From an optimization exercise on the open Yosys and OpenROAD flow, aimed at small area, a short achievable clock period and few clock cycles; shortcuts taken in it are not production practice.
At most, simulation tests tie the RTL to the original design; equivalence was not proved.
Some runs may be left out. An edit can pass the tests and still lose a function that they never use.
For runs 2, 3 and 5 to 7, only the layout was checked, not whether the RTL still works.

--- flow/design.v ---
module ALU
(
	data1_i,
	data2_i,
	ALUCtrl_i,
	data_o
);
input			[31:0] data1_i,data2_i;
input			[2:0]  ALUCtrl_i;
output			[31:0] data_o;
assign data_o=(ALUCtrl_i==3'b000)? data1_i+data2_i:  
			  (ALUCtrl_i==3'b001)? data1_i-data2_i:  
			  (ALUCtrl_i==3'b010)? data1_i&data2_i:  
			  (ALUCtrl_i==3'b011)? data1_i|data2_i:  
			  (ALUCtrl_i==3'b100)? data1_i*data2_i:  
			  32'd0;
endmodule
module ALU_Control
(
	funct_i,
	ALUOp_i,
	ALUCtrl_o
);
input			[5:0] funct_i;
input			[1:0] ALUOp_i;
output		[2:0] ALUCtrl_o;
assign ALUCtrl_o=(ALUOp_i==2'b01)? 3'b000:  
				 (ALUOp_i==2'b10)? 3'b011:      
				 (ALUOp_i==2'b11)? 3'b001:      
				 (funct_i==6'b100000)? 3'b000:  
				 (funct_i==6'b100010)? 3'b001:  
				 (funct_i==6'b100100)? 3'b010:  
				 (funct_i==6'b100101)? 3'b011:  
				 (funct_i==6'b011000)? 3'b100:  
				 3'b101;
endmodule
module Adder
(
	data1_in,
	data2_in,
	data_o
);
input			[31:0] data1_in,data2_in;
output			[31:0] data_o;
assign			data_o = data1_in + data2_in;
endmodule
module Control
(
	Op_i,
	Control_o,
	Branch_o,
	Jump_o
);
input			[5:0] Op_i;
wire			ALUSrc,RegWrite,RegDst,MemtoReg,Memory_write, Memory_read;
wire			[1:0] ALUOp;
output			Jump_o,Branch_o;
output			[31:0] Control_o;
assign			RegDst=(Op_i==6'b000000)?   1'b1:1'b0;      
assign			RegWrite=(Op_i==6'b000000                   
							|| Op_i==6'b001000                      
							|| Op_i==6'b001101                      
							|| Op_i==6'b100011)? 1'b1:1'b0;         
assign			ALUSrc=(Op_i==6'b000000)?   1'b0:1'b1;      
assign			MemtoReg=(Op_i==6'b100011)? 1'b1:1'b0;      
assign			Memory_write=(Op_i==6'b101011)? 1'b1:1'b0;  
assign			Memory_read=(Op_i==6'b100011)? 1'b1:1'b0;   
assign			ALUOp=(Op_i==6'b000000)? 2'b00:             
						     (Op_i==6'b100011 || Op_i==6'b101011 || Op_i==6'b001000)? 2'b01: 
						     (Op_i==6'b001101)? 2'b10: 
						     (Op_i==6'b000100)? 2'b11: 
						      2'b00;
assign			Control_o = {24'b0,RegDst,ALUSrc,ALUOp,Memory_write,Memory_read,MemtoReg,RegWrite};	
assign         Branch_o = (Op_i == 6'b000100)? 1'b1 : 1'b0;
assign         Jump_o = (Op_i == 6'b000010)? 1'b1 : 1'b0;
endmodule
module Equal(
   data1_i,
   data2_i,
   data_o 
);
input    [31:0]   data1_i, data2_i;
output            data_o;
assign data_o = (data1_i == data2_i)? 1'b1 : 1'b0;
endmodule
module Forwarding_Unit
(
    Regdst_i_WB,
    Regdst_i_M,
    EX_RSaddr_i,
    EX_RTaddr_i,
    ID_RSaddr_i,
    ID_RTaddr_i,
    Stage4_RegWrite_i,
    Stage3_RegWrite_i,
    mux7_o,
    mux6_o,
    mux9_o,
    mux10_o
);
input        Stage4_RegWrite_i, Stage3_RegWrite_i;
input  [4:0] EX_RSaddr_i, EX_RTaddr_i, ID_RSaddr_i, ID_RTaddr_i, Regdst_i_WB, Regdst_i_M;
output [1:0] mux7_o, mux6_o;
output       mux9_o, mux10_o;
assign mux6_o = ((Stage3_RegWrite_i == 1) && (Regdst_i_M != 0) && (Regdst_i_M == EX_RSaddr_i))? 2'b10: 
                ((Stage4_RegWrite_i == 1) && (Regdst_i_WB != 0) && !((Stage3_RegWrite_i == 1) && (Regdst_i_M != 0) && (Regdst_i_M == EX_RSaddr_i)) && (Regdst_i_WB == EX_RSaddr_i))? 2'b01:
                2'b00;
assign mux7_o = ((Stage3_RegWrite_i == 1) && (Regdst_i_M != 0) && (Regdst_i_M == EX_RTaddr_i))? 2'b10: 
                ((Stage4_RegWrite_i == 1) && (Regdst_i_WB != 0) && !((Stage3_RegWrite_i == 1) && (Regdst_i_M != 0) && (Regdst_i_M == EX_RTaddr_i)) && (Regdst_i_WB == EX_RTaddr_i))? 2'b01:2'b00;               
assign mux9_o = ((Stage4_RegWrite_i == 1) && (Regdst_i_WB != 0)  && (Regdst_i_WB == ID_RSaddr_i))? 1 : 0;
assign mux10_o = ((Stage4_RegWrite_i == 1) && (Regdst_i_WB != 0)  && (Regdst_i_WB == ID_RTaddr_i))? 1 : 0;
endmodule
module Hazard_Detection_Unit(
   RTaddr_i,
   inst_i,
   Memory_read_i,
   EX_RegWrite_i,
   EX_RDaddr_i,
   M_RegWrite_i,
   M_RDaddr_i,
   HD_o_PC,
   HD_o_Stage1,
   HD_o_mux3
);
input    [4:0]    RTaddr_i;
input    [31:0]   inst_i;
input             Memory_read_i;
input             EX_RegWrite_i, M_RegWrite_i;
input    [4:0]    EX_RDaddr_i, M_RDaddr_i;
output            HD_o_PC, HD_o_Stage1, HD_o_mux3;
reg               HD_o_PC, HD_o_Stage1, HD_o_mux3;
wire              load_use;
wire              branch_dep;
assign load_use = (Memory_read_i == 1 && (RTaddr_i == inst_i[25:21] || RTaddr_i == inst_i[20:16]));
assign branch_dep = (inst_i[31:26] == 6'b000100) &&
   ((EX_RegWrite_i && EX_RDaddr_i != 5'd0 && (EX_RDaddr_i == inst_i[25:21] || EX_RDaddr_i == inst_i[20:16])) ||
    (M_RegWrite_i  && M_RDaddr_i  != 5'd0 && (M_RDaddr_i  == inst_i[25:21] || M_RDaddr_i  == inst_i[20:16])));
always @(*) begin
   if(load_use || branch_dep) begin
      HD_o_PC = 1;
      HD_o_Stage1 = 1;
      HD_o_mux3 = 1;
   end   
   else begin 
      HD_o_PC = 0;
      HD_o_Stage1 = 0;
      HD_o_mux3 = 0;
   end   
end
endmodule
module JumpAddr(
   inst_26,
   mux1_o_3,
   jump_addr 
);
input    [25:0]   inst_26;
input    [3:0]    mux1_o_3;
output   [31:0]   jump_addr;
assign jump_addr = {mux1_o_3, inst_26, 1'b0, 1'b0};
endmodule
module MUX32
(
	data1_i,
	data2_i,
	select_i,
	data_o
);
input			[31:0] data1_i,data2_i;
input			select_i;
output			[31:0] data_o;
assign data_o=(select_i==1'b0)? data1_i:data2_i;
endmodule
module MUX32v3(
	data1_i,
	data2_i,
	data3_i,
	select_i,
	data_o
);
input	[31:0]	data1_i,data2_i,data3_i;
input	[1:0]	select_i;
output 	[31:0]	data_o;
assign	data_o=(select_i==2'b00)? data1_i: 
			   (select_i==2'b01)? data2_i: 
			   data3_i; 
endmodule
module MUX5
(
	data1_i,
	data2_i,
	select_i,
	data_o
);
input			[4:0] data1_i,data2_i;
input			select_i;
output			[4:0] data_o;
assign data_o=(select_i==1'b0)? data1_i:data2_i;
endmodule
module PC
(
	clk_i,
    rst_i,
	stall_i,
	pcEnable_i,
	pc_i,
	pc_o
);
input				   clk_i;
input				   rst_i;
input				   stall_i;
input          pcEnable_i;
input	 [31:0]		pc_i;
output	[31:0]		pc_o;
reg		[31:0]		pc_o;
always@(posedge clk_i or negedge rst_i) begin
    if(~rst_i) begin
        pc_o <= 32'b0;
    end
    else begin
    	if(stall_i) begin
    	end
    	else if( pcEnable_i )
    		pc_o <= pc_i;
    end
end
endmodule
module Registers
(
    clk_i,
    RSaddr_i,
    RTaddr_i,
    RDaddr_i, 
    RDdata_i,
    RegWrite_i, 
    RSdata_o, 
    RTdata_o 
);
input               clk_i;
input   [4:0]       RSaddr_i;
input   [4:0]       RTaddr_i;
input   [4:0]       RDaddr_i;
input   [31:0]      RDdata_i;
input               RegWrite_i;
output  [31:0]      RSdata_o; 
output  [31:0]      RTdata_o;
reg     [31:0]      register        [0:31];
assign  RSdata_o = (RSaddr_i == 5'd0) ? 32'd0 : register[RSaddr_i];
assign  RTdata_o = (RTaddr_i == 5'd0) ? 32'd0 : register[RTaddr_i];
always@(posedge clk_i) begin
    if(RegWrite_i)
        register[RDaddr_i] <= RDdata_i;
end
endmodule 
module Sign_Extend
(
	data_i,
	data_o
);
input			[15:0] data_i;
output			[31:0] data_o;
assign data_o = {16'b0, data_i};
endmodule
module Stage1(
	inst_i,
	inst_o,
   HD_i,
   stall_i,
   flush_i,
   data1_i,
   data1_o_1,
	clk_i,
   rst_i
);
input  [31:0] inst_i, data1_i;
input         clk_i, rst_i, HD_i, flush_i, stall_i;
output [31:0] inst_o, data1_o_1;
reg    [31:0] inst_o, data1_o_1;
always@ (posedge clk_i or negedge rst_i) begin
   if(~rst_i) begin
      inst_o <= 0;
      data1_o_1 <= 0;
   end
   else if(HD_i || stall_i) begin
      inst_o <= inst_o;
      data1_o_1 <= data1_o_1;
   end 
   else if(flush_i) begin
      inst_o <= 0;
      data1_o_1 <= 0;
   end
   else begin
      inst_o <= inst_i;
      data1_o_1 <= data1_i;
   end   
end
endmodule
module Stage2(
    RegWrite_i_2,
    RegWrite_o_2,
    MemtoReg_i_2,
    MemtoReg_o_2,
    Memory_write_i_2,
    Memory_write_o_2,
    Memory_read_i_2,
    Memory_read_o_2,
    ALUSrc_i_2,
    ALUOp_i_2,
    RegDst_i_2,
    ALUSrc_o_2,
    ALUOp_o_2,
    RegDst_o_2,
    clk_i,
	RSdata_i,
    RSdata_o,
    RTdata_i,
    RTdata_o,
	Sign_extend_i,
    Sign_extend_o,
	RSaddr_i,
	RSaddr_o,
	RTaddr_i,
	RTaddr_o,
	RDaddr_i,
	RDaddr_o,
   funct_i,
   funct_o,
   stall_i,
   rst_i
);
input         RegWrite_i_2,MemtoReg_i_2,Memory_write_i_2,Memory_read_i_2,ALUSrc_i_2,RegDst_i_2, clk_i;
output        RegWrite_o_2,MemtoReg_o_2,Memory_write_o_2,Memory_read_o_2,ALUSrc_o_2,RegDst_o_2;
reg           RegWrite_o_2,MemtoReg_o_2,Memory_write_o_2,Memory_read_o_2,ALUSrc_o_2,RegDst_o_2;
input  [1:0]  ALUOp_i_2;
output [1:0]  ALUOp_o_2;
(* fsm_encoding = "none" *)
reg    [1:0]  ALUOp_o_2;
input  [31:0] RSdata_i, RTdata_i, Sign_extend_i;
output [31:0] RSdata_o, RTdata_o, Sign_extend_o;
reg    [31:0] RSdata_o, RTdata_o, Sign_extend_o;
input  [4:0]  RSaddr_i, RTaddr_i, RDaddr_i;
output [4:0]  RSaddr_o, RTaddr_o, RDaddr_o;
reg    [4:0]  RSaddr_o, RTaddr_o, RDaddr_o;
input  [5:0]  funct_i;
output [5:0]  funct_o;
reg    [5:0]  funct_o;
input         stall_i, rst_i;
always @(posedge clk_i or negedge rst_i)begin
   if(~rst_i) begin
      RegWrite_o_2 <= 1'b0;
      MemtoReg_o_2 <= 1'b0;
      Memory_write_o_2 <= 1'b0;
      Memory_read_o_2 <= 1'b0;
   end
   else if(stall_i) begin
   end
   else begin
      RegWrite_o_2 <= RegWrite_i_2;
      MemtoReg_o_2 <= MemtoReg_i_2;	
      Memory_write_o_2 <= Memory_write_i_2;
      Memory_read_o_2 <= Memory_read_i_2;
   end
end
always @(posedge clk_i)begin
   if(stall_i) begin
   end
   else begin
      ALUSrc_o_2 <= ALUSrc_i_2;
      RegDst_o_2 <= RegDst_i_2;
      ALUOp_o_2 <= ALUOp_i_2;
      RSdata_o <= RSdata_i;
      RTdata_o <= RTdata_i;
      Sign_extend_o <= Sign_extend_i;
      RSaddr_o <= RSaddr_i;
      RTaddr_o <= RTaddr_i;
      RDaddr_o <= RDaddr_i;
      funct_o <= funct_i;
   end
end
endmodule
module Stage3(
	RegWrite_i_3,
    RegWrite_o_3,
    MemtoReg_i_3,
    MemtoReg_o_3,
    Memory_write_i_3,
    Memory_write_o_3,
    Memory_read_i_3,
    Memory_read_o_3,
    clk_i,
    rst_i,
    Data1_i,
    Data1_o,
    mux7_output_data_i,
    mux7_output_data_o,
	RDaddr_i,
    RDaddr_o,
    stall_i
);
input	      RegWrite_i_3,MemtoReg_i_3,Memory_write_i_3,Memory_read_i_3,clk_i,rst_i,stall_i;
output        RegWrite_o_3,MemtoReg_o_3,Memory_write_o_3,Memory_read_o_3;
input  [31:0] Data1_i, mux7_output_data_i;
output [31:0] Data1_o, mux7_output_data_o;
input  [4:0]  RDaddr_i;
output [4:0]  RDaddr_o;
reg	       RegWrite_o_3, MemtoReg_o_3, Memory_write_o_3, Memory_read_o_3;
reg [31:0] Data1_o, mux7_output_data_o;
reg [4:0]  RDaddr_o;
always @(posedge clk_i or negedge rst_i) begin
   if(~rst_i) begin
      RegWrite_o_3 <= 1'b0;
      MemtoReg_o_3 <= 1'b0;
      Memory_write_o_3 <= 1'b0;
      Memory_read_o_3 <= 1'b0;
   end
   else if(stall_i) begin
   end
   else begin
      RegWrite_o_3 <= RegWrite_i_3;
      MemtoReg_o_3 <= MemtoReg_i_3;	
      Memory_write_o_3 <= Memory_write_i_3;
      Memory_read_o_3 <= Memory_read_i_3;
   end
end
always @(posedge clk_i) begin
   if(stall_i) begin
   end
   else begin
      Data1_o <= Data1_i;
      mux7_output_data_o <= mux7_output_data_i;
      RDaddr_o <= RDaddr_i;
   end
end
endmodule
module Stage4(
	clk_i,
	rst_i,
	RegWrite_i_4,
	MemtoReg_i_4,
	RegWrite_o_4,
	MemtoReg_o_4,
	Data1_i,
	Data1_o,
    Data2_i,
	Data2_o,
    RDaddr_i,
    RDaddr_o,
    done_o,
    stall_i
);
input	      RegWrite_i_4,MemtoReg_i_4,clk_i,rst_i;
output	      RegWrite_o_4,MemtoReg_o_4;
input  [31:0] Data1_i, Data2_i;
output [31:0] Data1_o, Data2_o;
input  [4:0]  RDaddr_i;
output [4:0]  RDaddr_o;
output        done_o;
input         stall_i;
reg    		  RegWrite_o_4, MemtoReg_o_4, done_o;
reg    [31:0] Data1_o, Data2_o;
reg	   [4:0]  RDaddr_o;
always @(posedge clk_i or negedge rst_i) begin
   if(~rst_i) begin
      RegWrite_o_4 <= 1'b0;
      MemtoReg_o_4 <= 1'b0;
      done_o <= 1'b0;
   end
   else if(stall_i) begin
      done_o <= 1'b1;
   end
   else begin
      RegWrite_o_4 <= RegWrite_i_4;
      MemtoReg_o_4 <= MemtoReg_i_4;
      done_o <= 1'b0;
   end
end
always @(posedge clk_i) begin
   if(stall_i) begin
   end
   else begin
      Data1_o <= Data1_i;
      Data2_o <= Data2_i;
      RDaddr_o <= RDaddr_i;
   end
end
endmodule
module dcache_data_sram
(
	clk_i,
	addr_i,
	data_i,
	enable_i,
	write_i,
	data_o
);
input				  clk_i;
input	[2:0]		addr_i;
input	[255:0]	data_i;
input				  enable_i;
input				  write_i;
output	[255:0] 	data_o;
reg		[255:0]		memory 			[0:7];	
always@(posedge clk_i) begin
    if(enable_i && write_i) begin
		memory[addr_i]   <= data_i;
	end
end
assign 	data_o = (enable_i) ? memory[addr_i] : 256'b0;
endmodule
module dcache_tag_sram
(
	clk_i,
	rst_i,
	addr_i,
	data_i,
	enable_i,
	write_i,
	data_o
);
input				  clk_i;
input				  rst_i;
input	[2:0]		addr_i;
input	[25:0]	data_i;
input				  enable_i;
input				  write_i;
output	[25:0] 		data_o;
reg		[23:0]		memory 			[0:7];
reg		[7:0]		valid;
reg		[7:0]		dirty;
always@(posedge clk_i) begin
    if(enable_i && write_i) begin
		memory[addr_i]   <= data_i[23:0];
	end
end
always@(posedge clk_i or negedge rst_i) begin
    if(~rst_i) begin
		valid <= 8'b0;
		dirty <= 8'b0;
	end
    else if(enable_i && write_i) begin
		valid[addr_i] <= data_i[25];
		dirty[addr_i] <= data_i[24];
	end
end
assign 	data_o = (enable_i) ? {valid[addr_i], dirty[addr_i], memory[addr_i]} : 26'b0;
endmodule
module dcache_top
(
	clk_i, 
	rst_i,
	mem_data_i, 
	mem_ack_i, 	
	mem_data_o, 
	mem_addr_o, 	
	mem_enable_o, 
	mem_write_o, 
	p1_data_i, 
	p1_addr_i, 	
	p1_MemRead_i, 
	p1_MemWrite_i, 
	p1_data_o, 
	p1_stall_o
);
input				clk_i; 
input				rst_i;
input	[256-1:0]	  mem_data_i; 
input				      mem_ack_i; 
output	[256-1:0]	mem_data_o; 
output	[32-1:0]	mem_addr_o; 	
output				    mem_enable_o; 
output				    mem_write_o; 
input	[32-1:0]	p1_data_i; 
input	[32-1:0]	p1_addr_i; 	
input				    p1_MemRead_i; 
input				    p1_MemWrite_i; 
output	[32-1:0]p1_data_o; 
output				  p1_stall_o; 
wire	[2:0]		  cache_sram_index;
wire				    cache_sram_enable;
wire	[25:0]		cache_sram_tag;
wire	[255:0]		cache_sram_data;
wire				    cache_sram_write;
wire	[25:0]		sram_cache_tag;
wire	[255:0]		sram_cache_data;
wire				sram_valid;
wire				sram_dirty;
parameter 			STATE_IDLE			  = 3'h0,
					      STATE_READMISS		= 3'h1,
					      STATE_READMISSOK	= 3'h2,
					      STATE_WRITEBACK		= 3'h3,
					      STATE_MISS			  = 3'h4;
reg		[2:0]		state;
reg					  mem_enable;
reg					  mem_write;
reg					  cache_we;
wire				  cache_dirty;
reg					  write_back;
wire	[4:0]		  p1_offset;
wire	[2:0]		  p1_index;
wire	[23:0]		p1_tag;
wire	[255:0]		r_hit_data;
wire	[23:0]		sram_tag;
wire				    hit;
reg		[255:0]		w_hit_data;
wire				    write_hit;
wire				    p1_req;
reg		[31:0]		p1_data;
assign 	p1_req     = p1_MemRead_i | p1_MemWrite_i;
assign	p1_offset  = p1_addr_i[4:0];
assign	p1_index   = p1_addr_i[7:5];
assign	p1_tag     = p1_addr_i[31:8];
assign	p1_stall_o = ~hit & p1_req;
assign	p1_data_o  = p1_data; 
assign	sram_valid = sram_cache_tag[25];
assign	sram_dirty = sram_cache_tag[24];
assign	sram_tag   = sram_cache_tag[23:0];
assign	cache_sram_index  = p1_index;
assign	cache_sram_enable = p1_req;
assign	cache_sram_write  = cache_we | write_hit;
assign	cache_sram_tag    = {1'b1, cache_dirty, p1_tag};	
assign	cache_sram_data   = (hit) ? w_hit_data : mem_data_i;
assign	mem_enable_o = mem_enable;
assign	mem_addr_o   = (write_back) ? {sram_tag, p1_index, 5'b0} : {p1_tag, p1_index, 5'b0};
assign	mem_data_o   = sram_cache_data;
assign	mem_write_o  = mem_write;
assign	write_hit    = hit & p1_MemWrite_i;
assign	cache_dirty  = write_hit;
assign hit = (p1_tag == sram_tag && sram_valid == 1)? 1'b1:1'b0;
assign r_hit_data = (hit)? sram_cache_data : 0;
always@(*) begin
	p1_data = hit? 
      (p1_offset == 28 ? r_hit_data[255:224]:
      p1_offset == 24 ? r_hit_data[223:192]:
      p1_offset == 20 ? r_hit_data[191:160]:
      p1_offset == 16 ? r_hit_data[159:128]:
      p1_offset == 12 ? r_hit_data[127:96]:
      p1_offset == 8  ? r_hit_data[95:64]:
      p1_offset == 4  ? r_hit_data[63:32]:
      p1_offset == 0  ? r_hit_data[31:0] : 32'b0) : 32'b0; 
end
always@(*) begin
   w_hit_data = {
      p1_offset == 28 ? p1_data_i : r_hit_data[255:224],
      p1_offset == 24 ? p1_data_i : r_hit_data[223:192],
      p1_offset == 20 ? p1_data_i : r_hit_data[191:160],   
      p1_offset == 16 ? p1_data_i : r_hit_data[159:128],
      p1_offset == 12 ? p1_data_i : r_hit_data[127:96],
      p1_offset == 8 ? p1_data_i : r_hit_data[95:64],
      p1_offset == 4 ? p1_data_i : r_hit_data[63:32],
      p1_offset == 0 ? p1_data_i : r_hit_data[31:0]
   };
end
always@(posedge clk_i or negedge rst_i) begin
	if(~rst_i) begin
		state      <= STATE_IDLE;
		mem_enable <= 1'b0;
		mem_write  <= 1'b0;
		cache_we   <= 1'b0; 
		write_back <= 1'b0;
	end
	else begin
		case(state)		
			STATE_IDLE: begin
				if(p1_req && !hit) begin	 
					state <= STATE_MISS;
				end
				else begin
					state <= STATE_IDLE;
				end
			end
			STATE_MISS: begin
				if(sram_dirty) begin		 
               mem_enable <= 1'b1;
               mem_write  <= 1'b1;
               write_back <= 1'b1;
					state <= STATE_WRITEBACK;
				end
				else begin					 
               mem_enable <= 1'b1;
               mem_write  <= 1'b0;
               write_back <= 1'b0;
					state <= STATE_READMISS;
				end
			end
			STATE_READMISS: begin
				if(mem_ack_i) begin			 
               cache_we   <= 1'b1; 
               mem_enable <= 1'b0;
               mem_write <= 1'b0;
               state <= STATE_READMISSOK;
				end
				else begin
					state <= STATE_READMISS;
				end
			end
			STATE_READMISSOK: begin			 
               cache_we <= 1'b0;
               state <= STATE_IDLE;
			end
			STATE_WRITEBACK: begin
				if(mem_ack_i) begin			 
               write_back <= 1'b0;
               mem_enable <= 1'b1;
               mem_write <= 1'b0;
               state <= STATE_READMISS;
				end
				else begin
					state <= STATE_WRITEBACK;
				end
			end
			default: begin
				state <= STATE_IDLE;
			end
		endcase
	end
end
dcache_tag_sram dcache_tag_sram
(
	.clk_i(clk_i),
	.rst_i(rst_i),
	.addr_i(cache_sram_index),
	.data_i(cache_sram_tag),
	.enable_i(cache_sram_enable),
	.write_i(cache_sram_write),
	.data_o(sram_cache_tag)
);
dcache_data_sram dcache_data_sram
(
	.clk_i(clk_i),
	.addr_i(cache_sram_index),
	.data_i(cache_sram_data),
	.enable_i(cache_sram_enable),
	.write_i(cache_sram_write),
	.data_o(sram_cache_data)
);
endmodule
module CPU
(
    clk_i, 
	rst_i,
	imem_addr_o,
	imem_data_i,
	mem_data_i, 
	mem_ack_i, 	
	mem_data_o, 
	mem_addr_o, 	
	mem_enable_o, 
	mem_write_o,
	wb_valid_o,
	wb_rd_o,
	wb_data_o
);
input               clk_i;
input               rst_i;
input	[255:0]	mem_data_i; 
input			mem_ack_i; 	
output	[255:0]	mem_data_o; 
output	[31:0]	mem_addr_o; 	
output			mem_enable_o; 
output			mem_write_o; 
output	[31:0]	imem_addr_o;
input	[31:0]	imem_data_i;
output			wb_valid_o;
output	[4:0]	wb_rd_o;
output	[31:0]	wb_data_o;
wire  [31:0]   inst, inst_addr, instReadData;
wire  [31:0]   controlSignal_o;
wire           branch_o, jump_o, equal_o;
wire  [31:0]   Add_PC_o;
wire           HD_o_PC, HD_o_Stage1, HD_o_mux3;   
wire  [31:0]   PC_i;
wire  [31:0]   jump_addr;
wire  [31:0]   Adder_o;
wire  [31:0]   signExtend_o;
wire  [31:0]   ALU_o;
wire  [31:0]   mux1_o, mux3_o, mux4_o, mux5_o, mux6_o, mux7_o, mux9_o, mux10_o;
wire  [4:0]    mux8_o;
wire  [31:0]   Stage1_PC_o;
wire  [31:0]   Stage2_signExtend_o, Stage2_RSdata_o, Stage2_RTdata_o;
wire  [4:0]    Stage2_RTaddr_o, Stage2_RDaddr_o, Stage2_RSaddr_o;
wire  [5:0]    Stage2_funct_o;
wire  [1:0]    Stage2_ALUOp_o;
wire           Stage2_RegDst_o, Stage2_ALUSrc_o;
wire           Stage2_MemRead_o, Stage2_MemWrite_o, Stage2_MemtoReg_o, Stage2_RegWrite_o;
wire  [31:0]   Stage3_addr_o, Stage3_WriteData_o;
wire           Stage3_MemWrite_o, Stage3_MemRead_o, Stage3_RegWrite_o, Stage3_MemtoReg_o;
wire  [4:0]    Stage3_RDaddr_o;
wire  [31:0]   Stage4_Data1_o, Stage4_Data2_o;
wire  [4:0]    Stage4_RDaddr_o;
wire           Stage4_RegWrite_o, Stage4_MemtoReg_o;
wire  [31:0]   RSdata, RTdata;
wire  [2:0]    ALUCtrl_o;
wire  [31:0]   Data_Memory_o;
wire  [1:0]    Forwarding_Unit_mux6_o, Forwarding_Unit_mux7_o;
wire          Forwarding_Unit_mux9_o, Forwarding_Unit_mux10_o;
wire           cache_stall;
Control Control(
    .Op_i           (inst[31:26]),
    .Control_o      (controlSignal_o),
    .Branch_o       (branch_o),
    .Jump_o         (jump_o)
);
Adder Add_PC(
    .data1_in   (inst_addr),
    .data2_in   (32'd4),
    .data_o     (Add_PC_o)
);
PC PC(
    .clk_i      (clk_i),
	 .rst_i		 (rst_i),
    .stall_i    (cache_stall),
    .pcEnable_i (~HD_o_PC),
    .pc_i       (PC_i),
    .pc_o       (inst_addr)
);
assign imem_addr_o  = inst_addr;
assign instReadData = imem_data_i;
wire           Stage4_done_o;
assign wb_valid_o = Stage4_RegWrite_o && (Stage4_RDaddr_o != 5'd0) && !Stage4_done_o;
assign wb_rd_o    = Stage4_RDaddr_o;
assign wb_data_o  = mux5_o;
MUX32 mux1(
    .data1_i    (Add_PC_o),  
    .data2_i    (Adder_o),  
    .select_i   (branch_o && equal_o),
    .data_o     (mux1_o)
);
MUX32 mux2(
    .data1_i    (mux1_o), 
    .data2_i    (jump_addr), 
    .select_i   (jump_o),
    .data_o     (PC_i)
);
Adder Adder(
    .data1_in   (signExtend_o << 2),
    .data2_in   (Stage1_PC_o),
    .data_o     (Adder_o)
);
Registers Registers(
    .clk_i      (clk_i),
    .RSaddr_i   (inst[25:21]),
    .RTaddr_i   (inst[20:16]),
    .RDaddr_i   (Stage4_RDaddr_o),
    .RDdata_i   (mux5_o),
    .RegWrite_i (Stage4_RegWrite_o), 
    .RSdata_o   (RSdata), 
    .RTdata_o   (RTdata) 
);
MUX5 mux8(
    .data1_i    (Stage2_RTaddr_o), 
    .data2_i    (Stage2_RDaddr_o),
    .select_i   (Stage2_RegDst_o),
    .data_o     (mux8_o)
);
MUX32 mux4(
    .data1_i    (mux7_o),
    .data2_i    (Stage2_signExtend_o),
    .select_i   (Stage2_ALUSrc_o),
    .data_o     (mux4_o)
);
Sign_Extend Sign_Extend(
    .data_i     (inst[15:0]),
    .data_o     (signExtend_o)
);
ALU ALU(
    .data1_i    (mux6_o),
    .data2_i    (mux4_o),
    .ALUCtrl_i  (ALUCtrl_o),
    .data_o     (ALU_o)
);
ALU_Control ALU_Control(
    .funct_i    (Stage2_funct_o),
    .ALUOp_i    (Stage2_ALUOp_o),
    .ALUCtrl_o  (ALUCtrl_o)
);
MUX32 mux5(
    .data1_i(Stage4_Data2_o), 
    .data2_i(Stage4_Data1_o), 
    .select_i(Stage4_MemtoReg_o),
    .data_o(mux5_o)
);
MUX32v3 mux6(
    .data1_i(Stage2_RSdata_o),
    .data2_i(mux5_o),
    .data3_i(Stage3_addr_o), 
    .select_i(Forwarding_Unit_mux6_o),
    .data_o(mux6_o)
);
MUX32v3 mux7(
    .data1_i(Stage2_RTdata_o),
    .data2_i(mux5_o),
    .data3_i(Stage3_addr_o),
    .select_i(Forwarding_Unit_mux7_o),
    .data_o(mux7_o)
);
Forwarding_Unit Forwarding_Unit(
    .Regdst_i_WB(Stage4_RDaddr_o), 
    .Regdst_i_M(Stage3_RDaddr_o), 
    .EX_RSaddr_i(Stage2_RSaddr_o),
    .EX_RTaddr_i(Stage2_RTaddr_o), 
    .ID_RSaddr_i(inst[25:21]),
    .ID_RTaddr_i(inst[20:16]),
    .Stage4_RegWrite_i(Stage4_RegWrite_o),
    .Stage3_RegWrite_i(Stage3_RegWrite_o),
    .mux7_o(Forwarding_Unit_mux7_o),
    .mux6_o(Forwarding_Unit_mux6_o),
    .mux9_o(Forwarding_Unit_mux9_o),
    .mux10_o(Forwarding_Unit_mux10_o)
);
Stage4 Stage4(
    .RegWrite_i_4(Stage3_RegWrite_o),
    .RegWrite_o_4(Stage4_RegWrite_o), 
    .MemtoReg_i_4(Stage3_MemtoReg_o),
    .MemtoReg_o_4(Stage4_MemtoReg_o),
    .clk_i(clk_i),
    .Data1_i(Data_Memory_o),
	.Data1_o(Stage4_Data1_o),
    .Data2_i(Stage3_addr_o), 
	.Data2_o(Stage4_Data2_o),
    .RDaddr_i(Stage3_RDaddr_o), 
    .RDaddr_o(Stage4_RDaddr_o), 
    .done_o(Stage4_done_o),
    .rst_i(rst_i),
    .stall_i(cache_stall)
);
Stage3 Stage3(
    .RegWrite_i_3(Stage2_RegWrite_o),
    .RegWrite_o_3(Stage3_RegWrite_o),
    .MemtoReg_i_3(Stage2_MemtoReg_o),
    .MemtoReg_o_3(Stage3_MemtoReg_o),
    .Memory_write_i_3(Stage2_MemWrite_o),
    .Memory_write_o_3(Stage3_MemWrite_o),
    .Memory_read_i_3(Stage2_MemRead_o),
    .Memory_read_o_3(Stage3_MemRead_o),
    .clk_i(clk_i),
    .Data1_i(ALU_o),
    .Data1_o(Stage3_addr_o), 
    .mux7_output_data_i(mux7_o), 
    .mux7_output_data_o(Stage3_WriteData_o),
	 .RDaddr_i(mux8_o),
    .RDaddr_o(Stage3_RDaddr_o), 
    .rst_i(rst_i),
    .stall_i(cache_stall)
);
Stage2 Stage2(
    .RegWrite_i_2(mux3_o[0]),
    .RegWrite_o_2(Stage2_RegWrite_o),
    .MemtoReg_i_2(mux3_o[1]),
    .MemtoReg_o_2(Stage2_MemtoReg_o),
    .Memory_write_i_2(mux3_o[3]),
    .Memory_write_o_2(Stage2_MemWrite_o),
    .Memory_read_i_2(mux3_o[2]),
    .Memory_read_o_2(Stage2_MemRead_o),
    .ALUSrc_i_2(mux3_o[6]),
    .ALUOp_i_2(mux3_o[5:4]),
    .RegDst_i_2(mux3_o[7]),
    .ALUSrc_o_2(Stage2_ALUSrc_o),
    .ALUOp_o_2(Stage2_ALUOp_o),
    .RegDst_o_2(Stage2_RegDst_o),
    .clk_i(clk_i),
    .RSdata_i(mux9_o), 
    .RSdata_o(Stage2_RSdata_o),
    .RTdata_i(mux10_o), 
    .RTdata_o(Stage2_RTdata_o),
    .Sign_extend_i(signExtend_o),
    .Sign_extend_o(Stage2_signExtend_o),
    .RSaddr_i(inst[25:21]),
    .RSaddr_o(Stage2_RSaddr_o),
    .RTaddr_i(inst[20:16]),
    .RTaddr_o(Stage2_RTaddr_o), 
    .RDaddr_i(inst[15:11]),
    .RDaddr_o(Stage2_RDaddr_o),
    .funct_i(inst[5:0]),
    .funct_o(Stage2_funct_o),
    .rst_i(rst_i),
    .stall_i(cache_stall)
);
MUX32 mux3(
    .data1_i(controlSignal_o), 
    .data2_i(32'd0), 
    .select_i(HD_o_mux3),             
    .data_o(mux3_o) 
);
Stage1 Stage1(
	.inst_i(instReadData),
	.inst_o(inst),
    .HD_i(HD_o_Stage1),
    .stall_i(cache_stall),
    .flush_i(jump_o || (branch_o && equal_o)),
    .data1_i(Add_PC_o),
    .data1_o_1(Stage1_PC_o),
    .clk_i(clk_i),
    .rst_i(rst_i)
);
Hazard_Detection_Unit HD_Unit(
    .RTaddr_i(Stage2_RTaddr_o), 
    .inst_i(inst),
    .Memory_read_i(Stage2_MemRead_o),
    .EX_RegWrite_i(Stage2_RegWrite_o),
    .EX_RDaddr_i(mux8_o),
    .M_RegWrite_i(Stage3_RegWrite_o),
    .M_RDaddr_i(Stage3_RDaddr_o),
    .HD_o_PC(HD_o_PC),
    .HD_o_Stage1(HD_o_Stage1),
    .HD_o_mux3(HD_o_mux3)
);
Equal Equal(
    .data1_i(mux9_o), 
    .data2_i(mux10_o), 
    .data_o(equal_o)
);
JumpAddr JumpAddr(
    .inst_26(inst[25:0]),
    .mux1_o_3(mux1_o[31:28]),
    .jump_addr(jump_addr)    
);
MUX32 mux9(
   .data1_i(RSdata),
   .data2_i(mux5_o),
   .select_i(Forwarding_Unit_mux9_o),
   .data_o(mux9_o)
);
MUX32 mux10(
   .data1_i(RTdata),
   .data2_i(mux5_o),
   .select_i(Forwarding_Unit_mux10_o),
   .data_o(mux10_o)
);
dcache_top dcache
(
	.clk_i(clk_i), 
	.rst_i(rst_i),
	.mem_data_i(mem_data_i), 
	.mem_ack_i(mem_ack_i), 	
	.mem_data_o(mem_data_o), 
	.mem_addr_o(mem_addr_o), 	
	.mem_enable_o(mem_enable_o), 
	.mem_write_o(mem_write_o), 
	.p1_data_i(Stage3_WriteData_o), 
	.p1_addr_i(Stage3_addr_o), 	
	.p1_MemRead_i(Stage3_MemRead_o), 
	.p1_MemWrite_i(Stage3_MemWrite_o), 
	.p1_data_o(Data_Memory_o), 
	.p1_stall_o(cache_stall)
);
endmodule
--- flow/run.sh ---
#!/bin/bash
# synth_recipe.tcl (not shown) runs the flow's synth.tcl, then flattens the netlist and writes it again
# the make line also repeats each setting of config.mk as NAME=value (left out here)
make -C /OpenROAD-flow-scripts/flow DESIGN_CONFIG=/design/flow/config.mk WORK_HOME=/design/flow/orfs CLKGATE_MAP_FILE= SYNTH_SCRIPT=/design/flow/synth_recipe.tcl finish
--- flow/config.mk ---
export PLATFORM = sky130hd
export DESIGN_NAME = CPU
export DESIGN_NICKNAME = CPU
export VERILOG_FILES = /design/flow/design.v
export SDC_FILE = /design/flow/constraint.sdc
export NUM_CORES = 4
export LEC_CHECK = 0
export CAP_MARGIN = 20
export CORE_MARGIN = 2
export CORE_UTILIZATION = 40
export PLACE_DENSITY = 0.6
export SLEW_MARGIN = 20
--- flow/constraint.sdc ---
create_clock -name core_clock -period 15.0 [get_ports {clk_i}]
set_input_delay 3.0000 -clock core_clock [delete_from_list [all_inputs] [get_ports {clk_i}]]
set_output_delay 3.0000 -clock core_clock [all_outputs]
set_load 0.01 [all_outputs]
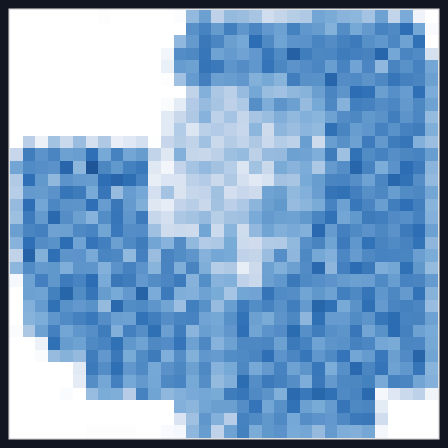
run_1/cell_density.png
34 x 34 tiles, from white (low) to dark blue (high), 0 to 100% covered.
18% of the tiles are nearly empty. The fullest tile reaches 85%. The emptiest ninth of the die: top left. The mean over all tiles is 44%.

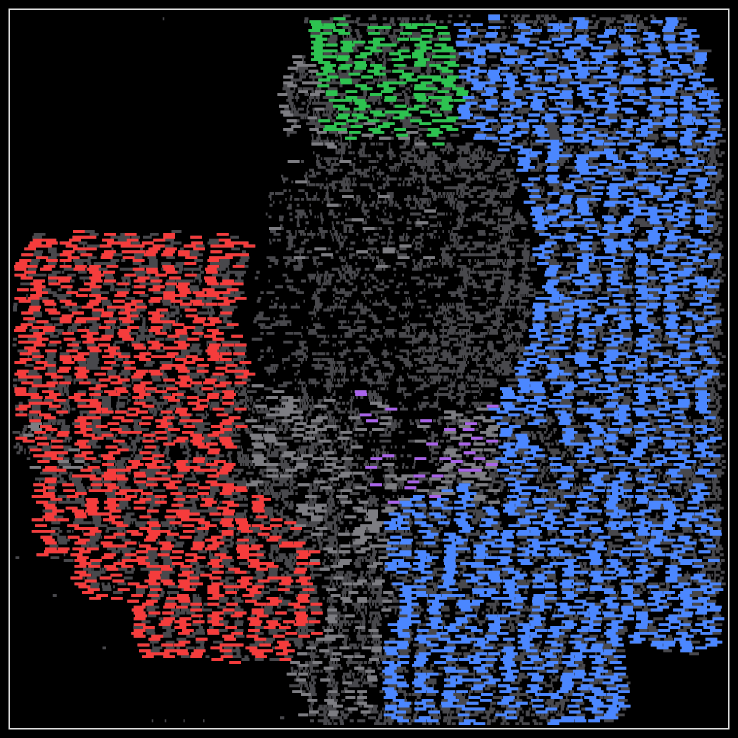
run_1/flops_by_reg.png
`dcache.dcache_data_sram.memory`: shown in blue, flops 2048. `Registers.register`: shown in red, flops 1024. `dcache.dcache_tag_sram.memory`: shown in green, flops 192, where top middle. `Stage3.mux7_output_data_o`: shown in purple, flops 32.

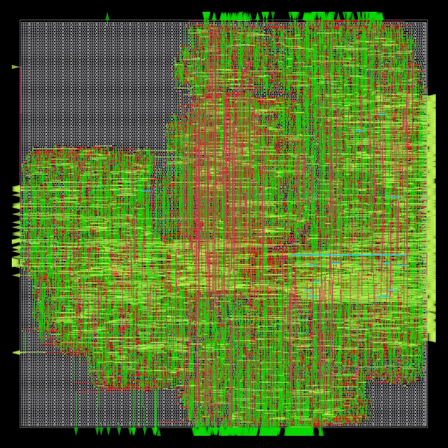
run_1/routing.png
wirelength, routed: 652000 µm
met3 wire length: 61200 µm

[run 1: kinds of logic (layout without fill, tap and decap cells)]
kind of cell,Yosys count,in the layout,share of synthesized area (%)
mux,1900,1900,18.9
flops,3627,3627,60.9
xor+xnor,260,260,1.34
compound gates,1251,1251,4.46
buf+inv,1301,2283,3.00
simple gates,2121,2121,5.05
fa+ha+maj,649,649,6.31
other cells,1,50,0.00211
[run 1: per-layer routing]
metal  GRT usage (%)  share of wire [%]  vias up
met4            14.8                6.3       28
met1            36.9                 38    58700
met3            6.14                9.4     1203
met5               0              0.055        -
met2            45.2                 47     6045
li1                -                  -    44300
[run 1: area by class of cell]
| type | instances | area [µm²] | area share (%) |
|---|---|---|---|
| clock buffers | 466 | 10000 | 4.90 |
| inverters | 573 | 2160 | 1.05 |
| multi-input cells | 6186 | 64700 | 31.6 |
| clock inverters | 239 | 2620 | 1.28 |
| well taps | 5904 | 7390 | 3.61 |
| repair buffers | 1005 | 9470 | 4.62 |
| flip-flops and latches | 3627 | 108000 | 52.9 |
| diodes | 45 | 113 | 0.0550 |
==> summary.md, run 1 <==
| Metric | Value |
|---|---|
| Outcome | `finished clean` |
| Finished Core Util | `46.3%` |
| Synth Register Bits | `3627` |
| Die area | `0.450 mm²` |
| Final worst clock skew | `129 ps` |
| Leading registers by flop count | `dcache.dcache_data_sram.memory x2048, Registers.register x1024, dcache.dcache_tag_sram.memory x192` |
| # clock sinks | `3627` |
| Hold Buf Count CTS | `0` |
| RSZ-0062 raised after global routing | `false` |
| I/O pins | `651` |
| Critical Path AT | `12120 ps` |
| Final nets | `12700` |
| Setup TNS | `0 ps` |
| Cells after Synth | `11100` |
| Grt total ovfl | `0` |
| R2R cell count | `32` |
| Syn avg cell area | `16.0 µm²` |
| Synth Cell Area | `0.178 mm²` |
| Post-route ant nets | `0` |
| CP max-delay cell | `o211a_1` |
| Most frequent cell after synthesis | `edfxtp_1` |
| Design Area, Final | `0.205 mm²` |
| Tcrit/Tclk final | `76.4%` |
| Max Clk Rate | `0.0873 GHz` |
| Hold depth | `2` |
| Crit path launch type | `flop` |
| Largest net degree at the start of global routing | `127` |
| Initial antenna violation count | `44` |
| Synth area leaders | `edfxtp_1 59%, mux4_2 15%, fa_1 4.6%, mux2i_1 3.8%, nor2_1 1.9%` |
| Clk pin slew, worst setup/hold paths | `70 ps` |
| CTS max path bufs | `4` |
| Slew headroom | `15.3%` |
| Post_cts resized | `0` |
| Layout area overhead | `15.2%` |
| Yosys warning count | `10` |
| Vias in the first global route | `110000` |
| Top cell by count, worst path | `fa_1` |
| Largest delay share family, worst path | `adder cells` |
| Reg-to-reg endpoint | `Stage3.Data1_o[31]` |
| Estimated wirelength of the detail-placed design | `435000 µm` |
| Clk latency of the worst-skew pair | `1030 ps` |
| Postcts setup bufs | `0` |
| Row count | `244` |
| Ys flop type | `edfxtp_1` |
| Min Tclk post-route | `11460 ps` |
| Post-synth EDFFs | `3496` |
| Crit-path max FO | `19` |
| Synth area leader | `edfxtp_1` |
| Commonest non-fill, non-tap cell in the layout | `edfxtp_1` |
| Final setup violation count | `0` |
| Global Route Usage Sum | `28.5%` |
| Share of post-route cells with drive strength above 1 | `19.0%` |
| Post-synth top area share | `59.1%` |
| Asr flop ratio synth | `3.53%` |
| Starting density of the core | `40.2%` |
| Max reg flops | `2048` |
| Hold_ws | `453 ps` |
| Endpoints failing hold | `0` |
| Avg WL per Cell | `36.1 µm` |
| Largest Register | `dcache.dcache_data_sram.memory` |
| Routability cong. | `1.01` |
Testbench counts for the RTL of run 1, summed over its fixed seeds: cycles 73,702.
==> run 2: a larger rewrite; changed files in full <==
==> flow/design.v <==
module mul_csa_ex(input [31:0] a_i, input [31:0] b_i, output [127:0] rows_o);
wire [31:0] pp0 = {32{b_i[0]}} & a_i;
wire [31:0] pp1 = {32{b_i[1]}} & {a_i[30:0], 1'b0};
wire [31:0] pp2 = {32{b_i[2]}} & {a_i[29:0], 2'b0};
wire [31:0] pp3 = {32{b_i[3]}} & {a_i[28:0], 3'b0};
wire [31:0] pp4 = {32{b_i[4]}} & {a_i[27:0], 4'b0};
wire [31:0] pp5 = {32{b_i[5]}} & {a_i[26:0], 5'b0};
wire [31:0] pp6 = {32{b_i[6]}} & {a_i[25:0], 6'b0};
wire [31:0] pp7 = {32{b_i[7]}} & {a_i[24:0], 7'b0};
wire [31:0] pp8 = {32{b_i[8]}} & {a_i[23:0], 8'b0};
wire [31:0] pp9 = {32{b_i[9]}} & {a_i[22:0], 9'b0};
wire [31:0] pp10 = {32{b_i[10]}} & {a_i[21:0], 10'b0};
wire [31:0] pp11 = {32{b_i[11]}} & {a_i[20:0], 11'b0};
wire [31:0] pp12 = {32{b_i[12]}} & {a_i[19:0], 12'b0};
wire [31:0] pp13 = {32{b_i[13]}} & {a_i[18:0], 13'b0};
wire [31:0] pp14 = {32{b_i[14]}} & {a_i[17:0], 14'b0};
wire [31:0] pp15 = {32{b_i[15]}} & {a_i[16:0], 15'b0};
wire [31:0] pp16 = {32{b_i[16]}} & {a_i[15:0], 16'b0};
wire [31:0] pp17 = {32{b_i[17]}} & {a_i[14:0], 17'b0};
wire [31:0] pp18 = {32{b_i[18]}} & {a_i[13:0], 18'b0};
wire [31:0] pp19 = {32{b_i[19]}} & {a_i[12:0], 19'b0};
wire [31:0] pp20 = {32{b_i[20]}} & {a_i[11:0], 20'b0};
wire [31:0] pp21 = {32{b_i[21]}} & {a_i[10:0], 21'b0};
wire [31:0] pp22 = {32{b_i[22]}} & {a_i[9:0], 22'b0};
wire [31:0] pp23 = {32{b_i[23]}} & {a_i[8:0], 23'b0};
wire [31:0] pp24 = {32{b_i[24]}} & {a_i[7:0], 24'b0};
wire [31:0] pp25 = {32{b_i[25]}} & {a_i[6:0], 25'b0};
wire [31:0] pp26 = {32{b_i[26]}} & {a_i[5:0], 26'b0};
wire [31:0] pp27 = {32{b_i[27]}} & {a_i[4:0], 27'b0};
wire [31:0] pp28 = {32{b_i[28]}} & {a_i[3:0], 28'b0};
wire [31:0] pp29 = {32{b_i[29]}} & {a_i[2:0], 29'b0};
wire [31:0] pp30 = {32{b_i[30]}} & {a_i[1:0], 30'b0};
wire [31:0] pp31 = {32{b_i[31]}} & {a_i[0:0], 31'b0};
wire [31:0] es0_0 = pp0 ^ pp1 ^ pp2;
wire [31:0] ec0_0m = (pp0 & pp1) | (pp0 & pp2) | (pp1 & pp2);
wire [31:0] ec0_0 = {ec0_0m[30:0], 1'b0};
wire [31:0] es0_1 = pp3 ^ pp4 ^ pp5;
wire [31:0] ec0_1m = (pp3 & pp4) | (pp3 & pp5) | (pp4 & pp5);
wire [31:0] ec0_1 = {ec0_1m[30:0], 1'b0};
wire [31:0] es0_2 = pp6 ^ pp7 ^ pp8;
wire [31:0] ec0_2m = (pp6 & pp7) | (pp6 & pp8) | (pp7 & pp8);
wire [31:0] ec0_2 = {ec0_2m[30:0], 1'b0};
wire [31:0] es0_3 = pp9 ^ pp10 ^ pp11;
wire [31:0] ec0_3m = (pp9 & pp10) | (pp9 & pp11) | (pp10 & pp11);
wire [31:0] ec0_3 = {ec0_3m[30:0], 1'b0};
wire [31:0] es0_4 = pp12 ^ pp13 ^ pp14;
wire [31:0] ec0_4m = (pp12 & pp13) | (pp12 & pp14) | (pp13 & pp14);
wire [31:0] ec0_4 = {ec0_4m[30:0], 1'b0};
wire [31:0] es0_5 = pp15 ^ pp16 ^ pp17;
wire [31:0] ec0_5m = (pp15 & pp16) | (pp15 & pp17) | (pp16 & pp17);
wire [31:0] ec0_5 = {ec0_5m[30:0], 1'b0};
wire [31:0] es0_6 = pp18 ^ pp19 ^ pp20;
wire [31:0] ec0_6m = (pp18 & pp19) | (pp18 & pp20) | (pp19 & pp20);
wire [31:0] ec0_6 = {ec0_6m[30:0], 1'b0};
wire [31:0] es0_7 = pp21 ^ pp22 ^ pp23;
wire [31:0] ec0_7m = (pp21 & pp22) | (pp21 & pp23) | (pp22 & pp23);
wire [31:0] ec0_7 = {ec0_7m[30:0], 1'b0};
wire [31:0] es0_8 = pp24 ^ pp25 ^ pp26;
wire [31:0] ec0_8m = (pp24 & pp25) | (pp24 & pp26) | (pp25 & pp26);
wire [31:0] ec0_8 = {ec0_8m[30:0], 1'b0};
wire [31:0] es0_9 = pp27 ^ pp28 ^ pp29;
wire [31:0] ec0_9m = (pp27 & pp28) | (pp27 & pp29) | (pp28 & pp29);
wire [31:0] ec0_9 = {ec0_9m[30:0], 1'b0};
wire [31:0] es1_0 = es0_0 ^ ec0_0 ^ es0_1;
wire [31:0] ec1_0m = (es0_0 & ec0_0) | (es0_0 & es0_1) | (ec0_0 & es0_1);
wire [31:0] ec1_0 = {ec1_0m[30:0], 1'b0};
wire [31:0] es1_1 = ec0_1 ^ es0_2 ^ ec0_2;
wire [31:0] ec1_1m = (ec0_1 & es0_2) | (ec0_1 & ec0_2) | (es0_2 & ec0_2);
wire [31:0] ec1_1 = {ec1_1m[30:0], 1'b0};
wire [31:0] es1_2 = es0_3 ^ ec0_3 ^ es0_4;
wire [31:0] ec1_2m = (es0_3 & ec0_3) | (es0_3 & es0_4) | (ec0_3 & es0_4);
wire [31:0] ec1_2 = {ec1_2m[30:0], 1'b0};
wire [31:0] es1_3 = ec0_4 ^ es0_5 ^ ec0_5;
wire [31:0] ec1_3m = (ec0_4 & es0_5) | (ec0_4 & ec0_5) | (es0_5 & ec0_5);
wire [31:0] ec1_3 = {ec1_3m[30:0], 1'b0};
wire [31:0] es1_4 = es0_6 ^ ec0_6 ^ es0_7;
wire [31:0] ec1_4m = (es0_6 & ec0_6) | (es0_6 & es0_7) | (ec0_6 & es0_7);
wire [31:0] ec1_4 = {ec1_4m[30:0], 1'b0};
wire [31:0] es1_5 = ec0_7 ^ es0_8 ^ ec0_8;
wire [31:0] ec1_5m = (ec0_7 & es0_8) | (ec0_7 & ec0_8) | (es0_8 & ec0_8);
wire [31:0] ec1_5 = {ec1_5m[30:0], 1'b0};
wire [31:0] es1_6 = es0_9 ^ ec0_9 ^ pp30;
wire [31:0] ec1_6m = (es0_9 & ec0_9) | (es0_9 & pp30) | (ec0_9 & pp30);
wire [31:0] ec1_6 = {ec1_6m[30:0], 1'b0};
wire [31:0] es2_0 = es1_0 ^ ec1_0 ^ es1_1;
wire [31:0] ec2_0m = (es1_0 & ec1_0) | (es1_0 & es1_1) | (ec1_0 & es1_1);
wire [31:0] ec2_0 = {ec2_0m[30:0], 1'b0};
wire [31:0] es2_1 = ec1_1 ^ es1_2 ^ ec1_2;
wire [31:0] ec2_1m = (ec1_1 & es1_2) | (ec1_1 & ec1_2) | (es1_2 & ec1_2);
wire [31:0] ec2_1 = {ec2_1m[30:0], 1'b0};
wire [31:0] es2_2 = es1_3 ^ ec1_3 ^ es1_4;
wire [31:0] ec2_2m = (es1_3 & ec1_3) | (es1_3 & es1_4) | (ec1_3 & es1_4);
wire [31:0] ec2_2 = {ec2_2m[30:0], 1'b0};
wire [31:0] es2_3 = ec1_4 ^ es1_5 ^ ec1_5;
wire [31:0] ec2_3m = (ec1_4 & es1_5) | (ec1_4 & ec1_5) | (es1_5 & ec1_5);
wire [31:0] ec2_3 = {ec2_3m[30:0], 1'b0};
wire [31:0] es2_4 = es1_6 ^ ec1_6 ^ pp31;
wire [31:0] ec2_4m = (es1_6 & ec1_6) | (es1_6 & pp31) | (ec1_6 & pp31);
wire [31:0] ec2_4 = {ec2_4m[30:0], 1'b0};
wire [31:0] es3_0 = es2_0 ^ ec2_0 ^ es2_1;
wire [31:0] ec3_0m = (es2_0 & ec2_0) | (es2_0 & es2_1) | (ec2_0 & es2_1);
wire [31:0] ec3_0 = {ec3_0m[30:0], 1'b0};
wire [31:0] es3_1 = ec2_1 ^ es2_2 ^ ec2_2;
wire [31:0] ec3_1m = (ec2_1 & es2_2) | (ec2_1 & ec2_2) | (es2_2 & ec2_2);
wire [31:0] ec3_1 = {ec3_1m[30:0], 1'b0};
wire [31:0] es3_2 = es2_3 ^ ec2_3 ^ es2_4;
wire [31:0] ec3_2m = (es2_3 & ec2_3) | (es2_3 & es2_4) | (ec2_3 & es2_4);
wire [31:0] ec3_2 = {ec3_2m[30:0], 1'b0};
wire [31:0] es4_0 = es3_0 ^ ec3_0 ^ es3_1;
wire [31:0] ec4_0m = (es3_0 & ec3_0) | (es3_0 & es3_1) | (ec3_0 & es3_1);
wire [31:0] ec4_0 = {ec4_0m[30:0], 1'b0};
wire [31:0] es4_1 = ec3_1 ^ es3_2 ^ ec3_2;
wire [31:0] ec4_1m = (ec3_1 & es3_2) | (ec3_1 & ec3_2) | (es3_2 & ec3_2);
wire [31:0] ec4_1 = {ec4_1m[30:0], 1'b0};
wire [31:0] es5_0 = es4_0 ^ ec4_0 ^ es4_1;
wire [31:0] ec5_0m = (es4_0 & ec4_0) | (es4_0 & es4_1) | (ec4_0 & es4_1);
wire [31:0] ec5_0 = {ec5_0m[30:0], 1'b0};
assign rows_o = {ec2_4, ec4_1, ec5_0, es5_0};
endmodule
module mul_csa_mem(input [127:0] rows_i, output [31:0] p_o);
wire [31:0] r0 = rows_i[31:0];
wire [31:0] r1 = rows_i[63:32];
wire [31:0] r2 = rows_i[95:64];
wire [31:0] r3 = rows_i[127:96];
wire [31:0] ms0_0 = r0 ^ r1 ^ r2;
wire [31:0] mc0_0m = (r0 & r1) | (r0 & r2) | (r1 & r2);
wire [31:0] mc0_0 = {mc0_0m[30:0], 1'b0};
wire [31:0] ms1_0 = ms0_0 ^ mc0_0 ^ r3;
wire [31:0] mc1_0m = (ms0_0 & mc0_0) | (ms0_0 & r3) | (mc0_0 & r3);
wire [31:0] mc1_0 = {mc1_0m[30:0], 1'b0};
assign p_o = ms1_0 + mc1_0;
endmodule
module CPU
(
    clk_i,
    rst_i,
    imem_addr_o,
    imem_data_i,
    mem_data_i,
    mem_ack_i,
    mem_data_o,
    mem_addr_o,
    mem_enable_o,
    mem_write_o,
    wb_valid_o,
    wb_rd_o,
    wb_data_o
);
input               clk_i;
input               rst_i;
input   [255:0]     mem_data_i;
input               mem_ack_i;
output  [255:0]     mem_data_o;
output  [31:0]      mem_addr_o;
output              mem_enable_o;
output              mem_write_o;
output  [31:0]      imem_addr_o;
input   [31:0]      imem_data_i;
output              wb_valid_o;
output  [4:0]       wb_rd_o;
output  [31:0]      wb_data_o;
localparam OP_ADD = 3'd0, OP_SUB = 3'd1, OP_AND = 3'd2, OP_OR = 3'd3, OP_ZERO = 3'd4;
wire        stall;           
wire        hazard;          
wire        taken;           
reg  [31:0] pc;
wire [31:0] pc4 = pc + 32'd4;
wire        if_jump = (imem_data_i[31:26] == 6'b000010);
wire [31:0] jtarget = {pc4[31:28], imem_data_i[25:0], 2'b00};
reg  [31:0] ex_btarget;
assign imem_addr_o = pc;
always @(posedge clk_i or negedge rst_i) begin
    if (~rst_i)
        pc <= 32'd0;
    else if (~stall) begin
        if (taken)
            pc <= ex_btarget;
        else if (~hazard)
            pc <= if_jump ? jtarget : pc4;
    end
end
reg  [31:0] id_inst;
reg  [31:0] id_pc4;
always @(posedge clk_i or negedge rst_i) begin
    if (~rst_i)
        id_inst <= 32'd0;
    else if (~stall) begin
        if (taken)
            id_inst <= 32'd0;
        else if (~hazard)
            id_inst <= imem_data_i;
    end
end
always @(posedge clk_i) begin
    if (~stall & ~hazard)
        id_pc4 <= pc4;
end
wire [5:0]  id_op    = id_inst[31:26];
wire [4:0]  id_rs    = id_inst[25:21];
wire [4:0]  id_rt    = id_inst[20:16];
wire [4:0]  id_rd    = id_inst[15:11];
wire [5:0]  id_funct = id_inst[5:0];
wire [15:0] id_imm   = id_inst[15:0];
wire id_isR    = (id_op == 6'b000000);
wire id_isAddi = (id_op == 6'b001000);
wire id_isOri  = (id_op == 6'b001101);
wire id_isLw   = (id_op == 6'b100011);
wire id_isSw   = (id_op == 6'b101011);
wire id_isBeq  = (id_op == 6'b000100) && (id_imm != 16'd0);    
wire id_isMul  = id_isR && (id_funct == 6'b011000);
wire [4:0] id_dest = id_isR ? id_rd : (id_isAddi | id_isOri | id_isLw) ? id_rt : 5'd0;
wire       id_useImm = id_isAddi | id_isOri | id_isLw | id_isSw;
wire       id_useRt  = id_isR | id_isSw | id_isBeq;
reg  [2:0] id_aluop;
always @(*) begin
    if (id_isR) begin
        case (id_funct)
            6'b100000: id_aluop = OP_ADD;
            6'b100010: id_aluop = OP_SUB;
            6'b100100: id_aluop = OP_AND;
            6'b100101: id_aluop = OP_OR;
            default:   id_aluop = OP_ZERO;    
        endcase
    end
    else if (id_isOri)
        id_aluop = OP_OR;
    else
        id_aluop = OP_ADD;
end
reg  [31:0] regs [1:31];
reg  [4:0]  wb_dest;
reg  [31:0] wb_data;
reg         wb_done;
always @(posedge clk_i) begin
    if (wb_dest != 5'd0)
        regs[wb_dest] <= wb_data;
end
wire [31:0] rf_a = (id_rs == 5'd0) ? 32'd0 : (id_rs == wb_dest) ? wb_data : regs[id_rs];
wire [31:0] rf_b = (id_rt == 5'd0) ? 32'd0 : (id_rt == wb_dest) ? wb_data : regs[id_rt];
reg  [4:0]  ex_dest;
reg         ex_isLw, ex_isMul;
reg  [4:0]  mem_dest;
assign hazard = (ex_isLw | ex_isMul) && (ex_dest != 5'd0) &&
                ((ex_dest == id_rs) || (id_useRt && ex_dest == id_rt));
wire id_fa_m = (id_rs != 5'd0) && (id_rs == ex_dest);
wire id_fa_w = (id_rs != 5'd0) && (id_rs == mem_dest);
wire id_fb_m = (id_rt != 5'd0) && (id_rt == ex_dest);
wire id_fb_w = (id_rt != 5'd0) && (id_rt == mem_dest);
reg  [31:0] ex_a, ex_b;
reg  [15:0] ex_imm;
reg  [2:0]  ex_aluop;
reg         ex_useImm;
reg         ex_isSw, ex_isBeq;
reg         ex_fa_m, ex_fa_w, ex_fb_m, ex_fb_w;
always @(posedge clk_i or negedge rst_i) begin
    if (~rst_i) begin
        ex_dest  <= 5'd0;
        ex_isLw  <= 1'b0;
        ex_isSw  <= 1'b0;
        ex_isMul <= 1'b0;
        ex_isBeq <= 1'b0;
    end
    else if (~stall) begin
        if (taken | hazard) begin
            ex_dest  <= 5'd0;
            ex_isLw  <= 1'b0;
            ex_isSw  <= 1'b0;
            ex_isMul <= 1'b0;
            ex_isBeq <= 1'b0;
        end
        else begin
            ex_dest  <= id_dest;
            ex_isLw  <= id_isLw;
            ex_isSw  <= id_isSw;
            ex_isMul <= id_isMul;
            ex_isBeq <= id_isBeq;
        end
    end
end
always @(posedge clk_i) begin
    if (~stall) begin
        ex_a       <= rf_a;
        ex_b       <= rf_b;
        ex_imm     <= id_imm;
        ex_aluop   <= id_aluop;
        ex_useImm  <= id_useImm;
        ex_fa_m    <= id_fa_m;
        ex_fa_w    <= id_fa_w & ~id_fa_m;
        ex_fb_m    <= id_fb_m;
        ex_fb_w    <= id_fb_w & ~id_fb_m;
        ex_btarget <= id_pc4 + {14'd0, id_imm, 2'b00};
    end
end
reg  [31:0] mem_res;
wire [31:0] opa = ex_fa_m ? mem_res : ex_fa_w ? wb_data : ex_a;
wire [31:0] opb = ex_fb_m ? mem_res : ex_fb_w ? wb_data : ex_b;
wire [31:0] alub = ex_useImm ? {16'd0, ex_imm} : opb;
reg  [31:0] alu_res;
always @(*) begin
    case (ex_aluop)
        OP_ADD:  alu_res = opa + alub;
        OP_SUB:  alu_res = opa - alub;
        OP_AND:  alu_res = opa & alub;
        OP_OR:   alu_res = opa | alub;
        default: alu_res = 32'd0;
    endcase
end
assign taken = ex_isBeq && (opa == opb);
wire [127:0] mul_rows;
mul_csa_ex mul_ex(.a_i(opa), .b_i(opb), .rows_o(mul_rows));
reg  [31:0] mem_sd;
reg         mem_isLw, mem_isSw, mem_isMul;
reg  [127:0] mem_rows;
always @(posedge clk_i or negedge rst_i) begin
    if (~rst_i) begin
        mem_dest  <= 5'd0;
        mem_isLw  <= 1'b0;
        mem_isSw  <= 1'b0;
        mem_isMul <= 1'b0;
    end
    else if (~stall) begin
        mem_dest  <= ex_dest;
        mem_isLw  <= ex_isLw;
        mem_isSw  <= ex_isSw;
        mem_isMul <= ex_isMul;
    end
end
always @(posedge clk_i) begin
    if (~stall) begin
        mem_res  <= alu_res;
        mem_sd   <= opb;
        mem_rows <= mul_rows;
    end
end
wire [31:0] mul_res;
mul_csa_mem mul_mem(.rows_i(mem_rows), .p_o(mul_res));
wire [5:0]  line = mem_res[10:5];
wire [2:0]  woff = mem_res[4:2];
reg  [255:0] f_data;
reg  [5:0]   f_tag;
reg          f_valid, f_dirty;
reg  [5:0]   m_tag;
reg          m_valid;
reg          busy;           
reg          busy_rd;        
wire rd_ack = busy & busy_rd & mem_ack_i;
wire hit_f  = f_valid & (f_tag == line);
wire hit_m0 = m_valid & (m_tag == line);
wire hit_m  = hit_m0 | rd_ack;                  
wire f_free = ~f_valid | ~f_dirty;
wire want_rd = (mem_isLw | mem_isSw) & ~hit_f & ~hit_m0;
wire want_wr = mem_isSw & ~hit_f & hit_m0 & ~f_free;
wire f_fill  = mem_isSw & ~hit_f & hit_m & (f_free | ~busy);
assign stall = (mem_isLw & ~hit_f & ~hit_m) |
               (mem_isSw & ~hit_f & ~(hit_m & (f_free | ~busy)));
assign mem_enable_o = ~busy & (want_rd | want_wr);
assign mem_write_o  = want_wr;
assign mem_addr_o   = want_wr ? {21'd0, f_tag, 5'd0} : {mem_res[31:5], 5'd0};
assign mem_data_o   = f_data;
always @(posedge clk_i or negedge rst_i) begin
    if (~rst_i) begin
        busy    <= 1'b0;
        busy_rd <= 1'b0;
        m_valid <= 1'b0;
        f_valid <= 1'b0;
        f_dirty <= 1'b0;
    end
    else begin
        if (mem_enable_o) begin
            busy    <= 1'b1;
            busy_rd <= want_rd;
        end
        else if (mem_ack_i)
            busy    <= 1'b0;
        if (rd_ack)
            m_valid <= 1'b1;
        if (f_fill) begin
            f_valid <= 1'b1;
            f_dirty <= 1'b1;
        end
        else if (mem_isSw & hit_f)
            f_dirty <= 1'b1;
    end
end
always @(posedge clk_i) begin
    if (rd_ack)
        m_tag <= line;
    if (f_fill)
        f_tag <= line;
end
genvar gw;
generate
    for (gw = 0; gw < 8; gw = gw + 1) begin : g_fword
        wire sel = (woff == gw);
        always @(posedge clk_i) begin
            if (f_fill | (mem_isSw & hit_f & sel))
                f_data[32*gw+31:32*gw] <= (mem_isSw & sel) ? mem_sd : mem_data_i[32*gw+31:32*gw];
        end
    end
endgenerate
wire [31:0] f_word = f_data[32*woff +: 32];
wire [31:0] m_word = mem_data_i[32*woff +: 32];
wire [31:0] ld_word = hit_f ? f_word : m_word;
always @(posedge clk_i or negedge rst_i) begin
    if (~rst_i) begin
        wb_dest <= 5'd0;
        wb_done <= 1'b0;
    end
    else begin
        wb_done <= stall;
        if (~stall)
            wb_dest <= mem_dest;
    end
end
always @(posedge clk_i) begin
    if (~stall)
        wb_data <= mem_isLw ? ld_word : mem_isMul ? mul_res : mem_res;
end
assign wb_valid_o = (wb_dest != 5'd0) & ~wb_done;
assign wb_rd_o    = wb_dest;
assign wb_data_o  = wb_data;
endmodule
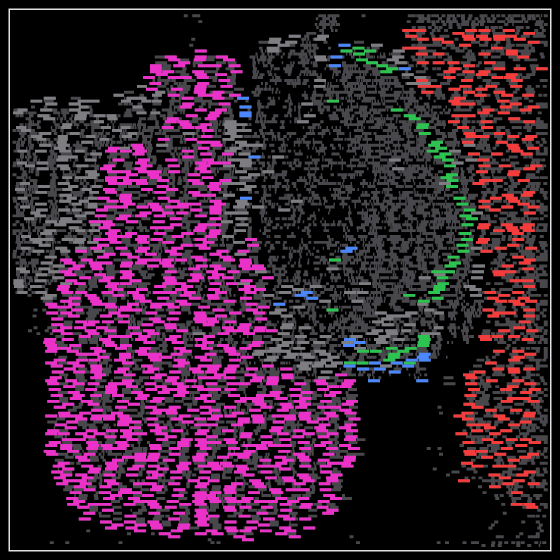
run_2/flops_by_reg.png
`wb_data`: shown in blue, flops 32. `f_data`: shown in red, flops 256, where a column on the right. `mem_rows`: shown in green, flops 68. `regs`: shown in magenta, flops 992.
Another 320 sequential cells are not coloured.

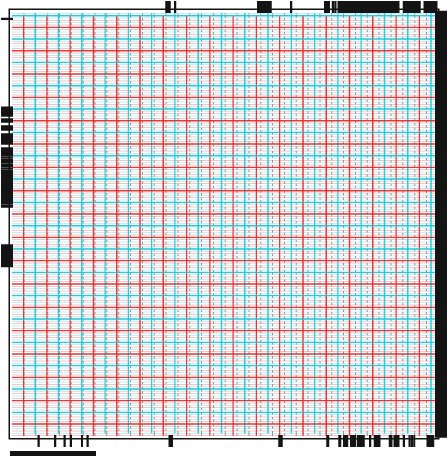
run_2/power_grid.png
The bar under the picture is 100 µm long. Pins as bars on the die edge. Tap cells in grey.
VDD: shown in cyan. VSS: shown in red.
36 straps on met4. 36 straps on met5. 651 signal pins sit on the boundary.

==> run 2 against run 1 <==
  * Synthesized cell count down 38%
  * Still clean on timing, DRC and antenna
  * First-iteration DRC count fell by 39%
  * Sequential share of layout area shrank 9.6 points
  * Largest cell class unchanged
  * Flip-flop and latch count down 1959
==> summary.md, run 2 <==
| Metric | Value |
|---|---|
| Finished Core Util | `47.1% (+0.77 points)` |
| Synth Register Bits | `1668 (-54%)` |
| Final Max Slew Viols | `0` |
| Syn avg cell area | `14.2 µm² (-11%)` |
| Cells after Synth | `6904 (-38%)` |
| Max reg flops | `992 (-52%)` |
| Layout area overhead | `17.0%` |
| Post-synth top area share | `48.3% (-11 points)` |
| Hold_ws | `419 ps (-33.1 ps)` |
| Post-route ant nets | `0 (unchanged)` |
| I/O pins | `651 (unchanged)` |
| RSZ-0062 raised after global routing | `false` |
| Largest Register | `regs` |
| Final worst clock skew | `96.6 ps (-31.9 ps)` |
| Design Area, Final | `0.115 mm² (-44%)` |
| Initial antenna violation count | `55 (+25%)` |
| Simple-Gate Fraction of Synth Area | `5.84% (+0.79 points)` |
| Estimated wirelength of the detail-placed design | `267000 µm (-39%)` |
| Row count | `181 (-26%)` |
| Global Route Usage Sum | `30.3% (+1.8 points)` |
| Crit path launch type | `flop` |
| Starting density of the core | `40.3% (+0.055 points)` |
| Routability cong. | `0.970 (-3.5%)` |
| # clock sinks | `1668 (-54%)` |
| Final setup violation count | `0 (unchanged)` |
| Compound-Gate Fraction of Synth Area | `5.61% (+1.2 points)` |
| Asr flop ratio synth | `5.52% (+2.0 points)` |
| Worst Setup SP | `mem_res[5]` |
| Post-synth EDFFs | `1576 (-55%)` |
| Synth Cell Area | `0.0980 mm² (-45%)` |
| Leading registers by flop count | `regs x992, f_data x256, mem_rows x68` |
| Area of the multi-input gates | `0.0451 mm² (-30%)` |
| Reg-to-Reg Start | `ex_fb_w` |
| Crit-path max FO | `43 (+24)` |
| Outcome | `finished clean` |
| R2R cell count | `23 (-28%)` |
| Largest delay share family, worst path | `buffers and inverters` |
| Hold depth | `0 (-2)` |
| Mux share of post-synthesis cell area | `21.0% (+2.0 points)` |
| Ys flop type | `edfxtp_1` |
| CTS max path bufs | `3 (-1)` |
| Wirelength, routed | `383000 µm (-41%)` |
| Slew headroom | `16.6% (+1.3 points)` |
| Min Tclk post-route | `7910 ps (-3550 ps)` |
| Clk pin slew, worst setup/hold paths | `60 ps (about the same)` |
| Postcts setup bufs | `0 (unchanged)` |
| Endpoints failing hold | `0 (unchanged)` |
| Max Clk Rate | `0.126 GHz (+45%)` |
| Synth area leader | `edfxtp_1` |
| Grt total ovfl | `0 (unchanged)` |
| Vias in the first global route | `67500 (-39%)` |
| Synth area leaders | `edfxtp_1 48%, mux4_2 14%, fa_1 8.5%, mux2_2 5.0%, mux2i_1 2.4%` |
| Adder-Cell Fraction of Synth Area | `11.0% (+4.7 points)` |
| Sequential cell area | `0.0497 mm² (-54%)` |
| Hold Buf Count CTS | `0 (unchanged)` |
| Final nets | `8361 (-34%)` |
| Avg WL per Cell | `35.3 µm (-2.3%)` |
| Top cell by count, worst path | `nand2_1` |
| Setup TNS | `0 ps (unchanged)` |
| Commonest non-fill, non-tap cell in the layout | `edfxtp_1` |
| Clk latency of the worst-skew pair | `910 ps (-120 ps)` |
| Largest net degree at the start of global routing | `134 (+5.5%)` |
| Critical Path AT | `4910 ps (-7210 ps)` |
| Post_cts resized | `0 (unchanged)` |
| Largest family of logic cells by synthesized area | `multiplexers` |
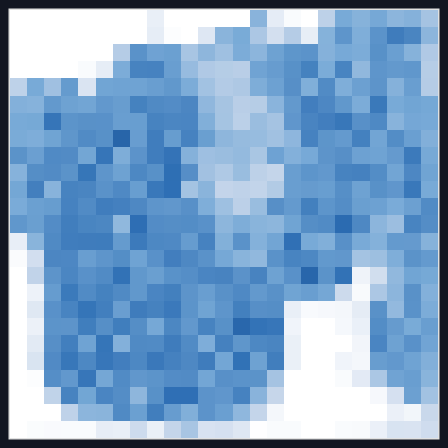
run_2/cell_density.png
25 x 25 tiles, from white (low) to dark blue (high), 0 to 100% covered.
The emptiest ninth of the die: bottom right. 0.60% of the tiles are over 75% full. The fullest tile reaches 79%. The mean over all tiles is 44%.

## run 2: changes by cell type after synthesis, moves of 54 or more
cell,before,now
mux4_2,1164,590
o21ai_0,456,177
o22ai_1,69,8
edfxtp_1,3496,1576
nand2_1,809,421
mux2_2,56,433
ha_1,238,184
nor2_1,880,587
mux2i_1,680,235
buf_1,153,57
inv_1,556,435
a221oi_1,48,110
clkbuf_1,406,315
## run 2: cell type report
class | instances | area share [%]
flip-flops and latches | 1668 | 43.3
multi-input cells | 4302 | 39.4
repair buffers | 843 | 7.00
clock buffers | 229 | 4.25
well taps | 3202 | 3.49
inverters | 468 | 1.53
clock inverters | 110 | 0.964
diodes | 39 | 0.0851
## run 2: worst paths after layout
check | endpoint | slack, ps
max | mem_addr_o[7] | 7090
max in group asynchronous | id_inst[17] | 11470
min reg2reg | ex_btarget[0] | 420
min | ex_btarget[0] | 420
min in group asynchronous | pc[7] | 2160
max reg2reg | mem_res[28] | 7890
## run 2: per-layer routing
layer  vias up  track usage (%)  wire length (µm)
li1      27000                -                 -
met1     35200             37.6            141000
met2      3983             48.7            180000
met3       882             7.48             36900
met4        34             16.7             24900
met5         -                0               252
==> run 3, diff against run 2 <==
--- a/flow/config.mk
+++ b/flow/config.mk
@@ -7,2 +7,3 @@
 export LEC_CHECK = 0
+export ABC_CLOCK_PERIOD_IN_PS = 4000
 export CAP_MARGIN = 20
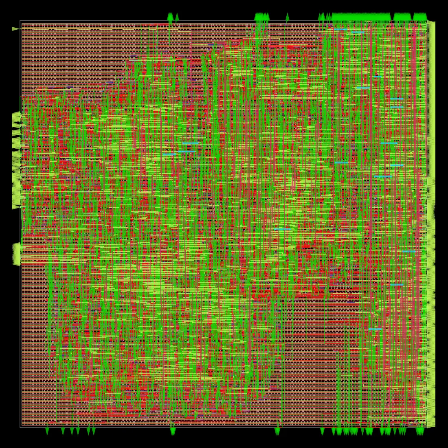
run_3/routing.png
Max Used Layer: met5
Global Route Usage Sum: 30.3%
Vias: 67200
met2 wire length: 180000 µm
met3 wire length: 36900 µm

==> run 3 against run 2 <==
  * Cell count unchanged
  * Clock skew unchanged
  * Wire length unchanged
  * Global-route usage did not move
  * Register-to-register slack about the same
  * Die area unchanged
  * Setup slack is the same
  * Worst hold slack unchanged
  * Flip-flop and latch count stayed put
  * Critical path depth did not move
  * Largest cell class unchanged
  * Highest routed layer unchanged
==> summary.md, run 3 <==
| Metric | Value |
|---|---|
| DRC viols | `0` |
| Layout area overhead | `17.0% (unchanged)` |
| Met2 usage | `48.7% (unchanged)` |
| Largest family of logic cells by synthesized area | `multiplexers` |
| Syn avg cell area | `14.2 µm² (unchanged)` |
| Top Usage Layer GRT | `met2` |
| Multi-In Gates | `4302 (unchanged)` |
| Outcome | `finished clean` |
| Final Max Slew Viols | `0 (unchanged)` |
| Filler cell count | `21200` |
| Adder-Cell Fraction of Synth Area | `11.0% (unchanged)` |
| Worst Setup SP | `mem_res[5]` |
| RSZ-0062 raised after global routing | `false` |
| Setup TNS | `0 ps (unchanged)` |
| DR pass1 iterations | `8` |
| Asr flop ratio synth | `5.52% (unchanged)` |
| Post-synth top area share | `48.3% (unchanged)` |
| Max reg flops | `992 (unchanged)` |
| Cells after Synth | `6904 (unchanged)` |
| Min Tclk post-route | `7910 ps (unchanged)` |
| Reg-to-Reg Start | `ex_fb_w` |
| Mux share of post-synthesis cell area | `21.0% (unchanged)` |
| Design Area, Final | `0.115 mm² (unchanged)` |
| Core area | `0.243 mm²` |
| Vias in the first global route | `67500 (unchanged)` |
| Post-synth EDFFs | `1576 (unchanged)` |
| Clock buf count | `229 (unchanged)` |
| Commonest non-fill, non-tap cell in the layout | `edfxtp_1` |
| Inverter count | `468 (unchanged)` |
| Area of the multi-input gates | `0.0451 mm² (unchanged)` |
| Grt total ovfl | `0 (unchanged)` |
| Clk pin slew, worst setup/hold paths | `60 ps (about the same)` |
| Clock-cell share | `5.21% (unchanged)` |
| Crit path launch type | `flop` |
| Synth area leader | `edfxtp_1` |
| Avg WL per Cell | `35.3 µm (unchanged)` |
| Row count | `181 (unchanged)` |
| Multi-input combinational area share | `39.4% (unchanged)` |
| Tap Count | `3202 (unchanged)` |
| Wirelength, routed | `383000 µm (unchanged)` |
| GR Util met3 | `7.48% (unchanged)` |
| CP endpoint kind | `output pin` |
| Synth Register Bits | `1668 (unchanged)` |
| Critical Path AT | `4910 ps (about the same)` |
| Met1 GRT Util | `37.6% (unchanged)` |
| Max Clk Rate | `0.126 GHz (unchanged)` |
| Starting density of the core | `40.3% (unchanged)` |
| Sequential cell area | `0.0497 mm² (unchanged)` |
| Post-route ant nets | `0 (unchanged)` |
| Final nets | `8361 (unchanged)` |
| Routability cong. | `0.970 (unchanged)` |
| Slew headroom | `16.6% (unchanged)` |
| Largest net degree at the start of global routing | `134 (unchanged)` |
| Placed cell area | `0.109 mm²` |
| Synth Cell Area | `0.0980 mm² (unchanged)` |
| CTS max path bufs | `3 (unchanged)` |
| Ant diodes | `39 (unchanged)` |
| Crit-path max FO | `43 (unchanged)` |
| Synth area leaders | `edfxtp_1 48%, mux4_2 14%, fa_1 8.5%, mux2_2 5.0%, mux2i_1 2.4%` |
| Postcts setup bufs | `0 (unchanged)` |
| Largest class | `flip-flops and latches` |
| Estimated wirelength of the detail-placed design | `267000 µm (unchanged)` |
| NonClk Buf Share | `7.00% (unchanged)` |
| Clk latency of the worst-skew pair | `910 ps (about the same)` |
| Ys flop type | `edfxtp_1` |
| Hold Buf Count CTS | `0 (unchanged)` |
| Simple-Gate Fraction of Synth Area | `5.84% (unchanged)` |
| Final worst clock skew | `96.6 ps (unchanged)` |
| Die width | `499 µm` |
| Leading registers by flop count | `regs x992, f_data x256, mem_rows x68` |
| Final setup violation count | `0 (unchanged)` |
| Post_cts resized | `0 (unchanged)` |
| Initial antenna violation count | `55 (unchanged)` |
| Num sequential | `1668 (unchanged)` |
| # clock sinks | `1668 (unchanged)` |
| Routed length on met1 | `141000 µm (unchanged)` |
| I/O pins | `651 (unchanged)` |
| Non-clock buffers | `843 (unchanged)` |
| Endpoints failing hold | `0 (unchanged)` |
| Seq/total area | `43.3% (unchanged)` |
| Largest Register | `regs` |
| Compound-Gate Fraction of Synth Area | `5.61% (unchanged)` |
## run 3: cell counts after synthesis
No cell type changed its count.
## run 3: final timing paths
path,to,slack [ps],depth (start not counted)
max,mem_addr_o[7],7090,9
min,ex_btarget[0],420,0
max reg2reg,mem_res[28],7890,23
min reg2reg,ex_btarget[0],420,0
max in group asynchronous,id_inst[17],11470,2
min in group asynchronous,pc[7],2160,1
## run 3: critical path, stage by stage (launching register included)
cell and delay [ps]:
edfxtp_1 540, xnor2_1 200, nand4_1 150, nor4_2 160, buf_4 680, or3b_2 890, inv_1 390, nand2_1 180
nand2_1 220, clkdlybuf4s50_1 560
## run 3: per-stage QoR
stage / setup WS (ps) / hold WS, ps / util [%]
CTS: 7040 / 420 / 47.0
global route: 6920 / 424 / 47.1
floorplan: 5880 / 400 / -
detailed placement: 7850 / 406 / 44.6
global placement: 7920 / 402 / 44.6
finish: 7090 / 419 / 47.1
==> run 4, diff against run 3 <==
--- a/flow/design.v
+++ b/flow/design.v
@@ -130,3 +130,36 @@
 wire [31:0] mc1_0 = {mc1_0m[30:0], 1'b0};
-assign p_o = ms1_0 + mc1_0;
+Adder add_p(.a_i(ms1_0), .b_i(mc1_0), .c_i(1'b0), .s_o(p_o));
+endmodule
+module Adder
+(
+    a_i,
+    b_i,
+    c_i,
+    s_o
+);
+input   [31:0]  a_i, b_i;
+input           c_i;
+output  [31:0]  s_o;
+wire [31:0] g0 = a_i & b_i;
+wire [31:0] p0 = a_i ^ b_i;
+wire [31:0] g [0:5];
+wire [31:0] p [0:5];
+assign g[0] = {g0[31:1], g0[0] | (p0[0] & c_i)};
+assign p[0] = p0;
+genvar l, i;
+generate
+    for (l = 0; l < 5; l = l + 1) begin : g_lvl
+        for (i = 0; i < 32; i = i + 1) begin : g_bit
+            if (i >= (1 << l)) begin : g_op
+                assign g[l+1][i] = g[l][i] | (p[l][i] & g[l][i-(1<<l)]);
+                assign p[l+1][i] = p[l][i] & p[l][i-(1<<l)];
+            end
+            else begin : g_pass
+                assign g[l+1][i] = g[l][i];
+                assign p[l+1][i] = p[l][i];
+            end
+        end
+    end
+endgenerate
+assign s_o = p0 ^ {g[5][30:0], c_i};
 endmodule
@@ -171,2 +204,4 @@
 assign imem_addr_o = pc;
+wire [31:0] pc_seq = hazard ? pc : pc4;
+wire [31:0] pc_nxt = taken ? ex_btarget : (if_jump & ~hazard) ? jtarget : pc_seq;
 always @(posedge clk_i or negedge rst_i) begin
@@ -174,8 +209,4 @@
         pc <= 32'd0;
-    else if (~stall) begin
-        if (taken)
-            pc <= ex_btarget;
-        else if (~hazard)
-            pc <= if_jump ? jtarget : pc4;
-    end
+    else if (~stall)
+        pc <= pc_nxt;
 end
@@ -248,2 +279,4 @@
 wire id_fb_w = (id_rt != 5'd0) && (id_rt == mem_dest);
+wire [31:0] id_btarget;
+Adder add_bt(.a_i(id_pc4), .b_i({14'd0, id_imm, 2'b00}), .c_i(1'b0), .s_o(id_btarget));
 reg  [31:0] ex_a, ex_b;
@@ -252,2 +285,3 @@
 reg         ex_useImm;
+reg         ex_rs0;
 reg         ex_isSw, ex_isBeq;
@@ -286,2 +320,3 @@
         ex_useImm  <= id_useImm;
+        ex_rs0     <= (id_rs == 5'd0);
         ex_fa_m    <= id_fa_m;
@@ -290,3 +325,3 @@
         ex_fb_w    <= id_fb_w & ~id_fb_m;
-        ex_btarget <= id_pc4 + {14'd0, id_imm, 2'b00};
+        ex_btarget <= id_btarget;
     end
@@ -297,2 +332,5 @@
 wire [31:0] alub = ex_useImm ? {16'd0, ex_imm} : opb;
+wire        ex_sub = (ex_aluop == OP_SUB);
+wire [31:0] addsub;
+Adder add_alu(.a_i(opa), .b_i(alub ^ {32{ex_sub}}), .c_i(ex_sub), .s_o(addsub));
 reg  [31:0] alu_res;
@@ -300,4 +338,4 @@
     case (ex_aluop)
-        OP_ADD:  alu_res = opa + alub;
-        OP_SUB:  alu_res = opa - alub;
+        OP_ADD:  alu_res = addsub;
+        OP_SUB:  alu_res = addsub;
         OP_AND:  alu_res = opa & alub;
@@ -309,3 +347,3 @@
 wire [127:0] mul_rows;
-mul_csa_ex mul_ex(.a_i(opa), .b_i(opb), .rows_o(mul_rows));
+mul_csa_ex mul_ex(.a_i(opa & {32{ex_isMul}}), .b_i(opb & {32{ex_isMul}}), .rows_o(mul_rows));
 reg  [31:0] mem_sd;
@@ -331,5 +369,6 @@
         mem_sd   <= opb;
-        mem_rows <= mul_rows;
     end
 end
+always @(posedge clk_i)
+    mem_rows <= mul_rows;
 wire [31:0] mul_res;
@@ -345,15 +384,23 @@
 reg          busy_rd;        
-wire rd_ack = busy & busy_rd & mem_ack_i;
-wire hit_f  = f_valid & (f_tag == line);
-wire hit_m0 = m_valid & (m_tag == line);
-wire hit_m  = hit_m0 | rd_ack;                  
-wire f_free = ~f_valid | ~f_dirty;
-wire want_rd = (mem_isLw | mem_isSw) & ~hit_f & ~hit_m0;
-wire want_wr = mem_isSw & ~hit_f & hit_m0 & ~f_free;
-wire f_fill  = mem_isSw & ~hit_f & hit_m & (f_free | ~busy);
-assign stall = (mem_isLw & ~hit_f & ~hit_m) |
-               (mem_isSw & ~hit_f & ~(hit_m & (f_free | ~busy)));
-assign mem_enable_o = ~busy & (want_rd | want_wr);
-assign mem_write_o  = want_wr;
-assign mem_addr_o   = want_wr ? {21'd0, f_tag, 5'd0} : {mem_res[31:5], 5'd0};
+reg  [5:0]   pend_line;      
+reg  [8:0]   next_ld;        
+wire hit_f   = f_valid & (f_tag == line);
+wire hit_m   = m_valid & (m_tag == line);
+wire f_fill  = mem_isSw & ~hit_f & hit_m & (~f_dirty | ~busy);
+wire ld_wait = mem_isLw & ~hit_f & ~hit_m;
+wire sw_wait = mem_isSw & ~hit_f & ~(hit_m & (~f_dirty | ~busy));
+assign stall = sw_wait | ld_wait;
+wire req_mem = (mem_isLw | mem_isSw) & ~hit_f & (~hit_m | (mem_isSw & f_dirty));
+wire [5:0] ex_line = ex_imm[10:5];
+wire req_ex  = (ex_isLw | ex_isSw) & ex_rs0 &
+               ~(f_valid & (f_tag == ex_line)) & ~(m_valid & (m_tag == ex_line));
+wire req_seq = mem_isLw & ~hit_f & hit_m & (mem_res[10:2] == next_ld);
+wire sel_ex  = ~req_mem & req_ex;
+wire sel_seq = ~req_mem & ~req_ex & req_seq;
+wire pf_copy = ~busy & sel_seq & ~f_dirty;         
+wire f_clean = ~busy & sel_seq & f_dirty;          
+assign mem_enable_o = ~busy & (req_mem | req_ex | req_seq);
+assign mem_write_o  = req_mem ? hit_m : (~req_ex & f_dirty);
+wire [5:0] rd_line  = req_mem ? line : req_ex ? ex_line : line + 6'd1;
+assign mem_addr_o   = {21'd0, mem_write_o ? f_tag : rd_line, 5'd0};
 assign mem_data_o   = f_data;
@@ -366,2 +413,3 @@
         f_dirty <= 1'b0;
+        next_ld <= 9'd0;
     end
@@ -370,7 +418,9 @@
             busy    <= 1'b1;
-            busy_rd <= want_rd;
+            busy_rd <= ~mem_write_o;
         end
-        else if (mem_ack_i)
+        else if (mem_ack_i) begin
             busy    <= 1'b0;
-        if (rd_ack)
+            busy_rd <= 1'b0;
+        end
+        if (busy_rd & mem_ack_i)
             m_valid <= 1'b1;
@@ -382,2 +432,8 @@
             f_dirty <= 1'b1;
+        else if (f_clean)
+            f_dirty <= 1'b0;
+        else if (pf_copy)
+            f_valid <= 1'b1;
+        if (mem_isLw & ~stall)
+            next_ld <= mem_res[10:2] + 9'd1;
     end
@@ -385,5 +441,7 @@
 always @(posedge clk_i) begin
-    if (rd_ack)
-        m_tag <= line;
-    if (f_fill)
+    if (busy_rd & mem_ack_i)
+        m_tag <= pend_line;
+    if (mem_enable_o)
+        pend_line <= rd_line;
+    if (f_fill | pf_copy)
         f_tag <= line;
@@ -395,3 +453,3 @@
         always @(posedge clk_i) begin
-            if (f_fill | (mem_isSw & hit_f & sel))
+            if (f_fill | pf_copy | (mem_isSw & hit_f & sel))
                 f_data[32*gw+31:32*gw] <= (mem_isSw & sel) ? mem_sd : mem_data_i[32*gw+31:32*gw];
==> flow/flow/run.sh (new file) <==
#!/bin/bash
# Layout flow: the standard layout (standard.sh, unchanged synthesis, floorplan, placement,
# CTS and routing at the design's clock period and SDC), with repair_timing asked to leave a
# setup margin, so that it sizes and buffers the critical paths beyond the 15 ns the SDC needs.
# Each tool's output goes to make_finish.log here (and ORFS's own logs under orfs/logs/).
set -euo pipefail
cd "$(dirname "$0")/.."
MARGIN=$(cat flow/setup_margin.txt)
echo "standard layout with SETUP_SLACK_MARGIN=$MARGIN"
bash standard.sh finish SETUP_SLACK_MARGIN="$MARGIN" > make_finish.log 2>&1 || { tail -50 make_finish.log; exit 1; }
tail -5 make_finish.log
ls -l out/final.def
==> flow/flow/setup_margin.txt (new file) <==
10
==> flow/standard.sh (new file) <==
#!/bin/bash
# synth_recipe.tcl (not shown) runs the flow's synth.tcl, then flattens the netlist and writes it again
# the make line also repeats each setting of config.mk as NAME=value (left out here)
make -C /OpenROAD-flow-scripts/flow DESIGN_CONFIG=/design/flow/config.mk WORK_HOME=/design/flow/orfs CLKGATE_MAP_FILE= SYNTH_SCRIPT=/design/flow/synth_recipe.tcl "${@:-finish}"
--- a/flow/config.mk
+++ b/flow/config.mk
@@ -7,3 +7,2 @@
 export LEC_CHECK = 0
-export ABC_CLOCK_PERIOD_IN_PS = 4000
 export CAP_MARGIN = 20
removed: flow/run.sh
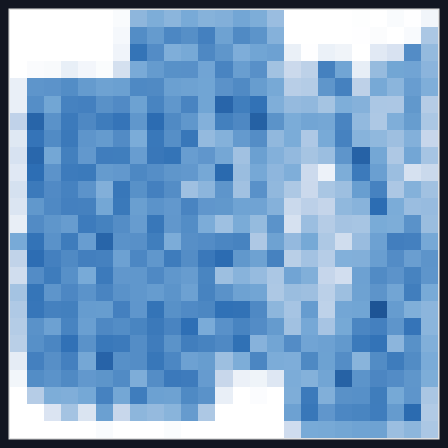
run_4/cell_density.png
25 x 25 tiles, from white (low) to dark blue (high), 0 to 100% covered.
The fullest tile reaches 86%. The mean over all tiles is 47%. 9.4% of the tiles are nearly empty.

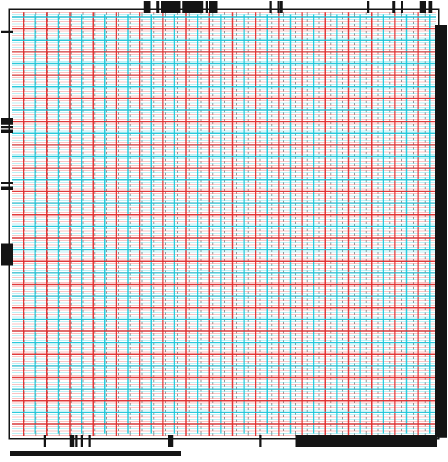
run_4/power_grid.png
The bar under the picture is 200 µm long. Pins as bars on the die edge. Tap cells in grey.
VSS: shown in red. VDD: shown in cyan.
The core has 182 rows. 36 straps on met4. 183 met1 rails follow the rows. 651 signal pins sit on the boundary.

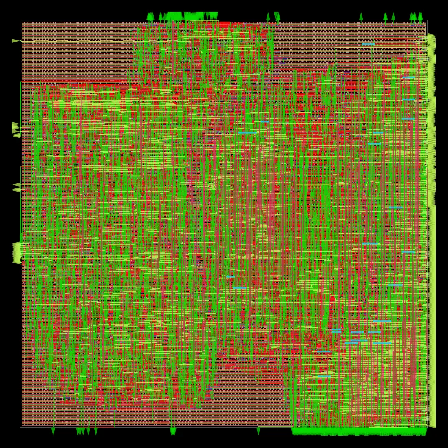
run_4/routing.png
Vias: 70000
met2 wire length: 196000 µm
wirelength, routed: 423000 µm
Avg WL per Cell: 37.2 µm

==> run 4 against run 3 <==
  * Area after synthesis up 0.61%
  * Fmax increased by 22%
  * Critical path depth rose by 1
  * Sequential share of layout area shrank 2.5 points
  * Non-clock buffer count rose by 300
  * Worst hold slack barely moved
  * Global-route usage rose by 3.1 points
  * Clock skew shrank 8.6 ps
==> summary.md, run 4 <==
| Metric | Value |
|---|---|
| Crit path launch type | `flop` |
| CP endpoint kind | `output pin` |
| Max Used Layer | `met5` |
| Largest Register | `regs` |
| Final setup violation count | `0 (unchanged)` |
| Clock-cell share | `5.23% (+0.015 points)` |
| Sequential cell area | `0.0494 mm² (-0.46%)` |
| Largest class | `flip-flops and latches` |
| Top Usage Layer GRT | `met2` |
| Filler cell count | `21100 (-0.48%)` |
| CTS max path bufs | `3 (unchanged)` |
| Max incr delay on CP | `590 ps (-300 ps)` |
| Placed cell area | `0.109 mm² (+0.35%)` |
| Top cell by count, worst path | `o21ai_4` |
| Max reg flops | `992 (unchanged)` |
| Final worst clock skew | `88.0 ps (-8.58 ps)` |
| Ys flop type | `edfxtp_1` |
| # clock sinks | `1684 (+0.96%)` |
| Ant diodes | `61 (+56%)` |
| Routed length on met1 | `156000 µm (+11%)` |
| RSZ-0062 raised after global routing | `true` |
| Synth Register Bits | `1684 (+0.96%)` |
| Clk latency of the worst-skew pair | `890 ps (-20 ps)` |
| Die width | `500 µm (+0.30%)` |
| Postcts setup bufs | `281 (+281)` |
| Multi-In Gates | `4508 (+4.8%)` |
| Grt total ovfl | `0 (unchanged)` |
| Seq/total area | `40.8% (-2.5 points)` |
| Synth area leader | `edfxtp_1` |
| Leading registers by flop count | `regs x992, f_data x256, mem_rows x68` |
| Multi-input combinational area share | `39.3% (-0.094 points)` |
| Row count | `182 (+0.55%)` |
| Post-synth EDFFs | `1515 (-3.9%)` |
| CP max-delay cell | `or4_4` |
| Endpoints failing hold | `0 (unchanged)` |
| I/O pins | `651 (unchanged)` |
| Synth Cell Area | `0.0986 mm² (+0.61%)` |
| Min Tclk post-route | `6510 ps (-1410 ps)` |
| Initial antenna violation count | `83 (+51%)` |
| Met3 wire length | `38500 µm (+4.2%)` |
| Asr flop ratio synth | `6.00% (+0.48 points)` |
| Design Area, Final | `0.121 mm² (+5.7%)` |
| GR Util met3 | `8.47% (+0.99 points)` |
| Estimated wirelength of the detail-placed design | `281000 µm (+5.1%)` |
| Vias in the first global route | `70100 (+3.8%)` |
| Num sequential | `1684 (+0.96%)` |
| Tap Count | `3220 (+0.56%)` |
| Routability cong. | `1.03 (+6.1%)` |
| Met2 usage | `52.7% (+4.0 points)` |
| Critical Path AT | `3510 ps (-1400 ps)` |
| Crit-path max FO | `8 (-81%)` |
| DRC viols | `0 (unchanged)` |
| Outcome | `finished clean` |
| Hold_ws | `419 ps (-0.221 ps)` |
| Hold Buf Count CTS | `0 (unchanged)` |
| Clock buf count | `247 (+7.9%)` |
| Post-synth top area share | `46.1% (-2.1 points)` |
| Clk pin slew, worst setup/hold paths | `60 ps (about the same)` |
| Commonest non-fill, non-tap cell in the layout | `edfxtp_1` |
| NonClk Buf Share | `9.80% (+2.8 points)` |
| Fin worst setup slack | `8490 ps (+1410 ps)` |
| Starting density of the core | `40.2% (-0.090 points)` |
| Largest delay share family, worst path | `simple AND/OR/NAND/NOR gates` |
| Setup TNS | `0 ps (unchanged)` |
| Layout area overhead | `22.9%` |
Testbench counts for the RTL of run 4, summed over its fixed seeds: cycles 61,225.
==> run 4: cell types whose count changed in the layout (fill, tap and decap cells not counted), sizes merged, moves of 68 or more <==
cell           before  now
buf               199  520
mux2              433  300
a211oi             13  197
dfxtp               0   68
mux2i             237  420
a221oi            110    2
clkdlybuf4s50     644  547
a21oi             270  187
==> run 4: final timing paths <==
| check | startpoint | to | slack, ps | depth (start not counted) |
|---|---|---|---|---|
| hold / removal | id_pc4[0] | ex_btarget[0] | 420 | 0 |
| min in group asynchronous | rst_i | id_inst[8] | 2100 | 1 |
| setup / recovery | mem_res[6] | mem_addr_o[6] | 8490 | 10 |
| hold reg to reg | id_pc4[0] | ex_btarget[0] | 420 | 0 |
| max in group asynchronous | rst_i | id_inst[25] | 11770 | 2 |
| setup reg to reg | mem_res[6] | pend_line[0] | 8510 | 44 |
==> run 4: kinds of logic (layout without fill, tap and decap cells) <==
kind of cell,Yosys count,count (layout),share of synthesized area [%]
flops,1684,1684,50.1
mux,1277,1277,20.5
simple gates,1390,1391,6.05
compound gates,933,933,6.25
buf+inv,925,1923,3.82
xor+xnor,277,277,2.47
fa+ha+maj,604,604,10.8
other cells,1,87,0.00380
--- run 5 (changed files replaced; the others as in run 4) ---
==> flow/design.v <==
module mul_csa_ex(input [31:0] a_i, input [31:0] b_i, output [127:0] rows_o);
wire [32:0] bx = {b_i, 1'b0};
wire [32:0] a1 = {1'b0, a_i};
wire [32:0] a2 = {a_i, 1'b0};
wire d0_one = bx[1] ^ bx[0];
wire d0_two = (bx[2] & ~bx[1] & ~bx[0]) | (~bx[2] & bx[1] & bx[0]);
wire d0_neg = bx[2] & ~(bx[1] & bx[0]);
wire [31:0] m0 = ({32{d0_one}} & a1[31:0]) | ({32{d0_two}} & a2[31:0]);
wire [31:0] pp0 = m0 ^ {32{d0_neg}};
wire d1_one = bx[3] ^ bx[2];
wire d1_two = (bx[4] & ~bx[3] & ~bx[2]) | (~bx[4] & bx[3] & bx[2]);
wire d1_neg = bx[4] & ~(bx[3] & bx[2]);
wire [29:0] m1 = ({30{d1_one}} & a1[29:0]) | ({30{d1_two}} & a2[29:0]);
wire [31:0] pp1 = {m1 ^ {30{d1_neg}}, 2'b0};
wire d2_one = bx[5] ^ bx[4];
wire d2_two = (bx[6] & ~bx[5] & ~bx[4]) | (~bx[6] & bx[5] & bx[4]);
wire d2_neg = bx[6] & ~(bx[5] & bx[4]);
wire [27:0] m2 = ({28{d2_one}} & a1[27:0]) | ({28{d2_two}} & a2[27:0]);
wire [31:0] pp2 = {m2 ^ {28{d2_neg}}, 4'b0};
wire d3_one = bx[7] ^ bx[6];
wire d3_two = (bx[8] & ~bx[7] & ~bx[6]) | (~bx[8] & bx[7] & bx[6]);
wire d3_neg = bx[8] & ~(bx[7] & bx[6]);
wire [25:0] m3 = ({26{d3_one}} & a1[25:0]) | ({26{d3_two}} & a2[25:0]);
wire [31:0] pp3 = {m3 ^ {26{d3_neg}}, 6'b0};
wire d4_one = bx[9] ^ bx[8];
wire d4_two = (bx[10] & ~bx[9] & ~bx[8]) | (~bx[10] & bx[9] & bx[8]);
wire d4_neg = bx[10] & ~(bx[9] & bx[8]);
wire [23:0] m4 = ({24{d4_one}} & a1[23:0]) | ({24{d4_two}} & a2[23:0]);
wire [31:0] pp4 = {m4 ^ {24{d4_neg}}, 8'b0};
wire d5_one = bx[11] ^ bx[10];
wire d5_two = (bx[12] & ~bx[11] & ~bx[10]) | (~bx[12] & bx[11] & bx[10]);
wire d5_neg = bx[12] & ~(bx[11] & bx[10]);
wire [21:0] m5 = ({22{d5_one}} & a1[21:0]) | ({22{d5_two}} & a2[21:0]);
wire [31:0] pp5 = {m5 ^ {22{d5_neg}}, 10'b0};
wire d6_one = bx[13] ^ bx[12];
wire d6_two = (bx[14] & ~bx[13] & ~bx[12]) | (~bx[14] & bx[13] & bx[12]);
wire d6_neg = bx[14] & ~(bx[13] & bx[12]);
wire [19:0] m6 = ({20{d6_one}} & a1[19:0]) | ({20{d6_two}} & a2[19:0]);
wire [31:0] pp6 = {m6 ^ {20{d6_neg}}, 12'b0};
wire d7_one = bx[15] ^ bx[14];
wire d7_two = (bx[16] & ~bx[15] & ~bx[14]) | (~bx[16] & bx[15] & bx[14]);
wire d7_neg = bx[16] & ~(bx[15] & bx[14]);
wire [17:0] m7 = ({18{d7_one}} & a1[17:0]) | ({18{d7_two}} & a2[17:0]);
wire [31:0] pp7 = {m7 ^ {18{d7_neg}}, 14'b0};
wire d8_one = bx[17] ^ bx[16];
wire d8_two = (bx[18] & ~bx[17] & ~bx[16]) | (~bx[18] & bx[17] & bx[16]);
wire d8_neg = bx[18] & ~(bx[17] & bx[16]);
wire [15:0] m8 = ({16{d8_one}} & a1[15:0]) | ({16{d8_two}} & a2[15:0]);
wire [31:0] pp8 = {m8 ^ {16{d8_neg}}, 16'b0};
wire d9_one = bx[19] ^ bx[18];
wire d9_two = (bx[20] & ~bx[19] & ~bx[18]) | (~bx[20] & bx[19] & bx[18]);
wire d9_neg = bx[20] & ~(bx[19] & bx[18]);
wire [13:0] m9 = ({14{d9_one}} & a1[13:0]) | ({14{d9_two}} & a2[13:0]);
wire [31:0] pp9 = {m9 ^ {14{d9_neg}}, 18'b0};
wire d10_one = bx[21] ^ bx[20];
wire d10_two = (bx[22] & ~bx[21] & ~bx[20]) | (~bx[22] & bx[21] & bx[20]);
wire d10_neg = bx[22] & ~(bx[21] & bx[20]);
wire [11:0] m10 = ({12{d10_one}} & a1[11:0]) | ({12{d10_two}} & a2[11:0]);
wire [31:0] pp10 = {m10 ^ {12{d10_neg}}, 20'b0};
wire d11_one = bx[23] ^ bx[22];
wire d11_two = (bx[24] & ~bx[23] & ~bx[22]) | (~bx[24] & bx[23] & bx[22]);
wire d11_neg = bx[24] & ~(bx[23] & bx[22]);
wire [9:0] m11 = ({10{d11_one}} & a1[9:0]) | ({10{d11_two}} & a2[9:0]);
wire [31:0] pp11 = {m11 ^ {10{d11_neg}}, 22'b0};
wire d12_one = bx[25] ^ bx[24];
wire d12_two = (bx[26] & ~bx[25] & ~bx[24]) | (~bx[26] & bx[25] & bx[24]);
wire d12_neg = bx[26] & ~(bx[25] & bx[24]);
wire [7:0] m12 = ({8{d12_one}} & a1[7:0]) | ({8{d12_two}} & a2[7:0]);
wire [31:0] pp12 = {m12 ^ {8{d12_neg}}, 24'b0};
wire d13_one = bx[27] ^ bx[26];
wire d13_two = (bx[28] & ~bx[27] & ~bx[26]) | (~bx[28] & bx[27] & bx[26]);
wire d13_neg = bx[28] & ~(bx[27] & bx[26]);
wire [5:0] m13 = ({6{d13_one}} & a1[5:0]) | ({6{d13_two}} & a2[5:0]);
wire [31:0] pp13 = {m13 ^ {6{d13_neg}}, 26'b0};
wire d14_one = bx[29] ^ bx[28];
wire d14_two = (bx[30] & ~bx[29] & ~bx[28]) | (~bx[30] & bx[29] & bx[28]);
wire d14_neg = bx[30] & ~(bx[29] & bx[28]);
wire [3:0] m14 = ({4{d14_one}} & a1[3:0]) | ({4{d14_two}} & a2[3:0]);
wire [31:0] pp14 = {m14 ^ {4{d14_neg}}, 28'b0};
wire d15_one = bx[31] ^ bx[30];
wire d15_two = (bx[32] & ~bx[31] & ~bx[30]) | (~bx[32] & bx[31] & bx[30]);
wire d15_neg = bx[32] & ~(bx[31] & bx[30]);
wire [1:0] m15 = ({2{d15_one}} & a1[1:0]) | ({2{d15_two}} & a2[1:0]);
wire [31:0] pp15 = {m15 ^ {2{d15_neg}}, 30'b0};
wire [31:0] ppn = {1'b0, d15_neg, 1'b0, d14_neg, 1'b0, d13_neg, 1'b0, d12_neg, 1'b0, d11_neg, 1'b0, d10_neg, 1'b0, d9_neg, 1'b0, d8_neg, 1'b0, d7_neg, 1'b0, d6_neg, 1'b0, d5_neg, 1'b0, d4_neg, 1'b0, d3_neg, 1'b0, d2_neg, 1'b0, d1_neg, 1'b0, d0_neg};
wire [31:0] es0_0 = pp0 ^ pp1 ^ pp2;
wire [31:0] ec0_0m = (pp0 & pp1) | (pp0 & pp2) | (pp1 & pp2);
wire [31:0] ec0_0 = {ec0_0m[30:0], 1'b0};
wire [31:0] es0_1 = pp3 ^ pp4 ^ pp5;
wire [31:0] ec0_1m = (pp3 & pp4) | (pp3 & pp5) | (pp4 & pp5);
wire [31:0] ec0_1 = {ec0_1m[30:0], 1'b0};
wire [31:0] es0_2 = pp6 ^ pp7 ^ pp8;
wire [31:0] ec0_2m = (pp6 & pp7) | (pp6 & pp8) | (pp7 & pp8);
wire [31:0] ec0_2 = {ec0_2m[30:0], 1'b0};
wire [31:0] es0_3 = pp9 ^ pp10 ^ pp11;
wire [31:0] ec0_3m = (pp9 & pp10) | (pp9 & pp11) | (pp10 & pp11);
wire [31:0] ec0_3 = {ec0_3m[30:0], 1'b0};
wire [31:0] es0_4 = pp12 ^ pp13 ^ pp14;
wire [31:0] ec0_4m = (pp12 & pp13) | (pp12 & pp14) | (pp13 & pp14);
wire [31:0] ec0_4 = {ec0_4m[30:0], 1'b0};
wire [31:0] es1_0 = es0_0 ^ ec0_0 ^ es0_1;
wire [31:0] ec1_0m = (es0_0 & ec0_0) | (es0_0 & es0_1) | (ec0_0 & es0_1);
wire [31:0] ec1_0 = {ec1_0m[30:0], 1'b0};
wire [31:0] es1_1 = ec0_1 ^ es0_2 ^ ec0_2;
wire [31:0] ec1_1m = (ec0_1 & es0_2) | (ec0_1 & ec0_2) | (es0_2 & ec0_2);
wire [31:0] ec1_1 = {ec1_1m[30:0], 1'b0};
wire [31:0] es1_2 = es0_3 ^ ec0_3 ^ es0_4;
wire [31:0] ec1_2m = (es0_3 & ec0_3) | (es0_3 & es0_4) | (ec0_3 & es0_4);
wire [31:0] ec1_2 = {ec1_2m[30:0], 1'b0};
wire [31:0] es1_3 = ec0_4 ^ pp15 ^ ppn;
wire [31:0] ec1_3m = (ec0_4 & pp15) | (ec0_4 & ppn) | (pp15 & ppn);
wire [31:0] ec1_3 = {ec1_3m[30:0], 1'b0};
wire [31:0] es2_0 = es1_0 ^ ec1_0 ^ es1_1;
wire [31:0] ec2_0m = (es1_0 & ec1_0) | (es1_0 & es1_1) | (ec1_0 & es1_1);
wire [31:0] ec2_0 = {ec2_0m[30:0], 1'b0};
wire [31:0] es2_1 = ec1_1 ^ es1_2 ^ ec1_2;
wire [31:0] ec2_1m = (ec1_1 & es1_2) | (ec1_1 & ec1_2) | (es1_2 & ec1_2);
wire [31:0] ec2_1 = {ec2_1m[30:0], 1'b0};
wire [31:0] es3_0 = es2_0 ^ ec2_0 ^ es2_1;
wire [31:0] ec3_0m = (es2_0 & ec2_0) | (es2_0 & es2_1) | (ec2_0 & es2_1);
wire [31:0] ec3_0 = {ec3_0m[30:0], 1'b0};
wire [31:0] es3_1 = ec2_1 ^ es1_3 ^ ec1_3;
wire [31:0] ec3_1m = (ec2_1 & es1_3) | (ec2_1 & ec1_3) | (es1_3 & ec1_3);
wire [31:0] ec3_1 = {ec3_1m[30:0], 1'b0};
assign rows_o = {ec3_1, es3_1, ec3_0, es3_0};
endmodule
module mul_csa_mem(input [127:0] rows_i, output [31:0] p_o);
wire [31:0] r0 = rows_i[31:0];
wire [31:0] r1 = rows_i[63:32];
wire [31:0] r2 = rows_i[95:64];
wire [31:0] r3 = rows_i[127:96];
wire [31:0] ms0_0 = r0 ^ r1 ^ r2;
wire [31:0] mc0_0m = (r0 & r1) | (r0 & r2) | (r1 & r2);
wire [31:0] mc0_0 = {mc0_0m[30:0], 1'b0};
wire [31:0] ms1_0 = ms0_0 ^ mc0_0 ^ r3;
wire [31:0] mc1_0m = (ms0_0 & mc0_0) | (ms0_0 & r3) | (mc0_0 & r3);
wire [31:0] mc1_0 = {mc1_0m[30:0], 1'b0};
Adder add_p(.a_i(ms1_0), .b_i(mc1_0), .c_i(1'b0), .s_o(p_o));
endmodule
module Adder
(
    a_i,
    b_i,
    c_i,
    s_o
);
input   [31:0]  a_i, b_i;
input           c_i;
output  [31:0]  s_o;
wire [31:0] g0 = a_i & b_i;
wire [31:0] p0 = a_i ^ b_i;
wire [31:0] g [0:5];
wire [31:0] p [0:5];
assign g[0] = {g0[31:1], g0[0] | (p0[0] & c_i)};
assign p[0] = p0;
genvar l, i;
generate
    for (l = 0; l < 5; l = l + 1) begin : g_lvl
        for (i = 0; i < 32; i = i + 1) begin : g_bit
            if (i >= (1 << l)) begin : g_op
                assign g[l+1][i] = g[l][i] | (p[l][i] & g[l][i-(1<<l)]);
                assign p[l+1][i] = p[l][i] & p[l][i-(1<<l)];
            end
            else begin : g_pass
                assign g[l+1][i] = g[l][i];
                assign p[l+1][i] = p[l][i];
            end
        end
    end
endgenerate
assign s_o = p0 ^ {g[5][30:0], c_i};
endmodule
module CPU
(
    clk_i,
    rst_i,
    imem_addr_o,
    imem_data_i,
    mem_data_i,
    mem_ack_i,
    mem_data_o,
    mem_addr_o,
    mem_enable_o,
    mem_write_o,
    wb_valid_o,
    wb_rd_o,
    wb_data_o
);
input               clk_i;
input               rst_i;
input   [255:0]     mem_data_i;
input               mem_ack_i;
output  [255:0]     mem_data_o;
output  [31:0]      mem_addr_o;
output              mem_enable_o;
output              mem_write_o;
output  [31:0]      imem_addr_o;
input   [31:0]      imem_data_i;
output              wb_valid_o;
output  [4:0]       wb_rd_o;
output  [31:0]      wb_data_o;
localparam OP_ADD = 3'd0, OP_SUB = 3'd1, OP_AND = 3'd2, OP_OR = 3'd3, OP_ZERO = 3'd4;
wire        stall;           
wire        hazard;          
wire        taken;           
reg  [31:0] pc;
wire [31:0] pc4 = pc + 32'd4;
wire        if_jump = (imem_data_i[31:26] == 6'b000010);
wire [31:0] jtarget = {pc4[31:28], imem_data_i[25:0], 2'b00};
reg  [31:0] ex_btarget;
assign imem_addr_o = pc;
wire [31:0] pc_seq = hazard ? pc : pc4;
wire [31:0] pc_nxt = taken ? ex_btarget : (if_jump & ~hazard) ? jtarget : pc_seq;
always @(posedge clk_i or negedge rst_i) begin
    if (~rst_i)
        pc <= 32'd0;
    else if (~stall)
        pc <= pc_nxt;
end
reg  [31:0] id_inst;
reg  [31:0] id_pc4;
always @(posedge clk_i or negedge rst_i) begin
    if (~rst_i)
        id_inst <= 32'd0;
    else if (~stall) begin
        if (taken)
            id_inst <= 32'd0;
        else if (~hazard)
            id_inst <= imem_data_i;
    end
end
always @(posedge clk_i) begin
    if (~stall & ~hazard)
        id_pc4 <= pc4;
end
wire [5:0]  id_op    = id_inst[31:26];
wire [4:0]  id_rs    = id_inst[25:21];
wire [4:0]  id_rt    = id_inst[20:16];
wire [4:0]  id_rd    = id_inst[15:11];
wire [5:0]  id_funct = id_inst[5:0];
wire [15:0] id_imm   = id_inst[15:0];
wire id_isR    = (id_op == 6'b000000);
wire id_isAddi = (id_op == 6'b001000);
wire id_isOri  = (id_op == 6'b001101);
wire id_isLw   = (id_op == 6'b100011);
wire id_isSw   = (id_op == 6'b101011);
wire id_isBeq  = (id_op == 6'b000100) && (id_imm != 16'd0);    
wire id_isMul  = id_isR && (id_funct == 6'b011000);
wire [4:0] id_dest = id_isR ? id_rd : (id_isAddi | id_isOri | id_isLw) ? id_rt : 5'd0;
wire       id_useImm = id_isAddi | id_isOri | id_isLw | id_isSw;
wire       id_useRt  = id_isR | id_isSw | id_isBeq;
reg  [2:0] id_aluop;
always @(*) begin
    if (id_isR) begin
        case (id_funct)
            6'b100000: id_aluop = OP_ADD;
            6'b100010: id_aluop = OP_SUB;
            6'b100100: id_aluop = OP_AND;
            6'b100101: id_aluop = OP_OR;
            default:   id_aluop = OP_ZERO;    
        endcase
    end
    else if (id_isOri)
        id_aluop = OP_OR;
    else
        id_aluop = OP_ADD;
end
reg  [31:0] regs [1:31];
reg  [4:0]  wb_dest;
reg  [31:0] wb_data;
reg         wb_done;
always @(posedge clk_i) begin
    if (wb_dest != 5'd0)
        regs[wb_dest] <= wb_data;
end
wire [31:0] rf_a = (id_rs == 5'd0) ? 32'd0 : (id_rs == wb_dest) ? wb_data : regs[id_rs];
wire [31:0] rf_b = (id_rt == 5'd0) ? 32'd0 : (id_rt == wb_dest) ? wb_data : regs[id_rt];
reg  [4:0]  ex_dest;
reg         ex_isLw, ex_isMul;
reg  [4:0]  mem_dest;
assign hazard = (ex_isLw | ex_isMul) && (ex_dest != 5'd0) &&
                ((ex_dest == id_rs) || (id_useRt && ex_dest == id_rt));
wire id_fa_m = (id_rs != 5'd0) && (id_rs == ex_dest);
wire id_fa_w = (id_rs != 5'd0) && (id_rs == mem_dest);
wire id_fb_m = (id_rt != 5'd0) && (id_rt == ex_dest);
wire id_fb_w = (id_rt != 5'd0) && (id_rt == mem_dest);
wire [31:0] id_btarget;
Adder add_bt(.a_i(id_pc4), .b_i({14'd0, id_imm, 2'b00}), .c_i(1'b0), .s_o(id_btarget));
reg  [31:0] ex_a, ex_b;
reg  [15:0] ex_imm;
reg  [2:0]  ex_aluop;
reg         ex_useImm;
reg         ex_rs0;
reg         ex_isSw, ex_isBeq;
reg         ex_fa_m, ex_fa_w, ex_fb_m, ex_fb_w;
always @(posedge clk_i or negedge rst_i) begin
    if (~rst_i) begin
        ex_dest  <= 5'd0;
        ex_isLw  <= 1'b0;
        ex_isSw  <= 1'b0;
        ex_isMul <= 1'b0;
        ex_isBeq <= 1'b0;
    end
    else if (~stall) begin
        if (taken | hazard) begin
            ex_dest  <= 5'd0;
            ex_isLw  <= 1'b0;
            ex_isSw  <= 1'b0;
            ex_isMul <= 1'b0;
            ex_isBeq <= 1'b0;
        end
        else begin
            ex_dest  <= id_dest;
            ex_isLw  <= id_isLw;
            ex_isSw  <= id_isSw;
            ex_isMul <= id_isMul;
            ex_isBeq <= id_isBeq;
        end
    end
end
always @(posedge clk_i) begin
    if (~stall) begin
        ex_a       <= rf_a;
        ex_b       <= rf_b;
        ex_imm     <= id_imm;
        ex_aluop   <= id_aluop;
        ex_useImm  <= id_useImm;
        ex_rs0     <= (id_rs == 5'd0);
        ex_fa_m    <= id_fa_m;
        ex_fa_w    <= id_fa_w & ~id_fa_m;
        ex_fb_m    <= id_fb_m;
        ex_fb_w    <= id_fb_w & ~id_fb_m;
        ex_btarget <= id_btarget;
    end
end
reg  [31:0] mem_res;
wire [31:0] opa = ex_fa_m ? mem_res : ex_fa_w ? wb_data : ex_a;
wire [31:0] opb = ex_fb_m ? mem_res : ex_fb_w ? wb_data : ex_b;
wire [31:0] alub = ex_useImm ? {16'd0, ex_imm} : opb;
wire        ex_sub = (ex_aluop == OP_SUB);
wire [31:0] addsub;
Adder add_alu(.a_i(opa), .b_i(alub ^ {32{ex_sub}}), .c_i(ex_sub), .s_o(addsub));
reg  [31:0] alu_res;
always @(*) begin
    case (ex_aluop)
        OP_ADD:  alu_res = addsub;
        OP_SUB:  alu_res = addsub;
        OP_AND:  alu_res = opa & alub;
        OP_OR:   alu_res = opa | alub;
        default: alu_res = 32'd0;
    endcase
end
assign taken = ex_isBeq && (opa == opb);
wire [127:0] mul_rows;
mul_csa_ex mul_ex(.a_i(opa & {32{ex_isMul}}), .b_i(opb & {32{ex_isMul}}), .rows_o(mul_rows));
reg  [31:0] mem_sd;
reg         mem_isLw, mem_isSw, mem_isMul;
reg  [127:0] mem_rows;
always @(posedge clk_i or negedge rst_i) begin
    if (~rst_i) begin
        mem_dest  <= 5'd0;
        mem_isLw  <= 1'b0;
        mem_isSw  <= 1'b0;
        mem_isMul <= 1'b0;
    end
    else if (~stall) begin
        mem_dest  <= ex_dest;
        mem_isLw  <= ex_isLw;
        mem_isSw  <= ex_isSw;
        mem_isMul <= ex_isMul;
    end
end
always @(posedge clk_i) begin
    if (~stall) begin
        mem_res  <= alu_res;
        mem_sd   <= opb;
    end
end
always @(posedge clk_i)
    mem_rows <= mul_rows;
wire [31:0] mul_res;
mul_csa_mem mul_mem(.rows_i(mem_rows), .p_o(mul_res));
wire [5:0]  line = mem_res[10:5];
wire [2:0]  woff = mem_res[4:2];
reg  [255:0] f_data;
reg  [5:0]   f_tag;
reg          f_valid, f_dirty;
reg  [5:0]   m_tag;
reg          m_valid;
reg          busy;           
reg          busy_rd;        
reg  [5:0]   pend_line;      
reg  [8:0]   next_ld;        
reg          mh_f, mh_m;     
reg          mseq;           
reg          xh_f, xh_m;     
wire mem_op = mem_isLw | mem_isSw;
wire f_fill  = mem_isSw & ~mh_f & mh_m & (~f_dirty | ~busy);
wire ld_wait = mem_isLw & ~mh_f & ~mh_m;
wire sw_wait = mem_isSw & ~mh_f & ~(mh_m & (~f_dirty | ~busy));
assign stall = sw_wait | ld_wait;
wire req_seq = mem_isLw & ~mh_f & mh_m & mseq;
wire req_ex  = (ex_isLw | ex_isSw) & ex_rs0 & ~xh_f & ~xh_m;
wire pf_copy = ~busy & req_seq & ~f_dirty;         
wire f_clean = ~busy & req_seq & f_dirty;          
assign mem_enable_o = ~busy & (mem_op ? ~mh_f & (~mh_m | (mem_isSw & f_dirty) | (mem_isLw & mseq)) : req_ex);
assign mem_write_o  = mem_op & mh_m & f_dirty;
wire [5:0] rd_line  = ~mem_op ? ex_imm[10:5] : mh_m ? line + 6'd1 : line;
assign mem_addr_o   = {21'd0, mem_write_o ? f_tag : rd_line, 5'd0};
assign mem_data_o   = f_data;
wire       rd_done = busy_rd & mem_ack_i;
wire       f_load  = f_fill | pf_copy;
wire [5:0] f_tag_n = f_load ? line : f_tag;
wire       f_val_n = f_valid | f_load;
wire [5:0] line_n  = stall ? line : alu_res[10:5];
wire [8:0] word_n  = stall ? mem_res[10:2] : alu_res[10:2];
wire [5:0] xline_n = stall ? ex_imm[10:5] : id_imm[10:5];
wire [8:0] next_ld_n = (mem_isLw & ~stall) ? mem_res[10:2] + 9'd1 : next_ld;
always @(posedge clk_i or negedge rst_i) begin
    if (~rst_i) begin
        busy    <= 1'b0;
        busy_rd <= 1'b0;
        m_valid <= 1'b0;
        f_valid <= 1'b0;
        f_dirty <= 1'b0;
        next_ld <= 9'd0;
        mh_f    <= 1'b0;
        mh_m    <= 1'b0;
        mseq    <= 1'b0;
        xh_f    <= 1'b0;
        xh_m    <= 1'b0;
    end
    else begin
        if (mem_enable_o) begin
            busy    <= 1'b1;
            busy_rd <= ~mem_write_o;
        end
        else if (mem_ack_i) begin
            busy    <= 1'b0;
            busy_rd <= 1'b0;
        end
        if (rd_done)
            m_valid <= 1'b1;
        if (f_fill) begin
            f_valid <= 1'b1;
            f_dirty <= 1'b1;
        end
        else if (mem_isSw & mh_f)
            f_dirty <= 1'b1;
        else if (f_clean)
            f_dirty <= 1'b0;
        else if (pf_copy)
            f_valid <= 1'b1;
        next_ld <= next_ld_n;
        mh_f    <= f_val_n & (f_tag_n == line_n);
        mh_m    <= rd_done ? (pend_line == line_n) : (m_valid & (m_tag == line_n));
        mseq    <= (word_n == next_ld_n);
        xh_f    <= f_val_n & (f_tag_n == xline_n);
        xh_m    <= rd_done ? (pend_line == xline_n) : (m_valid & (m_tag == xline_n));
    end
end
always @(posedge clk_i) begin
    if (rd_done)
        m_tag <= pend_line;
    if (mem_enable_o)
        pend_line <= rd_line;
    if (f_load)
        f_tag <= line;
end
genvar gw;
generate
    for (gw = 0; gw < 8; gw = gw + 1) begin : g_fword
        wire sel = (woff == gw);
        always @(posedge clk_i) begin
            if (f_load | (mem_isSw & mh_f & sel))
                f_data[32*gw+31:32*gw] <= (mem_isSw & sel) ? mem_sd : mem_data_i[32*gw+31:32*gw];
        end
    end
endgenerate
wire [31:0] f_word = f_data[32*woff +: 32];
wire [31:0] m_word = mem_data_i[32*woff +: 32];
wire [31:0] ld_word = mh_f ? f_word : m_word;
always @(posedge clk_i or negedge rst_i) begin
    if (~rst_i) begin
        wb_dest <= 5'd0;
        wb_done <= 1'b0;
    end
    else begin
        wb_done <= stall;
        if (~stall)
            wb_dest <= mem_dest;
    end
end
always @(posedge clk_i) begin
    if (~stall)
        wb_data <= mem_isLw ? ld_word : mem_isMul ? mul_res : mem_res;
end
assign wb_valid_o = (wb_dest != 5'd0) & ~wb_done;
assign wb_rd_o    = wb_dest;
assign wb_data_o  = wb_data;
endmodule
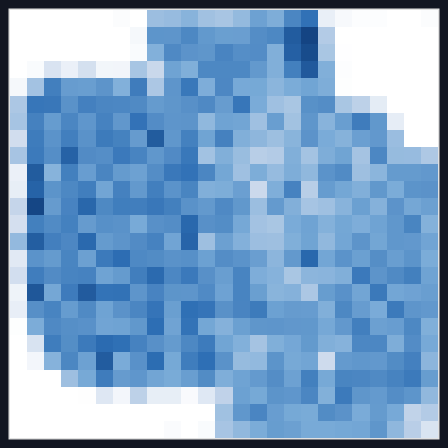
run_5/cell_density.png
25 x 25 tiles, from white (low) to dark blue (high), 0 to 100% covered.
The densest ninth of the die: left middle. The fullest tile reaches 92%. 15% of the tiles are nearly empty. 3.7% of the tiles are over 75% full.

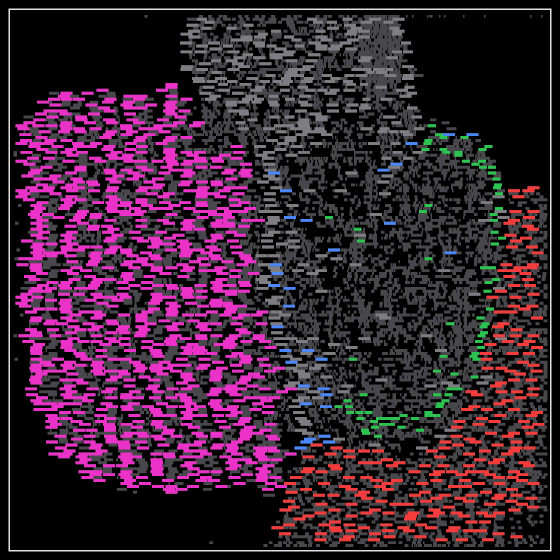
run_5/flops_by_reg.png
`mem_rows`: shown in green, flops 89. `f_data`: shown in red, flops 256. `wb_data`: shown in blue, flops 32. `regs`: shown in magenta, flops 992.
Another 341 sequential cells are not coloured.

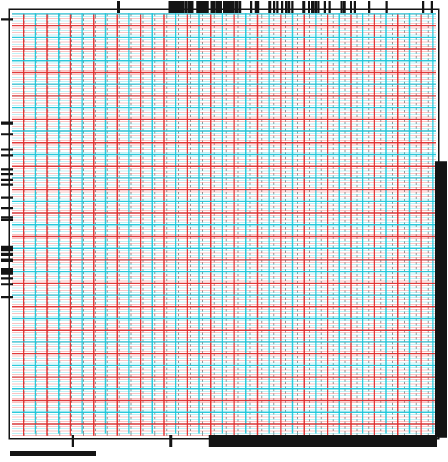
run_5/power_grid.png
The bar under the picture is 100 µm long. Pins as bars on the die edge. Tap cells in grey.
VDD: shown in cyan. VSS: shown in red.
36 straps on met5. 3185 tap cells. 651 signal pins sit on the boundary. 181 met1 rails follow the rows. The core has 180 rows.

==> run 5 against run 4 <==
  * Critical path depth down 2
  * Sequential share of layout area rose by 2.0 points
  * Wire length is 12% lower
  * Final area decreased by 3.7%
  * Clock skew shrank 49 ps
  * Critical endpoint is now mem_addr_o[7]
  * Via count decreased by 4.2%
  * Area after synthesis shrank 1.5%
  * Utilization shrank 0.92 points
  * Synthesized cell count shrank 4.2%
  * First-iteration DRC count shrank 4.6%
  * Highest routed layer unchanged
==> summary.md, run 5 <==
| Metric | Value |
|---|---|
| Min Tclk post-route | `5680 ps (-829 ps)` |
| HP Start | `id_pc4[1]` |
| Worst Setup SP | `mem_res[6]` |
| Starting density of the core | `40.3% (+0.15 points)` |
| Estimated wirelength of the detail-placed design | `247000 µm (-12%)` |
| Die area | `0.247 mm²` |
| Ys flop type | `edfxtp_1` |
| # clock sinks | `1710 (+1.5%)` |
| Largest net degree at the start of global routing | `146` |
| Outcome | `finished clean` |
| Hold depth | `0 (unchanged)` |
| Hold Buf Count CTS | `0 (unchanged)` |
| DR pass1 iterations | `6` |
| Setup TNS | `0 ps (unchanged)` |
| Fin worst setup slack | `9320 ps (+829 ps)` |
| Hold_ws | `426 ps (+6.59 ps)` |
| Synth area leaders | `edfxtp_1 47%, mux4_2 16%, fa_1 4.1%, xnor2_1 3.8%, mux2_2 3.2%` |
| Die width | `497 µm (-0.73%)` |
| Max reg flops | `992 (unchanged)` |
| Routability cong. | `0.977 (-5.1%)` |
| Leading registers by flop count | `regs x992, f_data x256, mem_rows x89` |
| Placed cell area | `0.107 mm² (-1.6%)` |
| Top Usage Layer GRT | `met2` |
| Crit-path max FO | `4 (-4)` |
| Routed length on met1 | `141000 µm (-9.7%)` |
| Largest Register | `regs` |
| Max Clk Rate | `0.176 GHz` |
| Vias | `67100 (-4.2%)` |
| Synth Cell Area | `0.0972 mm² (-1.5%)` |
| Post-synth EDFFs | `1509 (-0.40%)` |
| RSZ-0062 raised after global routing | `true` |
| Initial antenna violation count | `49 (-41%)` |
| R2R Setup Slk | `9330 ps (+820 ps)` |
| Final worst clock skew | `38.8 ps (-49.2 ps)` |
| Met2 usage | `47.0% (-5.7 points)` |
| Layout area overhead | `20.2%` |
| Design Area, Final | `0.117 mm² (-3.7%)` |
| Crit path launch type | `flop` |
| Syn avg cell area | `14.3 µm²` |
| Commonest non-fill, non-tap cell in the layout | `edfxtp_1` |
| Endpoints failing hold | `0 (unchanged)` |
| Worst hold endpoint | `ex_btarget[1]` |
| Max Used Layer | `met5` |
| CP Depth | `8 (-2)` |
| Synth Register Bits | `1710 (+1.5%)` |
| CP max-delay cell | `edfxtp_1` |
| GR Util met3 | `7.01% (-1.5 points)` |
| Synth area leader | `edfxtp_1` |
| Clk pin slew, worst setup/hold paths | `60 ps (about the same)` |
| Wirelength, routed | `374000 µm (-12%)` |
| Post-synth top area share | `46.6% (+0.50 points)` |
| Met2 wire length | `175000 µm (-11%)` |
| Worst setup path end | `mem_addr_o[7]` |
| R2R cell count | `41 (-6.8%)` |
| CP endpoint kind | `output pin` |
| Critical Path AT | `2680 ps (-830 ps)` |
| Postcts setup bufs | `133 (-53%)` |
| Post_cts resized | `372` |
| Asr flop ratio synth | `6.20% (+0.20 points)` |
| Reg-to-reg endpoint | `pend_line[4]` |
| TritonCTS Buffers | `192` |
| Met3 wire length | `34000 µm (-12%)` |
| Grt total ovfl | `0 (unchanged)` |
| DRC viols | `0 (unchanged)` |
| Clk latency of the worst-skew pair | `850 ps (-40 ps)` |
| I/O pins | `651 (unchanged)` |
| Final setup violation count | `0 (unchanged)` |
| Row count | `180 (-1.1%)` |
| Avg WL per Cell | `34.4 µm (-7.5%)` |
| Max incr delay on CP | `520 ps (-70 ps)` |
| Largest delay share family, worst path | `flip-flops` |
| Reg-to-Reg Start | `mem_res[6]` |
| CTS max path bufs | `3 (unchanged)` |
run 5: layout make-up:
class,count,area (µm²)
Antenna cell,24,60.1
Clock buffer,246,5180
Clock inverter,106,1050
Fill cell,20600,124000
Inverter,238,977
Multi-Input combinational cell,4330,45500
Sequential cell,1710,49900
Tap cell,3185,3990
Timing Repair Buffer,1028,10100
run 5: kinds of logic (layout without fill, tap and decap cells):
| group | Yosys count | after routing | synth area share (%) |
|---|---|---|---|
| mux | 1219 | 1219 | 21.6 |
| compound gates | 1134 | 1134 | 7.69 |
| buf+inv | 781 | 1618 | 3.26 |
| fa+ha+maj | 386 | 386 | 6.48 |
| flops | 1710 | 1710 | 51.3 |
| other cells | 1 | 50 | 0.00386 |
| xor+xnor | 532 | 532 | 4.81 |
| simple gates | 1031 | 1033 | 4.84 |
==> run 6, diff against run 5 <==
--- a/flow/design.v
+++ b/flow/design.v
@@ -275,4 +275,14 @@
 end
-wire [31:0] rf_a = (id_rs == 5'd0) ? 32'd0 : (id_rs == wb_dest) ? wb_data : regs[id_rs];
-wire [31:0] rf_b = (id_rt == 5'd0) ? 32'd0 : (id_rt == wb_dest) ? wb_data : regs[id_rt];
+reg  [31:0] rd_a, rd_b;
+integer k;
+always @(*) begin
+    rd_a = 32'd0;
+    rd_b = 32'd0;
+    for (k = 1; k < 32; k = k + 1) begin
+        rd_a = rd_a | (regs[k] & {32{id_rs == k}});
+        rd_b = rd_b | (regs[k] & {32{id_rt == k}});
+    end
+end
+wire [31:0] rf_a = (id_rs != 5'd0 && id_rs == wb_dest) ? wb_data : rd_a;
+wire [31:0] rf_b = (id_rt != 5'd0 && id_rt == wb_dest) ? wb_data : rd_b;
 reg  [4:0]  ex_dest;
==> flow/flow/run.sh (replaced) <==
#!/bin/bash
# Layout flow: the standard layout (standard.sh: the standard synthesis, floorplan, placement,
# CTS and routing at the design's clock period and SDC) with two changes:
#  - repair_timing is asked to leave a setup margin (flow/setup_margin.txt), so that it sizes and
#    buffers the critical paths beyond what the 15 ns clock needs;
#  - after placement's repair_design, flow/post_resize.tcl makes the port buffers buf_4 and runs
#    repair_timing on the placement.
# make's output goes to make_finish.log here; each ORFS step keeps its own log under orfs/logs/.
set -euo pipefail
cd "$(dirname "$0")/.."
MARGIN=$(cat flow/setup_margin.txt)
echo "standard layout with SETUP_SLACK_MARGIN=$MARGIN and flow/post_resize.tcl"
bash standard.sh finish SETUP_SLACK_MARGIN="$MARGIN" POST_RESIZE_TCL="$PWD/flow/post_resize.tcl" \
  > make_finish.log 2>&1 || { tail -50 make_finish.log; exit 1; }
tail -5 make_finish.log
ls -l out/final.def
==> flow/flow/post_resize.tcl (new file) <==
# Hook run by ORFS's resize step (POST_RESIZE_TCL), after repair_design on the global placement.
# 1. The port buffers that buffer_ports chose (the library's weakest buffer) become buf_4.
# 2. repair_timing with the setup margin the flow was given, on placement parasitics.
foreach inst [get_cells -quiet {input* output*}] {
  set ref [get_property $inst ref_name]
  if { [string match "sky130_fd_sc_hd__*buf*" $ref] && $ref != "sky130_fd_sc_hd__buf_4" } {
    replace_cell $inst sky130_fd_sc_hd__buf_4
  }
}
estimate_parasitics -placement
repair_timing -setup -setup_margin $::env(SETUP_SLACK_MARGIN) -repair_tns 100 -verbose
report_worst_slack -max
==> flow/flow/setup_margin.txt (replaced) <==
9.8
--- a/flow/config.mk
+++ b/flow/config.mk
@@ -10,2 +10,4 @@
 export CORE_UTILIZATION = 40
+export CTS_CLUSTER_DIAMETER = 100
+export CTS_CLUSTER_SIZE = 30
 export PLACE_DENSITY = 0.6
==> run 6 against run 5 <==
  * Synthesized cell count rose by 4.4%
  * Area after synthesis fell by 5.1%
  * The flow now stops in placement repair
==> summary.md, run 6 <==
| Metric | Value |
|---|---|
| Sequential area share after synthesis | `54.1%` |
| Post-synth EDFFs | `1509 (unchanged)` |
| Routability cong. | `1.02 (+4.1%)` |
| Last step reached | `placement repair` |
| Die width | `484 µm (-2.6%)` |
| Yosys cell types | `84` |
| Synth Register Bits | `1710 (unchanged)` |
| Asr flop ratio synth | `6.20% (unchanged)` |
| I/O pins | `651 (unchanged)` |
| Outcome | `stopped before the end` |
| Run Error | `Error: resize.tcl, 39 can't read "::env(SETUP_SLACK_MARGIN)": no such variable` |
| Synth area leaders | `edfxtp_1 49%, a22oi_1 5.0%, fa_1 4.4%, xnor2_1 4.1%, mux4_2 3.8%` |
| Syn avg cell area | `13.0 µm² (-9.0%)` |
| Cells after Synth | `7090` |
| Synth area leader | `edfxtp_1` |
| Starting density of the core | `40.2% (-0.17 points)` |
| Row count | `176 (-2.2%)` |
| Most frequent cell after synthesis | `edfxtp_1` |
| Synth top cells by count | `1509 x edfxtp_1, 611 x a22oi_1, 430 x xnor2_1` |
| Synth Cell Area | `0.0922 mm² (-5.1%)` |
| Die height | `484 µm` |
| Yosys warning count | `2` |
| Port buffer count | `624` |
| Post-synth top area share | `49.1% (+2.5 points)` |
| Ys flop type | `edfxtp_1` |
[run 6: worst max path at each step]
stage	slack, ps	end	from	depth (start not counted)
floorplan	9800	mem_rows[31]	wb_data[1]	24
global placement	8770	mem_rows[31]	ex_fb_w	24
[run 6: cells by family after synthesis]
group	synth area share (%)
buffers and inverters	3.44
AOI/OAI and AO/OA	15.0
adders and majority gates	6.85
and+or+nand+nor	6.67
xor gates and xnor gates	4.98
muxes	9.02
other	0.00407
DFF	54.1
[run 6: through the flow]
stage	cells	area, µm²	setup WS [ps]	hold slack [ps]
after global placement	10500	103000	8770	402
after floorplan	7115	92500	9800	400
==> run 7, diff against run 6 <==
--- a/flow/design.v
+++ b/flow/design.v
@@ -405,3 +405,2 @@
 reg          mseq;           
-reg          xh_f, xh_m;     
 wire mem_op = mem_isLw | mem_isSw;
@@ -411,12 +410,13 @@
 assign stall = sw_wait | ld_wait;
+reg          req_en, req_wr;
+reg  [5:0]   req_line;
 wire req_seq = mem_isLw & ~mh_f & mh_m & mseq;
-wire req_ex  = (ex_isLw | ex_isSw) & ex_rs0 & ~xh_f & ~xh_m;
 wire pf_copy = ~busy & req_seq & ~f_dirty;         
 wire f_clean = ~busy & req_seq & f_dirty;          
-assign mem_enable_o = ~busy & (mem_op ? ~mh_f & (~mh_m | (mem_isSw & f_dirty) | (mem_isLw & mseq)) : req_ex);
-assign mem_write_o  = mem_op & mh_m & f_dirty;
-wire [5:0] rd_line  = ~mem_op ? ex_imm[10:5] : mh_m ? line + 6'd1 : line;
-assign mem_addr_o   = {21'd0, mem_write_o ? f_tag : rd_line, 5'd0};
+assign mem_enable_o = req_en;
+assign mem_write_o  = req_wr;
+assign mem_addr_o   = {21'd0, req_line, 5'd0};
 assign mem_data_o   = f_data;
 wire       rd_done = busy_rd & mem_ack_i;
+wire       busy_n  = req_en | (busy & ~mem_ack_i);
 wire       f_load  = f_fill | pf_copy;
@@ -424,6 +424,21 @@
 wire       f_val_n = f_valid | f_load;
+wire       f_dirty_n = f_fill | (mem_isSw & mh_f) | (f_dirty & ~f_clean);
+wire       isLw_n  = stall ? mem_isLw : ex_isLw;
+wire       isSw_n  = stall ? mem_isSw : ex_isSw;
 wire [5:0] line_n  = stall ? line : alu_res[10:5];
 wire [8:0] word_n  = stall ? mem_res[10:2] : alu_res[10:2];
+wire       xop_n   = stall ? (ex_isLw | ex_isSw) & ex_rs0 :
+                     ~(taken | hazard) & (id_isLw | id_isSw) & (id_rs == 5'd0);
 wire [5:0] xline_n = stall ? ex_imm[10:5] : id_imm[10:5];
 wire [8:0] next_ld_n = (mem_isLw & ~stall) ? mem_res[10:2] + 9'd1 : next_ld;
+wire       mh_f_n  = f_val_n & (f_tag_n == line_n);
+wire       mh_m_n  = rd_done ? (pend_line == line_n) : (m_valid & (m_tag == line_n));
+wire       mseq_n  = (word_n == next_ld_n);
+wire       xh_f_n  = f_val_n & (f_tag_n == xline_n);
+wire       xh_m_n  = rd_done ? (pend_line == xline_n) : (m_valid & (m_tag == xline_n));
+wire       op_n    = isLw_n | isSw_n;
+wire       wr_n    = op_n & mh_m_n & f_dirty_n;
+wire       en_n    = ~busy_n & (op_n ? ~mh_f_n & (~mh_m_n | (isSw_n & f_dirty_n) | (isLw_n & mseq_n))
+                                     : xop_n & ~xh_f_n & ~xh_m_n);
+wire [5:0] rline_n = wr_n ? f_tag_n : ~op_n ? xline_n : mh_m_n ? line_n + 6'd1 : line_n;
 always @(posedge clk_i or negedge rst_i) begin
@@ -439,9 +454,9 @@
         mseq    <= 1'b0;
-        xh_f    <= 1'b0;
-        xh_m    <= 1'b0;
+        req_en  <= 1'b0;
+        req_wr  <= 1'b0;
     end
     else begin
-        if (mem_enable_o) begin
+        if (req_en) begin
             busy    <= 1'b1;
-            busy_rd <= ~mem_write_o;
+            busy_rd <= ~req_wr;
         end
@@ -453,18 +468,10 @@
             m_valid <= 1'b1;
-        if (f_fill) begin
-            f_valid <= 1'b1;
-            f_dirty <= 1'b1;
-        end
-        else if (mem_isSw & mh_f)
-            f_dirty <= 1'b1;
-        else if (f_clean)
-            f_dirty <= 1'b0;
-        else if (pf_copy)
-            f_valid <= 1'b1;
+        f_valid <= f_val_n;
+        f_dirty <= f_dirty_n;
         next_ld <= next_ld_n;
-        mh_f    <= f_val_n & (f_tag_n == line_n);
-        mh_m    <= rd_done ? (pend_line == line_n) : (m_valid & (m_tag == line_n));
-        mseq    <= (word_n == next_ld_n);
-        xh_f    <= f_val_n & (f_tag_n == xline_n);
-        xh_m    <= rd_done ? (pend_line == xline_n) : (m_valid & (m_tag == xline_n));
+        mh_f    <= mh_f_n;
+        mh_m    <= mh_m_n;
+        mseq    <= mseq_n;
+        req_en  <= en_n;
+        req_wr  <= wr_n;
     end
@@ -474,6 +481,7 @@
         m_tag <= pend_line;
-    if (mem_enable_o)
-        pend_line <= rd_line;
+    if (req_en)
+        pend_line <= req_line;
     if (f_load)
         f_tag <= line;
+    req_line <= rline_n;
 end
==> run 7 against run 6 <==
  * The run again fails in placement repair
  * Area after synthesis grew 0.22%
  * Synthesized cell count up 1.0%
==> summary.md, run 7 <==
| Metric | Value |
|---|---|
| Starting density of the core | `40.2% (+0.049 points)` |
| Row count | `176 (unchanged)` |
| Post-synth top area share | `49.0% (-0.11 points)` |
| Last step reached | `placement repair` |
| Synth area leaders | `edfxtp_1 49%, a22oi_1 4.9%, fa_1 4.4%, xnor2_1 4.0%, mux4_2 3.8%` |
| Asr flop ratio synth | `6.18% (-0.022 points)` |
| Die height | `485 µm (+0.11%)` |
| Yosys warning count | `2 (unchanged)` |
| Routability cong. | `1.00 (-1.4%)` |
| Run Error | `Error: resize.tcl, 39 can't read "::env(SETUP_SLACK_MARGIN)": no such variable` |
| Port buffer count | `624 (unchanged)` |
| Outcome | `stopped before the end` |
| Most frequent cell after synthesis | `edfxtp_1` |
| Ys flop type | `edfxtp_1` |
| Syn avg cell area | `12.9 µm² (-0.78%)` |
| Sequential area share after synthesis | `54.1% (about the same)` |
| Synth Register Bits | `1716 (+0.35%)` |
| Cells after Synth | `7161 (+1.0%)` |
| Synth Cell Area | `0.0924 mm² (+0.22%)` |
| Die width | `485 µm (+0.11%)` |
| I/O pins | `651 (unchanged)` |
| Synth top cells by count | `1509 x edfxtp_1, 599 x a22oi_1, 422 x nand2_1` |
| Yosys cell types | `103 (+23%)` |
| Post-synth EDFFs | `1509 (unchanged)` |
| Synth area leader | `edfxtp_1` |
==> run 7: worst max-delay path by stage <==
| stage | to | slack [ps] | startpoint |
|---|---|---|---|
| 3_3_place_gp | mem_rows[31] | 8570 | wb_data[15] |
| 2_1_floorplan | mem_rows[31] | 9750 | ex_fb_w |
==> run 7: logic make-up after synthesis <==
family | count (synthesis) | synth area share, %
buffers and inverters | 817 | 3.59
multiplexers | 549 | 8.42
other | 1 | 0.00406
AO/OA/AOI/OAI | 1885 | 15.5
AND/OR/NAND/NOR | 1304 | 6.83
adder cells (fa/ha/maj) | 388 | 6.84
XOR/XNOR | 501 | 4.75
flip-flops | 1716 | 54.1
==> run 7: per-stage QoR <==
step | instances | setup WS, ps | hold slack, ps
2_1_floorplan | 7186 | 9750 | 400
3_3_place_gp | 10500 | 8570 | 404
==> run 8, diff against run 7 <==
--- a/flow/design.v
+++ b/flow/design.v
@@ -1,2 +1,2 @@
-module mul_csa_ex(input [31:0] a_i, input [31:0] b_i, output [127:0] rows_o);
+module mul_csa_ex(input [31:0] a_i, input [31:0] b_i, output [191:0] rows_o);
 wire [32:0] bx = {b_i, 1'b0};
@@ -118,11 +118,5 @@
 wire [31:0] ec2_1 = {ec2_1m[30:0], 1'b0};
-wire [31:0] es3_0 = es2_0 ^ ec2_0 ^ es2_1;
-wire [31:0] ec3_0m = (es2_0 & ec2_0) | (es2_0 & es2_1) | (ec2_0 & es2_1);
-wire [31:0] ec3_0 = {ec3_0m[30:0], 1'b0};
-wire [31:0] es3_1 = ec2_1 ^ es1_3 ^ ec1_3;
-wire [31:0] ec3_1m = (ec2_1 & es1_3) | (ec2_1 & ec1_3) | (es1_3 & ec1_3);
-wire [31:0] ec3_1 = {ec3_1m[30:0], 1'b0};
-assign rows_o = {ec3_1, es3_1, ec3_0, es3_0};
+assign rows_o = {ec1_3, es1_3, ec2_1, es2_1, ec2_0, es2_0};
 endmodule
-module mul_csa_mem(input [127:0] rows_i, output [31:0] p_o);
+module mul_csa_mem(input [191:0] rows_i, output [31:0] p_o);
 wire [31:0] r0 = rows_i[31:0];
@@ -131,2 +125,4 @@
 wire [31:0] r3 = rows_i[127:96];
+wire [31:0] r4 = rows_i[159:128];
+wire [31:0] r5 = rows_i[191:160];
 wire [31:0] ms0_0 = r0 ^ r1 ^ r2;
@@ -134,6 +130,12 @@
 wire [31:0] mc0_0 = {mc0_0m[30:0], 1'b0};
-wire [31:0] ms1_0 = ms0_0 ^ mc0_0 ^ r3;
-wire [31:0] mc1_0m = (ms0_0 & mc0_0) | (ms0_0 & r3) | (mc0_0 & r3);
+wire [31:0] ms0_1 = r3 ^ r4 ^ r5;
+wire [31:0] mc0_1m = (r3 & r4) | (r3 & r5) | (r4 & r5);
+wire [31:0] mc0_1 = {mc0_1m[30:0], 1'b0};
+wire [31:0] ms1_0 = ms0_0 ^ mc0_0 ^ ms0_1;
+wire [31:0] mc1_0m = (ms0_0 & mc0_0) | (ms0_0 & ms0_1) | (mc0_0 & ms0_1);
 wire [31:0] mc1_0 = {mc1_0m[30:0], 1'b0};
-Adder add_p(.a_i(ms1_0), .b_i(mc1_0), .c_i(1'b0), .s_o(p_o));
+wire [31:0] ms2_0 = ms1_0 ^ mc1_0 ^ mc0_1;
+wire [31:0] mc2_0m = (ms1_0 & mc1_0) | (ms1_0 & mc0_1) | (mc1_0 & mc0_1);
+wire [31:0] mc2_0 = {mc2_0m[30:0], 1'b0};
+Adder add_p(.a_i(ms2_0), .b_i(mc2_0), .c_i(1'b0), .s_o(p_o));
 endmodule
@@ -270,3 +272,3 @@
 reg  [31:0] wb_data;
-reg         wb_done;
+reg         wb_valid;        
 always @(posedge clk_i) begin
@@ -363,3 +365,3 @@
 assign taken = ex_isBeq && (opa == opb);
-wire [127:0] mul_rows;
+wire [191:0] mul_rows;
 mul_csa_ex mul_ex(.a_i(opa & {32{ex_isMul}}), .b_i(opb & {32{ex_isMul}}), .rows_o(mul_rows));
@@ -367,3 +369,3 @@
 reg         mem_isLw, mem_isSw, mem_isMul;
-reg  [127:0] mem_rows;
+reg  [191:0] mem_rows;
 always @(posedge clk_i or negedge rst_i) begin
@@ -402,13 +404,23 @@
 reg  [5:0]   pend_line;      
+reg          sb_valid;
+reg  [5:0]   sb_line;
+reg  [2:0]   sb_woff;
+reg  [31:0]  sb_data;
 reg  [8:0]   next_ld;        
 reg          mh_f, mh_m;     
+reg          msb;            
 reg          mseq;           
+reg          sb_hm;          
 wire mem_op = mem_isLw | mem_isSw;
-wire f_fill  = mem_isSw & ~mh_f & mh_m & (~f_dirty | ~busy);
-wire ld_wait = mem_isLw & ~mh_f & ~mh_m;
-wire sw_wait = mem_isSw & ~mh_f & ~(mh_m & (~f_dirty | ~busy));
-assign stall = sw_wait | ld_wait;
 reg          req_en, req_wr;
 reg  [5:0]   req_line;
-wire req_seq = mem_isLw & ~mh_f & mh_m & mseq;
+wire wr_now  = req_en & req_wr;                    
+wire sb_drain = sb_valid & sb_hm & ~busy_rd & (~f_dirty | wr_now) & ~(mem_isSw & mh_f);
+wire f_fill  = mem_isSw & ~mh_f & mh_m & ~sb_valid & ~busy_rd & (~f_dirty | wr_now);
+wire sb_take = mem_isSw & ~mh_f & ~f_fill & ~msb & (~sb_valid | sb_drain);
+wire rd_me   = busy_rd & mem_ack_i & (pend_line == line);
+wire ld_wait = mem_isLw & (msb | (~mh_f & (~mh_m | busy_rd) & ~rd_me));
+wire sw_wait = mem_isSw & ~mh_f & ~f_fill & ~sb_take;
+assign stall = sw_wait | ld_wait;
+wire req_seq = mem_isLw & ~mh_f & mh_m & mseq & ~sb_valid;
 wire pf_copy = ~busy & req_seq & ~f_dirty;         
@@ -421,6 +433,8 @@
 wire       busy_n  = req_en | (busy & ~mem_ack_i);
-wire       f_load  = f_fill | pf_copy;
-wire [5:0] f_tag_n = f_load ? line : f_tag;
+wire       f_load  = f_fill | pf_copy | sb_drain;
+wire [5:0] f_tag_n = sb_drain ? sb_line : (f_fill | pf_copy) ? line : f_tag;
 wire       f_val_n = f_valid | f_load;
-wire       f_dirty_n = f_fill | (mem_isSw & mh_f) | (f_dirty & ~f_clean);
+wire       f_dirty_n = f_fill | sb_drain | (mem_isSw & mh_f) | (f_dirty & ~f_clean);
+wire       sb_val_n  = (sb_valid & ~sb_drain) | sb_take;
+wire [5:0] sb_line_n = sb_take ? line : sb_line;
 wire       isLw_n  = stall ? mem_isLw : ex_isLw;
@@ -435,3 +449,5 @@
 wire       mh_m_n  = rd_done ? (pend_line == line_n) : (m_valid & (m_tag == line_n));
+wire       msb_n   = sb_val_n & (sb_line_n == line_n);
 wire       mseq_n  = (word_n == next_ld_n);
+wire       sb_hm_n = rd_done ? (pend_line == sb_line_n) : (m_valid & (m_tag == sb_line_n));
 wire       xh_f_n  = f_val_n & (f_tag_n == xline_n);
@@ -439,19 +455,25 @@
 wire       op_n    = isLw_n | isSw_n;
-wire       wr_n    = op_n & mh_m_n & f_dirty_n;
-wire       en_n    = ~busy_n & (op_n ? ~mh_f_n & (~mh_m_n | (isSw_n & f_dirty_n) | (isLw_n & mseq_n))
-                                     : xop_n & ~xh_f_n & ~xh_m_n);
-wire [5:0] rline_n = wr_n ? f_tag_n : ~op_n ? xline_n : mh_m_n ? line_n + 6'd1 : line_n;
+wire       sbw_n   = sb_hm_n & f_dirty_n & ~(isSw_n & mh_f_n);
+wire       need_n  = op_n & ~mh_f_n & (~mh_m_n | (isSw_n & f_dirty_n) | (isLw_n & mseq_n));
+wire       wr_n    = sb_val_n ? sbw_n : need_n & mh_m_n & f_dirty_n;
+wire       en_n    = ~busy_n & (sb_val_n ? ~sb_hm_n | sbw_n :
+                                need_n | (xop_n & ~xh_f_n & ~xh_m_n));
+wire [5:0] rline_n = wr_n ? f_tag_n : sb_val_n ? sb_line_n : ~need_n ? xline_n :
+                     mh_m_n ? line_n + 6'd1 : line_n;
 always @(posedge clk_i or negedge rst_i) begin
     if (~rst_i) begin
-        busy    <= 1'b0;
-        busy_rd <= 1'b0;
-        m_valid <= 1'b0;
-        f_valid <= 1'b0;
-        f_dirty <= 1'b0;
-        next_ld <= 9'd0;
-        mh_f    <= 1'b0;
-        mh_m    <= 1'b0;
-        mseq    <= 1'b0;
-        req_en  <= 1'b0;
-        req_wr  <= 1'b0;
+        busy     <= 1'b0;
+        busy_rd  <= 1'b0;
+        m_valid  <= 1'b0;
+        f_valid  <= 1'b0;
+        f_dirty  <= 1'b0;
+        sb_valid <= 1'b0;
+        next_ld  <= 9'd0;
+        mh_f     <= 1'b0;
+        mh_m     <= 1'b0;
+        msb      <= 1'b0;
+        mseq     <= 1'b0;
+        sb_hm    <= 1'b0;
+        req_en   <= 1'b0;
+        req_wr   <= 1'b0;
     end
@@ -468,10 +490,13 @@
             m_valid <= 1'b1;
-        f_valid <= f_val_n;
-        f_dirty <= f_dirty_n;
-        next_ld <= next_ld_n;
-        mh_f    <= mh_f_n;
-        mh_m    <= mh_m_n;
-        mseq    <= mseq_n;
-        req_en  <= en_n;
-        req_wr  <= wr_n;
+        f_valid  <= f_val_n;
+        f_dirty  <= f_dirty_n;
+        sb_valid <= sb_val_n;
+        next_ld  <= next_ld_n;
+        mh_f     <= mh_f_n;
+        mh_m     <= mh_m_n;
+        msb      <= msb_n;
+        mseq     <= mseq_n;
+        sb_hm    <= sb_hm_n;
+        req_en   <= en_n;
+        req_wr   <= wr_n;
     end
@@ -484,5 +509,13 @@
     if (f_load)
-        f_tag <= line;
+        f_tag <= f_tag_n;
     req_line <= rline_n;
+    if (sb_take) begin
+        sb_line <= line;
+        sb_woff <= woff;
+        sb_data <= mem_sd;
+    end
 end
+wire [31:0] st_data = sb_drain ? sb_data : mem_sd;
+wire [2:0]  st_woff = sb_drain ? sb_woff : woff;
+wire        st_any  = sb_drain | mem_isSw;
 genvar gw;
@@ -490,6 +523,6 @@
     for (gw = 0; gw < 8; gw = gw + 1) begin : g_fword
-        wire sel = (woff == gw);
+        wire sel = (st_woff == gw);
         always @(posedge clk_i) begin
-            if (f_load | (mem_isSw & mh_f & sel))
-                f_data[32*gw+31:32*gw] <= (mem_isSw & sel) ? mem_sd : mem_data_i[32*gw+31:32*gw];
+            if (f_load | (mem_isSw & mh_f & (woff == gw)))
+                f_data[32*gw+31:32*gw] <= (st_any & sel) ? st_data : mem_data_i[32*gw+31:32*gw];
         end
@@ -502,7 +535,7 @@
     if (~rst_i) begin
-        wb_dest <= 5'd0;
-        wb_done <= 1'b0;
+        wb_dest  <= 5'd0;
+        wb_valid <= 1'b0;
     end
     else begin
-        wb_done <= stall;
+        wb_valid <= ~stall & (mem_dest != 5'd0);
         if (~stall)
@@ -515,3 +548,3 @@
 end
-assign wb_valid_o = (wb_dest != 5'd0) & ~wb_done;
+assign wb_valid_o = wb_valid;
 assign wb_rd_o    = wb_dest;
--- a/flow/flow/post_resize.tcl
+++ b/flow/flow/post_resize.tcl
@@ -10,3 +10,6 @@
 estimate_parasitics -placement
-repair_timing -setup -setup_margin $::env(SETUP_SLACK_MARGIN) -repair_tns 100 -verbose
+set fp [open [file join [file dirname [info script]] setup_margin.txt]]
+set margin [string trim [read $fp]]
+close $fp
+repair_timing -setup -setup_margin $margin -repair_tns 100 -verbose
 report_worst_slack -max
==> flow/flow/setup_margin.txt (replaced) <==
10.3
--- a/flow/config.mk
+++ b/flow/config.mk
@@ -10,4 +10,2 @@
 export CORE_UTILIZATION = 40
-export CTS_CLUSTER_DIAMETER = 100
-export CTS_CLUSTER_SIZE = 30
 export PLACE_DENSITY = 0.6
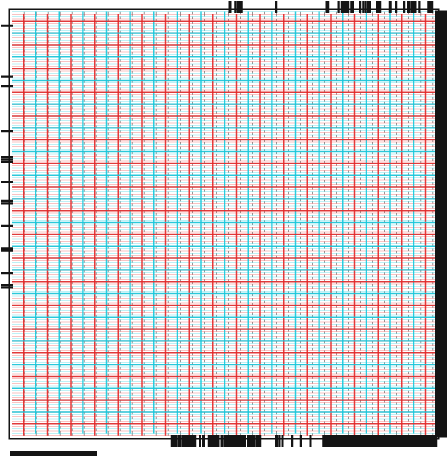
run_8/power_grid.png
The bar under the picture is 100 µm long. Pins as bars on the die edge. Tap cells in grey.
VSS: shown in red. VDD: shown in cyan.
651 signal pins sit on the boundary. 3167 tap cells. 35 straps on met5.

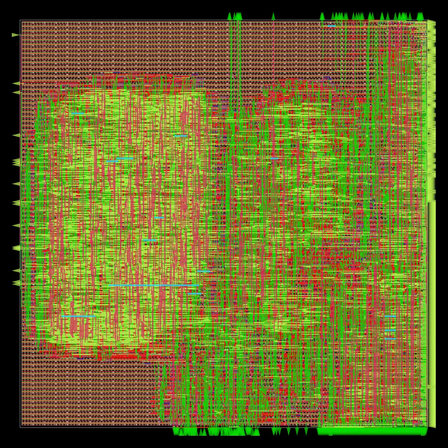
run_8/routing.png
met3 wire length: 69200 µm
routed length on met1: 152000 µm
Vias: 81200
Avg WL per Cell: 38.7 µm
met2 wire length: 196000 µm

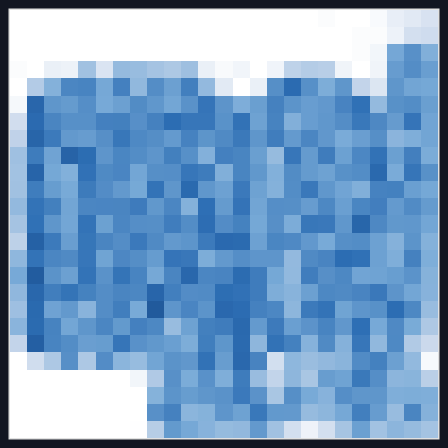
run_8/cell_density.png
25 x 25 tiles, from white (low) to dark blue (high), 0 to 100% covered.
The fullest tile reaches 83%. 5.1% of the tiles are over 75% full. The mean over all tiles is 47%. 16% of the tiles are nearly empty.

==> run 8 against run 7 <==
  * The run now finishes clean
  * Area after synthesis is 2.9% higher
  * Synthesized cell count is 8.2% higher
==> summary.md, run 8 <==
| Metric | Value |
|---|---|
| Synth area leaders | `edfxtp_1 49%, a22oi_1 5.3%, xnor2_1 4.2%, fa_1 4.2%, mux4_2 3.8%` |
| Synth top cells by count | `1550 x edfxtp_1, 670 x a22oi_1, 558 x nand2_1` |
| Adder-Cell Fraction of Synth Area | `6.58% (-0.26 points)` |
| Post-synth EDFFs | `1550 (+2.7%)` |
| DR pass1 iterations | `10` |
| TritonCTS clock tree | `built` |
| Port buffer count | `624 (unchanged)` |
| Synth Register Bits | `1783 (+3.9%)` |
| Asr flop ratio synth | `6.11% (-0.064 points)` |
| Outcome | `finished clean` |
| Die height | `492 µm (+1.4%)` |
| Starting density of the core | `40.1% (-0.089 points)` |
| Yosys warning count | `2 (unchanged)` |
| Max Used Layer | `met5` |
| Die width | `492 µm (+1.4%)` |
| Compound-Gate Fraction of Synth Area | `16.2% (+0.72 points)` |
| Met2 usage | `54.4%` |
| Synth Area in XOR/XNOR | `4.90% (+0.15 points)` |
| R2R cell count | `23` |
| Mux share of post-synthesis cell area | `6.02% (-2.4 points)` |
| Routability cong. | `0.969 (-3.4%)` |
| Cells after Synth | `7745 (+8.2%)` |
| Critical Path AT | `6020 ps` |
| Share of post-route cells with drive strength above 1 | `24.0%` |
| Simple-Gate Fraction of Synth Area | `8.07% (+1.2 points)` |
| Slew headroom | `12.9%` |
| Synth Cell Area | `0.0951 mm² (+2.9%)` |
| Yosys cell types | `115 (+12%)` |
| Synth area leader | `edfxtp_1` |
| Most frequent cell after synthesis | `edfxtp_1` |
| CP endpoint kind | `flop` |
| I/O pins | `651 (unchanged)` |
| Post-synth top area share | `48.9% (-0.10 points)` |
| Syn avg cell area | `12.3 µm² (-4.8%)` |
| Ys flop type | `edfxtp_1` |
| Row count | `179 (+1.7%)` |
| Post-route ant nets | `0` |
| Sequential area share after synthesis | `54.4% (+0.31 points)` |
| Worst Path Required | `15780 ps` |
| Largest family of logic cells by synthesized area | `compound AO/OA/AOI/OAI gates` |
| Met1 GRT Util | `42.8%` |
Testbench counts for the RTL of run 8, summed over its fixed seeds: cycles 55,981.
==> run 8: changes by cell type after synthesis, moves of 71 or more <==
cell and change:
nor2_1 +144, o21ai_0 +152, a21oi_1 +134, nand2_1 +136, mux2_2 -246, a22oi_1 +71
==> run 8: per-stage QoR <==
stage               instance area [µm²]  setup slack [ps]
detailed placement               107000              8800
CTS                              115000              9810
global placement                 106000              6150
global route                     116000              9690
finish                           117000              9760
floorplan                         95400              9310
==> run 8: cell type report <==
type | count | area [µm²]
Antenna cell | 31 | 77.6
Clock buffer | 238 | 5230
Clock inverter | 121 | 1270
Fill cell | 20600 | 121000
Inverter | 325 | 1300
Multi-Input combinational cell | 5075 | 42300
Sequential cell | 1783 | 51800
Tap cell | 3167 | 3960
Timing Repair Buffer | 1155 | 10600
Timing Repair inverter | 4 | 87.6
==> run 8: worst max-delay path, cell delays in order <==
cell	delay [ps]
buf_6	70
and3b_2	220
nand4_1	130
o211ai_1	190
buf_4	190
nand2_8	100
clkinv_16	110
buf_16	120
and3_4	200
buf_4	110
mux2_4	130
and4b_2	250
a221oi_2	280
o21ba_4	290
o21ai_1	120
a31o_1	230
mux2_4	250
==> run 9, diff against run 8 <==
--- a/flow/design.v
+++ b/flow/design.v
@@ -416,5 +416,7 @@
 reg  [5:0]   req_line;
-wire wr_now  = req_en & req_wr;                    
-wire sb_drain = sb_valid & sb_hm & ~busy_rd & (~f_dirty | wr_now) & ~(mem_isSw & mh_f);
-wire f_fill  = mem_isSw & ~mh_f & mh_m & ~sb_valid & ~busy_rd & (~f_dirty | wr_now);
+reg          req_sb;         
+reg          req_pf;         
+reg  [5:0]   pf_line;        
+wire sb_drain = sb_valid & sb_hm & ~busy_rd & (~f_dirty | (req_en & req_wr & req_sb));
+wire f_fill  = mem_isSw & ~mh_f & mh_m & ~sb_valid & ~busy_rd & ~f_dirty;
 wire sb_take = mem_isSw & ~mh_f & ~f_fill & ~msb & (~sb_valid | sb_drain);
@@ -422,7 +424,7 @@
 wire ld_wait = mem_isLw & (msb | (~mh_f & (~mh_m | busy_rd) & ~rd_me));
-wire sw_wait = mem_isSw & ~mh_f & ~f_fill & ~sb_take;
+wire sw_wait = mem_isSw & (mh_f ? sb_drain : ~f_fill & ~sb_take);
 assign stall = sw_wait | ld_wait;
-wire req_seq = mem_isLw & ~mh_f & mh_m & mseq & ~sb_valid;
-wire pf_copy = ~busy & req_seq & ~f_dirty;         
-wire f_clean = ~busy & req_seq & f_dirty;          
+wire seq_go  = mem_isLw & ~mh_f & mh_m & mseq & ~sb_valid & ~busy_rd;
+wire pf_copy = req_en & req_pf & ~req_wr & ~f_fill & ~(mem_isSw & mh_f);    
+wire f_clean = req_en & req_pf & req_wr;                                     
 assign mem_enable_o = req_en;
@@ -434,3 +436,3 @@
 wire       f_load  = f_fill | pf_copy | sb_drain;
-wire [5:0] f_tag_n = sb_drain ? sb_line : (f_fill | pf_copy) ? line : f_tag;
+wire [5:0] f_tag_n = sb_drain ? sb_line : f_fill ? line : pf_copy ? pf_line : f_tag;
 wire       f_val_n = f_valid | f_load;
@@ -455,9 +457,8 @@
 wire       op_n    = isLw_n | isSw_n;
-wire       sbw_n   = sb_hm_n & f_dirty_n & ~(isSw_n & mh_f_n);
-wire       need_n  = op_n & ~mh_f_n & (~mh_m_n | (isSw_n & f_dirty_n) | (isLw_n & mseq_n));
-wire       wr_n    = sb_val_n ? sbw_n : need_n & mh_m_n & f_dirty_n;
-wire       en_n    = ~busy_n & (sb_val_n ? ~sb_hm_n | sbw_n :
-                                need_n | (xop_n & ~xh_f_n & ~xh_m_n));
-wire [5:0] rline_n = wr_n ? f_tag_n : sb_val_n ? sb_line_n : ~need_n ? xline_n :
-                     mh_m_n ? line_n + 6'd1 : line_n;
+wire       pf_n    = ~sb_val_n & seq_go;
+wire       wr_n    = sb_val_n ? sb_hm_n & f_dirty_n : pf_n & f_dirty_n;
+wire       en_n    = ~busy_n & (sb_val_n ? ~sb_hm_n | f_dirty_n :
+                                pf_n | (op_n ? ~mh_f_n & ~mh_m_n : xop_n & ~xh_f_n & ~xh_m_n));
+wire [5:0] rline_n = wr_n ? f_tag_n : sb_val_n ? sb_line_n : pf_n ? line + 6'd1 :
+                     op_n ? line_n : xline_n;
 always @(posedge clk_i or negedge rst_i) begin
@@ -478,2 +479,4 @@
         req_wr   <= 1'b0;
+        req_sb   <= 1'b0;
+        req_pf   <= 1'b0;
     end
@@ -501,2 +504,4 @@
         req_wr   <= wr_n;
+        req_sb   <= sb_val_n;
+        req_pf   <= pf_n;
     end
@@ -511,2 +516,4 @@
     req_line <= rline_n;
+    if (seq_go)
+        pf_line <= line;
     if (sb_take) begin
==> flow/flow/post_resize.tcl (replaced) <==
# Hook run by ORFS's resize step (POST_RESIZE_TCL), after repair_design on the global placement.
# 1. The port buffers that buffer_ports chose (the library's weakest buffer, a delay cell) become
#    buf_4, or buf_1 on the wide data inputs, which have time to spare.
# 2. repair_timing with the setup margin in setup_margin.txt, on placement parasitics.
foreach inst [get_cells -quiet {input* output*}] {
  set ref [get_property $inst ref_name]
  if { ![string match "sky130_fd_sc_hd__*buf*" $ref] } { continue }
  set want sky130_fd_sc_hd__buf_4
  foreach pin [get_pins -of_objects $inst -filter "direction==input"] {
    foreach p [get_ports -quiet -of_objects [get_nets -of_objects $pin]] {
      if { [string match "mem_data_i*" [get_name $p]] || [string match "imem_data_i*" [get_name $p]] } {
        set want sky130_fd_sc_hd__buf_1
      }
    }
  }
  if { $ref != $want } {
    replace_cell $inst $want
  }
}
estimate_parasitics -placement
set fp [open [file join [file dirname [info script]] setup_margin.txt]]
set margin [string trim [read $fp]]
close $fp
repair_timing -setup -setup_margin $margin -repair_tns 100 -verbose
report_worst_slack -max
==> flow/flow/setup_margin.txt (replaced) <==
10.6
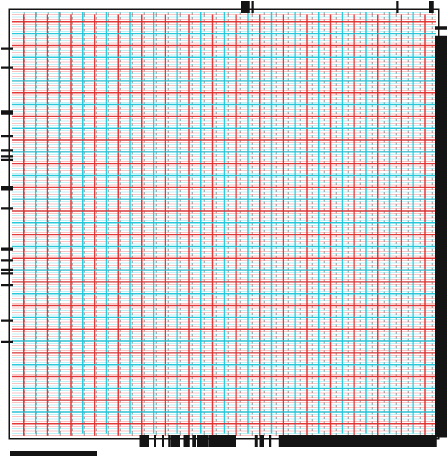
run_9/power_grid.png
The bar under the picture is 100 µm long. Pins as bars on the die edge. Tap cells in grey.
VSS: shown in red. VDD: shown in cyan.
651 signal pins sit on the boundary. The core has 179 rows. 35 straps on met4.

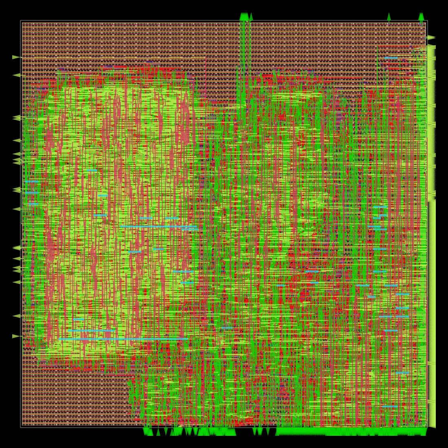
run_9/routing.png
wirelength, routed: 484000 µm
Avg WL per Cell: 39.4 µm
met3 wire length: 75400 µm
Vias: 83700
Global Route Usage Sum: 38.5%

==> run 9 against run 8 <==
  * Still clean on timing, DRC and antenna
  * Fmax increased by 9.9%
  * Wire length increased by 5.2%
  * Sequential share of layout area decreased by 1.6 points
  * Flip-flop and latch count increased by 6
  * Global-route usage increased by 1.9 points
  * Via count increased by 3.2%
==> summary.md, run 9 <==
| Metric | Value |
|---|---|
| Largest Register | `regs` |
| Clk latency of the worst-skew pair | `890 ps` |
| R2R cell count | `7 (-70%)` |
| Finished Core Util | `51.2%` |
| Synth top cells by count | `1555 x edfxtp_1, 562 x nand2_1, 547 x a22oi_1` |
| Worst Path Required | `15760 ps (-20 ps)` |
| Worst hold endpoint | `ex_btarget[0]` |
| Synth area leader | `edfxtp_1` |
| TritonCTS clock tree | `built` |
| Die height | `492 µm (+0.12%)` |
| Asr flop ratio synth | `6.15% (+0.035 points)` |
| Max Used Layer | `met5` |
| Initial antenna violation count | `79` |
| Synth Register Bits | `1789 (+0.34%)` |
| Post-route ant nets | `0 (unchanged)` |
| Layout area overhead | `27.4%` |
| Synth Area in XOR/XNOR | `4.93% (+0.034 points)` |
| DR pass1 iterations | `9 (-1)` |
| Simple-Gate Fraction of Synth Area | `8.22% (+0.15 points)` |
| Syn avg cell area | `12.3 µm² (-0.27%)` |
| Worst setup path end | `req_en` |
| Final setup violation count | `0` |
| Met2 usage | `57.4% (+3.0 points)` |
| Grt total ovfl | `0` |
| Post-synth EDFFs | `1555 (+0.32%)` |
| Routed length on met1 | `161000 µm (+5.9%)` |
| Final worst clock skew | `60.4 ps` |
| Adder-Cell Fraction of Synth Area | `6.66% (+0.077 points)` |
| Die width | `492 µm (+0.12%)` |
| Most frequent cell after synthesis | `edfxtp_1` |
| Yosys warning count | `2 (unchanged)` |
| Cells after Synth | `7785 (+0.52%)` |
| Reg-to-Reg Start | `id_inst[16]` |
| Critical Path AT | `5530 ps (-490 ps)` |
| Met1 GRT Util | `45.3% (+2.5 points)` |
| DRC viols | `0` |
| Core area | `0.237 mm²` |
| CP endpoint kind | `flop` |
| Synth area leaders | `edfxtp_1 49%, a22oi_1 4.3%, xnor2_1 4.2%, fa_1 4.2%, mux4_2 3.8%` |
| Commonest non-fill, non-tap cell in the layout | `edfxtp_1` |
| I/O pins | `651 (unchanged)` |
| Compound-Gate Fraction of Synth Area | `16.0% (-0.18 points)` |
| DRC marker count from the first detailed-route iteration | `16500` |
| Routability cong. | `1.06 (+8.9%)` |
| Min Tclk post-route | `4770 ps` |
| Starting density of the core | `40.2% (+0.060 points)` |
| Top Usage Layer GRT | `met2` |
| WS Path Type | `in2reg` |
| Slew headroom | `4.77% (-8.1 points)` |
| Vias in the first global route | `78100` |
| Final nets | `9568` |
| Sequential area share after synthesis | `54.5% (about the same)` |
| Setup WS pre-CTS | `9290 ps (+489 ps)` |
| Fin worst setup slack | `10230 ps (+474 ps)` |
| Synth Cell Area | `0.0954 mm² (+0.24%)` |
| Row count | `179 (unchanged)` |
| Leading registers by flop count | `regs x992, f_data x256, mem_rows x112` |
| Port buffer count | `624 (unchanged)` |
| Share of post-route cells with drive strength above 1 | `25.2% (+1.2 points)` |
| Mux share of post-synthesis cell area | `5.98% (-0.044 points)` |
| RSZ-0062 raised after global routing | `true` |
| Post-synth top area share | `49.0% (about the same)` |
| Yosys cell types | `105 (-8.7%)` |
| Largest family of logic cells by synthesized area | `compound AO/OA/AOI/OAI gates` |
| GR Util met3 | `17.1%` |
| Tcrit/Tclk final | `31.8%` |
| Outcome | `finished clean` |
| Setup TNS | `0 ps` |
| Ys flop type | `edfxtp_1` |
| Via density per instance | `6.81` |
| Met2 wire length | `206000 µm (+5.2%)` |
| Filler cell count | `20400 (-1.3%)` |
| TritonCTS Buffers | `189` |
Testbench counts for the RTL of run 9, summed over its fixed seeds: cycles 56,484.
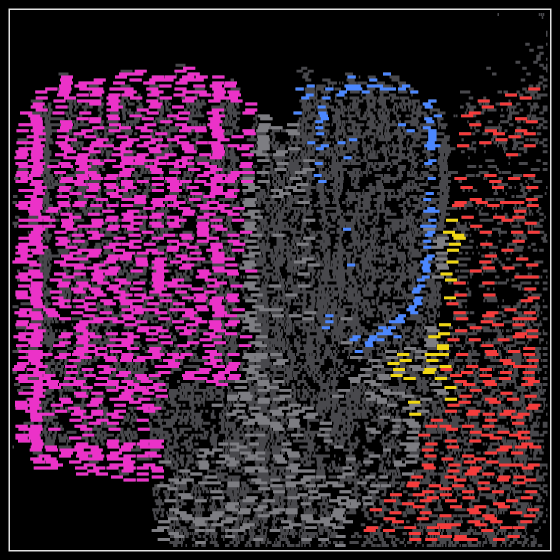
run_9/flops_by_reg.png
`regs`: shown in magenta, flops 992. `f_data`: shown in red, flops 256, where a column on the right. `sb_data`: shown in yellow, flops 32. `mem_rows`: shown in blue, flops 112.
Another 397 sequential cells are not coloured.

## run 9: cell count changes after synthesis, moves of 20 or more
cell / before / now
a31oi_1: 52 / 30
a22o_1: 244 / 310
nor2_1: 390 / 418
a22oi_1: 670 / 547
inv_1: 312 / 290
a221oi_1: 203 / 249
nor3_1: 96 / 116
a21oi_1: 251 / 291
## run 9: layout make-up
class	instances	area, µm²	area share, %
timing repair buffer	1478	14600	12.0
clock buffer	233	5030	4.14
tap	3167	3960	3.26
inverter	309	1300	1.07
clock inverter	119	1270	1.04
antenna	52	130	0.107
timing repair inverter	15	295	0.243
sequential	1789	52000	42.8
multi-input combinational	5125	42900	35.3
## run 9: worst max-delay path, stage by stage
cell and delay, ps:
buf_8 90, nand2_8 50, or4_4 430, o221ai_4 240, nand3_4 200, clkinv_16 120, buf_16 140, nor2_4 50
or3_4 400, a221oi_4 290, nand3_2 150, o311ai_2 250, o2bb2ai_1 110
## run 9: metrics by stage
stage	instances	instance area, µm²
after floorplan	7810	95900
after global placement	11300	106000
after detailed placement	11500	109000
after CTS	12100	120000
after global routing	12300	121000
final	12300	122000
==> run 10, diff against run 9 <==
--- a/flow/design.v
+++ b/flow/design.v
@@ -448,2 +448,6 @@
 wire [5:0] xline_n = stall ? ex_imm[10:5] : id_imm[10:5];
+wire       if_memop = ((imem_data_i[31:26] == 6'b100011) | (imem_data_i[31:26] == 6'b101011)) &
+                      (imem_data_i[25:21] == 5'd0);
+wire       iop_n   = (stall | hazard) ? (id_isLw | id_isSw) & (id_rs == 5'd0) : ~taken & if_memop;
+wire [5:0] iline_n = (stall | hazard) ? id_imm[10:5] : imem_data_i[10:5];
 wire [8:0] next_ld_n = (mem_isLw & ~stall) ? mem_res[10:2] + 9'd1 : next_ld;
@@ -456,2 +460,5 @@
 wire       xh_m_n  = rd_done ? (pend_line == xline_n) : (m_valid & (m_tag == xline_n));
+wire       ih_f_n  = f_val_n & (f_tag_n == iline_n);
+wire       ih_m_n  = rd_done ? (pend_line == iline_n) : (m_valid & (m_tag == iline_n));
+wire       xreq_n  = xop_n & ~xh_f_n & ~xh_m_n;
 wire       op_n    = isLw_n | isSw_n;
@@ -460,5 +467,5 @@
 wire       en_n    = ~busy_n & (sb_val_n ? ~sb_hm_n | f_dirty_n :
-                                pf_n | (op_n ? ~mh_f_n & ~mh_m_n : xop_n & ~xh_f_n & ~xh_m_n));
+                                pf_n | (op_n ? ~mh_f_n & ~mh_m_n : xreq_n | (iop_n & ~ih_f_n & ~ih_m_n)));
 wire [5:0] rline_n = wr_n ? f_tag_n : sb_val_n ? sb_line_n : pf_n ? line + 6'd1 :
-                     op_n ? line_n : xline_n;
+                     op_n ? line_n : xreq_n ? xline_n : iline_n;
 always @(posedge clk_i or negedge rst_i) begin
--- a/flow/flow/run.sh
+++ b/flow/flow/run.sh
@@ -5,3 +5,4 @@
 #    buffers the critical paths beyond what the 15 ns clock needs;
-#  - after placement's repair_design, flow/post_resize.tcl makes the port buffers buf_4 and runs
+#  - after placement's repair_design, flow/post_resize.tcl resizes the port buffers (buf_4, or
+#    buf_1 on the wide data inputs) and runs
 #    repair_timing on the placement.
==> flow/flow/setup_margin.txt (replaced) <==
10.3
--- a/flow/config.mk
+++ b/flow/config.mk
@@ -10,2 +10,4 @@
 export CORE_UTILIZATION = 40
+export CTS_CLUSTER_DIAMETER = 60
+export CTS_CLUSTER_SIZE = 20
 export PLACE_DENSITY = 0.6
==> run 10 against run 9 <==
  * Cell count is 2.5% lower
  * Utilization is 2.8 points lower
  * Final area is 4.5% lower
  * Global-route usage is 1.6 points lower
==> summary.md, run 10 <==
| Metric | Value |
|---|---|
| CP Depth | `15 (+2)` |
| R2R cell count | `9 (+2)` |
| Post-synth top area share | `48.6% (-0.41 points)` |
| Synth area leaders | `edfxtp_1 49%, a22oi_1 4.7%, fa_1 4.2%, xnor2_1 3.8%, mux4_2 3.5%` |
| Worst path bufs/invs | `4 (+1)` |
| Area of the multi-input gates | `0.0431 mm² (+0.41%)` |
| Largest family of logic cells by synthesized area | `compound AO/OA/AOI/OAI gates` |
| Tap Count | `3185 (+0.57%)` |
| Routability cong. | `0.966 (-8.4%)` |
| Share of post-route cells with drive strength above 1 | `20.9% (-4.3 points)` |
| Inverter count | `352 (+8.6%)` |
| Synth area leader | `edfxtp_1` |
| Post-synth EDFFs | `1556 (+0.064%)` |
| Finished Core Util | `48.4% (-2.8 points)` |
| Core area | `0.240 mm² (+1.0%)` |
| Vias | `82600 (-1.4%)` |
| Design Area, Final | `0.116 mm² (-4.5%)` |
| DR pass1 iterations | `13 (+4)` |
| NonClk Buf Share | `8.72% (-3.3 points)` |
| Vias in the first global route | `77200 (-1.1%)` |
| Met1 GRT Util | `43.5% (-1.8 points)` |
| First-pass GRT wire length | `632000 µm` |
| Non-clock buffers | `1186 (-20%)` |
| Top Usage Layer GRT | `met2` |
| Setup TNS | `0 ps (unchanged)` |
| Sequential area share after synthesis | `54.0% (-0.46 points)` |
| Die height | `495 µm (+0.45%)` |
| Yosys warning count | `2 (unchanged)` |
| I/O pins | `651 (unchanged)` |
| Die width | `495 µm (+0.45%)` |
| GR Util met3 | `14.4% (-2.7 points)` |
| Placed cell area | `0.107 mm² (-1.3%)` |
| Simple-Gate Fraction of Synth Area | `7.94% (-0.28 points)` |
| Commonest non-fill, non-tap cell in the layout | `edfxtp_1` |
| Filler cell count | `21200 (+4.0%)` |
| Clk latency of the worst-skew pair | `880 ps (about the same)` |
| Max incr delay on CP | `330 ps (-100 ps)` |
| Synth Area in XOR/XNOR | `4.88% (-0.054 points)` |
| Reg-to-Reg Start | `id_inst[17]` |
| TritonCTS clock tree | `built` |
| Port buffer count | `624 (unchanged)` |
| Post-route ant nets | `0 (unchanged)` |
| CP endpoint kind | `flop` |
| Synth Register Bits | `1790 (+0.056%)` |
| Met2 wire length | `203000 µm (-1.8%)` |
| Synth top cells by count | `1556 x edfxtp_1, 631 x nand2_1, 605 x a22oi_1` |
| Fin worst setup slack | `9970 ps (-259 ps)` |
| Compound-Gate Fraction of Synth Area | `16.7% (+0.72 points)` |
| DRC marker count from the first detailed-route iteration | `16100 (-2.8%)` |
| H-tree lvl count | `4` |
| Seq/total area | `44.8% (+2.0 points)` |
| Critical Path AT | `5780 ps (+250 ps)` |
| Num sequential | `1790 (+0.056%)` |
| Setup WS pre-CTS | `8960 ps (-327 ps)` |
| DRC viols | `0 (unchanged)` |
| Clock buf count | `166 (-29%)` |
| Mux share of post-synthesis cell area | `5.95% (-0.023 points)` |
| Asr flop ratio synth | `6.15% (about the same)` |
| Slew headroom | `17.3% (+13 points)` |
| CTS max path bufs | `3` |
| Initial antenna violation count | `56 (-29%)` |
| Grt total ovfl | `0 (unchanged)` |
| Leading registers by flop count | `regs x992, f_data x256, mem_rows x112` |
| Ant diodes | `40 (-23%)` |
| Layout area overhead | `20.6%` |
| Max_cap viols | `0` |
| Tcrit/Tclk final | `33.5% (+1.7 points)` |
| Starting density of the core | `40.1% (-0.048 points)` |
| Largest Register | `regs` |
| WS Path Type | `in2reg` |
| Syn avg cell area | `12.2 µm² (about the same)` |
| CP cell instances | `buf_8, nand2_8, a221o_1, nor4_4, o21ai_4, clkinv_16, buf_16, mux2i_4, a221o_1, a2111oi_4, nor4_4, buf_6, mux2i_1, mux2i_1, o221ai_1` |
| Max Used Layer | `met5` |
| Most frequent cell after synthesis | `edfxtp_1` |
| Final nets | `9298 (-2.8%)` |
| Min Tclk post-route | `5030 ps (+259 ps)` |
| RSZ-0062 raised after global routing | `true` |
| Non-Filler Instances | `12000 (-2.5%)` |
| TritonCTS Buffers | `154 (-19%)` |
| Sequential cell area | `0.0520 mm² (about the same)` |
| Yosys cell types | `100 (-4.8%)` |
| Placed cell count | `11500 (-0.39%)` |
| Multi-In Gates | `5153 (+0.55%)` |
| Outcome | `finished clean` |
| Ys flop type | `edfxtp_1` |
| Largest delay share family, worst path | `compound AO/OA/AOI/OAI gates` |
| Row count | `180 (+0.56%)` |
| Worst Path Required | `15750 ps (about the same)` |
| Worst hold endpoint | `ex_btarget[0]` |
| Via density per instance | `6.89 (+1.1%)` |
| Largest class | `flip-flops and latches` |
| Adder-Cell Fraction of Synth Area | `6.56% (-0.10 points)` |
| Met2 usage | `55.8% (-1.6 points)` |
| Cells after Synth | `7861 (+0.98%)` |
| CP max-delay cell | `a221o_1` |
| Clock-cell share | `4.58% (-0.60 points)` |
| Final setup violation count | `0 (unchanged)` |
| Final worst clock skew | `59.3 ps (-1.10 ps)` |
Testbench counts for the RTL of run 10, summed over its fixed seeds: cycles 55,864.
-- run 10: worst reg2reg max path, cell delays in order, from the launching register on --
cell      delay [ps]
dfrtp_1          750
nand2_1          610
nor2_4           650
buf_4            450
buf_4            500
a22o_1           260
a221oi_1          50
nand4_1          160
nor3_1            70
a31oi_1          910
-- run 10: worst max-delay path by stage --
stage          startpoint           to  slack [ps]
3_5_place_dp    mem_ack_i  req_line[3]        8960
5_1_grt         mem_ack_i  req_line[3]        9850
6_report        mem_ack_i  req_line[3]        9970
2_1_floorplan   mem_ack_i  req_line[3]        9520
3_3_place_gp    mem_ack_i  req_line[3]        6730
4_1_cts         mem_ack_i  req_line[3]       10040
-- run 10: timing repair --
| item | in CTS | in global routing |
|---|---|---|
| gates cloned | 17 | 8 |
| gates resized for setup | 140 | 182 |
| setup endpoints to repair | 61 | 80 |
| setup buffers | 55 | 111 |
| pin swaps | 34 | 63 |
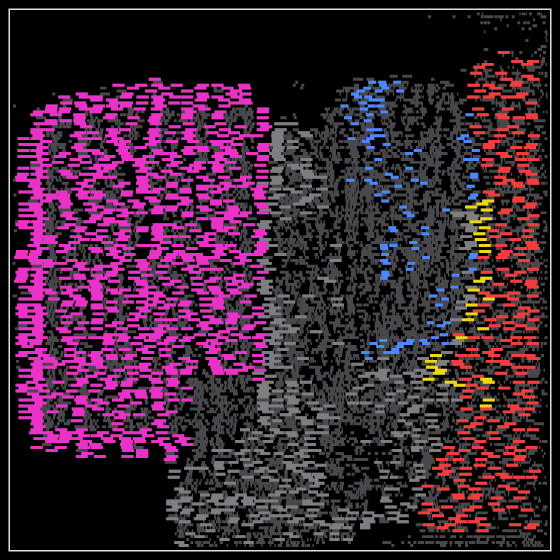
run_10/flops_by_reg.png
`f_data`: shown in red, flops 256, where a column on the right. `regs`: shown in magenta, flops 992. `mem_rows`: shown in blue, flops 112. `sb_data`: shown in yellow, flops 32, where right middle.

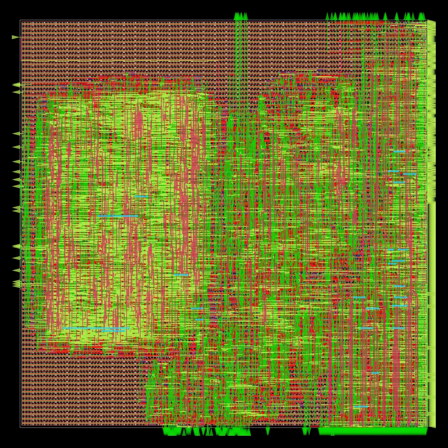
run_10/routing.png
wirelength, routed: 470000 µm
Global Route Usage Sum: 36.9%
routed length on met1: 157000 µm
met3 wire length: 69300 µm

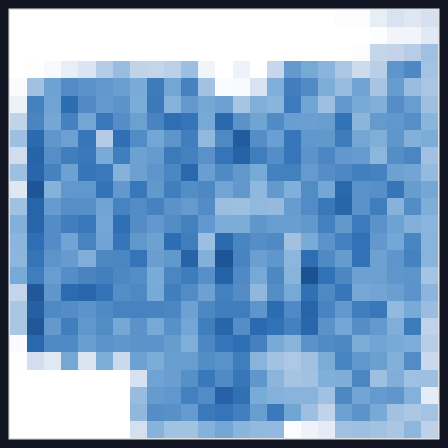
run_10/cell_density.png
25 x 25 tiles, from white (low) to dark blue (high), 0 to 100% covered.
The fullest tile reaches 86%. The mean over all tiles is 46%. 16% of the tiles are nearly empty.

==> run 11, diff against run 10 <==
--- a/flow/design.v
+++ b/flow/design.v
@@ -433,4 +433,4 @@
 assign mem_data_o   = f_data;
-wire       rd_done = busy_rd & mem_ack_i;
 wire       busy_n  = req_en | (busy & ~mem_ack_i);
+wire       rd_done = busy_rd & mem_ack_i;
 wire       f_load  = f_fill | pf_copy | sb_drain;
@@ -441,31 +441,53 @@
 wire [5:0] sb_line_n = sb_take ? line : sb_line;
-wire       isLw_n  = stall ? mem_isLw : ex_isLw;
-wire       isSw_n  = stall ? mem_isSw : ex_isSw;
-wire [5:0] line_n  = stall ? line : alu_res[10:5];
-wire [8:0] word_n  = stall ? mem_res[10:2] : alu_res[10:2];
-wire       xop_n   = stall ? (ex_isLw | ex_isSw) & ex_rs0 :
-                     ~(taken | hazard) & (id_isLw | id_isSw) & (id_rs == 5'd0);
-wire [5:0] xline_n = stall ? ex_imm[10:5] : id_imm[10:5];
+wire       pf_n    = ~sb_val_n & seq_go;
 wire       if_memop = ((imem_data_i[31:26] == 6'b100011) | (imem_data_i[31:26] == 6'b101011)) &
                       (imem_data_i[25:21] == 5'd0);
-wire       iop_n   = (stall | hazard) ? (id_isLw | id_isSw) & (id_rs == 5'd0) : ~taken & if_memop;
-wire [5:0] iline_n = (stall | hazard) ? id_imm[10:5] : imem_data_i[10:5];
-wire [8:0] next_ld_n = (mem_isLw & ~stall) ? mem_res[10:2] + 9'd1 : next_ld;
-wire       mh_f_n  = f_val_n & (f_tag_n == line_n);
-wire       mh_m_n  = rd_done ? (pend_line == line_n) : (m_valid & (m_tag == line_n));
-wire       msb_n   = sb_val_n & (sb_line_n == line_n);
-wire       mseq_n  = (word_n == next_ld_n);
-wire       sb_hm_n = rd_done ? (pend_line == sb_line_n) : (m_valid & (m_tag == sb_line_n));
-wire       xh_f_n  = f_val_n & (f_tag_n == xline_n);
-wire       xh_m_n  = rd_done ? (pend_line == xline_n) : (m_valid & (m_tag == xline_n));
-wire       ih_f_n  = f_val_n & (f_tag_n == iline_n);
-wire       ih_m_n  = rd_done ? (pend_line == iline_n) : (m_valid & (m_tag == iline_n));
-wire       xreq_n  = xop_n & ~xh_f_n & ~xh_m_n;
-wire       op_n    = isLw_n | isSw_n;
-wire       pf_n    = ~sb_val_n & seq_go;
-wire       wr_n    = sb_val_n ? sb_hm_n & f_dirty_n : pf_n & f_dirty_n;
-wire       en_n    = ~busy_n & (sb_val_n ? ~sb_hm_n | f_dirty_n :
-                                pf_n | (op_n ? ~mh_f_n & ~mh_m_n : xreq_n | (iop_n & ~ih_f_n & ~ih_m_n)));
-wire [5:0] rline_n = wr_n ? f_tag_n : sb_val_n ? sb_line_n : pf_n ? line + 6'd1 :
-                     op_n ? line_n : xreq_n ? xline_n : iline_n;
+wire [21:0] nx_a [0:1];
+genvar ga;
+generate
+    for (ga = 0; ga < 2; ga = ga + 1) begin : g_nx
+        wire       ack     = (ga == 1);
+        wire       a_rdme  = busy_rd & ack & (pend_line == line);
+        wire       a_stall = sw_wait | (mem_isLw & (msb | (~mh_f & (~mh_m | busy_rd) & ~a_rdme)));
+        wire       a_done  = busy_rd & ack;
+        wire       a_busy  = req_en | (busy & ~ack);
+        wire       isLw_n  = a_stall ? mem_isLw : ex_isLw;
+        wire       isSw_n  = a_stall ? mem_isSw : ex_isSw;
+        wire [5:0] line_n  = a_stall ? line : alu_res[10:5];
+        wire [8:0] word_n  = a_stall ? mem_res[10:2] : alu_res[10:2];
+        wire       xop_n   = a_stall ? (ex_isLw | ex_isSw) & ex_rs0 :
+                             ~(taken | hazard) & (id_isLw | id_isSw) & (id_rs == 5'd0);
+        wire [5:0] xline_n = a_stall ? ex_imm[10:5] : id_imm[10:5];
+        wire       iop_n   = (a_stall | hazard) ? (id_isLw | id_isSw) & (id_rs == 5'd0) : ~taken & if_memop;
+        wire [5:0] iline_n = (a_stall | hazard) ? id_imm[10:5] : imem_data_i[10:5];
+        wire [8:0] next_ld_n = (mem_isLw & ~a_stall) ? mem_res[10:2] + 9'd1 : next_ld;
+        wire       mh_f_n  = f_val_n & (f_tag_n == line_n);
+        wire       mh_m_n  = a_done ? (pend_line == line_n) : (m_valid & (m_tag == line_n));
+        wire       msb_n   = sb_val_n & (sb_line_n == line_n);
+        wire       mseq_n  = (word_n == next_ld_n);
+        wire       sb_hm_n = a_done ? (pend_line == sb_line_n) : (m_valid & (m_tag == sb_line_n));
+        wire       xh_f_n  = f_val_n & (f_tag_n == xline_n);
+        wire       xh_m_n  = a_done ? (pend_line == xline_n) : (m_valid & (m_tag == xline_n));
+        wire       ih_f_n  = f_val_n & (f_tag_n == iline_n);
+        wire       ih_m_n  = a_done ? (pend_line == iline_n) : (m_valid & (m_tag == iline_n));
+        wire       xreq_n  = xop_n & ~xh_f_n & ~xh_m_n;
+        wire       op_n    = isLw_n | isSw_n;
+        wire       wr_n    = sb_val_n ? sb_hm_n & f_dirty_n : pf_n & f_dirty_n;
+        wire       en_n    = ~a_busy & (sb_val_n ? ~sb_hm_n | f_dirty_n :
+                                        pf_n | (op_n ? ~mh_f_n & ~mh_m_n : xreq_n | (iop_n & ~ih_f_n & ~ih_m_n)));
+        wire [5:0] rline_n = wr_n ? f_tag_n : sb_val_n ? sb_line_n : pf_n ? line + 6'd1 :
+                             op_n ? line_n : xreq_n ? xline_n : iline_n;
+        assign nx_a[ga] = {en_n, wr_n, rline_n, mh_f_n, mh_m_n, msb_n, mseq_n, sb_hm_n, next_ld_n};
+    end
+endgenerate
+wire [21:0] nx = mem_ack_i ? nx_a[1] : nx_a[0];
+wire       en_n      = nx[21];
+wire       wr_n      = nx[20];
+wire [5:0] rline_n   = nx[19:14];
+wire       mh_f_n    = nx[13];
+wire       mh_m_n    = nx[12];
+wire       msb_n     = nx[11];
+wire       mseq_n    = nx[10];
+wire       sb_hm_n   = nx[9];
+wire [8:0] next_ld_n = nx[8:0];
 always @(posedge clk_i or negedge rst_i) begin
--- a/flow/flow/run.sh
+++ b/flow/flow/run.sh
@@ -5,4 +5,3 @@
 #    buffers the critical paths beyond what the 15 ns clock needs;
-#  - after placement's repair_design, flow/post_resize.tcl resizes the port buffers (buf_4, or
-#    buf_1 on the wide data inputs) and runs
+#  - after placement's repair_design, flow/post_resize.tcl makes the port buffers buf_4 and runs
 #    repair_timing on the placement.
--- a/flow/config.mk
+++ b/flow/config.mk
@@ -10,4 +10,2 @@
 export CORE_UTILIZATION = 40
-export CTS_CLUSTER_DIAMETER = 60
-export CTS_CLUSTER_SIZE = 20
 export PLACE_DENSITY = 0.6
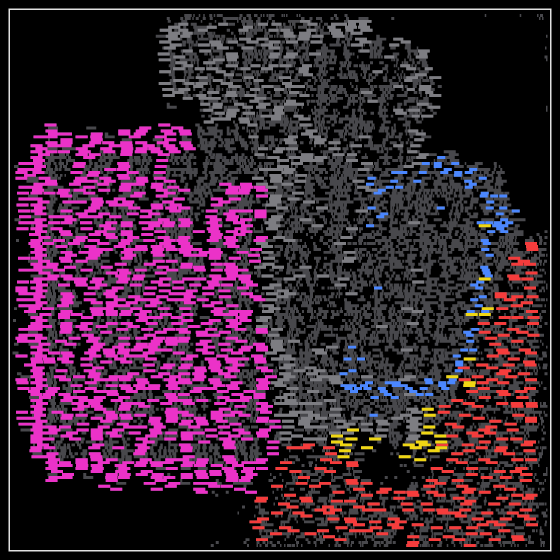
run_11/flops_by_reg.png
`f_data`: shown in red, flops 256, where bottom right. `regs`: shown in magenta, flops 992. `mem_rows`: shown in blue, flops 112, where right middle. `sb_data`: shown in yellow, flops 32, where bottom right.

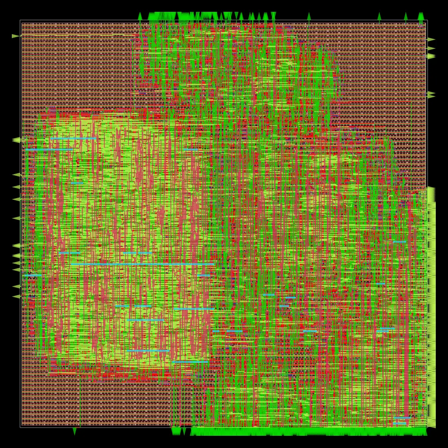
run_11/routing.png
wirelength, routed: 468000 µm
Global Route Usage Sum: 36.5%
met3 wire length: 70500 µm
Avg WL per Cell: 38.6 µm

==> run 11 against run 10 <==
  * Final area grew 0.37%
  * Flip-flop and latch count is the same
  * Utilization is essentially flat
  * Critical path depth grew 3
  * Largest cell class unchanged
  * Cell count grew 1.1%
  * Register-to-register slack gained 30 ps
  * Die area grew 0.59%
  * Still clean on timing, DRC and antenna
  * Highest routed layer unchanged
  * Setup slack gained 250 ps
  * Area after synthesis grew 0.59%
  * Clock skew shrank 1.8 ps
==> summary.md, run 11 <==
| Metric | Value |
|---|---|
| R2R Setup Slk | `10220 ps` |
| Commonest non-fill, non-tap cell in the layout | `edfxtp_1` |
| Post-route ant nets | `0 (unchanged)` |
| Synth area leader | `edfxtp_1` |
| Synth Register Bits | `1790 (unchanged)` |
| Reg-to-Reg Start | `wb_data[2]` |
| WS Path Type | `reg2reg` |
| Compound-Gate Fraction of Synth Area | `16.3% (-0.43 points)` |
| Max_cap viols | `0 (unchanged)` |
| First-pass GRT wire length | `629000 µm (-0.53%)` |
| Initial antenna violation count | `44 (-21%)` |
| Placed cell count | `11500 (+0.48%)` |
| Post-synth top area share | `48.3% (-0.29 points)` |
| GR Util met3 | `14.7% (+0.28 points)` |
| Yosys warning count | `2 (unchanged)` |
| Largest delay share family, worst path | `compound AO/OA/AOI/OAI gates` |
| Die width | `496 µm (+0.29%)` |
| Ys flop type | `edfxtp_1` |
| Leading registers by flop count | `regs x992, f_data x256, mem_rows x112` |
| Placed cell area | `0.106 mm² (-0.89%)` |
| Filler cell count | `21400 (+0.84%)` |
| Setup TNS | `0 ps (unchanged)` |
| Met1 GRT Util | `44.3% (+0.85 points)` |
| Sequential area share after synthesis | `53.7% (-0.32 points)` |
| TritonCTS Buffers | `196 (+27%)` |
| Sequential cell area | `0.0520 mm² (about the same)` |
| Synth area leaders | `edfxtp_1 48%, a22oi_1 4.9%, xnor2_1 4.6%, fa_1 4.2%, mux4_2 3.7%` |
| Met2 wire length | `195000 µm (-3.6%)` |
| Worst Path Required | `15740 ps (about the same)` |
| Critical Path AT | `5520 ps (-260 ps)` |
| Routed length on met1 | `160000 µm (+1.9%)` |
| CP max-delay cell | `or4b_4` |
| Clk latency of the worst-skew pair | `880 ps (about the same)` |
| DR pass1 iterations | `13 (unchanged)` |
| Core area | `0.241 mm² (+0.28%)` |
| Max reg flops | `992` |
| Share of post-route cells with drive strength above 1 | `20.0% (-0.87 points)` |
| Outcome | `finished clean` |
| Grt total ovfl | `0 (unchanged)` |
| Die area | `0.246 mm²` |
| Synth top cells by count | `1556 x edfxtp_1, 657 x nand2_1, 627 x a22oi_1` |
| CTS max path bufs | `3 (unchanged)` |
| Asr flop ratio synth | `6.15% (unchanged)` |
| CP cell instances | `buf_12, mux2i_1, o21a_2, o21ai_0, xnor2_1, ha_1, nor2b_4, o2111ai_4, nand2_2, xor2_2, a211oi_4, a2bb2oi_1, a211oi_1, or4b_4, o32ai_4, o32a_1, a31oi_1, a211o_1` |
| Setup WS pre-CTS | `9920 ps (+958 ps)` |
| Worst hold endpoint | `ex_btarget[0]` |
| TritonCTS clock tree | `built` |
| Min Tclk post-route | `4780 ps (-249 ps)` |
| Worst path bufs/invs | `1 (-3)` |
| Adder-Cell Fraction of Synth Area | `6.48% (-0.080 points)` |
| Port buffer count | `624 (unchanged)` |
| Final setup violation count | `0 (unchanged)` |
| Mux share of post-synthesis cell area | `6.10% (+0.15 points)` |
| Fin worst setup slack | `10220 ps (+249 ps)` |
| Post-synth EDFFs | `1556 (unchanged)` |
| I/O pins | `651 (unchanged)` |
| Synth Cell Area | `0.0968 mm²` |
| Tcrit/Tclk final | `31.9% (-1.7 points)` |
| Most frequent cell after synthesis | `edfxtp_1` |
| Vias | `83000 (+0.54%)` |
| Top Usage Layer GRT | `met2` |
| DRC viols | `0 (unchanged)` |
| Layout area overhead | `20.4%` |
| Starting density of the core | `40.2% (+0.12 points)` |
| Met2 usage | `53.0% (-2.8 points)` |
| Yosys cell types | `109 (+9.0%)` |
| Non-Filler Instances | `12100 (+1.1%)` |
| H-tree lvl count | `4 (unchanged)` |
| Synth Area in XOR/XNOR | `5.56% (+0.68 points)` |
| Max incr delay on CP | `520 ps (+190 ps)` |
| CP endpoint kind | `flop` |
| Largest Register | `regs` |
| Endpoints failing hold | `0` |
| Cells after Synth | `7984 (+1.6%)` |
| Syn avg cell area | `12.1 µm² (-0.96%)` |
| Final nets | `9391 (+1.0%)` |
| Simple-Gate Fraction of Synth Area | `8.02% (+0.073 points)` |
| Max Used Layer | `met5` |
| Via density per instance | `6.85 (-0.54%)` |
| Final worst clock skew | `57.5 ps (-1.81 ps)` |
| Die height | `496 µm (+0.29%)` |
| Finished Core Util | `48.4% (about the same)` |
| Design Area, Final | `0.117 mm² (+0.37%)` |
| Area of the multi-input gates | `0.0433 mm² (+0.48%)` |
| Vias in the first global route | `77700 (+0.69%)` |
| Largest family of logic cells by synthesized area | `compound AO/OA/AOI/OAI gates` |
| Row count | `180 (unchanged)` |
| Slew headroom | `16.7% (-0.53 points)` |
| R2R cell count | `18 (+9)` |
Testbench counts for the RTL of run 11, summed over its fixed seeds: cycles 55,864.
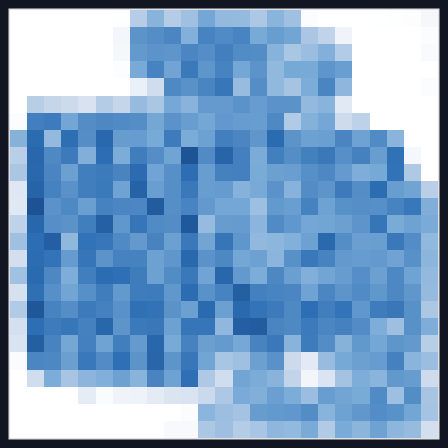
run_11/cell_density.png
25 x 25 tiles, from white (low) to dark blue (high), 0 to 100% covered.
The mean over all tiles is 46%. The emptiest ninth of the die: top right. 6.1% of the tiles are over 75% full. 16% of the tiles are nearly empty.

-- run 11: changes by cell type after synthesis, moves of 16 or more --
| cell | change |
|---|---|
| a22oi_1 | +22 |
| a221oi_1 | -20 |
| a31oi_1 | -17 |
| xnor2_1 | +86 |
| o32a_1 | -16 |
| inv_1 | -24 |
| a21oi_1 | +48 |
| nand2_1 | +26 |
| and2_1 | -25 |
| nor2_1 | +102 |
-- run 11: area by class of cell --
class | instances | area share, %
Antenna cell | 30 | 0.0644
Clock inverter | 132 | 1.09
Inverter | 328 | 1.12
Multi-Input combinational cell | 5290 | 37.1
Clock buffer | 232 | 4.58
Tap cell | 3185 | 3.42
Sequential cell | 1790 | 44.6
Timing Repair Buffer | 1122 | 7.96
Timing Repair inverter | 2 | 0.0193
-- run 11: worst max path at each step --
stage	depth (start not counted)	end	from
finish	18	req_en	wb_data[2]
global route	20	req_en	ex_fa_m
CTS	22	req_en	ex_fb_m
detailed placement	18	req_en	ex_fa_m
global placement	9	pc[2]	mem_ack_i
floorplan	20	mem_rows[95]	ex_isMul
-- run 11: what timing repair did --
item / CTS / global route
gates cloned: 21 / 12
setup buffers: 48 / 106
gates resized for setup: 128 / 168
endpoints found under the setup margin: 48 / 71
pin swaps: 6 / 59
==> run 12, diff against run 11 <==
--- a/flow/config.mk
+++ b/flow/config.mk
@@ -10,2 +10,4 @@
 export CORE_UTILIZATION = 40
+export CTS_CLUSTER_DIAMETER = 60
+export CTS_CLUSTER_SIZE = 20
 export PLACE_DENSITY = 0.6
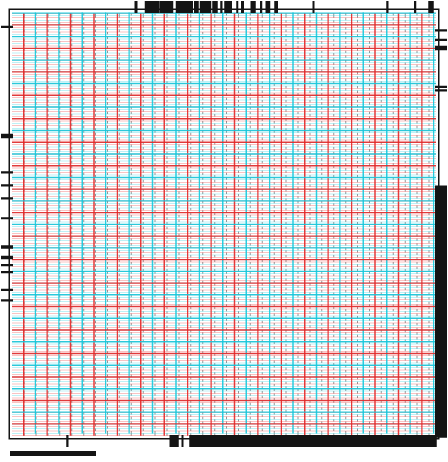
run_12/power_grid.png
The bar under the picture is 100 µm long. Pins as bars on the die edge. Tap cells in grey.
VDD: shown in cyan. VSS: shown in red.
The core has 180 rows. 36 straps on met5. 36 straps on met4. 651 signal pins sit on the boundary.

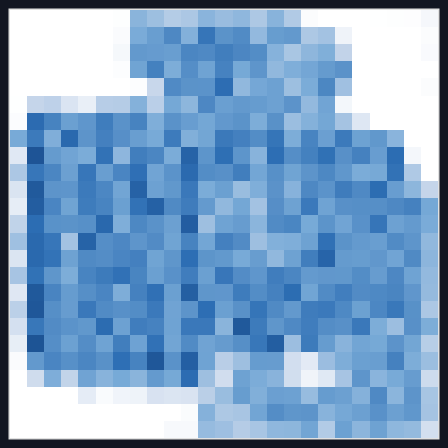
run_12/cell_density.png
25 x 25 tiles, from white (low) to dark blue (high), 0 to 100% covered.
5.1% of the tiles are over 75% full. The mean over all tiles is 45%. The fullest tile reaches 86%. The emptiest ninth of the die: top right. 16% of the tiles are nearly empty.

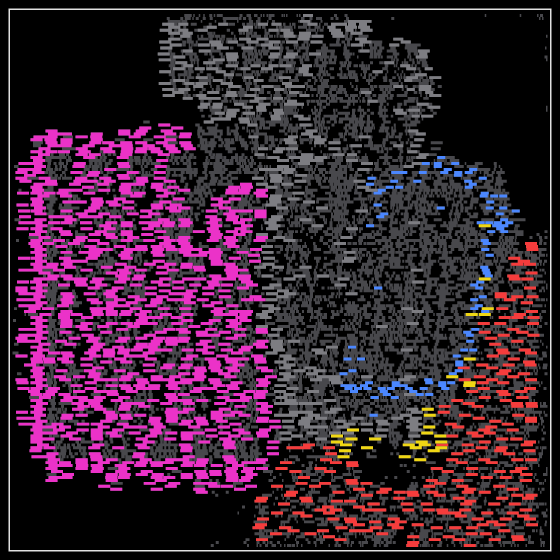
run_12/flops_by_reg.png
`regs`: shown in magenta, flops 992. `f_data`: shown in red, flops 256, where bottom right. `mem_rows`: shown in blue, flops 112, where right middle. `sb_data`: shown in yellow, flops 32, where bottom right.
Another 398 sequential cells are not coloured.

==> run 12 against run 11 <==
  * Cell count down 0.78%
  * Utilization decreased by 0.63 points
  * Area after synthesis is the same
  * Global-route usage is 0.12 points higher
  * Flip-flop and latch count unchanged
  * Critical path depth unchanged
  * Synthesized cell count unchanged
  * Sequential share of layout area up 0.58 points
  * Highest routed layer unchanged
  * Wire length shrank 0.25%
  * Die area unchanged
==> summary.md, run 12 <==
| Metric | Value |
|---|---|
| CP max-delay cell | `or4b_4` |
| R2R cell count | `18 (unchanged)` |
| CTS max path bufs | `3 (unchanged)` |
| H-tree lvl count | `4 (unchanged)` |
| Worst path bufs/invs | `2 (+1)` |
| Final setup violation count | `0 (unchanged)` |
| Tcrit/Tclk final | `32.0% (+0.089 points)` |
| Design Area, Final | `0.115 mm² (-1.3%)` |
| Yosys cell types | `109 (unchanged)` |
| Setup WS pre-CTS | `9920 ps (unchanged)` |
| Initial antenna violation count | `55 (+25%)` |
| Port buffer count | `624 (unchanged)` |
| Synth top cells by count | `1556 x edfxtp_1, 657 x nand2_1, 627 x a22oi_1` |
| Placed cell count | `11500 (unchanged)` |
| Reg-to-Reg Start | `ex_fb_w` |
| Cells after Synth | `7984 (unchanged)` |
| Outcome | `finished clean` |
| TritonCTS Buffers | `151 (-23%)` |
| Global Route Usage Sum | `36.7% (+0.12 points)` |
| Max_cap viols | `0 (unchanged)` |
| Worst hold endpoint | `ex_btarget[0]` |
| Setup TNS | `0 ps (unchanged)` |
| Synth area leader | `edfxtp_1` |
| TritonCTS clock tree | `built` |
| Grt total ovfl | `0 (unchanged)` |
| Fin worst setup slack | `10210 ps (-13.4 ps)` |
| Worst setup path end | `req_en` |
| DR pass1 iterations | `12 (-1)` |
| Non-Filler Instances | `12000 (-0.78%)` |
| Share of post-route cells with drive strength above 1 | `19.3% (-0.67 points)` |
| Layout area overhead | `18.8%` |
| Wirelength, routed | `467000 µm (-0.25%)` |
| Critical Path AT | `5520 ps (about the same)` |
| Starting density of the core | `40.2% (unchanged)` |
| Final worst clock skew | `53.7 ps (-3.80 ps)` |
| CP endpoint kind | `flop` |
| First-pass GRT wire length | `630000 µm (+0.21%)` |
| Leading registers by flop count | `regs x992, f_data x256, mem_rows x112` |
| Yosys warning count | `2 (unchanged)` |
| Synth area leaders | `edfxtp_1 48%, a22oi_1 4.9%, xnor2_1 4.6%, fa_1 4.2%, mux4_2 3.7%` |
| Largest Register | `regs` |
| Row count | `180 (unchanged)` |
| Finished Core Util | `47.8% (-0.63 points)` |
| Syn avg cell area | `12.1 µm² (unchanged)` |
| Post-synth top area share | `48.3% (unchanged)` |
| DRC viols | `0 (unchanged)` |
| Slew headroom | `13.3% (-3.4 points)` |
| Synth Cell Area | `0.0968 mm² (unchanged)` |
| Post-synth EDFFs | `1556 (unchanged)` |
| CP Depth | `18 (unchanged)` |
| CP cell instances | `buf_12, buf_4, mux2_2, o211ai_1, nand2_1, xnor2_1, ha_4, a21oi_4, nand2_2, xor2_2, a211oi_4, a2bb2oi_1, a211oi_1, or4b_4, o32ai_4, o32a_1, a31oi_1, a211o_1` |
| Core area | `0.241 mm² (unchanged)` |
| Max reg flops | `992 (unchanged)` |
| Vias in the first global route | `77500 (-0.31%)` |
run 12: area by class of cell:
class                      count  area, µm²
clock buffer                 166       3900
antenna                       41        103
inverter                     328       1320
multi-input combinational   5290      43300
tap                         3185       3990
fill                       21500     126000
sequential                  1790      52000
clock inverter               102       1250
timing repair inverter         2       22.5
timing repair buffer        1112       9160
run 12: what timing repair did:
item / in CTS / in global routing
hold endpoints to repair: 0 / 0
cloned: 26 / 8
setup endpoints to repair: 51 / 88
pin swaps: 14 / 49
setup buffers: 65 / 78
hold buffers: 0 / 0
gates resized for setup: 147 / 138
run 12: layer usage:
layer | wire (µm) | GRT usage [%]
met5 | 462 | 0.367
met4 | 40400 | 24.7
met3 | 70500 | 14.8
met2 | 196000 | 53.5
met1 | 159000 | 44.5
run 12: cells by family after synthesis:
kind of cell	Yosys count	synth area share, %
compound gates	2199	16.3
xor+xnor	614	5.56
fa+ha+maj	383	6.48
buf+inv	932	3.86
flops	1790	53.7
mux	385	6.10
other cells	1	0.00387
simple gates	1680	8.02
==> run 13, diff against run 12 <==
--- a/flow/flow/run.sh
+++ b/flow/flow/run.sh
@@ -5,3 +5,4 @@
 #    buffers the critical paths beyond what the 15 ns clock needs;
-#  - after placement's repair_design, flow/post_resize.tcl makes the port buffers buf_4 and runs
+#  - after placement's repair_design, flow/post_resize.tcl resizes the port buffers (buf_4, or
+#    buf_1 on the wide data inputs) and runs
 #    repair_timing on the placement.
--- a/flow/config.mk
+++ b/flow/config.mk
@@ -9,3 +9,3 @@
 export CORE_MARGIN = 2
-export CORE_UTILIZATION = 40
+export CORE_UTILIZATION = 50
 export CTS_CLUSTER_DIAMETER = 60
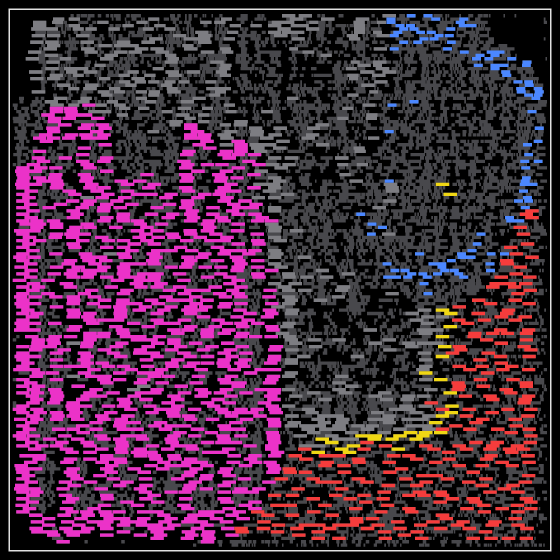
run_13/flops_by_reg.png
`regs`: shown in magenta, flops 992. `sb_data`: shown in yellow, flops 32, where bottom right. `f_data`: shown in red, flops 256, where bottom right. `mem_rows`: shown in blue, flops 112.
Another 398 sequential cells are not coloured.

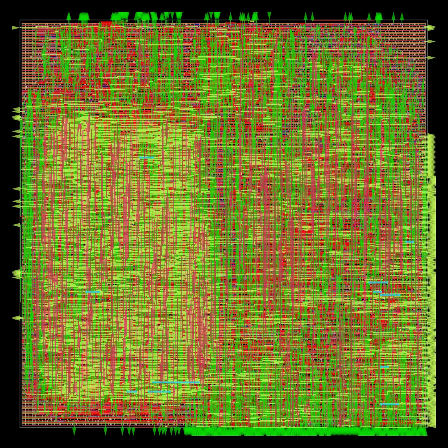
run_13/routing.png
met3 wire length: 70200 µm
routed length on met1: 156000 µm
Vias: 82200

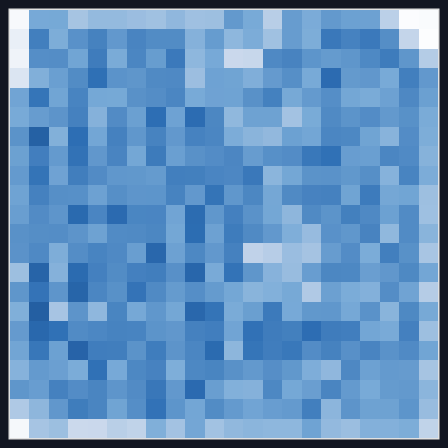
run_13/cell_density.png
22 x 22 tiles, from white (low) to dark blue (high), 0 to 100% covered.
The fullest tile reaches 81%. 3.9% of the tiles are over 75% full. 0.40% of the tiles are nearly empty. The mean over all tiles is 56%.

==> run 13 against run 12 <==
  * Non-clock buffer count down 15
  * Global-route usage up 8.8 points
  * Via count down 0.50%
  * Utilization up 11 points
  * Largest cell class unchanged
  * Setup slack worse by 130 ps
  * Critical endpoint is now mem_res[26]
  * Final area down 1.1%
==> summary.md, run 13 <==
| Metric | Value |
|---|---|
| Ant diodes | `32 (-22%)` |
| Multi-In Gates | `5289 (-0.019%)` |
| DRC marker count from the first detailed-route iteration | `16200` |
| Post-synth EDFFs | `1556 (unchanged)` |
| Largest Register | `regs` |
| Hold Buf Count CTS | `0 (unchanged)` |
| Tap Count | `2526 (-21%)` |
| Area of the multi-input gates | `0.0433 mm² (-0.12%)` |
| Setup WS pre-CTS | `10000 ps (+81.0 ps)` |
| Hold_ws | `423 ps` |
| Top Usage Layer GRT | `met2` |
| Met1 GRT Util | `56.3% (+12 points)` |
| Leading registers by flop count | `regs x992, f_data x256, mem_rows x112` |
| Tcrit/Tclk final | `32.8% (+0.84 points)` |
| Core area | `0.192 mm² (-20%)` |
| Post_cts resized | `125 (-15%)` |
| Synth Cell Area | `0.0968 mm² (unchanged)` |
| Share of post-route cells with drive strength above 1 | `19.0% (-0.36 points)` |
| TritonCTS Buffers | `148 (-2.0%)` |
| DR pass1 iterations | `13 (+1)` |
| Critical Path AT | `5490 ps (-30 ps)` |
| Placed cell count | `10900 (-5.5%)` |
| Cells after Synth | `7984 (unchanged)` |
| Global Route Usage Sum | `45.5% (+8.8 points)` |
| Grt total ovfl | `0 (unchanged)` |
| Mux share of post-synthesis cell area | `6.10% (unchanged)` |
| DRC viols | `0 (unchanged)` |
| Postcts setup bufs | `47 (-28%)` |
| Initial antenna violation count | `43 (-22%)` |
| Met2 usage | `66.6% (+13 points)` |
| Adder-Cell Fraction of Synth Area | `6.48% (unchanged)` |
| CP max-delay cell | `mux2i_4` |
| Worst path bufs/invs | `3 (+1)` |
| First-pass GRT wire length | `624000 µm (-0.96%)` |
| NonClk Buf Share | `7.74% (-0.22 points)` |
| GR Util met3 | `16.4% (+1.7 points)` |
| Port buffer count | `624 (unchanged)` |
| Max_cap viols | `0 (unchanged)` |
| H-tree lvl count | `4 (unchanged)` |
| Vias in the first global route | `77100 (-0.44%)` |
| Simple-Gate Fraction of Synth Area | `8.02% (unchanged)` |
| Synth area leaders | `edfxtp_1 48%, a22oi_1 4.9%, xnor2_1 4.6%, fa_1 4.2%, mux4_2 3.7%` |
| Finished Core Util | `59.1% (+11 points)` |
| Multi-input combinational area share | `38.0% (+0.37 points)` |
| CTS max path bufs | `3 (unchanged)` |
| Max reg flops | `992 (unchanged)` |
| Post-synth top area share | `48.3% (unchanged)` |
| Non-Filler Instances | `11300 (-5.7%)` |
| Synth top cells by count | `1556 x edfxtp_1, 657 x nand2_1, 627 x a22oi_1` |
| Slew headroom | `13.7% (+0.36 points)` |
| Compound-Gate Fraction of Synth Area | `16.3% (unchanged)` |
| Setup TNS | `0 ps (unchanged)` |
| Wirelength, routed | `463000 µm (-0.82%)` |
| Seq/total area | `45.7% (+0.50 points)` |
| Outcome | `finished clean` |
| Clock buf count | `163 (-1.8%)` |
| Final worst clock skew | `56.8 ps (+3.13 ps)` |
| Max Used Layer | `met5` |
| Synth Area in XOR/XNOR | `5.56% (unchanged)` |
| Inverter count | `330 (unchanged)` |
| Design Area, Final | `0.114 mm² (-1.1%)` |
| CP endpoint kind | `flop` |
| TritonCTS clock tree | `built` |
| Clock-cell share | `4.54% (+0.060 points)` |
| Largest class | `flip-flops and latches` |
| Non-clock buffers | `1097 (-1.3%)` |
| Yosys warning count | `2 (unchanged)` |
| Fin worst setup slack | `10080 ps (-125 ps)` |
| Syn avg cell area | `12.1 µm² (unchanged)` |
| Met2 wire length | `195000 µm (-0.46%)` |
| Largest family of logic cells by synthesized area | `compound AO/OA/AOI/OAI gates` |
| Starting density of the core | `50.3% (+10 points)` |
| Yosys cell types | `109 (unchanged)` |
| Sequential cell area | `0.0520 mm² (about the same)` |
| Filler cell count | `15600 (-27%)` |
| Layout area overhead | `17.5%` |
| CP cell instances | `clkbuf_16, mux2i_4, o21a_1, inv_1, ha_1, a21o_1, a21o_1, o21a_4, buf_12, o311ai_2, a31oi_1, o21a_1, or2_2, a31oi_1, xor2_1, o22ai_1` |
| Synth area leader | `edfxtp_1` |
| Row count | `161 (-11%)` |
| Final setup violation count | `0 (unchanged)` |
## run 13: cell counts after synthesis
Identical to the previous run, type by type.
## run 13: worst paths after layout
kind / from / to / slack, ps / depth (start not counted)
worst max-delay path: ex_fa_w / mem_res[26] / 10080 / 16
worst min-delay path: id_pc4[1] / ex_btarget[1] / 420 / 0
worst max register to register: ex_fa_w / mem_res[26] / 10080 / 16
worst min register to register: id_pc4[1] / ex_btarget[1] / 420 / 0
max in group asynchronous: rst_i / ex_isMul / 11340 / 2
min in group asynchronous: rst_i / mem_isMul / 2270 / 1
## run 13: kinds of logic (layout without fill, tap and decap cells)
family | count (synthesis) | after routing
adders and majority gates | 383 | 383
and+or+nand+nor | 1680 | 1682
other | 1 | 58
buffers and inverters | 932 | 1690
muxes | 385 | 385
AOI/OAI and AO/OA | 2199 | 2199
xor gates and xnor gates | 614 | 614
DFF | 1790 | 1790
==> run 14, diff against run 13 <==
==> flow/flow/setup_margin.txt (replaced) <==
10.2
--- a/flow/config.mk
+++ b/flow/config.mk
@@ -9,3 +9,3 @@
 export CORE_MARGIN = 2
-export CORE_UTILIZATION = 50
+export CORE_UTILIZATION = 40
 export CTS_CLUSTER_DIAMETER = 60
==> run 14 against run 13 <==
  * Largest cell class unchanged
  * Final area decreased by 1.0%
  * Critical path depth increased by 6
  * Synthesized cell count unchanged
  * First-iteration DRC count decreased by 7.0%
  * Still clean
  * Highest routed layer unchanged
==> summary.md, run 14 <==
| Metric | Value |
|---|---|
| Multi-In Gates | `5289 (unchanged)` |
| Worst setup path end | `req_en` |
| Synth area leaders | `edfxtp_1 48%, a22oi_1 4.9%, xnor2_1 4.6%, fa_1 4.2%, mux4_2 3.7%` |
| CTS max path bufs | `3 (unchanged)` |
| WS Path Type | `reg2reg` |
| Yosys cell types | `109 (unchanged)` |
| Final nets | `9216` |
| Worst Path Required | `15710 ps` |
| Cells after Synth | `7984 (unchanged)` |
| Final worst clock skew | `52.1 ps (-4.74 ps)` |
| Synth Register Bits | `1790` |
| Starting density of the core | `40.2% (-10 points)` |
| Global Route Usage Sum | `35.7% (-9.8 points)` |
| Design Area, Final | `0.113 mm² (-1.0%)` |
| Max_cap viols | `0 (unchanged)` |
| Core area | `0.241 mm² (+25%)` |
| Critical Path AT | `5550 ps (+60 ps)` |
| Largest Register | `regs` |
| Syn avg cell area | `12.1 µm² (unchanged)` |
| Tap Count | `3185 (+26%)` |
| Post_cts resized | `53 (-58%)` |
| HP Start | `id_pc4[1]` |
| TritonCTS Buffers | `153 (+3.4%)` |
| RSZ-0062 raised after global routing | `true` |
| Avg WL per Cell | `38.2 µm` |
| Num sequential | `1790` |
| Sequential cell area | `0.0520 mm² (about the same)` |
| Share of post-route cells with drive strength above 1 | `17.6% (-1.3 points)` |
| Initial antenna violation count | `47 (+9.3%)` |
| Ant diodes | `28 (-13%)` |
| I/O pins | `651` |
| Reg-to-Reg Start | `ex_fb_w` |
| Clk latency of the worst-skew pair | `880 ps` |
| R2R cell count | `22 (+6)` |
| Post-route ant nets | `0` |
| Post-synth EDFFs | `1556 (unchanged)` |
| Seq/total area | `46.1% (+0.46 points)` |
| Worst Setup SP | `ex_fb_w` |
| Vias in the first global route | `76500 (-0.85%)` |
| Multi-input combinational area share | `38.2% (+0.23 points)` |
| Synth area leader | `edfxtp_1` |
| Synth top cells by count | `1556 x edfxtp_1, 657 x nand2_1, 627 x a22oi_1` |
| TritonCTS clock tree | `built` |
| CP cell instances | `buf_6, buf_12, mux2i_4, o21a_4, buf_12, nor2_4, a21oi_2, xnor2_2, inv_1, fa_2, nor2b_4, o2111ai_4, a21oi_2, o21a_2, o31ai_4, buf_12, a21oi_4, xnor2_1, or4_4, a2111oi_4, o21ai_0, a211o_1` |
| Largest delay share family, worst path | `compound AO/OA/AOI/OAI gates` |
| Inverter count | `330 (unchanged)` |
| Die height | `496 µm` |
| DRC viols | `0 (unchanged)` |
| Crit path launch type | `flop` |
| CP Depth | `22 (+6)` |
| Die width | `496 µm` |
| NonClk Buf Share | `6.21% (-1.5 points)` |
| GR Util met3 | `12.9% (-3.6 points)` |
| Outcome | `finished clean` |
| Layout area overhead | `16.3%` |
| Sequential area share after synthesis | `53.7%` |
| Row count | `180 (+12%)` |
| Setup TNS | `0 ps (unchanged)` |
| Hold depth | `0 (unchanged)` |
| Post-synth top area share | `48.3% (unchanged)` |
| Worst path bufs/invs | `5 (+2)` |
| Reg-to-reg endpoint | `req_en` |
| Slew headroom | `10.6% (-3.0 points)` |
| DRC marker count from the first detailed-route iteration | `15100 (-7.0%)` |
| Yosys warning count | `2 (unchanged)` |
| Worst hold endpoint | `ex_btarget[1]` |
| Grt total ovfl | `0 (unchanged)` |
| Largest class | `flip-flops and latches` |
| Filler cell count | `21700 (+40%)` |
| First-pass GRT wire length | `615000 µm (-1.4%)` |
| Synth Cell Area | `0.0968 mm² (unchanged)` |
| CTS root buf | `clkbuf_16` |
| Placed cell count | `11500 (+5.7%)` |
| Hold_ws | `429 ps (+5.89 ps)` |
| Port buffer count | `624 (unchanged)` |
| Tcrit/Tclk final | `32.3% (-0.53 points)` |
| Final Max Slew Viols | `0` |
| Largest net degree at the start of global routing | `85` |
| Top Usage Layer GRT | `met2` |
| Most frequent cell after synthesis | `edfxtp_1` |
| Die area | `0.246 mm²` |
| Clock buf count | `170 (+4.3%)` |
| CP max-delay cell | `or4_4` |
| Leading registers by flop count | `regs x992, f_data x256, mem_rows x112` |
| Non-Filler Instances | `11900 (+4.9%)` |
| H-tree lvl count | `4 (unchanged)` |
| Max reg flops | `992 (unchanged)` |
| Non-clock buffers | `991 (-9.7%)` |
| R2R Setup Slk | `10160 ps (+80 ps)` |
| Met1 GRT Util | `43.4% (-13 points)` |
| Met2 usage | `52.8% (-14 points)` |
| Clock-cell share | `4.62% (+0.082 points)` |
| Final setup violation count | `0 (unchanged)` |
| Top cell by count, worst path | `buf_12` |
| Postcts setup bufs | `7 (-85%)` |
| Hold Buf Count CTS | `0 (unchanged)` |
| CP endpoint kind | `flop` |
| Commonest non-fill, non-tap cell in the layout | `edfxtp_1` |
| Asr flop ratio synth | `6.15%` |
| Area of the multi-input gates | `0.0431 mm² (-0.43%)` |
| DR pass1 iterations | `13 (unchanged)` |
| Most frequent cells in the layout | `1556 x edfxtp_1, 639 x nand2_1, 629 x buf_4` |
==> run 14: cell counts after synthesis <==
No cell type changed its count.
==> run 14: cells by family (layout without fill, tap and decap cells) <==
family | after synthesis | count (layout) | synth area share, %
compound gates | 2199 | 2199 | 16.3
xor+xnor | 614 | 614 | 5.56
fa+ha+maj | 383 | 383 | 6.48
buf+inv | 932 | 1594 | 3.86
flops | 1790 | 1790 | 53.7
mux | 385 | 385 | 6.10
other cells | 1 | 54 | 0.00387
simple gates | 1680 | 1682 | 8.02
==> run 14: routing by layer <==
metal / share of wire (%) / wire [µm]
met5: 0.15 / 686
met4: 8.8 / 40000
met2: 43 / 193000
met3: 14 / 64100
met1: 34 / 156000
==> run 14: through the flow <==
step	util [%]	worst slack, ps
2_1_floorplan	-	10210
3_3_place_gp	44.7	8340
3_5_place_dp	44.0	9870
4_1_cts	46.3	10000
5_1_grt	46.8	10010
6_report	46.8	10160
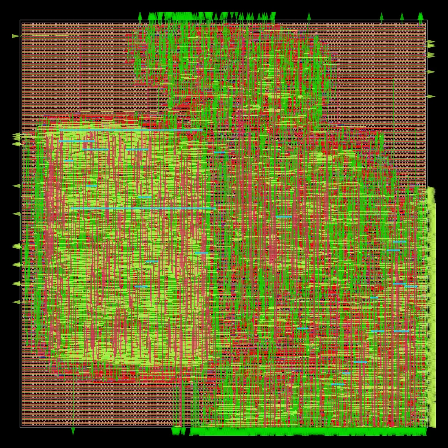
run_14/routing.png
routed length on met1: 156000 µm
Vias: 80900
wirelength, routed: 454000 µm

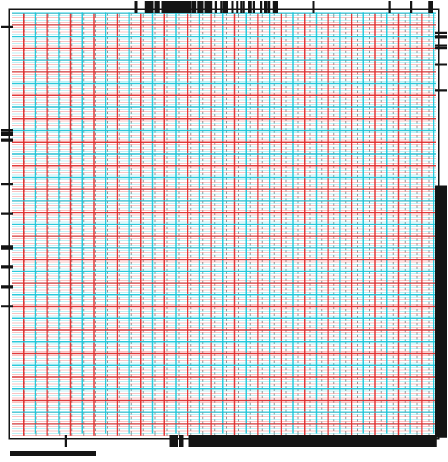
run_14/power_grid.png
The bar under the picture is 100 µm long. Pins as bars on the die edge. Tap cells in grey.
VDD: shown in cyan. VSS: shown in red.
36 straps on met5. 3185 tap cells. The core has 180 rows. 181 met1 rails follow the rows. 651 signal pins sit on the boundary.

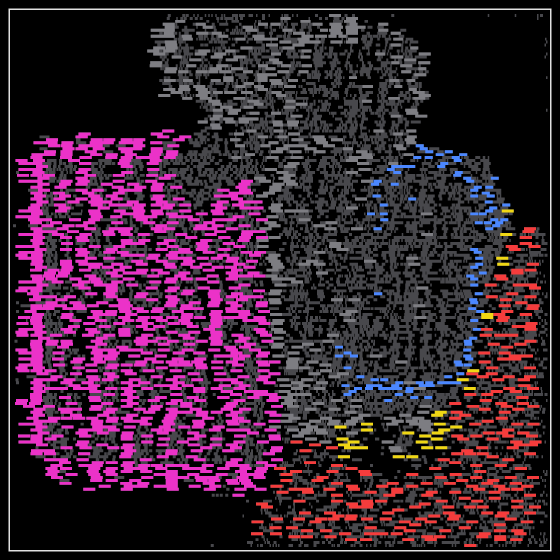
run_14/flops_by_reg.png
`sb_data`: shown in yellow, flops 32, where bottom right. `regs`: shown in magenta, flops 992. `f_data`: shown in red, flops 256, where bottom right. `mem_rows`: shown in blue, flops 112, where right middle.

run_14/cell_density.png
25 x 25 tiles, from white (low) to dark blue (high), 0 to 100% covered.
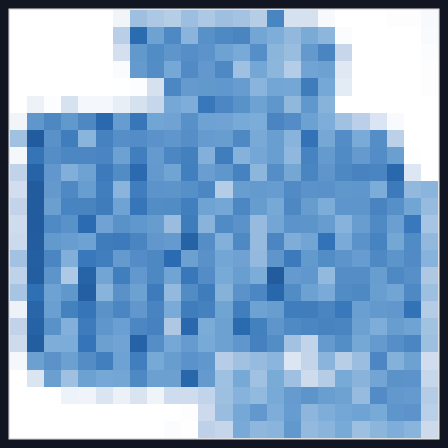

==> run 15, diff against run 14 <==
==> flow/flow/setup_margin.txt (replaced) <==
10.3
--- a/flow/config.mk
+++ b/flow/config.mk
@@ -9,5 +9,5 @@
 export CORE_MARGIN = 2
-export CORE_UTILIZATION = 40
-export CTS_CLUSTER_DIAMETER = 60
-export CTS_CLUSTER_SIZE = 20
+export CORE_UTILIZATION = 50
+export CTS_CLUSTER_DIAMETER = 80
+export CTS_CLUSTER_SIZE = 24
 export PLACE_DENSITY = 0.6
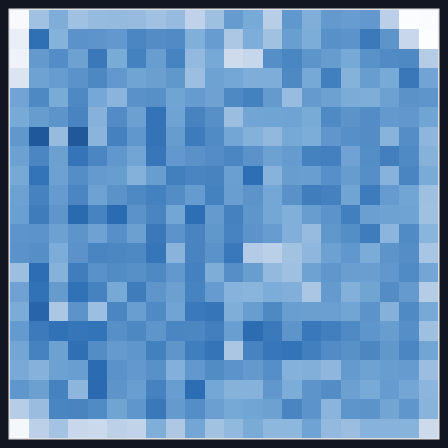
run_15/cell_density.png
22 x 22 tiles, from white (low) to dark blue (high), 0 to 100% covered.
0.40% of the tiles are nearly empty. The fullest tile reaches 84%. 2.1% of the tiles are over 75% full.

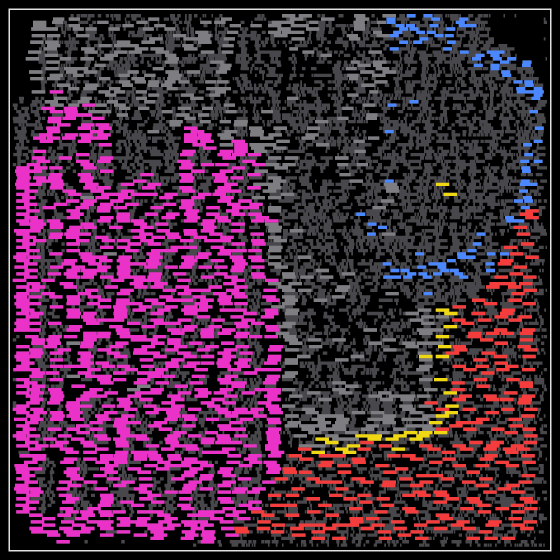
run_15/flops_by_reg.png
`sb_data`: shown in yellow, flops 32, where bottom right. `f_data`: shown in red, flops 256, where bottom right. `mem_rows`: shown in blue, flops 112. `regs`: shown in magenta, flops 992.

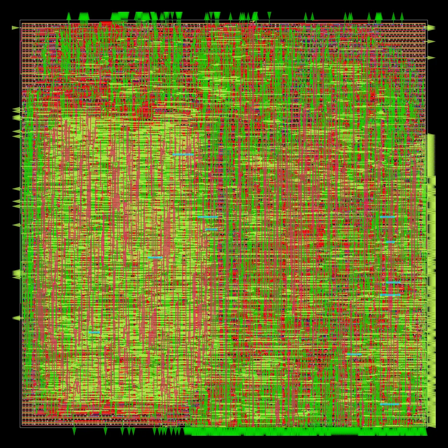
run_15/routing.png
met3 wire length: 65900 µm
Global Route Usage Sum: 44.6%

==> run 15 against run 14 <==
  * Still clean on timing, DRC and antenna
  * Worst hold slack better by 2.1 ps
  * Non-clock buffer count up 38
  * Register-to-register slack about the same
  * Die area down 20%
  * Critical path type unchanged
  * Area after synthesis unchanged
==> summary.md, run 15 <==
| Metric | Value |
|---|---|
| First-pass GRT wire length | `615000 µm (about the same)` |
| Yosys cell types | `109 (unchanged)` |
| Mux share of post-synthesis cell area | `6.10% (unchanged)` |
| Synth Register Bits | `1790 (unchanged)` |
| Worst Setup SP | `ex_fb_w` |
| Largest Register | `regs` |
| Hold_ws | `431 ps (+2.11 ps)` |
| DRC viols | `0 (unchanged)` |
| Asr flop ratio synth | `6.15% (unchanged)` |
| I/O pins | `651 (unchanged)` |
| Final worst clock skew | `76.4 ps (+24.3 ps)` |
| Vias in the first global route | `76300 (-0.24%)` |
| TritonCTS Buffers | `108 (-29%)` |
| Met1 GRT Util | `55.5% (+12 points)` |
| Sequential area share after synthesis | `53.7% (unchanged)` |
| Slew headroom | `9.21% (-1.4 points)` |
| Core area | `0.192 mm² (-20%)` |
| Finished Core Util | `58.0% (+11 points)` |
| Setup WS pre-CTS | `10000 ps (+133 ps)` |
| Most frequent cell after synthesis | `edfxtp_1` |
| Outcome | `finished clean` |
| Worst setup path end | `req_en` |
| Synth top cells by count | `1556 x edfxtp_1, 657 x nand2_1, 627 x a22oi_1` |
| Setup TNS | `0 ps (unchanged)` |
| Filler cell count | `15800 (-27%)` |
| Design Area, Final | `0.112 mm² (-0.98%)` |
| Crit-path max FO | `6` |
| Non-Filler Instances | `11200 (-5.8%)` |
| Starting density of the core | `50.3% (+10 points)` |
| WS Path Type | `reg2reg` |
| Vias | `81100 (+0.31%)` |
| Routed length on met1 | `156000 µm (about the same)` |
| Met2 wire length | `195000 µm (+1.1%)` |
| Postcts setup bufs | `17 (+10)` |
| Leading registers by flop count | `regs x992, f_data x256, mem_rows x112` |
| R2R cell count | `22 (unchanged)` |
| Compound-Gate Fraction of Synth Area | `16.3% (unchanged)` |
| Post-route ant nets | `0 (unchanged)` |
| Wirelength, routed | `457000 µm (+0.68%)` |
| Simple-Gate Fraction of Synth Area | `8.02% (unchanged)` |
| Met2 usage | `65.9% (+13 points)` |
| Crit path launch type | `flop` |
| H-tree lvl count | `3 (-1)` |
| Placed cell count | `10900 (-5.4%)` |
| TritonCTS clock tree | `built` |
| Worst Path Required | `15690 ps (-20 ps)` |
| RSZ-0062 raised after global routing | `true` |
| DRC marker count from the first detailed-route iteration | `15800 (+4.7%)` |
| Critical Path AT | `5530 ps (-20 ps)` |
| Largest family of logic cells by synthesized area | `compound AO/OA/AOI/OAI gates` |
| Adder-Cell Fraction of Synth Area | `6.48% (unchanged)` |
| Die height | `444 µm (-10%)` |
| Commonest non-fill, non-tap cell in the layout | `edfxtp_1` |
| Max_cap viols | `0 (unchanged)` |
| Final setup violation count | `0 (unchanged)` |
| Worst hold endpoint | `ex_btarget[1]` |
| Die width | `444 µm (-10%)` |
| Final Max Slew Viols | `0 (unchanged)` |
| HP Start | `id_pc4[1]` |
| Synth Area in XOR/XNOR | `5.56% (unchanged)` |
| CTS max path bufs | `3 (unchanged)` |
| Reg-to-Reg Start | `ex_fb_w` |
| Avg WL per Cell | `40.8 µm (+6.9%)` |
| CP endpoint kind | `flop` |
| Port buffer count | `624 (unchanged)` |
| Synth area leader | `edfxtp_1` |
| Grt total ovfl | `0 (unchanged)` |
| Most frequent cells in the layout | `1556 x edfxtp_1, 637 x nand2_1, 630 x buf_4` |
| Synth area leaders | `edfxtp_1 48%, a22oi_1 4.9%, xnor2_1 4.6%, fa_1 4.2%, mux4_2 3.7%` |
| Die area | `0.197 mm² (-20%)` |
| Share of post-route cells with drive strength above 1 | `17.5% (-0.17 points)` |
| Max Used Layer | `met5` |
| Largest net degree at the start of global routing | `95 (+12%)` |
| Tcrit/Tclk final | `32.3% (+0.050 points)` |
| Syn avg cell area | `12.1 µm² (unchanged)` |
| Synth Cell Area | `0.0968 mm² (unchanged)` |
| Clk latency of the worst-skew pair | `860 ps (-20 ps)` |
| R2R Setup Slk | `10150 ps (about the same)` |
| Final nets | `9209 (-0.076%)` |
| Hold Buf Count CTS | `0 (unchanged)` |
| GR Util met3 | `14.6% (+1.7 points)` |
| Cells after Synth | `7984 (unchanged)` |
-- run 15: area by class of cell --
cell class	count	area [µm²]	area share [%]
Tap cell	2526	3160	2.83
Inverter	328	1310	1.17
Antenna cell	34	85.1	0.0763
Multi-Input combinational cell	5289	43300	38.8
Sequential cell	1790	52000	46.6
Clock inverter	67	836	0.749
Clock buffer	127	2890	2.59
Timing Repair Buffer	1029	7960	7.14
Timing Repair inverter	2	22.5	0.0202
-- run 15: worst max-delay path, stage by stage, from the launching register on --
cell	delay, ps
edfxtp_1	410
buf_6	150
clkbuf_16	160
mux2i_4	190
o21a_2	230
buf_12	130
nor2_4	70
a21oi_2	60
xnor2_2	200
inv_1	90
fa_2	420
nor2b_4	160
o2111ai_4	190
nand2_2	140
xor2_2	80
a211oi_4	470
a2bb2oi_2	110
a211oi_2	230
or4b_4	520
o32ai_4	130
o32a_1	210
a31oi_1	100
a211o_1	230

## Gallery

PDN straps and rails.
The bar under the picture is 100 µm long. Pins as bars on the die edge. Tap cells in grey.
(a)
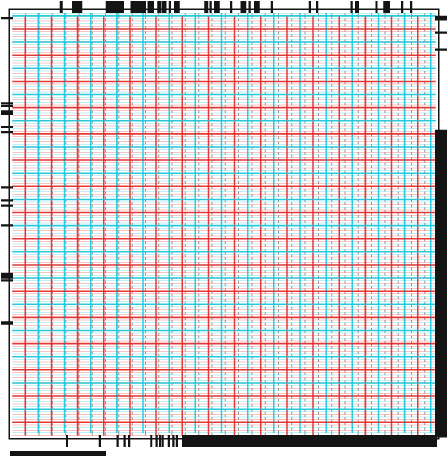
(b)
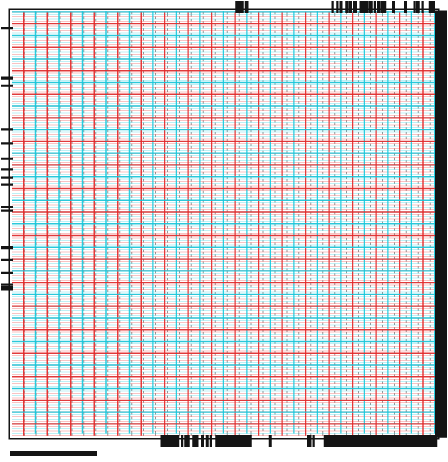
- run 10 = (b)
- run 15 = (a)
The one with the largest die is (b).

## static timing again, ports no longer ideal
The flow's constraints put no driver on any port. The routed layouts listed below were extracted and timed again, unchanged, in two steps. Step 1, drivers: a clkbuf_16 drives clk_i and a buf_2 each remaining input, both assumed. Step 2 moves the port delays by t, midway between the first and last clock arrival at a register: inputs arrive t later, outputs are due t later. That takes back most of the time a late clock gives input paths. a / b / c = ideal ports / drivers / drivers and shift; a / b = the first two.
| run | t (ns) | setup slack, ns | worst setup path after step 2 | latest minus earliest clock arrival (ns) | worst register clock-pin slew, ns |
|---|---|---|---|---|---|
| run 1 | 1.073 | 3.539 / 3.539 / 3.539 | register to register | 0.128 / 0.128 | 0.07 / 0.07 |
| run 2 | 0.953 | 7.086 / 6.994 / 7.690 | input to register | 0.097 / 0.098 | 0.07 / 0.07 |
| run 3 | 0.953 | 7.086 / 6.994 / 7.690 | input to register | 0.097 / 0.098 | 0.07 / 0.07 |
| run 4 | 0.932 | 8.493 / 8.402 / 8.505 | register to register | 0.094 / 0.094 | 0.07 / 0.07 |
| run 5 | 0.932 | 9.322 / 9.231 / 9.143 | input to register | 0.058 / 0.058 | 0.07 / 0.07 |
| run 8 | 0.968 | 9.755 / 9.797 / 8.828 | input to register | 0.069 / 0.069 | 0.07 / 0.07 |
| run 9 | 0.953 | 10.230 / 10.255 / 9.303 | input to register | 0.072 / 0.072 | 0.07 / 0.07 |
| run 10 | 0.940 | 9.970 / 9.987 / 9.047 | input to register | 0.067 / 0.068 | 0.09 / 0.09 |
| run 11 | 0.953 | 10.220 / 10.171 / 9.920 | input to register | 0.057 / 0.058 | 0.07 / 0.07 |
| run 12 | 0.962 | 10.206 / 10.171 / 9.966 | input to register | 0.061 / 0.062 | 0.09 / 0.09 |
| run 13 | 0.948 | 10.081 / 10.081 / 9.816 | input to register | 0.061 / 0.061 | 0.09 / 0.09 |
| run 14 | 0.944 | 10.161 / 10.103 / 9.908 | input to register | 0.056 / 0.055 | 0.09 / 0.09 |
| run 15 | 0.922 | 10.153 / 10.153 / 9.805 | input to register | 0.081 / 0.081 | 0.11 / 0.11 |
After both steps every run listed still meets setup and hold.
